What follows belongs to an exercise in optimizing a design on an open flow for small area; a production flow would make more cautious choices. In this exercise RTL edits were held to simulation tests only and were not proved equivalent to the original. Not every run is shown, and edits may drop behaviour that the tests do not exercise.

<file path="flow/config.mk">
export PLATFORM = sky130hd
export DESIGN_NAME = fpga2
export DESIGN_NICKNAME = fpga2
export VERILOG_FILES = /design/flow/design.v
export SDC_FILE = /design/flow/constraint.sdc
export NUM_CORES = 4
export LEC_CHECK = 0
export ABC_AREA = 1
export CAP_MARGIN = 20
export CORE_MARGIN = 2
export CORE_UTILIZATION = 55
export SLEW_MARGIN = 20
export SYNTH_MEMORY_MAX_BITS = 65536
</file>
<file path="flow/constraint.sdc">
create_clock -name core_clock -period 150.0 [get_ports {clk}]
set_input_delay 30.0000 -clock core_clock [delete_from_list [all_inputs] [get_ports {clk}]]
set_output_delay 30.0000 -clock core_clock [all_outputs]
set_load 0.01 [all_outputs]
</file>
<file path="flow/design.v">
module fpga2(
    input clk,
    input rst,
    input volUP,
    input volDOWN,
    input candy,
    input increase,
    input decrease,
    input open,
    input mute,
    input play,
    input mode,
    output audio_mclk,
    output audio_lrck,
    output audio_sck,
    output audio_sdin,
    output reg IA,
    output IB,
    output reg IIA,
    output IIB,
    output [3:0] DIGIT,
    output [6:0] DISPLAY
);
    function [23:0] inc24(input [23:0] a, input ci);
        integer i; reg c;
        begin
            c = ci;
            for (i = 0; i < 24; i = i + 1) begin
                inc24[i] = a[i] ^ c;
                c = c & a[i];
            end
        end
    endfunction
    function [13:0] inc14(input [13:0] a);
        integer i; reg c;
        begin
            c = 1'b1;
            for (i = 0; i < 14; i = i + 1) begin
                inc14[i] = a[i] ^ c;
                c = c & a[i];
            end
        end
    endfunction
    function [8:0] inc9(input [8:0] a);
        integer i; reg c;
        begin
            c = 1'b1;
            for (i = 0; i < 9; i = i + 1) begin
                inc9[i] = a[i] ^ c;
                c = c & a[i];
            end
        end
    endfunction
    function lt4(input [3:0] a, input [3:0] b);
        integer i; reg l;
        begin
            l = 1'b0;
            for (i = 0; i < 4; i = i + 1)
                l = (~a[i] & b[i]) | (~(a[i] ^ b[i]) & l);
            lt4 = l;
        end
    endfunction
    function [2:0] btn_next(input [2:0] s, input b);
        case ({b, s})
            4'd0: btn_next = 3'd0;
            4'd3: btn_next = 3'd0;
            4'd1: btn_next = 3'd0;
            4'd5: btn_next = 3'd0;
            4'd7: btn_next = 3'd4;
            4'd6: btn_next = 3'd0;
            4'd2: btn_next = 3'd0;
            4'd4: btn_next = 3'd0;
            4'd8: btn_next = 3'd3;
            4'd11: btn_next = 3'd1;
            4'd9: btn_next = 3'd5;
            4'd13: btn_next = 3'd7;
            4'd15: btn_next = 3'd6;
            4'd14: btn_next = 3'd2;
            4'd10: btn_next = 3'd2;
            4'd12: btn_next = 3'd3;
            default: btn_next = 3'd0;
        endcase
    endfunction
    function btn_pulse(input [2:0] s);
        btn_pulse = (s == 3'd6) || (s == 3'd4);
    endfunction
    localparam [2:0] BTN_R4 = 3'd7;
    reg [2:0] up_s, dn_s, inc_s, dec_s, rst_s;
    always @(posedge clk) begin
        up_s  <= btn_next(up_s, volUP);
        dn_s  <= btn_next(dn_s, volDOWN);
        inc_s <= btn_next(inc_s, increase);
        dec_s <= btn_next(dec_s, decrease);
        rst_s <= btn_next(rst_s, rst);
    end
    wire volUP_pulse    = btn_pulse(up_s);
    wire volDOWN_pulse  = btn_pulse(dn_s);
    wire increase_pulse = btn_pulse(inc_s);
    wire decrease_pulse = btn_pulse(dec_s);
    reg rst_pulse;
    always @(posedge clk)
        rst_pulse <= (rst_s == BTN_R4);
    reg [3:0] curcandy_num;
    always @(posedge clk or posedge rst) begin
        if (rst)
            curcandy_num <= 4'd0;
        else if (increase_pulse && !decrease_pulse && curcandy_num != 4'd9)
            curcandy_num <= curcandy_num + 4'd1;
        else if (!increase_pulse && decrease_pulse && curcandy_num != 4'd0)
            curcandy_num <= curcandy_num - 4'd1;
    end
    reg [23:0] count;
    reg [3:0] sec;
    wire [23:0] counter = candy ? 24'd269531 : 24'd332031;
    wire count_hit = (count == counter);
    always @(posedge clk) begin
        if (rst_pulse || !open) begin
            count <= 24'd0;
            sec <= 4'd0;
        end else if (count_hit) begin
            count <= 24'd0;
            sec <= sec + 4'd1;
        end else begin
            count <= inc24(count, !lt4(curcandy_num, sec));
        end
    end
    wire motor_on = open && lt4(sec, curcandy_num);
    always @(posedge clk or posedge rst_pulse) begin
        if (rst_pulse) begin
            IA <= 1'b0;
            IIA <= 1'b0;
        end else begin
            IA <= motor_on && !candy;
            IIA <= motor_on && candy;
        end
    end
    assign IB = 1'b0;
    assign IIB = 1'b0;
    reg [13:0] cnt;
    always @(posedge clk or posedge rst_pulse) begin
        if (rst_pulse)
            cnt <= 14'd0;
        else
            cnt <= inc14(cnt);
    end
    wire beat_tick = (cnt == 14'h1FFF);
    wire scan_tick = (cnt[7:0] == 8'h7F);
    wire load_tick = (cnt[8:0] == 9'd255);
    reg scan_on;                  
    reg [3:0] display_num;
    wire [2:0] dpos3 = cnt[9:7] - 3'd1;
    wire [1:0] dpos = dpos3[2:1];
    always @(posedge clk or posedge rst_pulse) begin
        if (rst_pulse)
            scan_on <= 1'b0;
        else if (scan_tick)
            scan_on <= 1'b1;
    end
    always @(posedge clk) begin
        if (scan_tick) begin
            if (!scan_on)
                display_num <= 4'd10;
            else if (dpos == 2'd2)
                display_num <= {3'd0, candy};
            else if (dpos == 2'd3)
                display_num <= curcandy_num;
        end
    end
    assign DIGIT = !scan_on ? 4'b1111 :
                   (dpos == 2'd0) ? 4'b1110 :
                   (dpos == 2'd1) ? 4'b1101 :
                   (dpos == 2'd2) ? 4'b1011 : 4'b0111;
    wire [3:0] shown = !scan_on ? 4'd0 :
                       (dpos == 2'd1 || dpos == 2'd2) ? 4'd10 : display_num;
    reg [6:0] seg;
    always @(*) begin
        case (shown)
            4'd0: seg = 7'b1000000;
            4'd1: seg = 7'b1111001;
            4'd2: seg = 7'b0100100;
            4'd3: seg = 7'b0110000;
            4'd4: seg = 7'b0011001;
            4'd5: seg = 7'b0010010;
            4'd6: seg = 7'b0000010;
            4'd7: seg = 7'b1111000;
            4'd8: seg = 7'b0000000;
            4'd9: seg = 7'b0010000;
            4'd10: seg = 7'b0111111;
            default: seg = 7'b1111111;
        endcase
    end
    assign DISPLAY = seg;
    reg [8:0] ibeat;
    always @(posedge clk) begin
        if (rst_pulse)
            ibeat <= 9'd0;
        else if (beat_tick)
            ibeat <= play ? inc9(ibeat) : 9'd0;
    end
    reg [3:0] romL, romR;
    always @(*) begin
        case ({candy, ibeat})
            10'd0: romL = 4'd10;
            10'd1: romL = 4'd10;
            10'd2: romL = 4'd10;
            10'd3: romL = 4'd10;
            10'd4: romL = 4'd10;
            10'd5: romL = 4'd10;
            10'd6: romL = 4'd10;
            10'd7: romL = 4'd10;
            10'd8: romL = 4'd10;
            10'd9: romL = 4'd10;
            10'd10: romL = 4'd10;
            10'd11: romL = 4'd10;
            10'd12: romL = 4'd10;
            10'd13: romL = 4'd10;
            10'd14: romL = 4'd10;
            10'd15: romL = 4'd10;
            10'd16: romL = 4'd10;
            10'd17: romL = 4'd10;
            10'd18: romL = 4'd10;
            10'd19: romL = 4'd10;
            10'd20: romL = 4'd10;
            10'd21: romL = 4'd10;
            10'd22: romL = 4'd10;
            10'd23: romL = 4'd10;
            10'd24: romL = 4'd0;
            10'd25: romL = 4'd0;
            10'd26: romL = 4'd0;
            10'd27: romL = 4'd0;
            10'd28: romL = 4'd0;
            10'd29: romL = 4'd0;
            10'd30: romL = 4'd0;
            10'd31: romL = 4'd8;
            10'd32: romL = 4'd0;
            10'd33: romL = 4'd0;
            10'd34: romL = 4'd0;
            10'd35: romL = 4'd0;
            10'd36: romL = 4'd0;
            10'd37: romL = 4'd0;
            10'd38: romL = 4'd0;
            10'd39: romL = 4'd0;
            10'd40: romL = 4'd0;
            10'd41: romL = 4'd0;
            10'd42: romL = 4'd0;
            10'd43: romL = 4'd0;
            10'd44: romL = 4'd0;
            10'd45: romL = 4'd0;
            10'd46: romL = 4'd0;
            10'd47: romL = 4'd0;
            10'd48: romL = 4'd0;
            10'd49: romL = 4'd0;
            10'd50: romL = 4'd0;
            10'd51: romL = 4'd0;
            10'd52: romL = 4'd0;
            10'd53: romL = 4'd0;
            10'd54: romL = 4'd0;
            10'd55: romL = 4'd0;
            10'd56: romL = 4'd0;
            10'd57: romL = 4'd0;
            10'd58: romL = 4'd0;
            10'd59: romL = 4'd0;
            10'd60: romL = 4'd0;
            10'd61: romL = 4'd0;
            10'd62: romL = 4'd0;
            10'd63: romL = 4'd0;
            10'd64: romL = 4'd6;
            10'd65: romL = 4'd6;
            10'd66: romL = 4'd6;
            10'd67: romL = 4'd6;
            10'd68: romL = 4'd6;
            10'd69: romL = 4'd6;
            10'd70: romL = 4'd6;
            10'd71: romL = 4'd6;
            10'd72: romL = 4'd6;
            10'd73: romL = 4'd6;
            10'd74: romL = 4'd6;
            10'd75: romL = 4'd6;
            10'd76: romL = 4'd6;
            10'd77: romL = 4'd6;
            10'd78: romL = 4'd6;
            10'd79: romL = 4'd6;
            10'd80: romL = 4'd6;
            10'd81: romL = 4'd6;
            10'd82: romL = 4'd6;
            10'd83: romL = 4'd6;
            10'd84: romL = 4'd6;
            10'd85: romL = 4'd6;
            10'd86: romL = 4'd6;
            10'd87: romL = 4'd6;
            10'd88: romL = 4'd6;
            10'd89: romL = 4'd6;
            10'd90: romL = 4'd6;
            10'd91: romL = 4'd6;
            10'd92: romL = 4'd6;
            10'd93: romL = 4'd6;
            10'd94: romL = 4'd6;
            10'd95: romL = 4'd6;
            10'd96: romL = 4'd4;
            10'd97: romL = 4'd4;
            10'd98: romL = 4'd4;
            10'd99: romL = 4'd4;
            10'd100: romL = 4'd4;
            10'd101: romL = 4'd4;
            10'd102: romL = 4'd4;
            10'd103: romL = 4'd4;
            10'd104: romL = 4'd4;
            10'd105: romL = 4'd4;
            10'd106: romL = 4'd4;
            10'd107: romL = 4'd4;
            10'd108: romL = 4'd4;
            10'd109: romL = 4'd4;
            10'd110: romL = 4'd4;
            10'd111: romL = 4'd4;
            10'd112: romL = 4'd4;
            10'd113: romL = 4'd4;
            10'd114: romL = 4'd4;
            10'd115: romL = 4'd4;
            10'd116: romL = 4'd4;
            10'd117: romL = 4'd4;
            10'd118: romL = 4'd4;
            10'd119: romL = 4'd4;
            10'd120: romL = 4'd4;
            10'd121: romL = 4'd4;
            10'd122: romL = 4'd4;
            10'd123: romL = 4'd4;
            10'd124: romL = 4'd4;
            10'd125: romL = 4'd4;
            10'd126: romL = 4'd4;
            10'd127: romL = 4'd4;
            10'd128: romL = 4'd10;
            10'd129: romL = 4'd10;
            10'd130: romL = 4'd10;
            10'd131: romL = 4'd10;
            10'd132: romL = 4'd10;
            10'd133: romL = 4'd10;
            10'd134: romL = 4'd10;
            10'd135: romL = 4'd10;
            10'd136: romL = 4'd10;
            10'd137: romL = 4'd10;
            10'd138: romL = 4'd10;
            10'd139: romL = 4'd10;
            10'd140: romL = 4'd10;
            10'd141: romL = 4'd10;
            10'd142: romL = 4'd10;
            10'd143: romL = 4'd10;
            10'd144: romL = 4'd10;
            10'd145: romL = 4'd10;
            10'd146: romL = 4'd10;
            10'd147: romL = 4'd10;
            10'd148: romL = 4'd10;
            10'd149: romL = 4'd10;
            10'd150: romL = 4'd10;
            10'd151: romL = 4'd10;
            10'd152: romL = 4'd0;
            10'd153: romL = 4'd0;
            10'd154: romL = 4'd0;
            10'd155: romL = 4'd0;
            10'd156: romL = 4'd0;
            10'd157: romL = 4'd0;
            10'd158: romL = 4'd0;
            10'd159: romL = 4'd8;
            10'd160: romL = 4'd0;
            10'd161: romL = 4'd0;
            10'd162: romL = 4'd0;
            10'd163: romL = 4'd0;
            10'd164: romL = 4'd0;
            10'd165: romL = 4'd0;
            10'd166: romL = 4'd0;
            10'd167: romL = 4'd0;
            10'd168: romL = 4'd0;
            10'd169: romL = 4'd0;
            10'd170: romL = 4'd0;
            10'd171: romL = 4'd0;
            10'd172: romL = 4'd0;
            10'd173: romL = 4'd0;
            10'd174: romL = 4'd0;
            10'd175: romL = 4'd0;
            10'd176: romL = 4'd0;
            10'd177: romL = 4'd0;
            10'd178: romL = 4'd0;
            10'd179: romL = 4'd0;
            10'd180: romL = 4'd0;
            10'd181: romL = 4'd0;
            10'd182: romL = 4'd0;
            10'd183: romL = 4'd0;
            10'd184: romL = 4'd0;
            10'd185: romL = 4'd0;
            10'd186: romL = 4'd0;
            10'd187: romL = 4'd0;
            10'd188: romL = 4'd0;
            10'd189: romL = 4'd0;
            10'd190: romL = 4'd0;
            10'd191: romL = 4'd0;
            10'd192: romL = 4'd6;
            10'd193: romL = 4'd6;
            10'd194: romL = 4'd6;
            10'd195: romL = 4'd6;
            10'd196: romL = 4'd6;
            10'd197: romL = 4'd6;
            10'd198: romL = 4'd6;
            10'd199: romL = 4'd6;
            10'd200: romL = 4'd6;
            10'd201: romL = 4'd6;
            10'd202: romL = 4'd6;
            10'd203: romL = 4'd6;
            10'd204: romL = 4'd6;
            10'd205: romL = 4'd6;
            10'd206: romL = 4'd6;
            10'd207: romL = 4'd6;
            10'd208: romL = 4'd6;
            10'd209: romL = 4'd6;
            10'd210: romL = 4'd6;
            10'd211: romL = 4'd6;
            10'd212: romL = 4'd6;
            10'd213: romL = 4'd6;
            10'd214: romL = 4'd6;
            10'd215: romL = 4'd6;
            10'd216: romL = 4'd6;
            10'd217: romL = 4'd6;
            10'd218: romL = 4'd6;
            10'd219: romL = 4'd6;
            10'd220: romL = 4'd6;
            10'd221: romL = 4'd6;
            10'd222: romL = 4'd6;
            10'd223: romL = 4'd6;
            10'd224: romL = 4'd4;
            10'd225: romL = 4'd4;
            10'd226: romL = 4'd4;
            10'd227: romL = 4'd4;
            10'd228: romL = 4'd4;
            10'd229: romL = 4'd4;
            10'd230: romL = 4'd4;
            10'd231: romL = 4'd4;
            10'd232: romL = 4'd4;
            10'd233: romL = 4'd4;
            10'd234: romL = 4'd4;
            10'd235: romL = 4'd4;
            10'd236: romL = 4'd4;
            10'd237: romL = 4'd4;
            10'd238: romL = 4'd4;
            10'd239: romL = 4'd4;
            10'd240: romL = 4'd4;
            10'd241: romL = 4'd4;
            10'd242: romL = 4'd4;
            10'd243: romL = 4'd4;
            10'd244: romL = 4'd4;
            10'd245: romL = 4'd4;
            10'd246: romL = 4'd4;
            10'd247: romL = 4'd4;
            10'd248: romL = 4'd4;
            10'd249: romL = 4'd4;
            10'd250: romL = 4'd4;
            10'd251: romL = 4'd4;
            10'd252: romL = 4'd4;
            10'd253: romL = 4'd4;
            10'd254: romL = 4'd4;
            10'd255: romL = 4'd4;
            10'd256: romL = 4'd10;
            10'd257: romL = 4'd10;
            10'd258: romL = 4'd10;
            10'd259: romL = 4'd10;
            10'd260: romL = 4'd10;
            10'd261: romL = 4'd10;
            10'd262: romL = 4'd10;
            10'd263: romL = 4'd10;
            10'd264: romL = 4'd10;
            10'd265: romL = 4'd10;
            10'd266: romL = 4'd10;
            10'd267: romL = 4'd10;
            10'd268: romL = 4'd10;
            10'd269: romL = 4'd10;
            10'd270: romL = 4'd10;
            10'd271: romL = 4'd8;
            10'd272: romL = 4'd10;
            10'd273: romL = 4'd10;
            10'd274: romL = 4'd10;
            10'd275: romL = 4'd10;
            10'd276: romL = 4'd10;
            10'd277: romL = 4'd10;
            10'd278: romL = 4'd10;
            10'd279: romL = 4'd10;
            10'd280: romL = 4'd0;
            10'd281: romL = 4'd0;
            10'd282: romL = 4'd0;
            10'd283: romL = 4'd0;
            10'd284: romL = 4'd0;
            10'd285: romL = 4'd0;
            10'd286: romL = 4'd0;
            10'd287: romL = 4'd8;
            10'd288: romL = 4'd0;
            10'd289: romL = 4'd0;
            10'd290: romL = 4'd0;
            10'd291: romL = 4'd0;
            10'd292: romL = 4'd0;
            10'd293: romL = 4'd0;
            10'd294: romL = 4'd0;
            10'd295: romL = 4'd0;
            10'd296: romL = 4'd0;
            10'd297: romL = 4'd0;
            10'd298: romL = 4'd0;
            10'd299: romL = 4'd0;
            10'd300: romL = 4'd0;
            10'd301: romL = 4'd0;
            10'd302: romL = 4'd0;
            10'd303: romL = 4'd8;
            10'd304: romL = 4'd0;
            10'd305: romL = 4'd0;
            10'd306: romL = 4'd0;
            10'd307: romL = 4'd0;
            10'd308: romL = 4'd0;
            10'd309: romL = 4'd0;
            10'd310: romL = 4'd0;
            10'd311: romL = 4'd0;
            10'd312: romL = 4'd0;
            10'd313: romL = 4'd0;
            10'd314: romL = 4'd0;
            10'd315: romL = 4'd0;
            10'd316: romL = 4'd0;
            10'd317: romL = 4'd0;
            10'd318: romL = 4'd0;
            10'd319: romL = 4'd0;
            10'd320: romL = 4'd6;
            10'd321: romL = 4'd6;
            10'd322: romL = 4'd6;
            10'd323: romL = 4'd6;
            10'd324: romL = 4'd6;
            10'd325: romL = 4'd6;
            10'd326: romL = 4'd6;
            10'd327: romL = 4'd6;
            10'd328: romL = 4'd6;
            10'd329: romL = 4'd6;
            10'd330: romL = 4'd6;
            10'd331: romL = 4'd6;
            10'd332: romL = 4'd6;
            10'd333: romL = 4'd6;
            10'd334: romL = 4'd6;
            10'd335: romL = 4'd8;
            10'd336: romL = 4'd6;
            10'd337: romL = 4'd6;
            10'd338: romL = 4'd6;
            10'd339: romL = 4'd6;
            10'd340: romL = 4'd6;
            10'd341: romL = 4'd6;
            10'd342: romL = 4'd6;
            10'd343: romL = 4'd6;
            10'd344: romL = 4'd6;
            10'd345: romL = 4'd6;
            10'd346: romL = 4'd6;
            10'd347: romL = 4'd6;
            10'd348: romL = 4'd6;
            10'd349: romL = 4'd6;
            10'd350: romL = 4'd6;
            10'd351: romL = 4'd8;
            10'd352: romL = 4'd4;
            10'd353: romL = 4'd4;
            10'd354: romL = 4'd4;
            10'd355: romL = 4'd4;
            10'd356: romL = 4'd4;
            10'd357: romL = 4'd4;
            10'd358: romL = 4'd4;
            10'd359: romL = 4'd4;
            10'd360: romL = 4'd4;
            10'd361: romL = 4'd4;
            10'd362: romL = 4'd4;
            10'd363: romL = 4'd4;
            10'd364: romL = 4'd4;
            10'd365: romL = 4'd4;
            10'd366: romL = 4'd4;
            10'd367: romL = 4'd8;
            10'd368: romL = 4'd4;
            10'd369: romL = 4'd4;
            10'd370: romL = 4'd4;
            10'd371: romL = 4'd4;
            10'd372: romL = 4'd4;
            10'd373: romL = 4'd4;
            10'd374: romL = 4'd4;
            10'd375: romL = 4'd4;
            10'd376: romL = 4'd4;
            10'd377: romL = 4'd4;
            10'd378: romL = 4'd4;
            10'd379: romL = 4'd4;
            10'd380: romL = 4'd4;
            10'd381: romL = 4'd4;
            10'd382: romL = 4'd4;
            10'd383: romL = 4'd8;
            10'd384: romL = 4'd10;
            10'd385: romL = 4'd10;
            10'd386: romL = 4'd10;
            10'd387: romL = 4'd10;
            10'd388: romL = 4'd10;
            10'd389: romL = 4'd10;
            10'd390: romL = 4'd10;
            10'd391: romL = 4'd10;
            10'd392: romL = 4'd10;
            10'd393: romL = 4'd10;
            10'd394: romL = 4'd10;
            10'd395: romL = 4'd10;
            10'd396: romL = 4'd10;
            10'd397: romL = 4'd10;
            10'd398: romL = 4'd10;
            10'd399: romL = 4'd8;
            10'd400: romL = 4'd10;
            10'd401: romL = 4'd10;
            10'd402: romL = 4'd10;
            10'd403: romL = 4'd10;
            10'd404: romL = 4'd10;
            10'd405: romL = 4'd10;
            10'd406: romL = 4'd10;
            10'd407: romL = 4'd8;
            10'd408: romL = 4'd0;
            10'd409: romL = 4'd0;
            10'd410: romL = 4'd0;
            10'd411: romL = 4'd0;
            10'd412: romL = 4'd0;
            10'd413: romL = 4'd0;
            10'd414: romL = 4'd0;
            10'd415: romL = 4'd8;
            10'd416: romL = 4'd0;
            10'd417: romL = 4'd0;
            10'd418: romL = 4'd0;
            10'd419: romL = 4'd0;
            10'd420: romL = 4'd0;
            10'd421: romL = 4'd0;
            10'd422: romL = 4'd0;
            10'd423: romL = 4'd0;
            10'd424: romL = 4'd0;
            10'd425: romL = 4'd0;
            10'd426: romL = 4'd0;
            10'd427: romL = 4'd0;
            10'd428: romL = 4'd0;
            10'd429: romL = 4'd0;
            10'd430: romL = 4'd0;
            10'd431: romL = 4'd8;
            10'd432: romL = 4'd0;
            10'd433: romL = 4'd0;
            10'd434: romL = 4'd0;
            10'd435: romL = 4'd0;
            10'd436: romL = 4'd0;
            10'd437: romL = 4'd0;
            10'd438: romL = 4'd0;
            10'd439: romL = 4'd0;
            10'd440: romL = 4'd0;
            10'd441: romL = 4'd0;
            10'd442: romL = 4'd0;
            10'd443: romL = 4'd0;
            10'd444: romL = 4'd0;
            10'd445: romL = 4'd0;
            10'd446: romL = 4'd0;
            10'd447: romL = 4'd8;
            10'd448: romL = 4'd6;
            10'd449: romL = 4'd6;
            10'd450: romL = 4'd6;
            10'd451: romL = 4'd6;
            10'd452: romL = 4'd6;
            10'd453: romL = 4'd6;
            10'd454: romL = 4'd6;
            10'd455: romL = 4'd6;
            10'd456: romL = 4'd6;
            10'd457: romL = 4'd6;
            10'd458: romL = 4'd6;
            10'd459: romL = 4'd6;
            10'd460: romL = 4'd6;
            10'd461: romL = 4'd6;
            10'd462: romL = 4'd6;
            10'd463: romL = 4'd8;
            10'd464: romL = 4'd6;
            10'd465: romL = 4'd6;
            10'd466: romL = 4'd6;
            10'd467: romL = 4'd6;
            10'd468: romL = 4'd6;
            10'd469: romL = 4'd6;
            10'd470: romL = 4'd6;
            10'd471: romL = 4'd6;
            10'd472: romL = 4'd6;
            10'd473: romL = 4'd6;
            10'd474: romL = 4'd6;
            10'd475: romL = 4'd6;
            10'd476: romL = 4'd6;
            10'd477: romL = 4'd6;
            10'd478: romL = 4'd6;
            10'd479: romL = 4'd6;
            10'd480: romL = 4'd4;
            10'd481: romL = 4'd4;
            10'd482: romL = 4'd4;
            10'd483: romL = 4'd4;
            10'd484: romL = 4'd4;
            10'd485: romL = 4'd4;
            10'd486: romL = 4'd4;
            10'd487: romL = 4'd4;
            10'd488: romL = 4'd4;
            10'd489: romL = 4'd4;
            10'd490: romL = 4'd4;
            10'd491: romL = 4'd4;
            10'd492: romL = 4'd4;
            10'd493: romL = 4'd4;
            10'd494: romL = 4'd4;
            10'd495: romL = 4'd8;
            10'd496: romL = 4'd15;
            10'd497: romL = 4'd15;
            10'd498: romL = 4'd15;
            10'd499: romL = 4'd15;
            10'd500: romL = 4'd15;
            10'd501: romL = 4'd15;
            10'd502: romL = 4'd15;
            10'd503: romL = 4'd15;
            10'd504: romL = 4'd15;
            10'd505: romL = 4'd15;
            10'd506: romL = 4'd15;
            10'd507: romL = 4'd15;
            10'd508: romL = 4'd15;
            10'd509: romL = 4'd15;
            10'd510: romL = 4'd15;
            10'd511: romL = 4'd15;
            10'd512: romL = 4'd10;
            10'd513: romL = 4'd10;
            10'd514: romL = 4'd10;
            10'd515: romL = 4'd10;
            10'd516: romL = 4'd10;
            10'd517: romL = 4'd10;
            10'd518: romL = 4'd10;
            10'd519: romL = 4'd10;
            10'd520: romL = 4'd10;
            10'd521: romL = 4'd10;
            10'd522: romL = 4'd10;
            10'd523: romL = 4'd10;
            10'd524: romL = 4'd13;
            10'd525: romL = 4'd13;
            10'd526: romL = 4'd13;
            10'd527: romL = 4'd13;
            10'd528: romL = 4'd5;
            10'd529: romL = 4'd5;
            10'd530: romL = 4'd5;
            10'd531: romL = 4'd5;
            10'd532: romL = 4'd5;
            10'd533: romL = 4'd5;
            10'd534: romL = 4'd5;
            10'd535: romL = 4'd5;
            10'd536: romL = 4'd5;
            10'd537: romL = 4'd5;
            10'd538: romL = 4'd5;
            10'd539: romL = 4'd5;
            10'd540: romL = 4'd13;
            10'd541: romL = 4'd13;
            10'd542: romL = 4'd13;
            10'd543: romL = 4'd13;
            10'd544: romL = 4'd10;
            10'd545: romL = 4'd10;
            10'd546: romL = 4'd10;
            10'd547: romL = 4'd10;
            10'd548: romL = 4'd10;
            10'd549: romL = 4'd10;
            10'd550: romL = 4'd10;
            10'd551: romL = 4'd10;
            10'd552: romL = 4'd10;
            10'd553: romL = 4'd10;
            10'd554: romL = 4'd10;
            10'd555: romL = 4'd10;
            10'd556: romL = 4'd13;
            10'd557: romL = 4'd13;
            10'd558: romL = 4'd13;
            10'd559: romL = 4'd13;
            10'd560: romL = 4'd5;
            10'd561: romL = 4'd5;
            10'd562: romL = 4'd5;
            10'd563: romL = 4'd5;
            10'd564: romL = 4'd5;
            10'd565: romL = 4'd5;
            10'd566: romL = 4'd5;
            10'd567: romL = 4'd5;
            10'd568: romL = 4'd5;
            10'd569: romL = 4'd5;
            10'd570: romL = 4'd5;
            10'd571: romL = 4'd5;
            10'd572: romL = 4'd13;
            10'd573: romL = 4'd13;
            10'd574: romL = 4'd13;
            10'd575: romL = 4'd13;
            10'd576: romL = 4'd15;
            10'd577: romL = 4'd15;
            10'd578: romL = 4'd15;
            10'd579: romL = 4'd15;
            10'd580: romL = 4'd15;
            10'd581: romL = 4'd15;
            10'd582: romL = 4'd15;
            10'd583: romL = 4'd15;
            10'd584: romL = 4'd15;
            10'd585: romL = 4'd15;
            10'd586: romL = 4'd15;
            10'd587: romL = 4'd15;
            10'd588: romL = 4'd1;
            10'd589: romL = 4'd1;
            10'd590: romL = 4'd1;
            10'd591: romL = 4'd1;
            10'd592: romL = 4'd5;
            10'd593: romL = 4'd5;
            10'd594: romL = 4'd5;
            10'd595: romL = 4'd5;
            10'd596: romL = 4'd5;
            10'd597: romL = 4'd5;
            10'd598: romL = 4'd5;
            10'd599: romL = 4'd5;
            10'd600: romL = 4'd5;
            10'd601: romL = 4'd5;
            10'd602: romL = 4'd5;
            10'd603: romL = 4'd5;
            10'd604: romL = 4'd1;
            10'd605: romL = 4'd1;
            10'd606: romL = 4'd1;
            10'd607: romL = 4'd1;
            10'd608: romL = 4'd15;
            10'd609: romL = 4'd15;
            10'd610: romL = 4'd15;
            10'd611: romL = 4'd15;
            10'd612: romL = 4'd15;
            10'd613: romL = 4'd15;
            10'd614: romL = 4'd15;
            10'd615: romL = 4'd15;
            10'd616: romL = 4'd15;
            10'd617: romL = 4'd15;
            10'd618: romL = 4'd15;
            10'd619: romL = 4'd15;
            10'd620: romL = 4'd1;
            10'd621: romL = 4'd1;
            10'd622: romL = 4'd1;
            10'd623: romL = 4'd1;
            10'd624: romL = 4'd5;
            10'd625: romL = 4'd5;
            10'd626: romL = 4'd5;
            10'd627: romL = 4'd5;
            10'd628: romL = 4'd5;
            10'd629: romL = 4'd5;
            10'd630: romL = 4'd5;
            10'd631: romL = 4'd5;
            10'd632: romL = 4'd5;
            10'd633: romL = 4'd5;
            10'd634: romL = 4'd5;
            10'd635: romL = 4'd5;
            10'd636: romL = 4'd1;
            10'd637: romL = 4'd1;
            10'd638: romL = 4'd1;
            10'd639: romL = 4'd1;
            10'd640: romL = 4'd0;
            10'd641: romL = 4'd0;
            10'd642: romL = 4'd0;
            10'd643: romL = 4'd0;
            10'd644: romL = 4'd0;
            10'd645: romL = 4'd0;
            10'd646: romL = 4'd0;
            10'd647: romL = 4'd0;
            10'd648: romL = 4'd0;
            10'd649: romL = 4'd0;
            10'd650: romL = 4'd0;
            10'd651: romL = 4'd0;
            10'd652: romL = 4'd5;
            10'd653: romL = 4'd5;
            10'd654: romL = 4'd5;
            10'd655: romL = 4'd5;
            10'd656: romL = 4'd10;
            10'd657: romL = 4'd10;
            10'd658: romL = 4'd10;
            10'd659: romL = 4'd10;
            10'd660: romL = 4'd10;
            10'd661: romL = 4'd10;
            10'd662: romL = 4'd10;
            10'd663: romL = 4'd10;
            10'd664: romL = 4'd10;
            10'd665: romL = 4'd10;
            10'd666: romL = 4'd10;
            10'd667: romL = 4'd10;
            10'd668: romL = 4'd5;
            10'd669: romL = 4'd5;
            10'd670: romL = 4'd5;
            10'd671: romL = 4'd5;
            10'd672: romL = 4'd0;
            10'd673: romL = 4'd0;
            10'd674: romL = 4'd0;
            10'd675: romL = 4'd0;
            10'd676: romL = 4'd0;
            10'd677: romL = 4'd0;
            10'd678: romL = 4'd0;
            10'd679: romL = 4'd0;
            10'd680: romL = 4'd0;
            10'd681: romL = 4'd0;
            10'd682: romL = 4'd0;
            10'd683: romL = 4'd0;
            10'd684: romL = 4'd5;
            10'd685: romL = 4'd5;
            10'd686: romL = 4'd5;
            10'd687: romL = 4'd5;
            10'd688: romL = 4'd10;
            10'd689: romL = 4'd10;
            10'd690: romL = 4'd10;
            10'd691: romL = 4'd10;
            10'd692: romL = 4'd10;
            10'd693: romL = 4'd10;
            10'd694: romL = 4'd10;
            10'd695: romL = 4'd10;
            10'd696: romL = 4'd10;
            10'd697: romL = 4'd10;
            10'd698: romL = 4'd10;
            10'd699: romL = 4'd10;
            10'd700: romL = 4'd5;
            10'd701: romL = 4'd5;
            10'd702: romL = 4'd5;
            10'd703: romL = 4'd5;
            10'd704: romL = 4'd2;
            10'd705: romL = 4'd2;
            10'd706: romL = 4'd2;
            10'd707: romL = 4'd2;
            10'd708: romL = 4'd2;
            10'd709: romL = 4'd2;
            10'd710: romL = 4'd2;
            10'd711: romL = 4'd2;
            10'd712: romL = 4'd2;
            10'd713: romL = 4'd2;
            10'd714: romL = 4'd2;
            10'd715: romL = 4'd2;
            10'd716: romL = 4'd10;
            10'd717: romL = 4'd10;
            10'd718: romL = 4'd10;
            10'd719: romL = 4'd10;
            10'd720: romL = 4'd0;
            10'd721: romL = 4'd0;
            10'd722: romL = 4'd0;
            10'd723: romL = 4'd0;
            10'd724: romL = 4'd0;
            10'd725: romL = 4'd0;
            10'd726: romL = 4'd0;
            10'd727: romL = 4'd0;
            10'd728: romL = 4'd0;
            10'd729: romL = 4'd0;
            10'd730: romL = 4'd0;
            10'd731: romL = 4'd0;
            10'd732: romL = 4'd10;
            10'd733: romL = 4'd10;
            10'd734: romL = 4'd10;
            10'd735: romL = 4'd10;
            10'd736: romL = 4'd2;
            10'd737: romL = 4'd2;
            10'd738: romL = 4'd2;
            10'd739: romL = 4'd2;
            10'd740: romL = 4'd2;
            10'd741: romL = 4'd2;
            10'd742: romL = 4'd2;
            10'd743: romL = 4'd2;
            10'd744: romL = 4'd2;
            10'd745: romL = 4'd2;
            10'd746: romL = 4'd2;
            10'd747: romL = 4'd2;
            10'd748: romL = 4'd10;
            10'd749: romL = 4'd10;
            10'd750: romL = 4'd10;
            10'd751: romL = 4'd10;
            10'd752: romL = 4'd0;
            10'd753: romL = 4'd0;
            10'd754: romL = 4'd0;
            10'd755: romL = 4'd0;
            10'd756: romL = 4'd0;
            10'd757: romL = 4'd0;
            10'd758: romL = 4'd0;
            10'd759: romL = 4'd0;
            10'd760: romL = 4'd0;
            10'd761: romL = 4'd0;
            10'd762: romL = 4'd0;
            10'd763: romL = 4'd0;
            10'd764: romL = 4'd10;
            10'd765: romL = 4'd10;
            10'd766: romL = 4'd10;
            10'd767: romL = 4'd10;
            10'd768: romL = 4'd10;
            10'd769: romL = 4'd10;
            10'd770: romL = 4'd10;
            10'd771: romL = 4'd10;
            10'd772: romL = 4'd10;
            10'd773: romL = 4'd10;
            10'd774: romL = 4'd10;
            10'd775: romL = 4'd10;
            10'd776: romL = 4'd10;
            10'd777: romL = 4'd10;
            10'd778: romL = 4'd10;
            10'd779: romL = 4'd10;
            10'd780: romL = 4'd13;
            10'd781: romL = 4'd13;
            10'd782: romL = 4'd13;
            10'd783: romL = 4'd13;
            10'd784: romL = 4'd5;
            10'd785: romL = 4'd5;
            10'd786: romL = 4'd5;
            10'd787: romL = 4'd5;
            10'd788: romL = 4'd5;
            10'd789: romL = 4'd5;
            10'd790: romL = 4'd5;
            10'd791: romL = 4'd5;
            10'd792: romL = 4'd5;
            10'd793: romL = 4'd5;
            10'd794: romL = 4'd5;
            10'd795: romL = 4'd5;
            10'd796: romL = 4'd13;
            10'd797: romL = 4'd13;
            10'd798: romL = 4'd13;
            10'd799: romL = 4'd13;
            10'd800: romL = 4'd10;
            10'd801: romL = 4'd10;
            10'd802: romL = 4'd10;
            10'd803: romL = 4'd10;
            10'd804: romL = 4'd10;
            10'd805: romL = 4'd10;
            10'd806: romL = 4'd10;
            10'd807: romL = 4'd10;
            10'd808: romL = 4'd10;
            10'd809: romL = 4'd10;
            10'd810: romL = 4'd10;
            10'd811: romL = 4'd10;
            10'd812: romL = 4'd13;
            10'd813: romL = 4'd13;
            10'd814: romL = 4'd13;
            10'd815: romL = 4'd13;
            10'd816: romL = 4'd5;
            10'd817: romL = 4'd5;
            10'd818: romL = 4'd5;
            10'd819: romL = 4'd5;
            10'd820: romL = 4'd5;
            10'd821: romL = 4'd5;
            10'd822: romL = 4'd5;
            10'd823: romL = 4'd5;
            10'd824: romL = 4'd5;
            10'd825: romL = 4'd5;
            10'd826: romL = 4'd5;
            10'd827: romL = 4'd5;
            10'd828: romL = 4'd13;
            10'd829: romL = 4'd13;
            10'd830: romL = 4'd13;
            10'd831: romL = 4'd13;
            10'd832: romL = 4'd15;
            10'd833: romL = 4'd15;
            10'd834: romL = 4'd15;
            10'd835: romL = 4'd15;
            10'd836: romL = 4'd15;
            10'd837: romL = 4'd15;
            10'd838: romL = 4'd15;
            10'd839: romL = 4'd15;
            10'd840: romL = 4'd15;
            10'd841: romL = 4'd15;
            10'd842: romL = 4'd15;
            10'd843: romL = 4'd15;
            10'd844: romL = 4'd1;
            10'd845: romL = 4'd1;
            10'd846: romL = 4'd1;
            10'd847: romL = 4'd1;
            10'd848: romL = 4'd5;
            10'd849: romL = 4'd5;
            10'd850: romL = 4'd5;
            10'd851: romL = 4'd5;
            10'd852: romL = 4'd5;
            10'd853: romL = 4'd5;
            10'd854: romL = 4'd5;
            10'd855: romL = 4'd5;
            10'd856: romL = 4'd5;
            10'd857: romL = 4'd5;
            10'd858: romL = 4'd5;
            10'd859: romL = 4'd5;
            10'd860: romL = 4'd1;
            10'd861: romL = 4'd1;
            10'd862: romL = 4'd1;
            10'd863: romL = 4'd1;
            10'd864: romL = 4'd15;
            10'd865: romL = 4'd15;
            10'd866: romL = 4'd15;
            10'd867: romL = 4'd15;
            10'd868: romL = 4'd15;
            10'd869: romL = 4'd15;
            10'd870: romL = 4'd15;
            10'd871: romL = 4'd15;
            10'd872: romL = 4'd15;
            10'd873: romL = 4'd15;
            10'd874: romL = 4'd15;
            10'd875: romL = 4'd15;
            10'd876: romL = 4'd1;
            10'd877: romL = 4'd1;
            10'd878: romL = 4'd1;
            10'd879: romL = 4'd1;
            10'd880: romL = 4'd5;
            10'd881: romL = 4'd5;
            10'd882: romL = 4'd5;
            10'd883: romL = 4'd5;
            10'd884: romL = 4'd5;
            10'd885: romL = 4'd5;
            10'd886: romL = 4'd5;
            10'd887: romL = 4'd5;
            10'd888: romL = 4'd5;
            10'd889: romL = 4'd5;
            10'd890: romL = 4'd5;
            10'd891: romL = 4'd5;
            10'd892: romL = 4'd1;
            10'd893: romL = 4'd1;
            10'd894: romL = 4'd1;
            10'd895: romL = 4'd1;
            10'd896: romL = 4'd0;
            10'd897: romL = 4'd0;
            10'd898: romL = 4'd0;
            10'd899: romL = 4'd0;
            10'd900: romL = 4'd0;
            10'd901: romL = 4'd0;
            10'd902: romL = 4'd0;
            10'd903: romL = 4'd0;
            10'd904: romL = 4'd0;
            10'd905: romL = 4'd0;
            10'd906: romL = 4'd0;
            10'd907: romL = 4'd0;
            10'd908: romL = 4'd5;
            10'd909: romL = 4'd5;
            10'd910: romL = 4'd5;
            10'd911: romL = 4'd5;
            10'd912: romL = 4'd10;
            10'd913: romL = 4'd10;
            10'd914: romL = 4'd10;
            10'd915: romL = 4'd10;
            10'd916: romL = 4'd10;
            10'd917: romL = 4'd10;
            10'd918: romL = 4'd10;
            10'd919: romL = 4'd10;
            10'd920: romL = 4'd10;
            10'd921: romL = 4'd10;
            10'd922: romL = 4'd10;
            10'd923: romL = 4'd10;
            10'd924: romL = 4'd5;
            10'd925: romL = 4'd5;
            10'd926: romL = 4'd5;
            10'd927: romL = 4'd5;
            10'd928: romL = 4'd0;
            10'd929: romL = 4'd0;
            10'd930: romL = 4'd0;
            10'd931: romL = 4'd0;
            10'd932: romL = 4'd0;
            10'd933: romL = 4'd0;
            10'd934: romL = 4'd0;
            10'd935: romL = 4'd0;
            10'd936: romL = 4'd0;
            10'd937: romL = 4'd0;
            10'd938: romL = 4'd0;
            10'd939: romL = 4'd0;
            10'd940: romL = 4'd5;
            10'd941: romL = 4'd5;
            10'd942: romL = 4'd5;
            10'd943: romL = 4'd5;
            10'd944: romL = 4'd10;
            10'd945: romL = 4'd10;
            10'd946: romL = 4'd10;
            10'd947: romL = 4'd10;
            10'd948: romL = 4'd10;
            10'd949: romL = 4'd10;
            10'd950: romL = 4'd10;
            10'd951: romL = 4'd10;
            10'd952: romL = 4'd10;
            10'd953: romL = 4'd10;
            10'd954: romL = 4'd10;
            10'd955: romL = 4'd10;
            10'd956: romL = 4'd5;
            10'd957: romL = 4'd5;
            10'd958: romL = 4'd5;
            10'd959: romL = 4'd5;
            10'd960: romL = 4'd2;
            10'd961: romL = 4'd2;
            10'd962: romL = 4'd2;
            10'd963: romL = 4'd2;
            10'd964: romL = 4'd2;
            10'd965: romL = 4'd2;
            10'd966: romL = 4'd2;
            10'd967: romL = 4'd2;
            10'd968: romL = 4'd2;
            10'd969: romL = 4'd2;
            10'd970: romL = 4'd2;
            10'd971: romL = 4'd2;
            10'd972: romL = 4'd2;
            10'd973: romL = 4'd2;
            10'd974: romL = 4'd2;
            10'd975: romL = 4'd2;
            10'd976: romL = 4'd0;
            10'd977: romL = 4'd0;
            10'd978: romL = 4'd0;
            10'd979: romL = 4'd0;
            10'd980: romL = 4'd0;
            10'd981: romL = 4'd0;
            10'd982: romL = 4'd0;
            10'd983: romL = 4'd0;
            10'd984: romL = 4'd0;
            10'd985: romL = 4'd0;
            10'd986: romL = 4'd0;
            10'd987: romL = 4'd0;
            10'd988: romL = 4'd0;
            10'd989: romL = 4'd0;
            10'd990: romL = 4'd0;
            10'd991: romL = 4'd0;
            10'd992: romL = 4'd10;
            10'd993: romL = 4'd10;
            10'd994: romL = 4'd10;
            10'd995: romL = 4'd10;
            10'd996: romL = 4'd10;
            10'd997: romL = 4'd10;
            10'd998: romL = 4'd10;
            10'd999: romL = 4'd10;
            10'd1000: romL = 4'd10;
            10'd1001: romL = 4'd10;
            10'd1002: romL = 4'd10;
            10'd1003: romL = 4'd10;
            10'd1004: romL = 4'd10;
            10'd1005: romL = 4'd10;
            10'd1006: romL = 4'd10;
            10'd1007: romL = 4'd10;
            10'd1008: romL = 4'd9;
            10'd1009: romL = 4'd9;
            10'd1010: romL = 4'd9;
            10'd1011: romL = 4'd9;
            10'd1012: romL = 4'd9;
            10'd1013: romL = 4'd9;
            10'd1014: romL = 4'd9;
            10'd1015: romL = 4'd9;
            10'd1016: romL = 4'd9;
            10'd1017: romL = 4'd9;
            10'd1018: romL = 4'd9;
            10'd1019: romL = 4'd9;
            10'd1020: romL = 4'd9;
            10'd1021: romL = 4'd9;
            10'd1022: romL = 4'd9;
            10'd1023: romL = 4'd9;
            default: romL = 4'd8;
        endcase
    end
    always @(*) begin
        case ({candy, ibeat})
            10'd0: romR = 4'd15;
            10'd1: romR = 4'd15;
            10'd2: romR = 4'd15;
            10'd3: romR = 4'd15;
            10'd4: romR = 4'd15;
            10'd5: romR = 4'd15;
            10'd6: romR = 4'd15;
            10'd7: romR = 4'd15;
            10'd8: romR = 4'd15;
            10'd9: romR = 4'd15;
            10'd10: romR = 4'd15;
            10'd11: romR = 4'd15;
            10'd12: romR = 4'd15;
            10'd13: romR = 4'd15;
            10'd14: romR = 4'd15;
            10'd15: romR = 4'd15;
            10'd16: romR = 4'd15;
            10'd17: romR = 4'd15;
            10'd18: romR = 4'd15;
            10'd19: romR = 4'd15;
            10'd20: romR = 4'd15;
            10'd21: romR = 4'd15;
            10'd22: romR = 4'd15;
            10'd23: romR = 4'd11;
            10'd24: romR = 4'd2;
            10'd25: romR = 4'd2;
            10'd26: romR = 4'd2;
            10'd27: romR = 4'd2;
            10'd28: romR = 4'd2;
            10'd29: romR = 4'd2;
            10'd30: romR = 4'd2;
            10'd31: romR = 4'd2;
            10'd32: romR = 4'd2;
            10'd33: romR = 4'd2;
            10'd34: romR = 4'd2;
            10'd35: romR = 4'd2;
            10'd36: romR = 4'd2;
            10'd37: romR = 4'd2;
            10'd38: romR = 4'd2;
            10'd39: romR = 4'd2;
            10'd40: romR = 4'd2;
            10'd41: romR = 4'd2;
            10'd42: romR = 4'd2;
            10'd43: romR = 4'd2;
            10'd44: romR = 4'd2;
            10'd45: romR = 4'd2;
            10'd46: romR = 4'd2;
            10'd47: romR = 4'd2;
            10'd48: romR = 4'd11;
            10'd49: romR = 4'd11;
            10'd50: romR = 4'd11;
            10'd51: romR = 4'd11;
            10'd52: romR = 4'd11;
            10'd53: romR = 4'd11;
            10'd54: romR = 4'd11;
            10'd55: romR = 4'd11;
            10'd56: romR = 4'd2;
            10'd57: romR = 4'd2;
            10'd58: romR = 4'd2;
            10'd59: romR = 4'd2;
            10'd60: romR = 4'd10;
            10'd61: romR = 4'd10;
            10'd62: romR = 4'd10;
            10'd63: romR = 4'd10;
            10'd64: romR = 4'd8;
            10'd65: romR = 4'd8;
            10'd66: romR = 4'd8;
            10'd67: romR = 4'd8;
            10'd68: romR = 4'd8;
            10'd69: romR = 4'd8;
            10'd70: romR = 4'd8;
            10'd71: romR = 4'd8;
            10'd72: romR = 4'd8;
            10'd73: romR = 4'd8;
            10'd74: romR = 4'd8;
            10'd75: romR = 4'd8;
            10'd76: romR = 4'd10;
            10'd77: romR = 4'd10;
            10'd78: romR = 4'd10;
            10'd79: romR = 4'd10;
            10'd80: romR = 4'd10;
            10'd81: romR = 4'd10;
            10'd82: romR = 4'd10;
            10'd83: romR = 4'd10;
            10'd84: romR = 4'd10;
            10'd85: romR = 4'd10;
            10'd86: romR = 4'd10;
            10'd87: romR = 4'd10;
            10'd88: romR = 4'd2;
            10'd89: romR = 4'd2;
            10'd90: romR = 4'd2;
            10'd91: romR = 4'd2;
            10'd92: romR = 4'd2;
            10'd93: romR = 4'd2;
            10'd94: romR = 4'd2;
            10'd95: romR = 4'd2;
            10'd96: romR = 4'd14;
            10'd97: romR = 4'd14;
            10'd98: romR = 4'd14;
            10'd99: romR = 4'd14;
            10'd100: romR = 4'd14;
            10'd101: romR = 4'd14;
            10'd102: romR = 4'd14;
            10'd103: romR = 4'd14;
            10'd104: romR = 4'd14;
            10'd105: romR = 4'd14;
            10'd106: romR = 4'd14;
            10'd107: romR = 4'd14;
            10'd108: romR = 4'd2;
            10'd109: romR = 4'd2;
            10'd110: romR = 4'd2;
            10'd111: romR = 4'd2;
            10'd112: romR = 4'd2;
            10'd113: romR = 4'd2;
            10'd114: romR = 4'd2;
            10'd115: romR = 4'd2;
            10'd116: romR = 4'd2;
            10'd117: romR = 4'd2;
            10'd118: romR = 4'd2;
            10'd119: romR = 4'd2;
            10'd120: romR = 4'd10;
            10'd121: romR = 4'd10;
            10'd122: romR = 4'd10;
            10'd123: romR = 4'd10;
            10'd124: romR = 4'd10;
            10'd125: romR = 4'd10;
            10'd126: romR = 4'd10;
            10'd127: romR = 4'd10;
            10'd128: romR = 4'd15;
            10'd129: romR = 4'd15;
            10'd130: romR = 4'd15;
            10'd131: romR = 4'd15;
            10'd132: romR = 4'd15;
            10'd133: romR = 4'd15;
            10'd134: romR = 4'd15;
            10'd135: romR = 4'd15;
            10'd136: romR = 4'd15;
            10'd137: romR = 4'd15;
            10'd138: romR = 4'd15;
            10'd139: romR = 4'd15;
            10'd140: romR = 4'd15;
            10'd141: romR = 4'd15;
            10'd142: romR = 4'd15;
            10'd143: romR = 4'd11;
            10'd144: romR = 4'd15;
            10'd145: romR = 4'd15;
            10'd146: romR = 4'd15;
            10'd147: romR = 4'd15;
            10'd148: romR = 4'd15;
            10'd149: romR = 4'd15;
            10'd150: romR = 4'd15;
            10'd151: romR = 4'd15;
            10'd152: romR = 4'd7;
            10'd153: romR = 4'd7;
            10'd154: romR = 4'd7;
            10'd155: romR = 4'd7;
            10'd156: romR = 4'd7;
            10'd157: romR = 4'd7;
            10'd158: romR = 4'd7;
            10'd159: romR = 4'd7;
            10'd160: romR = 4'd7;
            10'd161: romR = 4'd7;
            10'd162: romR = 4'd7;
            10'd163: romR = 4'd7;
            10'd164: romR = 4'd7;
            10'd165: romR = 4'd7;
            10'd166: romR = 4'd7;
            10'd167: romR = 4'd7;
            10'd168: romR = 4'd7;
            10'd169: romR = 4'd7;
            10'd170: romR = 4'd7;
            10'd171: romR = 4'd7;
            10'd172: romR = 4'd7;
            10'd173: romR = 4'd7;
            10'd174: romR = 4'd7;
            10'd175: romR = 4'd11;
            10'd176: romR = 4'd5;
            10'd177: romR = 4'd5;
            10'd178: romR = 4'd5;
            10'd179: romR = 4'd5;
            10'd180: romR = 4'd5;
            10'd181: romR = 4'd5;
            10'd182: romR = 4'd5;
            10'd183: romR = 4'd5;
            10'd184: romR = 4'd14;
            10'd185: romR = 4'd14;
            10'd186: romR = 4'd14;
            10'd187: romR = 4'd14;
            10'd188: romR = 4'd14;
            10'd189: romR = 4'd14;
            10'd190: romR = 4'd14;
            10'd191: romR = 4'd14;
            10'd192: romR = 4'd2;
            10'd193: romR = 4'd2;
            10'd194: romR = 4'd2;
            10'd195: romR = 4'd2;
            10'd196: romR = 4'd2;
            10'd197: romR = 4'd2;
            10'd198: romR = 4'd2;
            10'd199: romR = 4'd2;
            10'd200: romR = 4'd2;
            10'd201: romR = 4'd2;
            10'd202: romR = 4'd2;
            10'd203: romR = 4'd2;
            10'd204: romR = 4'd10;
            10'd205: romR = 4'd10;
            10'd206: romR = 4'd10;
            10'd207: romR = 4'd10;
            10'd208: romR = 4'd10;
            10'd209: romR = 4'd10;
            10'd210: romR = 4'd10;
            10'd211: romR = 4'd10;
            10'd212: romR = 4'd10;
            10'd213: romR = 4'd10;
            10'd214: romR = 4'd10;
            10'd215: romR = 4'd10;
            10'd216: romR = 4'd2;
            10'd217: romR = 4'd2;
            10'd218: romR = 4'd2;
            10'd219: romR = 4'd2;
            10'd220: romR = 4'd2;
            10'd221: romR = 4'd2;
            10'd222: romR = 4'd2;
            10'd223: romR = 4'd2;
            10'd224: romR = 4'd14;
            10'd225: romR = 4'd14;
            10'd226: romR = 4'd14;
            10'd227: romR = 4'd14;
            10'd228: romR = 4'd14;
            10'd229: romR = 4'd14;
            10'd230: romR = 4'd14;
            10'd231: romR = 4'd14;
            10'd232: romR = 4'd14;
            10'd233: romR = 4'd14;
            10'd234: romR = 4'd14;
            10'd235: romR = 4'd14;
            10'd236: romR = 4'd12;
            10'd237: romR = 4'd12;
            10'd238: romR = 4'd12;
            10'd239: romR = 4'd12;
            10'd240: romR = 4'd12;
            10'd241: romR = 4'd12;
            10'd242: romR = 4'd12;
            10'd243: romR = 4'd12;
            10'd244: romR = 4'd12;
            10'd245: romR = 4'd12;
            10'd246: romR = 4'd12;
            10'd247: romR = 4'd12;
            10'd248: romR = 4'd3;
            10'd249: romR = 4'd3;
            10'd250: romR = 4'd3;
            10'd251: romR = 4'd3;
            10'd252: romR = 4'd3;
            10'd253: romR = 4'd3;
            10'd254: romR = 4'd3;
            10'd255: romR = 4'd3;
            10'd256: romR = 4'd15;
            10'd257: romR = 4'd15;
            10'd258: romR = 4'd15;
            10'd259: romR = 4'd15;
            10'd260: romR = 4'd15;
            10'd261: romR = 4'd15;
            10'd262: romR = 4'd15;
            10'd263: romR = 4'd15;
            10'd264: romR = 4'd15;
            10'd265: romR = 4'd15;
            10'd266: romR = 4'd15;
            10'd267: romR = 4'd15;
            10'd268: romR = 4'd15;
            10'd269: romR = 4'd15;
            10'd270: romR = 4'd15;
            10'd271: romR = 4'd15;
            10'd272: romR = 4'd15;
            10'd273: romR = 4'd15;
            10'd274: romR = 4'd15;
            10'd275: romR = 4'd15;
            10'd276: romR = 4'd15;
            10'd277: romR = 4'd15;
            10'd278: romR = 4'd15;
            10'd279: romR = 4'd15;
            10'd280: romR = 4'd2;
            10'd281: romR = 4'd2;
            10'd282: romR = 4'd2;
            10'd283: romR = 4'd2;
            10'd284: romR = 4'd2;
            10'd285: romR = 4'd2;
            10'd286: romR = 4'd2;
            10'd287: romR = 4'd2;
            10'd288: romR = 4'd2;
            10'd289: romR = 4'd2;
            10'd290: romR = 4'd2;
            10'd291: romR = 4'd2;
            10'd292: romR = 4'd2;
            10'd293: romR = 4'd2;
            10'd294: romR = 4'd2;
            10'd295: romR = 4'd2;
            10'd296: romR = 4'd2;
            10'd297: romR = 4'd2;
            10'd298: romR = 4'd2;
            10'd299: romR = 4'd2;
            10'd300: romR = 4'd2;
            10'd301: romR = 4'd2;
            10'd302: romR = 4'd2;
            10'd303: romR = 4'd2;
            10'd304: romR = 4'd11;
            10'd305: romR = 4'd11;
            10'd306: romR = 4'd11;
            10'd307: romR = 4'd11;
            10'd308: romR = 4'd11;
            10'd309: romR = 4'd11;
            10'd310: romR = 4'd11;
            10'd311: romR = 4'd11;
            10'd312: romR = 4'd2;
            10'd313: romR = 4'd2;
            10'd314: romR = 4'd2;
            10'd315: romR = 4'd2;
            10'd316: romR = 4'd10;
            10'd317: romR = 4'd10;
            10'd318: romR = 4'd10;
            10'd319: romR = 4'd10;
            10'd320: romR = 4'd8;
            10'd321: romR = 4'd8;
            10'd322: romR = 4'd8;
            10'd323: romR = 4'd8;
            10'd324: romR = 4'd8;
            10'd325: romR = 4'd8;
            10'd326: romR = 4'd8;
            10'd327: romR = 4'd8;
            10'd328: romR = 4'd8;
            10'd329: romR = 4'd8;
            10'd330: romR = 4'd8;
            10'd331: romR = 4'd8;
            10'd332: romR = 4'd10;
            10'd333: romR = 4'd10;
            10'd334: romR = 4'd10;
            10'd335: romR = 4'd10;
            10'd336: romR = 4'd10;
            10'd337: romR = 4'd10;
            10'd338: romR = 4'd10;
            10'd339: romR = 4'd10;
            10'd340: romR = 4'd10;
            10'd341: romR = 4'd10;
            10'd342: romR = 4'd10;
            10'd343: romR = 4'd10;
            10'd344: romR = 4'd2;
            10'd345: romR = 4'd2;
            10'd346: romR = 4'd2;
            10'd347: romR = 4'd2;
            10'd348: romR = 4'd2;
            10'd349: romR = 4'd2;
            10'd350: romR = 4'd2;
            10'd351: romR = 4'd2;
            10'd352: romR = 4'd14;
            10'd353: romR = 4'd14;
            10'd354: romR = 4'd14;
            10'd355: romR = 4'd14;
            10'd356: romR = 4'd14;
            10'd357: romR = 4'd14;
            10'd358: romR = 4'd14;
            10'd359: romR = 4'd14;
            10'd360: romR = 4'd14;
            10'd361: romR = 4'd14;
            10'd362: romR = 4'd14;
            10'd363: romR = 4'd14;
            10'd364: romR = 4'd2;
            10'd365: romR = 4'd2;
            10'd366: romR = 4'd2;
            10'd367: romR = 4'd2;
            10'd368: romR = 4'd2;
            10'd369: romR = 4'd2;
            10'd370: romR = 4'd2;
            10'd371: romR = 4'd2;
            10'd372: romR = 4'd2;
            10'd373: romR = 4'd2;
            10'd374: romR = 4'd2;
            10'd375: romR = 4'd2;
            10'd376: romR = 4'd10;
            10'd377: romR = 4'd10;
            10'd378: romR = 4'd10;
            10'd379: romR = 4'd10;
            10'd380: romR = 4'd10;
            10'd381: romR = 4'd10;
            10'd382: romR = 4'd10;
            10'd383: romR = 4'd10;
            10'd384: romR = 4'd15;
            10'd385: romR = 4'd15;
            10'd386: romR = 4'd15;
            10'd387: romR = 4'd15;
            10'd388: romR = 4'd15;
            10'd389: romR = 4'd15;
            10'd390: romR = 4'd15;
            10'd391: romR = 4'd15;
            10'd392: romR = 4'd15;
            10'd393: romR = 4'd15;
            10'd394: romR = 4'd15;
            10'd395: romR = 4'd15;
            10'd396: romR = 4'd15;
            10'd397: romR = 4'd15;
            10'd398: romR = 4'd15;
            10'd399: romR = 4'd11;
            10'd400: romR = 4'd15;
            10'd401: romR = 4'd15;
            10'd402: romR = 4'd15;
            10'd403: romR = 4'd15;
            10'd404: romR = 4'd15;
            10'd405: romR = 4'd15;
            10'd406: romR = 4'd15;
            10'd407: romR = 4'd15;
            10'd408: romR = 4'd7;
            10'd409: romR = 4'd7;
            10'd410: romR = 4'd7;
            10'd411: romR = 4'd7;
            10'd412: romR = 4'd7;
            10'd413: romR = 4'd7;
            10'd414: romR = 4'd7;
            10'd415: romR = 4'd7;
            10'd416: romR = 4'd7;
            10'd417: romR = 4'd7;
            10'd418: romR = 4'd7;
            10'd419: romR = 4'd7;
            10'd420: romR = 4'd7;
            10'd421: romR = 4'd7;
            10'd422: romR = 4'd7;
            10'd423: romR = 4'd7;
            10'd424: romR = 4'd7;
            10'd425: romR = 4'd7;
            10'd426: romR = 4'd7;
            10'd427: romR = 4'd7;
            10'd428: romR = 4'd7;
            10'd429: romR = 4'd7;
            10'd430: romR = 4'd7;
            10'd431: romR = 4'd11;
            10'd432: romR = 4'd7;
            10'd433: romR = 4'd7;
            10'd434: romR = 4'd7;
            10'd435: romR = 4'd7;
            10'd436: romR = 4'd7;
            10'd437: romR = 4'd7;
            10'd438: romR = 4'd7;
            10'd439: romR = 4'd7;
            10'd440: romR = 4'd6;
            10'd441: romR = 4'd6;
            10'd442: romR = 4'd6;
            10'd443: romR = 4'd6;
            10'd444: romR = 4'd6;
            10'd445: romR = 4'd6;
            10'd446: romR = 4'd6;
            10'd447: romR = 4'd6;
            10'd448: romR = 4'd9;
            10'd449: romR = 4'd9;
            10'd450: romR = 4'd9;
            10'd451: romR = 4'd9;
            10'd452: romR = 4'd9;
            10'd453: romR = 4'd9;
            10'd454: romR = 4'd9;
            10'd455: romR = 4'd9;
            10'd456: romR = 4'd9;
            10'd457: romR = 4'd9;
            10'd458: romR = 4'd9;
            10'd459: romR = 4'd9;
            10'd460: romR = 4'd3;
            10'd461: romR = 4'd3;
            10'd462: romR = 4'd3;
            10'd463: romR = 4'd3;
            10'd464: romR = 4'd3;
            10'd465: romR = 4'd3;
            10'd466: romR = 4'd3;
            10'd467: romR = 4'd3;
            10'd468: romR = 4'd3;
            10'd469: romR = 4'd3;
            10'd470: romR = 4'd3;
            10'd471: romR = 4'd3;
            10'd472: romR = 4'd15;
            10'd473: romR = 4'd15;
            10'd474: romR = 4'd15;
            10'd475: romR = 4'd15;
            10'd476: romR = 4'd15;
            10'd477: romR = 4'd15;
            10'd478: romR = 4'd15;
            10'd479: romR = 4'd11;
            10'd480: romR = 4'd8;
            10'd481: romR = 4'd8;
            10'd482: romR = 4'd8;
            10'd483: romR = 4'd8;
            10'd484: romR = 4'd8;
            10'd485: romR = 4'd8;
            10'd486: romR = 4'd8;
            10'd487: romR = 4'd8;
            10'd488: romR = 4'd8;
            10'd489: romR = 4'd8;
            10'd490: romR = 4'd8;
            10'd491: romR = 4'd8;
            10'd492: romR = 4'd9;
            10'd493: romR = 4'd9;
            10'd494: romR = 4'd9;
            10'd495: romR = 4'd9;
            10'd496: romR = 4'd9;
            10'd497: romR = 4'd9;
            10'd498: romR = 4'd9;
            10'd499: romR = 4'd9;
            10'd500: romR = 4'd9;
            10'd501: romR = 4'd9;
            10'd502: romR = 4'd9;
            10'd503: romR = 4'd9;
            10'd504: romR = 4'd13;
            10'd505: romR = 4'd13;
            10'd506: romR = 4'd13;
            10'd507: romR = 4'd13;
            10'd508: romR = 4'd13;
            10'd509: romR = 4'd13;
            10'd510: romR = 4'd13;
            10'd511: romR = 4'd13;
            10'd512: romR = 4'd7;
            10'd513: romR = 4'd7;
            10'd514: romR = 4'd7;
            10'd515: romR = 4'd7;
            10'd516: romR = 4'd7;
            10'd517: romR = 4'd7;
            10'd518: romR = 4'd7;
            10'd519: romR = 4'd7;
            10'd520: romR = 4'd7;
            10'd521: romR = 4'd7;
            10'd522: romR = 4'd7;
            10'd523: romR = 4'd7;
            10'd524: romR = 4'd4;
            10'd525: romR = 4'd4;
            10'd526: romR = 4'd4;
            10'd527: romR = 4'd4;
            10'd528: romR = 4'd7;
            10'd529: romR = 4'd7;
            10'd530: romR = 4'd7;
            10'd531: romR = 4'd7;
            10'd532: romR = 4'd7;
            10'd533: romR = 4'd7;
            10'd534: romR = 4'd7;
            10'd535: romR = 4'd7;
            10'd536: romR = 4'd7;
            10'd537: romR = 4'd7;
            10'd538: romR = 4'd7;
            10'd539: romR = 4'd7;
            10'd540: romR = 4'd7;
            10'd541: romR = 4'd7;
            10'd542: romR = 4'd7;
            10'd543: romR = 4'd7;
            10'd544: romR = 4'd15;
            10'd545: romR = 4'd15;
            10'd546: romR = 4'd15;
            10'd547: romR = 4'd15;
            10'd548: romR = 4'd15;
            10'd549: romR = 4'd15;
            10'd550: romR = 4'd15;
            10'd551: romR = 4'd15;
            10'd552: romR = 4'd15;
            10'd553: romR = 4'd15;
            10'd554: romR = 4'd15;
            10'd555: romR = 4'd15;
            10'd556: romR = 4'd15;
            10'd557: romR = 4'd15;
            10'd558: romR = 4'd15;
            10'd559: romR = 4'd11;
            10'd560: romR = 4'd15;
            10'd561: romR = 4'd15;
            10'd562: romR = 4'd15;
            10'd563: romR = 4'd15;
            10'd564: romR = 4'd15;
            10'd565: romR = 4'd15;
            10'd566: romR = 4'd15;
            10'd567: romR = 4'd15;
            10'd568: romR = 4'd15;
            10'd569: romR = 4'd15;
            10'd570: romR = 4'd15;
            10'd571: romR = 4'd15;
            10'd572: romR = 4'd7;
            10'd573: romR = 4'd7;
            10'd574: romR = 4'd7;
            10'd575: romR = 4'd7;
            10'd576: romR = 4'd4;
            10'd577: romR = 4'd4;
            10'd578: romR = 4'd4;
            10'd579: romR = 4'd4;
            10'd580: romR = 4'd4;
            10'd581: romR = 4'd4;
            10'd582: romR = 4'd4;
            10'd583: romR = 4'd4;
            10'd584: romR = 4'd4;
            10'd585: romR = 4'd4;
            10'd586: romR = 4'd4;
            10'd587: romR = 4'd4;
            10'd588: romR = 4'd0;
            10'd589: romR = 4'd0;
            10'd590: romR = 4'd0;
            10'd591: romR = 4'd0;
            10'd592: romR = 4'd4;
            10'd593: romR = 4'd4;
            10'd594: romR = 4'd4;
            10'd595: romR = 4'd4;
            10'd596: romR = 4'd4;
            10'd597: romR = 4'd4;
            10'd598: romR = 4'd4;
            10'd599: romR = 4'd4;
            10'd600: romR = 4'd4;
            10'd601: romR = 4'd4;
            10'd602: romR = 4'd4;
            10'd603: romR = 4'd4;
            10'd604: romR = 4'd0;
            10'd605: romR = 4'd0;
            10'd606: romR = 4'd0;
            10'd607: romR = 4'd0;
            10'd608: romR = 4'd3;
            10'd609: romR = 4'd3;
            10'd610: romR = 4'd3;
            10'd611: romR = 4'd3;
            10'd612: romR = 4'd3;
            10'd613: romR = 4'd3;
            10'd614: romR = 4'd3;
            10'd615: romR = 4'd3;
            10'd616: romR = 4'd3;
            10'd617: romR = 4'd3;
            10'd618: romR = 4'd3;
            10'd619: romR = 4'd3;
            10'd620: romR = 4'd3;
            10'd621: romR = 4'd3;
            10'd622: romR = 4'd3;
            10'd623: romR = 4'd3;
            10'd624: romR = 4'd0;
            10'd625: romR = 4'd0;
            10'd626: romR = 4'd0;
            10'd627: romR = 4'd0;
            10'd628: romR = 4'd0;
            10'd629: romR = 4'd0;
            10'd630: romR = 4'd0;
            10'd631: romR = 4'd0;
            10'd632: romR = 4'd0;
            10'd633: romR = 4'd0;
            10'd634: romR = 4'd0;
            10'd635: romR = 4'd0;
            10'd636: romR = 4'd0;
            10'd637: romR = 4'd0;
            10'd638: romR = 4'd0;
            10'd639: romR = 4'd0;
            10'd640: romR = 4'd7;
            10'd641: romR = 4'd7;
            10'd642: romR = 4'd7;
            10'd643: romR = 4'd7;
            10'd644: romR = 4'd7;
            10'd645: romR = 4'd7;
            10'd646: romR = 4'd7;
            10'd647: romR = 4'd7;
            10'd648: romR = 4'd7;
            10'd649: romR = 4'd7;
            10'd650: romR = 4'd7;
            10'd651: romR = 4'd7;
            10'd652: romR = 4'd4;
            10'd653: romR = 4'd4;
            10'd654: romR = 4'd4;
            10'd655: romR = 4'd4;
            10'd656: romR = 4'd7;
            10'd657: romR = 4'd7;
            10'd658: romR = 4'd7;
            10'd659: romR = 4'd7;
            10'd660: romR = 4'd7;
            10'd661: romR = 4'd7;
            10'd662: romR = 4'd7;
            10'd663: romR = 4'd7;
            10'd664: romR = 4'd7;
            10'd665: romR = 4'd7;
            10'd666: romR = 4'd7;
            10'd667: romR = 4'd7;
            10'd668: romR = 4'd4;
            10'd669: romR = 4'd4;
            10'd670: romR = 4'd4;
            10'd671: romR = 4'd4;
            10'd672: romR = 4'd0;
            10'd673: romR = 4'd0;
            10'd674: romR = 4'd0;
            10'd675: romR = 4'd0;
            10'd676: romR = 4'd0;
            10'd677: romR = 4'd0;
            10'd678: romR = 4'd0;
            10'd679: romR = 4'd0;
            10'd680: romR = 4'd0;
            10'd681: romR = 4'd0;
            10'd682: romR = 4'd0;
            10'd683: romR = 4'd0;
            10'd684: romR = 4'd0;
            10'd685: romR = 4'd0;
            10'd686: romR = 4'd0;
            10'd687: romR = 4'd0;
            10'd688: romR = 4'd0;
            10'd689: romR = 4'd0;
            10'd690: romR = 4'd0;
            10'd691: romR = 4'd0;
            10'd692: romR = 4'd0;
            10'd693: romR = 4'd0;
            10'd694: romR = 4'd0;
            10'd695: romR = 4'd0;
            10'd696: romR = 4'd0;
            10'd697: romR = 4'd0;
            10'd698: romR = 4'd0;
            10'd699: romR = 4'd0;
            10'd700: romR = 4'd4;
            10'd701: romR = 4'd4;
            10'd702: romR = 4'd4;
            10'd703: romR = 4'd4;
            10'd704: romR = 4'd7;
            10'd705: romR = 4'd7;
            10'd706: romR = 4'd7;
            10'd707: romR = 4'd7;
            10'd708: romR = 4'd7;
            10'd709: romR = 4'd7;
            10'd710: romR = 4'd7;
            10'd711: romR = 4'd7;
            10'd712: romR = 4'd7;
            10'd713: romR = 4'd7;
            10'd714: romR = 4'd7;
            10'd715: romR = 4'd7;
            10'd716: romR = 4'd4;
            10'd717: romR = 4'd4;
            10'd718: romR = 4'd4;
            10'd719: romR = 4'd4;
            10'd720: romR = 4'd7;
            10'd721: romR = 4'd7;
            10'd722: romR = 4'd7;
            10'd723: romR = 4'd7;
            10'd724: romR = 4'd7;
            10'd725: romR = 4'd7;
            10'd726: romR = 4'd7;
            10'd727: romR = 4'd7;
            10'd728: romR = 4'd7;
            10'd729: romR = 4'd7;
            10'd730: romR = 4'd7;
            10'd731: romR = 4'd7;
            10'd732: romR = 4'd4;
            10'd733: romR = 4'd4;
            10'd734: romR = 4'd4;
            10'd735: romR = 4'd4;
            10'd736: romR = 4'd0;
            10'd737: romR = 4'd0;
            10'd738: romR = 4'd0;
            10'd739: romR = 4'd0;
            10'd740: romR = 4'd0;
            10'd741: romR = 4'd0;
            10'd742: romR = 4'd0;
            10'd743: romR = 4'd0;
            10'd744: romR = 4'd0;
            10'd745: romR = 4'd0;
            10'd746: romR = 4'd0;
            10'd747: romR = 4'd0;
            10'd748: romR = 4'd0;
            10'd749: romR = 4'd0;
            10'd750: romR = 4'd0;
            10'd751: romR = 4'd0;
            10'd752: romR = 4'd0;
            10'd753: romR = 4'd0;
            10'd754: romR = 4'd0;
            10'd755: romR = 4'd0;
            10'd756: romR = 4'd0;
            10'd757: romR = 4'd0;
            10'd758: romR = 4'd0;
            10'd759: romR = 4'd0;
            10'd760: romR = 4'd0;
            10'd761: romR = 4'd0;
            10'd762: romR = 4'd0;
            10'd763: romR = 4'd0;
            10'd764: romR = 4'd4;
            10'd765: romR = 4'd4;
            10'd766: romR = 4'd4;
            10'd767: romR = 4'd4;
            10'd768: romR = 4'd7;
            10'd769: romR = 4'd7;
            10'd770: romR = 4'd7;
            10'd771: romR = 4'd7;
            10'd772: romR = 4'd7;
            10'd773: romR = 4'd7;
            10'd774: romR = 4'd7;
            10'd775: romR = 4'd7;
            10'd776: romR = 4'd7;
            10'd777: romR = 4'd7;
            10'd778: romR = 4'd7;
            10'd779: romR = 4'd7;
            10'd780: romR = 4'd7;
            10'd781: romR = 4'd7;
            10'd782: romR = 4'd7;
            10'd783: romR = 4'd7;
            10'd784: romR = 4'd15;
            10'd785: romR = 4'd15;
            10'd786: romR = 4'd15;
            10'd787: romR = 4'd15;
            10'd788: romR = 4'd15;
            10'd789: romR = 4'd15;
            10'd790: romR = 4'd15;
            10'd791: romR = 4'd15;
            10'd792: romR = 4'd15;
            10'd793: romR = 4'd15;
            10'd794: romR = 4'd15;
            10'd795: romR = 4'd15;
            10'd796: romR = 4'd15;
            10'd797: romR = 4'd15;
            10'd798: romR = 4'd15;
            10'd799: romR = 4'd15;
            10'd800: romR = 4'd7;
            10'd801: romR = 4'd7;
            10'd802: romR = 4'd7;
            10'd803: romR = 4'd7;
            10'd804: romR = 4'd7;
            10'd805: romR = 4'd7;
            10'd806: romR = 4'd7;
            10'd807: romR = 4'd7;
            10'd808: romR = 4'd7;
            10'd809: romR = 4'd7;
            10'd810: romR = 4'd7;
            10'd811: romR = 4'd7;
            10'd812: romR = 4'd7;
            10'd813: romR = 4'd7;
            10'd814: romR = 4'd7;
            10'd815: romR = 4'd7;
            10'd816: romR = 4'd6;
            10'd817: romR = 4'd6;
            10'd818: romR = 4'd6;
            10'd819: romR = 4'd6;
            10'd820: romR = 4'd6;
            10'd821: romR = 4'd6;
            10'd822: romR = 4'd6;
            10'd823: romR = 4'd6;
            10'd824: romR = 4'd6;
            10'd825: romR = 4'd6;
            10'd826: romR = 4'd6;
            10'd827: romR = 4'd6;
            10'd828: romR = 4'd6;
            10'd829: romR = 4'd6;
            10'd830: romR = 4'd6;
            10'd831: romR = 4'd6;
            10'd832: romR = 4'd4;
            10'd833: romR = 4'd4;
            10'd834: romR = 4'd4;
            10'd835: romR = 4'd4;
            10'd836: romR = 4'd4;
            10'd837: romR = 4'd4;
            10'd838: romR = 4'd4;
            10'd839: romR = 4'd4;
            10'd840: romR = 4'd4;
            10'd841: romR = 4'd4;
            10'd842: romR = 4'd4;
            10'd843: romR = 4'd4;
            10'd844: romR = 4'd4;
            10'd845: romR = 4'd4;
            10'd846: romR = 4'd4;
            10'd847: romR = 4'd4;
            10'd848: romR = 4'd0;
            10'd849: romR = 4'd0;
            10'd850: romR = 4'd0;
            10'd851: romR = 4'd0;
            10'd852: romR = 4'd0;
            10'd853: romR = 4'd0;
            10'd854: romR = 4'd0;
            10'd855: romR = 4'd0;
            10'd856: romR = 4'd0;
            10'd857: romR = 4'd0;
            10'd858: romR = 4'd0;
            10'd859: romR = 4'd0;
            10'd860: romR = 4'd0;
            10'd861: romR = 4'd0;
            10'd862: romR = 4'd0;
            10'd863: romR = 4'd0;
            10'd864: romR = 4'd3;
            10'd865: romR = 4'd3;
            10'd866: romR = 4'd3;
            10'd867: romR = 4'd3;
            10'd868: romR = 4'd3;
            10'd869: romR = 4'd3;
            10'd870: romR = 4'd3;
            10'd871: romR = 4'd3;
            10'd872: romR = 4'd3;
            10'd873: romR = 4'd3;
            10'd874: romR = 4'd3;
            10'd875: romR = 4'd3;
            10'd876: romR = 4'd3;
            10'd877: romR = 4'd3;
            10'd878: romR = 4'd3;
            10'd879: romR = 4'd3;
            10'd880: romR = 4'd4;
            10'd881: romR = 4'd4;
            10'd882: romR = 4'd4;
            10'd883: romR = 4'd4;
            10'd884: romR = 4'd4;
            10'd885: romR = 4'd4;
            10'd886: romR = 4'd4;
            10'd887: romR = 4'd4;
            10'd888: romR = 4'd4;
            10'd889: romR = 4'd4;
            10'd890: romR = 4'd4;
            10'd891: romR = 4'd4;
            10'd892: romR = 4'd4;
            10'd893: romR = 4'd4;
            10'd894: romR = 4'd4;
            10'd895: romR = 4'd4;
            10'd896: romR = 4'd0;
            10'd897: romR = 4'd0;
            10'd898: romR = 4'd0;
            10'd899: romR = 4'd0;
            10'd900: romR = 4'd0;
            10'd901: romR = 4'd0;
            10'd902: romR = 4'd0;
            10'd903: romR = 4'd0;
            10'd904: romR = 4'd0;
            10'd905: romR = 4'd0;
            10'd906: romR = 4'd0;
            10'd907: romR = 4'd0;
            10'd908: romR = 4'd0;
            10'd909: romR = 4'd0;
            10'd910: romR = 4'd0;
            10'd911: romR = 4'd0;
            10'd912: romR = 4'd0;
            10'd913: romR = 4'd0;
            10'd914: romR = 4'd0;
            10'd915: romR = 4'd0;
            10'd916: romR = 4'd0;
            10'd917: romR = 4'd0;
            10'd918: romR = 4'd0;
            10'd919: romR = 4'd0;
            10'd920: romR = 4'd0;
            10'd921: romR = 4'd0;
            10'd922: romR = 4'd0;
            10'd923: romR = 4'd0;
            10'd924: romR = 4'd0;
            10'd925: romR = 4'd0;
            10'd926: romR = 4'd0;
            10'd927: romR = 4'd0;
            10'd928: romR = 4'd11;
            10'd929: romR = 4'd11;
            10'd930: romR = 4'd11;
            10'd931: romR = 4'd11;
            10'd932: romR = 4'd11;
            10'd933: romR = 4'd11;
            10'd934: romR = 4'd11;
            10'd935: romR = 4'd11;
            10'd936: romR = 4'd11;
            10'd937: romR = 4'd11;
            10'd938: romR = 4'd11;
            10'd939: romR = 4'd11;
            10'd940: romR = 4'd11;
            10'd941: romR = 4'd11;
            10'd942: romR = 4'd11;
            10'd943: romR = 4'd11;
            10'd944: romR = 4'd11;
            10'd945: romR = 4'd11;
            10'd946: romR = 4'd11;
            10'd947: romR = 4'd11;
            10'd948: romR = 4'd11;
            10'd949: romR = 4'd11;
            10'd950: romR = 4'd11;
            10'd951: romR = 4'd11;
            10'd952: romR = 4'd11;
            10'd953: romR = 4'd11;
            10'd954: romR = 4'd11;
            10'd955: romR = 4'd11;
            10'd956: romR = 4'd11;
            10'd957: romR = 4'd11;
            10'd958: romR = 4'd11;
            10'd959: romR = 4'd11;
            10'd960: romR = 4'd10;
            10'd961: romR = 4'd10;
            10'd962: romR = 4'd10;
            10'd963: romR = 4'd10;
            10'd964: romR = 4'd10;
            10'd965: romR = 4'd10;
            10'd966: romR = 4'd10;
            10'd967: romR = 4'd10;
            10'd968: romR = 4'd10;
            10'd969: romR = 4'd10;
            10'd970: romR = 4'd10;
            10'd971: romR = 4'd10;
            10'd972: romR = 4'd10;
            10'd973: romR = 4'd10;
            10'd974: romR = 4'd10;
            10'd975: romR = 4'd10;
            10'd976: romR = 4'd1;
            10'd977: romR = 4'd1;
            10'd978: romR = 4'd1;
            10'd979: romR = 4'd1;
            10'd980: romR = 4'd1;
            10'd981: romR = 4'd1;
            10'd982: romR = 4'd1;
            10'd983: romR = 4'd1;
            10'd984: romR = 4'd1;
            10'd985: romR = 4'd1;
            10'd986: romR = 4'd1;
            10'd987: romR = 4'd1;
            10'd988: romR = 4'd1;
            10'd989: romR = 4'd1;
            10'd990: romR = 4'd1;
            10'd991: romR = 4'd1;
            10'd992: romR = 4'd14;
            10'd993: romR = 4'd14;
            10'd994: romR = 4'd14;
            10'd995: romR = 4'd14;
            10'd996: romR = 4'd14;
            10'd997: romR = 4'd14;
            10'd998: romR = 4'd14;
            10'd999: romR = 4'd14;
            10'd1000: romR = 4'd14;
            10'd1001: romR = 4'd14;
            10'd1002: romR = 4'd14;
            10'd1003: romR = 4'd14;
            10'd1004: romR = 4'd14;
            10'd1005: romR = 4'd14;
            10'd1006: romR = 4'd14;
            10'd1007: romR = 4'd14;
            10'd1008: romR = 4'd5;
            10'd1009: romR = 4'd5;
            10'd1010: romR = 4'd5;
            10'd1011: romR = 4'd5;
            10'd1012: romR = 4'd5;
            10'd1013: romR = 4'd5;
            10'd1014: romR = 4'd5;
            10'd1015: romR = 4'd5;
            10'd1016: romR = 4'd5;
            10'd1017: romR = 4'd5;
            10'd1018: romR = 4'd5;
            10'd1019: romR = 4'd5;
            10'd1020: romR = 4'd5;
            10'd1021: romR = 4'd5;
            10'd1022: romR = 4'd5;
            10'd1023: romR = 4'd11;
            default: romR = 4'd11;
        endcase
    end
    wire [3:0] idxL = play ? romL : 4'd8;
    wire [3:0] idxR = play ? romR : 4'd11;
    reg [13:0] imgL, imgR;
    always @(*) begin
        case (idxL)
            4'd0: imgL = 14'h2911;  
            4'd1: imgL = 14'h1cb0;  
            4'd2: imgL = 14'h1db0;  
            4'd4: imgL = 14'h2c4f;  
            4'd5: imgL = 14'h0c18;  
            4'd6: imgL = 14'h0cce;  
            4'd8: imgL = 14'h0e84;  
            4'd9: imgL = 14'h1ff7;  
            4'd10: imgL = 14'h29b4;  
            4'd13: imgL = 14'h25e4;  
            4'd15: imgL = 14'h2d90;  
            default: imgL = 14'h0e84;
        endcase
    end
    always @(*) begin
        case (idxR)
            4'd0: imgR = 14'h3515;  
            4'd1: imgR = 14'h1340;  
            4'd2: imgR = 14'h1db3;  
            4'd3: imgR = 14'h34d0;  
            4'd4: imgR = 14'h1741;  
            4'd5: imgR = 14'h37b9;  
            4'd6: imgR = 14'h1873;  
            4'd7: imgR = 14'h2ba9;  
            4'd8: imgR = 14'h241c;  
            4'd9: imgR = 14'h1636;  
            4'd10: imgR = 14'h2989;  
            4'd11: imgR = 14'h04d2;  
            4'd12: imgR = 14'h1941;  
            4'd13: imgR = 14'h3c21;  
            4'd14: imgR = 14'h015a;  
            4'd15: imgR = 14'h2cc5;  
            default: imgR = 14'h04d2;
        endcase
    end
    localparam [13:0] NS0_L = 14'h2742;
    function [13:0] nstepL(input [13:0] s);
        nstepL = {s[12:0], s[13] ^ s[1] ^ s[6] ^ s[8] ^ (s[12:0] == 13'd0)};
    endfunction
    localparam [13:0] NS0_R = 14'h0269;
    function [13:0] nstepR(input [13:0] s);
        nstepR = {s[12:0], s[13] ^ s[2] ^ s[7] ^ s[12] ^ (s[12:0] == 13'd0)};
    endfunction
    reg [2:0] vol_u;
    always @(posedge clk) begin
        if (rst_pulse)
            vol_u <= 3'd3;
        else if (volUP_pulse && !volDOWN_pulse)
            vol_u <= (vol_u == 3'd0) ? 3'd5 : (vol_u == 3'd1) ? 3'd1 : vol_u - 3'd1;
        else if (!volUP_pulse && volDOWN_pulse)
            vol_u <= (vol_u == 3'd5) ? 3'd0 : (vol_u == 3'd0) ? 3'd0 : vol_u + 3'd1;
    end
    reg [13:0] cntL, cntR;
    reg b_clk, c_clk;
    wire hitL = (cntL == imgL);
    wire hitR = (cntR == imgR);
    always @(posedge clk) begin
        if (rst_pulse) begin
            cntL <= NS0_L;
            cntR <= NS0_R;
            b_clk <= 1'b0;
            c_clk <= 1'b0;
        end else begin
            cntL <= hitL ? NS0_L : nstepL(cntL);
            cntR <= hitR ? NS0_R : nstepR(cntR);
            b_clk <= b_clk ^ hitL;
            c_clk <= c_clk ^ hitR;
        end
    end
    reg [2:0] s_u;
    reg s_silL, s_silR, s_posL, s_posR;
    always @(posedge clk or posedge rst_pulse) begin
        if (rst_pulse)
            s_u <= 3'd0;
        else if (load_tick)
            s_u <= mute ? 3'd0 : vol_u;
    end
    always @(posedge clk) begin
        if (load_tick) begin
            s_silL <= (idxL == 4'd8);
            s_silR <= (idxR == 4'd11);
            s_posL <= b_clk;
            s_posR <= c_clk;
        end
    end
    assign audio_mclk = cnt[1];
    assign audio_lrck = cnt[8];
    assign audio_sck = 1'b1;
    wire [3:0] sj = cnt[7:4];
    wire [3:0] thr = {s_u, 1'b0};
    wire ch_sil = cnt[8] ? s_silR : s_silL;
    wire ch_pos = cnt[8] ? s_posR : s_posL;
    assign audio_sdin = (sj != 4'd0) && !ch_sil && (ch_pos ? (sj == thr) : (sj <= thr));
endmodule
</file>
<file path="flow/flow/run.sh">
#!/bin/bash
# Own layout flow: the standard synthesis (unchanged), then an area
# re-mapping of its combinational logic with ABC (flip-flops untouched; 12
# randomised deepsyn runs, 4 at a time, the smallest kept and proved
# equivalent to the standard netlist, else the standard netlist is used), then the standard ORFS steps
# from floorplan to finish with 1x port buffers and a clock tree of clkbuf_4
# without dummy loads. Each tool's output goes to its own log here.
set -euo pipefail
W=$PWD
R=$W/orfs/results/sky130hd/fpga2/base
YOSYS=$(command -v yosys || echo /OpenROAD-flow-scripts/tools/install/yosys/bin/yosys)
export LIBF=$FLOW_HOME/platforms/sky130hd/lib/sky130_fd_sc_hd__tt_025C_1v80.lib
export FLOW_TOP
DU=""
for c in $(sed -n '/DONT_USE_CELLS += /,/^#/p' $FLOW_HOME/platforms/sky130hd/config.mk | grep -o 'sky130_fd_sc_hd__[a-z0-9_]*'); do DU="$DU -dont_use $c"; done
export DONT_USE_ARGS="$DU"

bash standard.sh synth > log_synth_standard.txt 2>&1
cp $R/1_2_yosys.v $W/synth_standard.v

for B in 0 4 8; do
  for S in $((B+1)) $((B+2)) $((B+3)) $((B+4)); do
    printf 'strash\n&get -n\n&deepsyn -T 60 -S %s\n&put\ndch\namap\n' $S > $W/area_$S.abc
    ( IN_V=$W/synth_standard.v OUT_V=$W/synth_reopt_$S.v STAT_OUT=$W/reopt_stat_$S.txt \
      ABC_SCRIPT=$W/area_$S.abc ABC_CONSTR=$W/flow/abc.constr \
      timeout 900 $YOSYS -c flow/reopt.tcl > log_reopt_yosys_$S.txt 2>&1 || true ) &
  done
  wait
done

BEST=""; BA=""
for S in 1 2 3 4 5 6 7 8 9 10 11 12; do
  [ -s $W/synth_reopt_$S.v ] || continue
  A=$(grep "Chip area for module" $W/reopt_stat_$S.txt | awk '{print $NF}')
  if [ -z "$BA" ] || awk "BEGIN{exit !($A < $BA)}"; then BA=$A; BEST=$S; fi
done
echo "best reopt: $BEST area $BA" > reopt_choice.txt

if [ -n "$BEST" ] && GOLD_V=$W/synth_standard.v GATE_V=$W/synth_reopt_$BEST.v \
     timeout 900 $YOSYS -c flow/equiv.tcl > log_equiv_yosys.txt 2>&1; then
  echo "equivalence proved; using re-mapped netlist $BEST" >> reopt_choice.txt
  cp $W/synth_reopt_$BEST.v $R/1_2_yosys.v
  rm -f $R/1_synth.odb $R/1_synth.sdc
else
  echo "no proved re-mapped netlist; using the standard netlist" >> reopt_choice.txt
fi

bash standard.sh finish \
  "BUFFER_PORTS_ARGS=-buffer_cell sky130_fd_sc_hd__buf_1" \
  "CTS_ARGS=-sink_clustering_enable -repair_clock_nets -dont_use_dummy_load -buf_list sky130_fd_sc_hd__clkbuf_4" \
  > log_orfs_finish.txt 2>&1
</file>
<file path="flow/flow/abc.constr">
set_driving_cell sky130_fd_sc_hd__buf_1
set_load 5
</file>
<file path="flow/flow/equiv.tcl">
# Proves the re-mapped netlist equivalent to the standard synthesis netlist
# (registers matched by name; induction over the matched registers).
set lib $::env(LIBF)
yosys read_verilog $::env(GOLD_V)
yosys rename $::env(FLOW_TOP) gold
yosys read_verilog $::env(GATE_V)
yosys rename $::env(FLOW_TOP) gate
yosys read_liberty -ignore_miss_func $lib
yosys hierarchy -check
yosys flatten
yosys async2sync
yosys opt_clean
yosys equiv_make gold gate equiv
yosys hierarchy -top equiv
yosys equiv_simple -undef
yosys equiv_induct -undef
yosys equiv_status -assert
</file>
<file path="flow/flow/reopt.tcl">
# Re-maps the combinational logic of the standard synthesis netlist for area
# (ABC with an area-oriented script). Flip-flops (names and cell types) and
# tie cells are kept exactly as the standard synthesis made them.
set lib $::env(LIBF)
yosys read_liberty -ignore_miss_func $lib
yosys read_verilog $::env(IN_V)
yosys hierarchy -top $::env(FLOW_TOP)
yosys blackbox sky130_fd_sc_hd__df* sky130_fd_sc_hd__edf* sky130_fd_sc_hd__conb_1
yosys flatten
yosys opt -purge
yosys abc -liberty $lib {*}$::env(DONT_USE_ARGS) -script $::env(ABC_SCRIPT) -constr $::env(ABC_CONSTR) -D 150000
yosys read_liberty -lib -overwrite -ignore_miss_func $lib
yosys opt_clean -purge
yosys splitnets
yosys opt_clean -purge
yosys hilomap -singleton -hicell sky130_fd_sc_hd__conb_1 HI -locell sky130_fd_sc_hd__conb_1 LO
yosys insbuf -buf sky130_fd_sc_hd__buf_4 A X
yosys tee -o $::env(STAT_OUT) stat -liberty $lib
yosys check -assert -mapped
yosys write_verilog -noattr -nohex -nodec $::env(OUT_V)
</file>
<file path="flow/standard.sh">
#!/bin/bash
# synth_recipe.tcl (not shown) runs the flow's synth.tcl, then flattens the netlist and writes it again
# the make line also repeats each setting of config.mk as NAME=value (left out here)
make -C /OpenROAD-flow-scripts/flow DESIGN_CONFIG=/design/flow/config.mk WORK_HOME=/design/flow/orfs CLKGATE_MAP_FILE= SYNTH_SCRIPT=/design/flow/synth_recipe.tcl "${@:-finish}"
</file>
### Pin placement, run 1

Pins as bars across the die edge, other pins in grey.
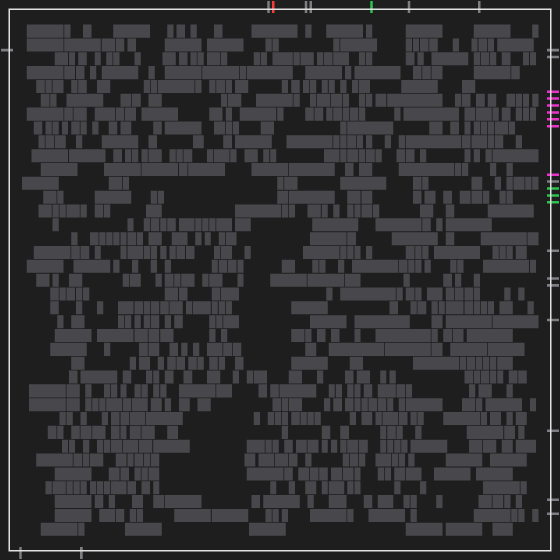
| port | colour | pins | direction | edge |
|---|---|---|---|---|
| open | red | 1 | input | top |
| DIGIT | green | 4 | output | 3 right, 1 top |
| DISPLAY | magenta | 7 | output | right |
all pins by edge: 20 right, 7 top, 2 bottom, 1 left
height of the die: 106 microns
IO Port Bufs: 25
Die W: 106 microns

### Final layout, run 1

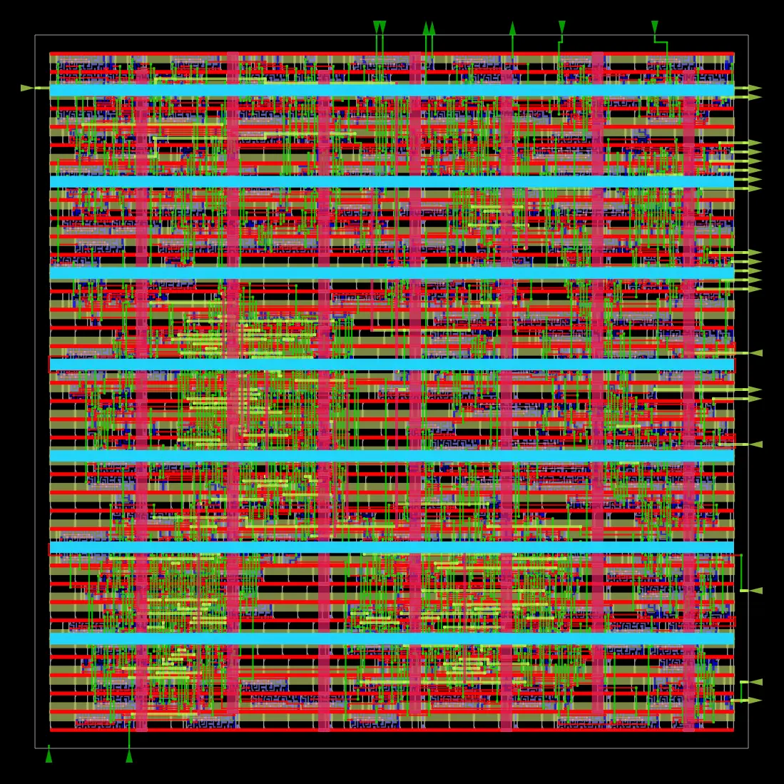
io pins: 30
row count: 37
fin util: 0.593
Final Cell Area: 6070 sq um
fin cells: 933

==> results.txt, run 1 <==
Signal inverters 112; crit path from candy; Clock buf/inv share 0.0210; TritonCTS Buffers 17; CP max stage cell nor4_1; initial antenna violation count 0; highest metal used met4; Syn Inst Count 763; grt peak-use layer met2; Initial DRC Count 384; CLK BUF 17; M2 GR Usage 0.375; register-to-register setup slack 144410 ps; status timing/DRC/antenna clean; pin count of the biggest net entering global routing 38; Max-area cell class multi-input combinational cells; vias in the first global route 4967; Signal buf overhead 0.0192; setup_tns 0 ps; dpl ws 115250 ps; most frequent cells in the layout nor2_1, clkinv_1, dfxtp_1; number of diodes 0; Yosys warning count 1; Slew HR 0.353; Max Cap Viol 0; fraction of area in multi-input gates 0.440; CP top delay family simple AND/OR/NAND/NOR gates; GRT Total Usage 0.244; reg2reg path depth 19; Tap Cells 136; final wirelength 13.1 mm; fraction of layout cells with a size suffix above 1 0.0251; min Tclk post-route 34280 ps; largest fanout on the critical path 6; first-pass GRT wire length 22.3 mm; Final ANT Viol Nets 0; #MultiIn Comb 522; CP startpoint kind input pin; slew at the pin with the worst max-slew slack 962 ps; Avg Synthesized Cell Area 7.52 sq um; nets@finish 810; crit path kind in2reg; total gr overflow 0; Final Setup Violations 0; RSZ-0062 raised after global routing false; CTS max path bufs 2; RR Endpoint cntR[8]; M1 GR Usage 0.330; cts repair resizes 0; reg2reg start ibeat[6]; Layout area overhead 5.71%; Hold-fix buffers, CTS 0; cell count after placement 916; fmax 29.2 MHz; Detail Placement HPWL 9.70 mm; met3 GRT Util 0.0601; worst setup path endpoint cntL[0]; multi-input logic area 2670 sq um
### I/O nets highlighted, run 1

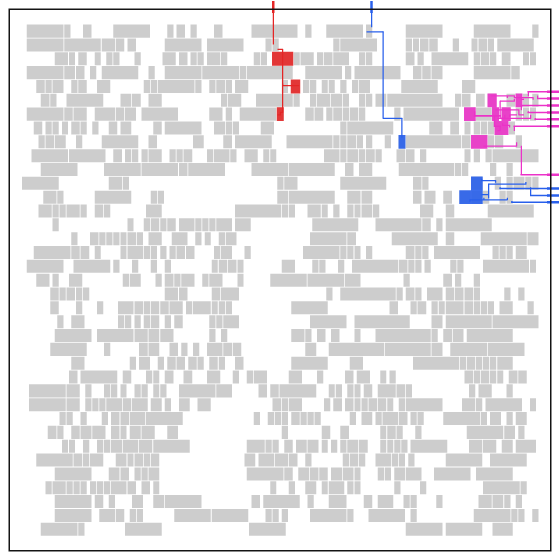
| port | colour | bits | direction | end cells | buffers | wire |
|---|---|---|---|---|---|---|
| open | red | 1 | input | 3 | 1 | 24.6 microns |
| DIGIT | blue | 4 | output | 4 | 4 | 75.9 microns |
| DISPLAY | magenta | 7 | output | 7 | 7 | 91.1 microns |

### Clock network drawn from the DEF, run 1

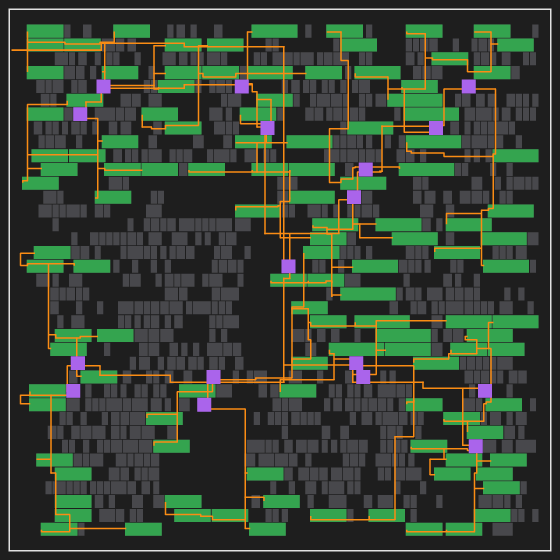
[cells driving clock nets] purple | count: 17
[clock wires] orange | length: 1460 microns
[flip-flops] green | count: 118
routed clock nets: 18

### Power grid, run 1

Pins as bars on the die edge. Tap cells in grey.
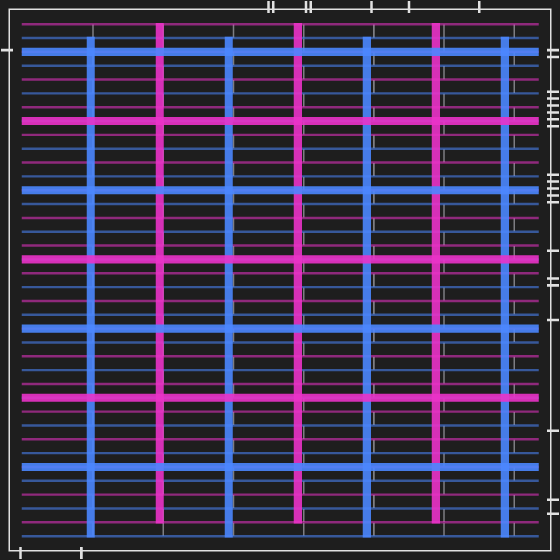

==> run 2: changes to the inputs <==
--- a/flow/design.v
+++ b/flow/design.v
@@ -138,9 +138,24 @@
     assign IIB = 1'b0;
     reg [13:0] cnt;
+    wire [13:0] cnt_inc = inc14(cnt);
     always @(posedge clk or posedge rst_pulse) begin
-        if (rst_pulse)
-            cnt <= 14'd0;
-        else
-            cnt <= inc14(cnt);
+        if (rst_pulse) begin
+            cnt[1] <= 1'b0;
+            cnt[8] <= 1'b0;
+        end else begin
+            cnt[1] <= cnt_inc[1];
+            cnt[8] <= cnt_inc[8];
+        end
+    end
+    always @(posedge clk) begin
+        if (rst_pulse) begin
+            cnt[0] <= 1'b0;
+            cnt[7:2] <= 6'd0;
+            cnt[13:9] <= 5'd0;
+        end else begin
+            cnt[0] <= cnt_inc[0];
+            cnt[7:2] <= cnt_inc[7:2];
+            cnt[13:9] <= cnt_inc[13:9];
+        end
     end
     wire beat_tick = (cnt == 14'h1FFF);
--- a/flow/config.mk
+++ b/flow/config.mk
@@ -10,4 +10,5 @@
 export CORE_MARGIN = 2
 export CORE_UTILIZATION = 55
+export GPL_TIMING_DRIVEN = 0
 export SLEW_MARGIN = 20
 export SYNTH_MEMORY_MAX_BITS = 65536
### Power grid, run 2

Pins as bars on the die edge. Tap cells in grey.
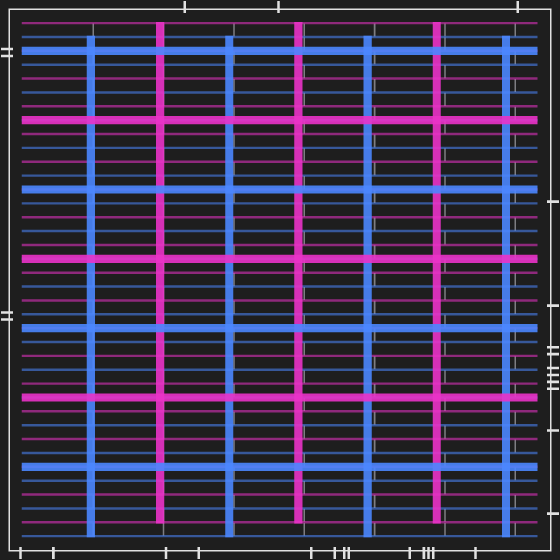
| net | colour |
|---|---|
| VDD | magenta |
| VSS | blue |
signal pins: 30
tap cells: 136
met1 rails: 38
Core ar.: 10200 sq um
Die W: 106 microns

### Path with the least slack, run 2

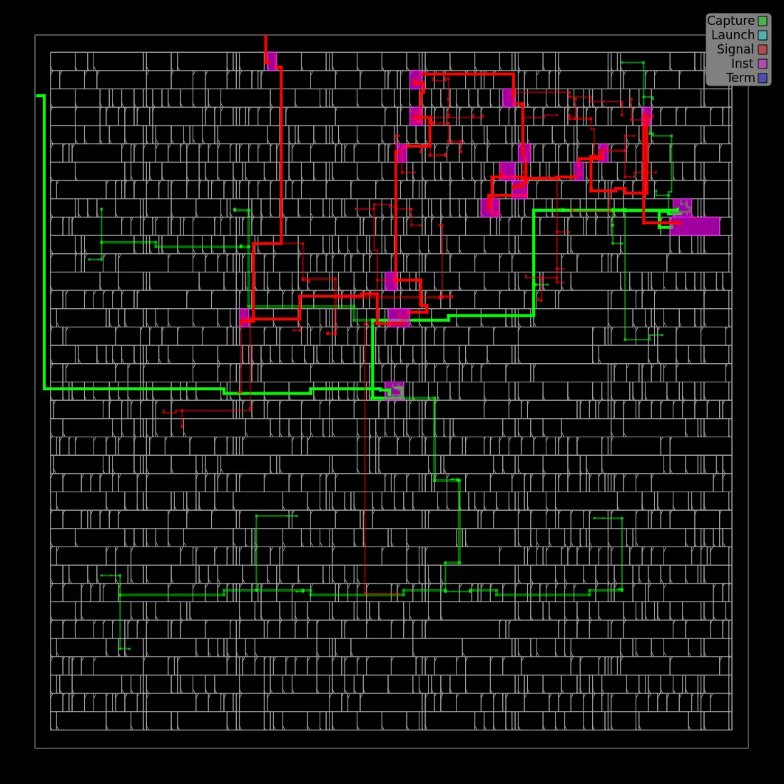
min Tclk post-route: 34010 ps
setup_tns: 0 ps
fin util: 0.600
setup ws final: 115990 ps

==> run 2 against run 1 <==
Net effect: sequential share of layout area is 1.3 points lower; setup slack better by 270 ps; register-to-register slack hardly changed; via count is 0.39% lower; first-iteration DRC count is 3.9% higher; flip-flop and latch count stayed put; synthesized cell count is 0.92% higher; core utilization is 0.69 points higher; synthesized area is 0.44% lower; fmax is 0.80% higher; global-route usage is 0.67 points lower; clock skew is 4.5 ps higher.
==> results.txt, run 2 <==
crit path from candy; largest fanout on the critical path 11; Avg Synthesized Cell Area 7.42 sq um; grt peak-use layer met2; Max Cap Viol 0; Detail Placement HPWL 9.43 mm; CLK BUF 17; sequential cell area share 0.410; Signal inverters 112; RSZ-0062 raised after global routing false; RR Endpoint cntR[12]; fraction of layout cells with a size suffix above 1 0.0357; IO Port Bufs 25; io pins 30; WP data required 150400 ps; initial antenna violation count 0; first-pass GRT wire length 21.4 mm; Signal buf overhead 0.0301; status timing/DRC/antenna clean; slew at the pin with the worst max-slew slack 934 ps; number of diodes 0; multi-input logic area 2710 sq um; M2 GR Usage 0.379; M1 GR Usage 0.303; Final Setup Violations 0; Reg clk slew, reported paths 80 ps; worst setup path endpoint cntR[12]; max reg flops 24; vias in the first global route 4856; cts repair resizes 0; Clock buf/inv share 0.0209; fin cells 949; final wirelength 12.8 mm; CP startpoint kind input pin; WHS Path Cells 2; nets@finish 826; fraction of area in multi-input gates 0.443; Max-area cell class multi-input combinational cells; Final Cell Area 6110 sq um; met3 GRT Util 0.0711; pin count of the biggest net entering global routing 26; crit path buf inv count 3; row count 37; Initial DRC Count 399; highest metal used met4; CTS max path bufs 2; crit path kind in2reg; GRT Total Usage 0.237; reg2reg path depth 22; Setup crit end kind flop; initial core utilization 0.561; Hold-fix buffers, CTS 0; Final ANT Viol Nets 0; most frequent cells in the layout nor2_1, clkinv_1, dfxtp_1; Layout area overhead 6.92%; Tap Cells 136; total gr overflow 0; CP top delay family simple AND/OR/NAND/NOR gates; Post-Place Cell Area 5980 sq um; Slew HR 0.370; #MultiIn Comb 529; dpl ws 115550 ps; Post-CTS Setup Bufs 0; fmax 29.4 MHz; CP max stage cell nor4_1; cell count after placement 932; hold_ws 439 ps; TritonCTS Buffers 17; register-to-register setup slack 144410 ps; Hold Path Class reg2reg; Syn Inst Count 770; Yosys warning count 1; reg2reg start ibeat[7]
### I/O nets highlighted, run 2

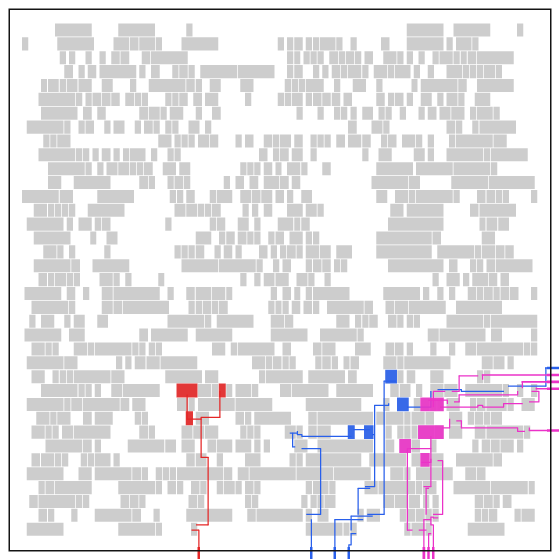

==> run 3: changes to the inputs <==
--- a/flow/flow/run.sh
+++ b/flow/flow/run.sh
@@ -5,5 +5,6 @@
 # equivalent to the standard netlist, else the standard netlist is used), then the standard ORFS steps
 # from floorplan to finish with 1x port buffers and a clock tree of clkbuf_4
-# without dummy loads. Each tool's output goes to its own log here.
+# without dummy loads; placement is not timing-driven (no timing buffers),
+# so the synthesis pass-through buffers are removed before it. Each tool's output goes to its own log here.
 set -euo pipefail
 W=$PWD
@@ -47,4 +48,5 @@
 
 bash standard.sh finish \
+  "PRE_GLOBAL_PLACE_TCL=$W/flow/pre_gpl.tcl" \
   "BUFFER_PORTS_ARGS=-buffer_cell sky130_fd_sc_hd__buf_1" \
   "CTS_ARGS=-sink_clustering_enable -repair_clock_nets -dont_use_dummy_load -buf_list sky130_fd_sc_hd__clkbuf_4" \
==> flow/flow/pre_gpl.tcl (new file) <==
# Before global placement: remove the synthesis buffers (the pass-through
# buffers the netlist writer needs), as the standard flow does when its
# placement is timing-driven.
remove_buffers
### I/O nets highlighted, run 3

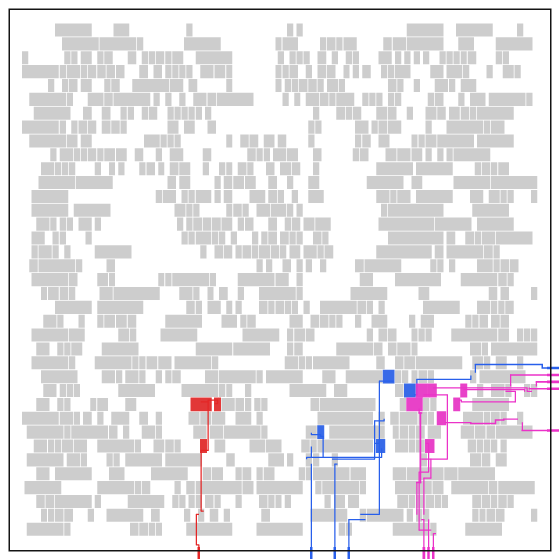
| port | colour | bits | direction | end cells | buffers | wire |
|---|---|---|---|---|---|---|
| DISPLAY | magenta | 7 | output | 7 | 7 | 178 microns |
| DIGIT | blue | 4 | output | 4 | 4 | 151 microns |
| open | red | 1 | input | 3 | 1 | 35.5 microns |

### Path with the least slack, run 3

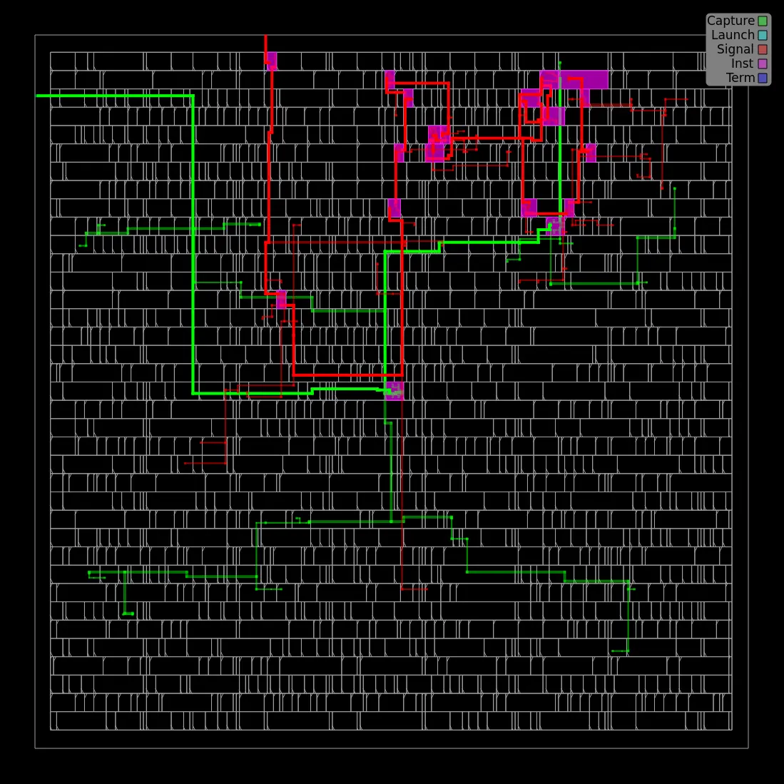
min Tclk post-route: 33940 ps
setup ws final: 116060 ps
fin cells: 937
fin util: 0.591

==> run 3 against run 2 <==
Net effect: flip-flop and latch count unchanged; fmax increased by 0.21%; highest routed layer unchanged.
==> results.txt, run 3 <==
CP top delay family simple AND/OR/NAND/NOR gates; io pins 30; cell count after placement 920; Core ar. 10200 sq um; first-pass GRT wire length 22.0 mm; Tap Cells 136; Reg clk slew, reported paths 80 ps; Avg Synthesized Cell Area 7.42 sq um; CTS max path bufs 2; Post-CTS Setup Bufs 0; sequential cell area share 0.416; highest metal used met4; grt peak-use layer met2; most frequent cells in the layout nor2_1, clkinv_1, dfxtp_1; crit path from candy; Post-Place Cell Area 5890 sq um; final wirelength 12.6 mm; met3 GRT Util 0.0674; CP startpoint kind input pin; max reg flops 24; Syn Inst Count 770; RR Endpoint cntR[1]; CP max stage cell nor4_1; Final Cell Area 6020 sq um; M2 GR Usage 0.387; fraction of area in multi-input gates 0.449; Clock buf/inv share 0.0212; row count 37; dpl ws 115630 ps; crit path kind in2reg; Die W 106 microns; setup_tns 0 ps; WP data required 150360 ps; Initial DRC Count 523; pin count of the biggest net entering global routing 26; WHS Path Cells 2; IO Port Bufs 25; Final ANT Viol Nets 0; multi-input logic area 2710 sq um; CLK BUF 17; #MultiIn Comb 529; Detail Placement HPWL 9.52 mm; slew at the pin with the worst max-slew slack 902 ps; Max Cap Viol 0; Hold Path Class reg2reg; height of the die 106 microns; register-to-register setup slack 144570 ps; nets@finish 814; crit path buf inv count 5; TritonCTS Buffers 17; hold_ws 433 ps; status timing/DRC/antenna clean; GRT Total Usage 0.243; number of diodes 0
### Pin placement, run 3

Pins as bars across the die edge, other pins in grey.
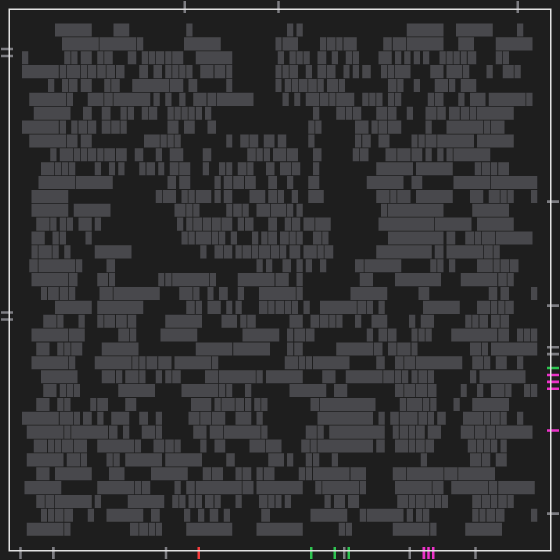

==> run 4: changes to the inputs <==
--- a/flow/flow/run.sh
+++ b/flow/flow/run.sh
@@ -20,6 +20,9 @@
 cp $R/1_2_yosys.v $W/synth_standard.v
 
+# deepsyn seeds, 4 at a time (the first ones gave the smallest results for
+# this design in trial runs)
+SEEDS=(26 25 8 19 20 16 17 18 1 2 3 4)
 for B in 0 4 8; do
-  for S in $((B+1)) $((B+2)) $((B+3)) $((B+4)); do
+  for S in ${SEEDS[@]:$B:4}; do
     printf 'strash\n&get -n\n&deepsyn -T 60 -S %s\n&put\ndch\namap\n' $S > $W/area_$S.abc
     ( IN_V=$W/synth_standard.v OUT_V=$W/synth_reopt_$S.v STAT_OUT=$W/reopt_stat_$S.txt \
@@ -31,5 +34,5 @@
 
 BEST=""; BA=""
-for S in 1 2 3 4 5 6 7 8 9 10 11 12; do
+for S in ${SEEDS[@]}; do
   [ -s $W/synth_reopt_$S.v ] || continue
   A=$(grep "Chip area for module" $W/reopt_stat_$S.txt | awk '{print $NF}')
### Pin placement, run 4

Pins as bars across the die edge, other pins in grey.
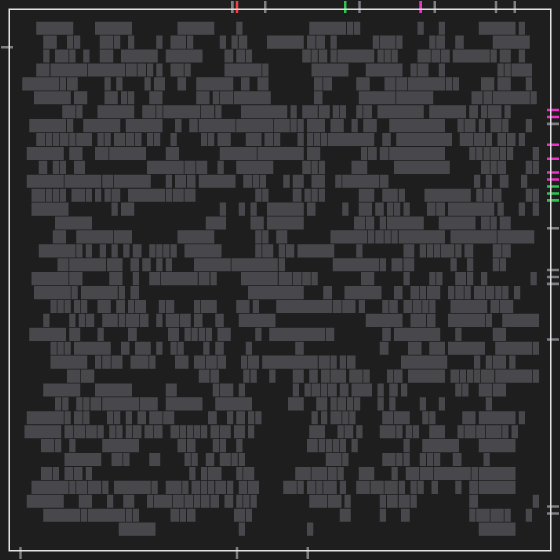
| port | colour | pins | direction | edge |
|---|---|---|---|---|
| DIGIT | green | 4 | output | 3 right, 1 top |
| DISPLAY | magenta | 7 | output | 6 right, 1 top |
| open | red | 1 | input | top |
all pins by edge: 17 right, 9 top, 3 bottom, 1 left

==> run 4 against run 3 <==
Net effect: routed wire length fell by 2.8%; sequential share of layout area increased by 0.28 points; clock skew increased by 9.4 ps; flip-flop and latch count unchanged; register-to-register slack got worse by 630 ps; global-route usage shrank 1.1 points; largest cell class unchanged; critical path depth increased by 1; setup slack worse by 390 ps; core utilization decreased by 0.39 points.
==> results.txt, run 4 <==
status timing/DRC/antenna clean; Yosys warning count 1; fin util 0.587; max reg flops 24; setup ws final 115670 ps; fmax 29.1 MHz; fin cells 918; CLK BUF 17; cell count after placement 901; most frequent cells in the layout nor2_1, clkinv_1, dfxtp_1; Setup crit end kind flop; io pins 30; Die ar. 11100 sq um; Hold Path Class reg2reg; highest metal used met4; Core ar. 10200 sq um; number of diodes 0; Reg clk slew, reported paths 90 ps; met3 GRT Util 0.0612; height of the die 106 microns; crit path kind in2reg; initial antenna violation count 0; Post-Place Cell Area 5850 sq um; clk sinks 118; Detail Placement HPWL 9.34 mm; CP startpoint kind input pin; multi-input logic area 2650 sq um; vias post-DR 5197; Slew HR 0.337; WP data required 150410 ps; dpl ws 115250 ps; Clock buf/inv share 0.0213; initial core utilization 0.557; grt peak-use layer met2; Max-area cell class multi-input combinational cells; crit path buf inv count 5; first-pass GRT wire length 21.1 mm; Cell Area, Synth 5670 sq um; fraction of area in multi-input gates 0.443; WL met3 705 microns; count of flip-flops and latches 118; IO Port Bufs 25; hold_ws 449 ps; Final ANT Viol Nets 0; pin count of the biggest net entering global routing 25; vias in the first global route 4763; GRT Total Usage 0.232; Signal buf overhead 0.0157; Syn Inst Count 751; total gr overflow 0; Tap Cells 136; sequential cell area share 0.418; fraction of layout cells with a size suffix above 1 0.0217; TritonCTS Buffers 17; Signal inverters 116; #MultiIn Comb 506; Max Cap Viol 0; final period utilization 0.229; CP top delay family compound AO/OA/AOI/OAI gates; setup_tns 0 ps; RSZ-0062 raised after global routing false; Hold-fix buffers, CTS 0; Final Cell Area 5980 sq um; row count 37; worst setup path endpoint cntR[10]; M1 GR Usage 0.322; CTS max path bufs 2; RR Endpoint cntR[10]; Initial DRC Count 299; slew at the pin with the worst max-slew slack 983 ps; reg2reg path depth 22; WHS Path Cells 1; Layout area overhead 5.40%; nets@finish 795; cts repair resizes 0; min Tclk post-route 34330 ps; largest fanout on the critical path 10; Avg Synthesized Cell Area 7.55 sq um; reg2reg start ibeat[6]; Die W 106 microns; CP max stage cell a2111oi_1; final wirelength 12.3 mm; Post-CTS Setup Bufs 0
### I/O nets highlighted, run 4

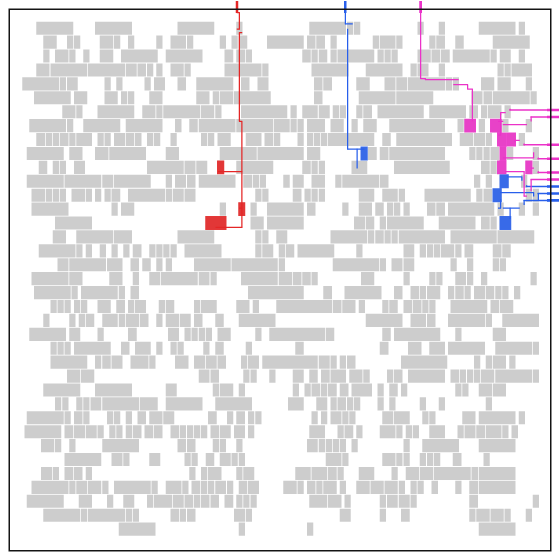
| port | colour | bits | direction | end cells | buffers | wire |
|---|---|---|---|---|---|---|
| open | red | 1 | input | 3 | 1 | 53.5 microns |
| DISPLAY | magenta | 7 | output | 7 | 7 | 87.7 microns |
| DIGIT | blue | 4 | output | 4 | 4 | 65.7 microns |

### Power grid, run 4

Pins as bars on the die edge. Tap cells in grey.
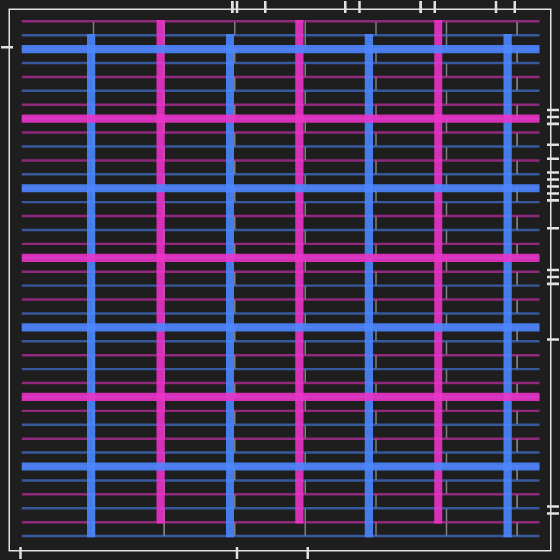

==> run 5: changes to the inputs <==
--- a/flow/design.v
+++ b/flow/design.v
@@ -280,68 +280,68 @@
             10'd62: romL = 4'd0;
             10'd63: romL = 4'd0;
-            10'd64: romL = 4'd6;
-            10'd65: romL = 4'd6;
-            10'd66: romL = 4'd6;
-            10'd67: romL = 4'd6;
-            10'd68: romL = 4'd6;
-            10'd69: romL = 4'd6;
-            10'd70: romL = 4'd6;
-            10'd71: romL = 4'd6;
-            10'd72: romL = 4'd6;
-            10'd73: romL = 4'd6;
-            10'd74: romL = 4'd6;
-            10'd75: romL = 4'd6;
-            10'd76: romL = 4'd6;
-            10'd77: romL = 4'd6;
-            10'd78: romL = 4'd6;
-            10'd79: romL = 4'd6;
-            10'd80: romL = 4'd6;
-            10'd81: romL = 4'd6;
-            10'd82: romL = 4'd6;
-            10'd83: romL = 4'd6;
-            10'd84: romL = 4'd6;
-            10'd85: romL = 4'd6;
-            10'd86: romL = 4'd6;
-            10'd87: romL = 4'd6;
-            10'd88: romL = 4'd6;
-            10'd89: romL = 4'd6;
-            10'd90: romL = 4'd6;
-            10'd91: romL = 4'd6;
-            10'd92: romL = 4'd6;
-            10'd93: romL = 4'd6;
-            10'd94: romL = 4'd6;
-            10'd95: romL = 4'd6;
-            10'd96: romL = 4'd4;
-            10'd97: romL = 4'd4;
-            10'd98: romL = 4'd4;
-            10'd99: romL = 4'd4;
-            10'd100: romL = 4'd4;
-            10'd101: romL = 4'd4;
-            10'd102: romL = 4'd4;
-            10'd103: romL = 4'd4;
-            10'd104: romL = 4'd4;
-            10'd105: romL = 4'd4;
-            10'd106: romL = 4'd4;
-            10'd107: romL = 4'd4;
-            10'd108: romL = 4'd4;
-            10'd109: romL = 4'd4;
-            10'd110: romL = 4'd4;
-            10'd111: romL = 4'd4;
-            10'd112: romL = 4'd4;
-            10'd113: romL = 4'd4;
-            10'd114: romL = 4'd4;
-            10'd115: romL = 4'd4;
-            10'd116: romL = 4'd4;
-            10'd117: romL = 4'd4;
-            10'd118: romL = 4'd4;
-            10'd119: romL = 4'd4;
-            10'd120: romL = 4'd4;
-            10'd121: romL = 4'd4;
-            10'd122: romL = 4'd4;
-            10'd123: romL = 4'd4;
-            10'd124: romL = 4'd4;
-            10'd125: romL = 4'd4;
-            10'd126: romL = 4'd4;
-            10'd127: romL = 4'd4;
+            10'd64: romL = 4'd4;
+            10'd65: romL = 4'd4;
+            10'd66: romL = 4'd4;
+            10'd67: romL = 4'd4;
+            10'd68: romL = 4'd4;
+            10'd69: romL = 4'd4;
+            10'd70: romL = 4'd4;
+            10'd71: romL = 4'd4;
+            10'd72: romL = 4'd4;
+            10'd73: romL = 4'd4;
+            10'd74: romL = 4'd4;
+            10'd75: romL = 4'd4;
+            10'd76: romL = 4'd4;
+            10'd77: romL = 4'd4;
+            10'd78: romL = 4'd4;
+            10'd79: romL = 4'd4;
+            10'd80: romL = 4'd4;
+            10'd81: romL = 4'd4;
+            10'd82: romL = 4'd4;
+            10'd83: romL = 4'd4;
+            10'd84: romL = 4'd4;
+            10'd85: romL = 4'd4;
+            10'd86: romL = 4'd4;
+            10'd87: romL = 4'd4;
+            10'd88: romL = 4'd4;
+            10'd89: romL = 4'd4;
+            10'd90: romL = 4'd4;
+            10'd91: romL = 4'd4;
+            10'd92: romL = 4'd4;
+            10'd93: romL = 4'd4;
+            10'd94: romL = 4'd4;
+            10'd95: romL = 4'd4;
+            10'd96: romL = 4'd7;
+            10'd97: romL = 4'd7;
+            10'd98: romL = 4'd7;
+            10'd99: romL = 4'd7;
+            10'd100: romL = 4'd7;
+            10'd101: romL = 4'd7;
+            10'd102: romL = 4'd7;
+            10'd103: romL = 4'd7;
+            10'd104: romL = 4'd7;
+            10'd105: romL = 4'd7;
+            10'd106: romL = 4'd7;
+            10'd107: romL = 4'd7;
+            10'd108: romL = 4'd7;
+            10'd109: romL = 4'd7;
+            10'd110: romL = 4'd7;
+            10'd111: romL = 4'd7;
+            10'd112: romL = 4'd7;
+            10'd113: romL = 4'd7;
+            10'd114: romL = 4'd7;
+            10'd115: romL = 4'd7;
+            10'd116: romL = 4'd7;
+            10'd117: romL = 4'd7;
+            10'd118: romL = 4'd7;
+            10'd119: romL = 4'd7;
+            10'd120: romL = 4'd7;
+            10'd121: romL = 4'd7;
+            10'd122: romL = 4'd7;
+            10'd123: romL = 4'd7;
+            10'd124: romL = 4'd7;
+            10'd125: romL = 4'd7;
+            10'd126: romL = 4'd7;
+            10'd127: romL = 4'd7;
             10'd128: romL = 4'd10;
             10'd129: romL = 4'd10;
@@ -408,68 +408,68 @@
             10'd190: romL = 4'd0;
             10'd191: romL = 4'd0;
-            10'd192: romL = 4'd6;
-            10'd193: romL = 4'd6;
-            10'd194: romL = 4'd6;
-            10'd195: romL = 4'd6;
-            10'd196: romL = 4'd6;
-            10'd197: romL = 4'd6;
-            10'd198: romL = 4'd6;
-            10'd199: romL = 4'd6;
-            10'd200: romL = 4'd6;
-            10'd201: romL = 4'd6;
-            10'd202: romL = 4'd6;
-            10'd203: romL = 4'd6;
-            10'd204: romL = 4'd6;
-            10'd205: romL = 4'd6;
-            10'd206: romL = 4'd6;
-            10'd207: romL = 4'd6;
-            10'd208: romL = 4'd6;
-            10'd209: romL = 4'd6;
-            10'd210: romL = 4'd6;
-            10'd211: romL = 4'd6;
-            10'd212: romL = 4'd6;
-            10'd213: romL = 4'd6;
-            10'd214: romL = 4'd6;
-            10'd215: romL = 4'd6;
-            10'd216: romL = 4'd6;
-            10'd217: romL = 4'd6;
-            10'd218: romL = 4'd6;
-            10'd219: romL = 4'd6;
-            10'd220: romL = 4'd6;
-            10'd221: romL = 4'd6;
-            10'd222: romL = 4'd6;
-            10'd223: romL = 4'd6;
-            10'd224: romL = 4'd4;
-            10'd225: romL = 4'd4;
-            10'd226: romL = 4'd4;
-            10'd227: romL = 4'd4;
-            10'd228: romL = 4'd4;
-            10'd229: romL = 4'd4;
-            10'd230: romL = 4'd4;
-            10'd231: romL = 4'd4;
-            10'd232: romL = 4'd4;
-            10'd233: romL = 4'd4;
-            10'd234: romL = 4'd4;
-            10'd235: romL = 4'd4;
-            10'd236: romL = 4'd4;
-            10'd237: romL = 4'd4;
-            10'd238: romL = 4'd4;
-            10'd239: romL = 4'd4;
-            10'd240: romL = 4'd4;
-            10'd241: romL = 4'd4;
-            10'd242: romL = 4'd4;
-            10'd243: romL = 4'd4;
-            10'd244: romL = 4'd4;
-            10'd245: romL = 4'd4;
-            10'd246: romL = 4'd4;
-            10'd247: romL = 4'd4;
-            10'd248: romL = 4'd4;
-            10'd249: romL = 4'd4;
-            10'd250: romL = 4'd4;
-            10'd251: romL = 4'd4;
-            10'd252: romL = 4'd4;
-            10'd253: romL = 4'd4;
-            10'd254: romL = 4'd4;
-            10'd255: romL = 4'd4;
+            10'd192: romL = 4'd4;
+            10'd193: romL = 4'd4;
+            10'd194: romL = 4'd4;
+            10'd195: romL = 4'd4;
+            10'd196: romL = 4'd4;
+            10'd197: romL = 4'd4;
+            10'd198: romL = 4'd4;
+            10'd199: romL = 4'd4;
+            10'd200: romL = 4'd4;
+            10'd201: romL = 4'd4;
+            10'd202: romL = 4'd4;
+            10'd203: romL = 4'd4;
+            10'd204: romL = 4'd4;
+            10'd205: romL = 4'd4;
+            10'd206: romL = 4'd4;
+            10'd207: romL = 4'd4;
+            10'd208: romL = 4'd4;
+            10'd209: romL = 4'd4;
+            10'd210: romL = 4'd4;
+            10'd211: romL = 4'd4;
+            10'd212: romL = 4'd4;
+            10'd213: romL = 4'd4;
+            10'd214: romL = 4'd4;
+            10'd215: romL = 4'd4;
+            10'd216: romL = 4'd4;
+            10'd217: romL = 4'd4;
+            10'd218: romL = 4'd4;
+            10'd219: romL = 4'd4;
+            10'd220: romL = 4'd4;
+            10'd221: romL = 4'd4;
+            10'd222: romL = 4'd4;
+            10'd223: romL = 4'd4;
+            10'd224: romL = 4'd7;
+            10'd225: romL = 4'd7;
+            10'd226: romL = 4'd7;
+            10'd227: romL = 4'd7;
+            10'd228: romL = 4'd7;
+            10'd229: romL = 4'd7;
+            10'd230: romL = 4'd7;
+            10'd231: romL = 4'd7;
+            10'd232: romL = 4'd7;
+            10'd233: romL = 4'd7;
+            10'd234: romL = 4'd7;
+            10'd235: romL = 4'd7;
+            10'd236: romL = 4'd7;
+            10'd237: romL = 4'd7;
+            10'd238: romL = 4'd7;
+            10'd239: romL = 4'd7;
+            10'd240: romL = 4'd7;
+            10'd241: romL = 4'd7;
+            10'd242: romL = 4'd7;
+            10'd243: romL = 4'd7;
+            10'd244: romL = 4'd7;
+            10'd245: romL = 4'd7;
+            10'd246: romL = 4'd7;
+            10'd247: romL = 4'd7;
+            10'd248: romL = 4'd7;
+            10'd249: romL = 4'd7;
+            10'd250: romL = 4'd7;
+            10'd251: romL = 4'd7;
+            10'd252: romL = 4'd7;
+            10'd253: romL = 4'd7;
+            10'd254: romL = 4'd7;
+            10'd255: romL = 4'd7;
             10'd256: romL = 4'd10;
             10'd257: romL = 4'd10;
@@ -536,67 +536,67 @@
             10'd318: romL = 4'd0;
             10'd319: romL = 4'd0;
-            10'd320: romL = 4'd6;
-            10'd321: romL = 4'd6;
-            10'd322: romL = 4'd6;
-            10'd323: romL = 4'd6;
-            10'd324: romL = 4'd6;
-            10'd325: romL = 4'd6;
-            10'd326: romL = 4'd6;
-            10'd327: romL = 4'd6;
-            10'd328: romL = 4'd6;
-            10'd329: romL = 4'd6;
-            10'd330: romL = 4'd6;
-            10'd331: romL = 4'd6;
-            10'd332: romL = 4'd6;
-            10'd333: romL = 4'd6;
-            10'd334: romL = 4'd6;
+            10'd320: romL = 4'd4;
+            10'd321: romL = 4'd4;
+            10'd322: romL = 4'd4;
+            10'd323: romL = 4'd4;
+            10'd324: romL = 4'd4;
+            10'd325: romL = 4'd4;
+            10'd326: romL = 4'd4;
+            10'd327: romL = 4'd4;
+            10'd328: romL = 4'd4;
+            10'd329: romL = 4'd4;
+            10'd330: romL = 4'd4;
+            10'd331: romL = 4'd4;
+            10'd332: romL = 4'd4;
+            10'd333: romL = 4'd4;
+            10'd334: romL = 4'd4;
             10'd335: romL = 4'd8;
-            10'd336: romL = 4'd6;
-            10'd337: romL = 4'd6;
-            10'd338: romL = 4'd6;
-            10'd339: romL = 4'd6;
-            10'd340: romL = 4'd6;
-            10'd341: romL = 4'd6;
-            10'd342: romL = 4'd6;
-            10'd343: romL = 4'd6;
-            10'd344: romL = 4'd6;
-            10'd345: romL = 4'd6;
-            10'd346: romL = 4'd6;
-            10'd347: romL = 4'd6;
-            10'd348: romL = 4'd6;
-            10'd349: romL = 4'd6;
-            10'd350: romL = 4'd6;
+            10'd336: romL = 4'd4;
+            10'd337: romL = 4'd4;
+            10'd338: romL = 4'd4;
+            10'd339: romL = 4'd4;
+            10'd340: romL = 4'd4;
+            10'd341: romL = 4'd4;
+            10'd342: romL = 4'd4;
+            10'd343: romL = 4'd4;
+            10'd344: romL = 4'd4;
+            10'd345: romL = 4'd4;
+            10'd346: romL = 4'd4;
+            10'd347: romL = 4'd4;
+            10'd348: romL = 4'd4;
+            10'd349: romL = 4'd4;
+            10'd350: romL = 4'd4;
             10'd351: romL = 4'd8;
-            10'd352: romL = 4'd4;
-            10'd353: romL = 4'd4;
-            10'd354: romL = 4'd4;
-            10'd355: romL = 4'd4;
-            10'd356: romL = 4'd4;
-            10'd357: romL = 4'd4;
-            10'd358: romL = 4'd4;
-            10'd359: romL = 4'd4;
-            10'd360: romL = 4'd4;
-            10'd361: romL = 4'd4;
-            10'd362: romL = 4'd4;
-            10'd363: romL = 4'd4;
-            10'd364: romL = 4'd4;
-            10'd365: romL = 4'd4;
-            10'd366: romL = 4'd4;
+            10'd352: romL = 4'd7;
+            10'd353: romL = 4'd7;
+            10'd354: romL = 4'd7;
+            10'd355: romL = 4'd7;
+            10'd356: romL = 4'd7;
+            10'd357: romL = 4'd7;
+            10'd358: romL = 4'd7;
+            10'd359: romL = 4'd7;
+            10'd360: romL = 4'd7;
+            10'd361: romL = 4'd7;
+            10'd362: romL = 4'd7;
+            10'd363: romL = 4'd7;
+            10'd364: romL = 4'd7;
+            10'd365: romL = 4'd7;
+            10'd366: romL = 4'd7;
             10'd367: romL = 4'd8;
-            10'd368: romL = 4'd4;
-            10'd369: romL = 4'd4;
-            10'd370: romL = 4'd4;
-            10'd371: romL = 4'd4;
-            10'd372: romL = 4'd4;
-            10'd373: romL = 4'd4;
-            10'd374: romL = 4'd4;
-            10'd375: romL = 4'd4;
-            10'd376: romL = 4'd4;
-            10'd377: romL = 4'd4;
-            10'd378: romL = 4'd4;
-            10'd379: romL = 4'd4;
-            10'd380: romL = 4'd4;
-            10'd381: romL = 4'd4;
-            10'd382: romL = 4'd4;
+            10'd368: romL = 4'd7;
+            10'd369: romL = 4'd7;
+            10'd370: romL = 4'd7;
+            10'd371: romL = 4'd7;
+            10'd372: romL = 4'd7;
+            10'd373: romL = 4'd7;
+            10'd374: romL = 4'd7;
+            10'd375: romL = 4'd7;
+            10'd376: romL = 4'd7;
+            10'd377: romL = 4'd7;
+            10'd378: romL = 4'd7;
+            10'd379: romL = 4'd7;
+            10'd380: romL = 4'd7;
+            10'd381: romL = 4'd7;
+            10'd382: romL = 4'd7;
             10'd383: romL = 4'd8;
             10'd384: romL = 4'd10;
@@ -664,51 +664,51 @@
             10'd446: romL = 4'd0;
             10'd447: romL = 4'd8;
-            10'd448: romL = 4'd6;
-            10'd449: romL = 4'd6;
-            10'd450: romL = 4'd6;
-            10'd451: romL = 4'd6;
-            10'd452: romL = 4'd6;
-            10'd453: romL = 4'd6;
-            10'd454: romL = 4'd6;
-            10'd455: romL = 4'd6;
-            10'd456: romL = 4'd6;
-            10'd457: romL = 4'd6;
-            10'd458: romL = 4'd6;
-            10'd459: romL = 4'd6;
-            10'd460: romL = 4'd6;
-            10'd461: romL = 4'd6;
-            10'd462: romL = 4'd6;
+            10'd448: romL = 4'd4;
+            10'd449: romL = 4'd4;
+            10'd450: romL = 4'd4;
+            10'd451: romL = 4'd4;
+            10'd452: romL = 4'd4;
+            10'd453: romL = 4'd4;
+            10'd454: romL = 4'd4;
+            10'd455: romL = 4'd4;
+            10'd456: romL = 4'd4;
+            10'd457: romL = 4'd4;
+            10'd458: romL = 4'd4;
+            10'd459: romL = 4'd4;
+            10'd460: romL = 4'd4;
+            10'd461: romL = 4'd4;
+            10'd462: romL = 4'd4;
             10'd463: romL = 4'd8;
-            10'd464: romL = 4'd6;
-            10'd465: romL = 4'd6;
-            10'd466: romL = 4'd6;
-            10'd467: romL = 4'd6;
-            10'd468: romL = 4'd6;
-            10'd469: romL = 4'd6;
-            10'd470: romL = 4'd6;
-            10'd471: romL = 4'd6;
-            10'd472: romL = 4'd6;
-            10'd473: romL = 4'd6;
-            10'd474: romL = 4'd6;
-            10'd475: romL = 4'd6;
-            10'd476: romL = 4'd6;
-            10'd477: romL = 4'd6;
-            10'd478: romL = 4'd6;
-            10'd479: romL = 4'd6;
-            10'd480: romL = 4'd4;
-            10'd481: romL = 4'd4;
-            10'd482: romL = 4'd4;
-            10'd483: romL = 4'd4;
-            10'd484: romL = 4'd4;
-            10'd485: romL = 4'd4;
-            10'd486: romL = 4'd4;
-            10'd487: romL = 4'd4;
-            10'd488: romL = 4'd4;
-            10'd489: romL = 4'd4;
-            10'd490: romL = 4'd4;
-            10'd491: romL = 4'd4;
-            10'd492: romL = 4'd4;
-            10'd493: romL = 4'd4;
-            10'd494: romL = 4'd4;
+            10'd464: romL = 4'd4;
+            10'd465: romL = 4'd4;
+            10'd466: romL = 4'd4;
+            10'd467: romL = 4'd4;
+            10'd468: romL = 4'd4;
+            10'd469: romL = 4'd4;
+            10'd470: romL = 4'd4;
+            10'd471: romL = 4'd4;
+            10'd472: romL = 4'd4;
+            10'd473: romL = 4'd4;
+            10'd474: romL = 4'd4;
+            10'd475: romL = 4'd4;
+            10'd476: romL = 4'd4;
+            10'd477: romL = 4'd4;
+            10'd478: romL = 4'd4;
+            10'd479: romL = 4'd4;
+            10'd480: romL = 4'd7;
+            10'd481: romL = 4'd7;
+            10'd482: romL = 4'd7;
+            10'd483: romL = 4'd7;
+            10'd484: romL = 4'd7;
+            10'd485: romL = 4'd7;
+            10'd486: romL = 4'd7;
+            10'd487: romL = 4'd7;
+            10'd488: romL = 4'd7;
+            10'd489: romL = 4'd7;
+            10'd490: romL = 4'd7;
+            10'd491: romL = 4'd7;
+            10'd492: romL = 4'd7;
+            10'd493: romL = 4'd7;
+            10'd494: romL = 4'd7;
             10'd495: romL = 4'd8;
             10'd496: romL = 4'd15;
@@ -740,8 +740,8 @@
             10'd522: romL = 4'd10;
             10'd523: romL = 4'd10;
-            10'd524: romL = 4'd13;
-            10'd525: romL = 4'd13;
-            10'd526: romL = 4'd13;
-            10'd527: romL = 4'd13;
+            10'd524: romL = 4'd14;
+            10'd525: romL = 4'd14;
+            10'd526: romL = 4'd14;
+            10'd527: romL = 4'd14;
             10'd528: romL = 4'd5;
             10'd529: romL = 4'd5;
@@ -756,8 +756,8 @@
             10'd538: romL = 4'd5;
             10'd539: romL = 4'd5;
-            10'd540: romL = 4'd13;
-            10'd541: romL = 4'd13;
-            10'd542: romL = 4'd13;
-            10'd543: romL = 4'd13;
+            10'd540: romL = 4'd14;
+            10'd541: romL = 4'd14;
+            10'd542: romL = 4'd14;
+            10'd543: romL = 4'd14;
             10'd544: romL = 4'd10;
             10'd545: romL = 4'd10;
@@ -772,8 +772,8 @@
             10'd554: romL = 4'd10;
             10'd555: romL = 4'd10;
-            10'd556: romL = 4'd13;
-            10'd557: romL = 4'd13;
-            10'd558: romL = 4'd13;
-            10'd559: romL = 4'd13;
+            10'd556: romL = 4'd14;
+            10'd557: romL = 4'd14;
+            10'd558: romL = 4'd14;
+            10'd559: romL = 4'd14;
             10'd560: romL = 4'd5;
             10'd561: romL = 4'd5;
@@ -788,8 +788,8 @@
             10'd570: romL = 4'd5;
             10'd571: romL = 4'd5;
-            10'd572: romL = 4'd13;
-            10'd573: romL = 4'd13;
-            10'd574: romL = 4'd13;
-            10'd575: romL = 4'd13;
+            10'd572: romL = 4'd14;
+            10'd573: romL = 4'd14;
+            10'd574: romL = 4'd14;
+            10'd575: romL = 4'd14;
             10'd576: romL = 4'd15;
             10'd577: romL = 4'd15;
@@ -996,8 +996,8 @@
             10'd778: romL = 4'd10;
             10'd779: romL = 4'd10;
-            10'd780: romL = 4'd13;
-            10'd781: romL = 4'd13;
-            10'd782: romL = 4'd13;
-            10'd783: romL = 4'd13;
+            10'd780: romL = 4'd14;
+            10'd781: romL = 4'd14;
+            10'd782: romL = 4'd14;
+            10'd783: romL = 4'd14;
             10'd784: romL = 4'd5;
             10'd785: romL = 4'd5;
@@ -1012,8 +1012,8 @@
             10'd794: romL = 4'd5;
             10'd795: romL = 4'd5;
-            10'd796: romL = 4'd13;
-            10'd797: romL = 4'd13;
-            10'd798: romL = 4'd13;
-            10'd799: romL = 4'd13;
+            10'd796: romL = 4'd14;
+            10'd797: romL = 4'd14;
+            10'd798: romL = 4'd14;
+            10'd799: romL = 4'd14;
             10'd800: romL = 4'd10;
             10'd801: romL = 4'd10;
@@ -1028,8 +1028,8 @@
             10'd810: romL = 4'd10;
             10'd811: romL = 4'd10;
-            10'd812: romL = 4'd13;
-            10'd813: romL = 4'd13;
-            10'd814: romL = 4'd13;
-            10'd815: romL = 4'd13;
+            10'd812: romL = 4'd14;
+            10'd813: romL = 4'd14;
+            10'd814: romL = 4'd14;
+            10'd815: romL = 4'd14;
             10'd816: romL = 4'd5;
             10'd817: romL = 4'd5;
@@ -1044,8 +1044,8 @@
             10'd826: romL = 4'd5;
             10'd827: romL = 4'd5;
-            10'd828: romL = 4'd13;
-            10'd829: romL = 4'd13;
-            10'd830: romL = 4'd13;
-            10'd831: romL = 4'd13;
+            10'd828: romL = 4'd14;
+            10'd829: romL = 4'd14;
+            10'd830: romL = 4'd14;
+            10'd831: romL = 4'd14;
             10'd832: romL = 4'd15;
             10'd833: romL = 4'd15;
@@ -2280,11 +2280,11 @@
             4'd1: imgL = 14'h1cb0;  
             4'd2: imgL = 14'h1db0;  
-            4'd4: imgL = 14'h2c4f;  
+            4'd4: imgL = 14'h0cce;  
             4'd5: imgL = 14'h0c18;  
-            4'd6: imgL = 14'h0cce;  
+            4'd7: imgL = 14'h2c4f;  
             4'd8: imgL = 14'h0e84;  
             4'd9: imgL = 14'h1ff7;  
             4'd10: imgL = 14'h29b4;  
-            4'd13: imgL = 14'h25e4;  
+            4'd14: imgL = 14'h25e4;  
             4'd15: imgL = 14'h2d90;  
             default: imgL = 14'h0e84;
--- a/flow/flow/run.sh
+++ b/flow/flow/run.sh
@@ -20,9 +20,6 @@
 cp $R/1_2_yosys.v $W/synth_standard.v
 
-# deepsyn seeds, 4 at a time (the first ones gave the smallest results for
-# this design in trial runs)
-SEEDS=(26 25 8 19 20 16 17 18 1 2 3 4)
 for B in 0 4 8; do
-  for S in ${SEEDS[@]:$B:4}; do
+  for S in $((B+1)) $((B+2)) $((B+3)) $((B+4)); do
     printf 'strash\n&get -n\n&deepsyn -T 60 -S %s\n&put\ndch\namap\n' $S > $W/area_$S.abc
     ( IN_V=$W/synth_standard.v OUT_V=$W/synth_reopt_$S.v STAT_OUT=$W/reopt_stat_$S.txt \
@@ -34,5 +31,5 @@
 
 BEST=""; BA=""
-for S in ${SEEDS[@]}; do
+for S in 1 2 3 4 5 6 7 8 9 10 11 12; do
   [ -s $W/synth_reopt_$S.v ] || continue
   A=$(grep "Chip area for module" $W/reopt_stat_$S.txt | awk '{print $NF}')
### Power grid, run 5

Pins as bars on the die edge. Tap cells in grey.
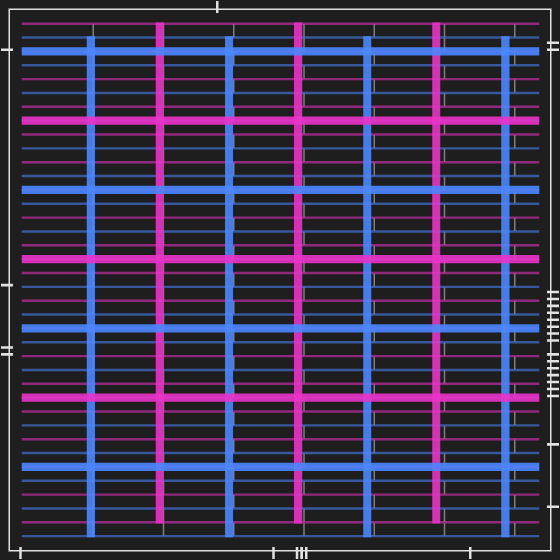
| net | colour |
|---|---|
| VSS | blue |
| VDD | magenta |
signal pins: 30
rows: 37

### Final layout, run 5

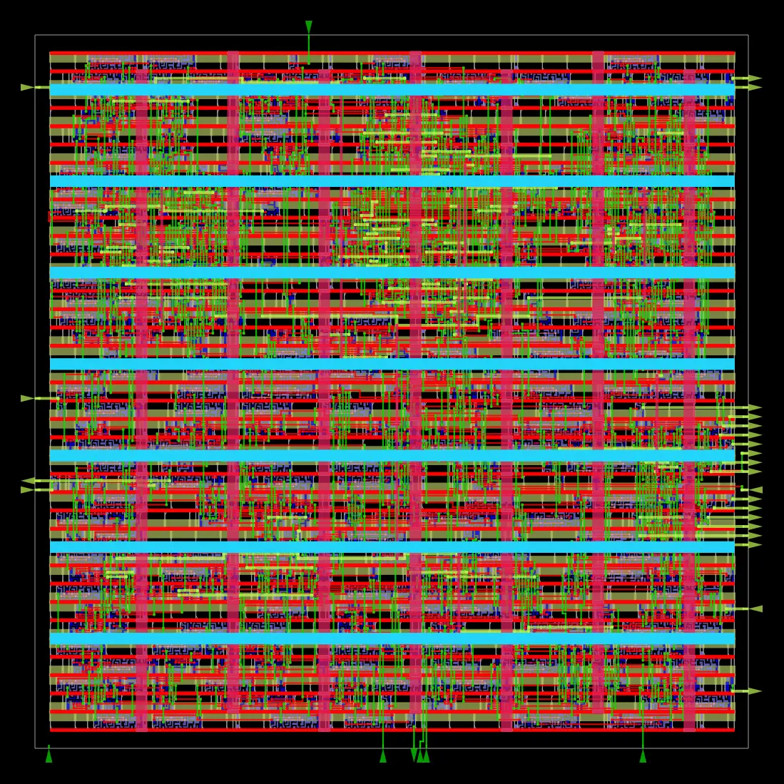
Final Cell Area: 6040 sq um
Die W: 106 microns

==> run 5 against run 4 <==
Net effect: critical path depth increased by 3; synthesized area increased by 0.97%; largest cell class unchanged; sequential share of layout area decreased by 0.41 points; first-iteration DRC count increased by 22%; hold slack got worse by 12 ps; clock skew decreased by 4.7 ps; still clean on timing, DRC and antenna; final cell count increased by 1.3%.
==> results.txt, run 5 <==
initial antenna violation count 0; final period utilization 0.228; vias in the first global route 4835; fin util 0.590; WP data required 150390 ps; #MultiIn Comb 527; Avg Synthesized Cell Area 7.52 sq um; fmax 29.2 MHz; CP top delay family compound AO/OA/AOI/OAI gates; IO Port Bufs 25; hold_ws 437 ps; min Tclk post-route 34250 ps; CTS max path bufs 2; Tap Cells 136; reg2reg start ibeat[6]; most frequent cells in the layout nor2_1, clkinv_1, dfxtp_1; Layout area overhead 5.42%; setup_tns 0 ps; M2 GR Usage 0.389; met3 GRT Util 0.0607; Hold Path Class reg2reg; worst setup path endpoint cntL[12]; Core ar. 10200 sq um; Setup crit end kind flop; total gr overflow 0; CP startpoint kind input pin; Syn Inst Count 762; status timing/DRC/antenna clean; Final Setup Violations 0; M1 GR Usage 0.315; largest fanout on the critical path 11; first-pass GRT wire length 21.8 mm; Initial DRC Count 364; WHS Path Cells 1; reg2reg path depth 22; Die ar. 11200 sq um

## re-timing with driven ports
The flow's constraints put no driver on any port. The routed layouts listed below were extracted and timed again, unchanged, in two steps. Step 1 sets driving cells, clkbuf_16 on the clock port and buf_2 on the other inputs (assumed; they add their load-dependent delay and slew). Step 2, shift: input delay + t, output delay - t, t = (earliest + latest rising clock arrival at the registers) / 2. This alone moves slack from input paths to output paths. Slacks: ideal / step 1 / step 2; pairs: ideal / step 1.
| run | shift t [ns] | setup WS [ns] | latest minus earliest clock arrival (ns) | worst register clock-pin slew, ns |
|---|---|---|---|---|
| run 1 | 0.519 | 115.717 / 115.726 / 115.207 | 0.028 / 0.028 | 0.10 / 0.10 |
| run 2 | 0.548 | 115.989 / 115.996 / 115.448 | 0.033 / 0.032 | 0.10 / 0.10 |
| run 3 | 0.526 | 116.060 / 116.071 / 115.545 | 0.026 / 0.027 | 0.09 / 0.09 |
| run 4 | 0.531 | 115.665 / 115.677 / 115.146 | 0.049 / 0.048 | 0.11 / 0.11 |
| run 5 | 0.536 | 115.750 / 115.736 / 115.200 | 0.031 / 0.031 | 0.10 / 0.10 |
After both steps setup and hold are still met in every run listed. The setup slack of run 5, which loses most, moves by -0.014 ns with the drivers and by -0.550 ns with both steps.
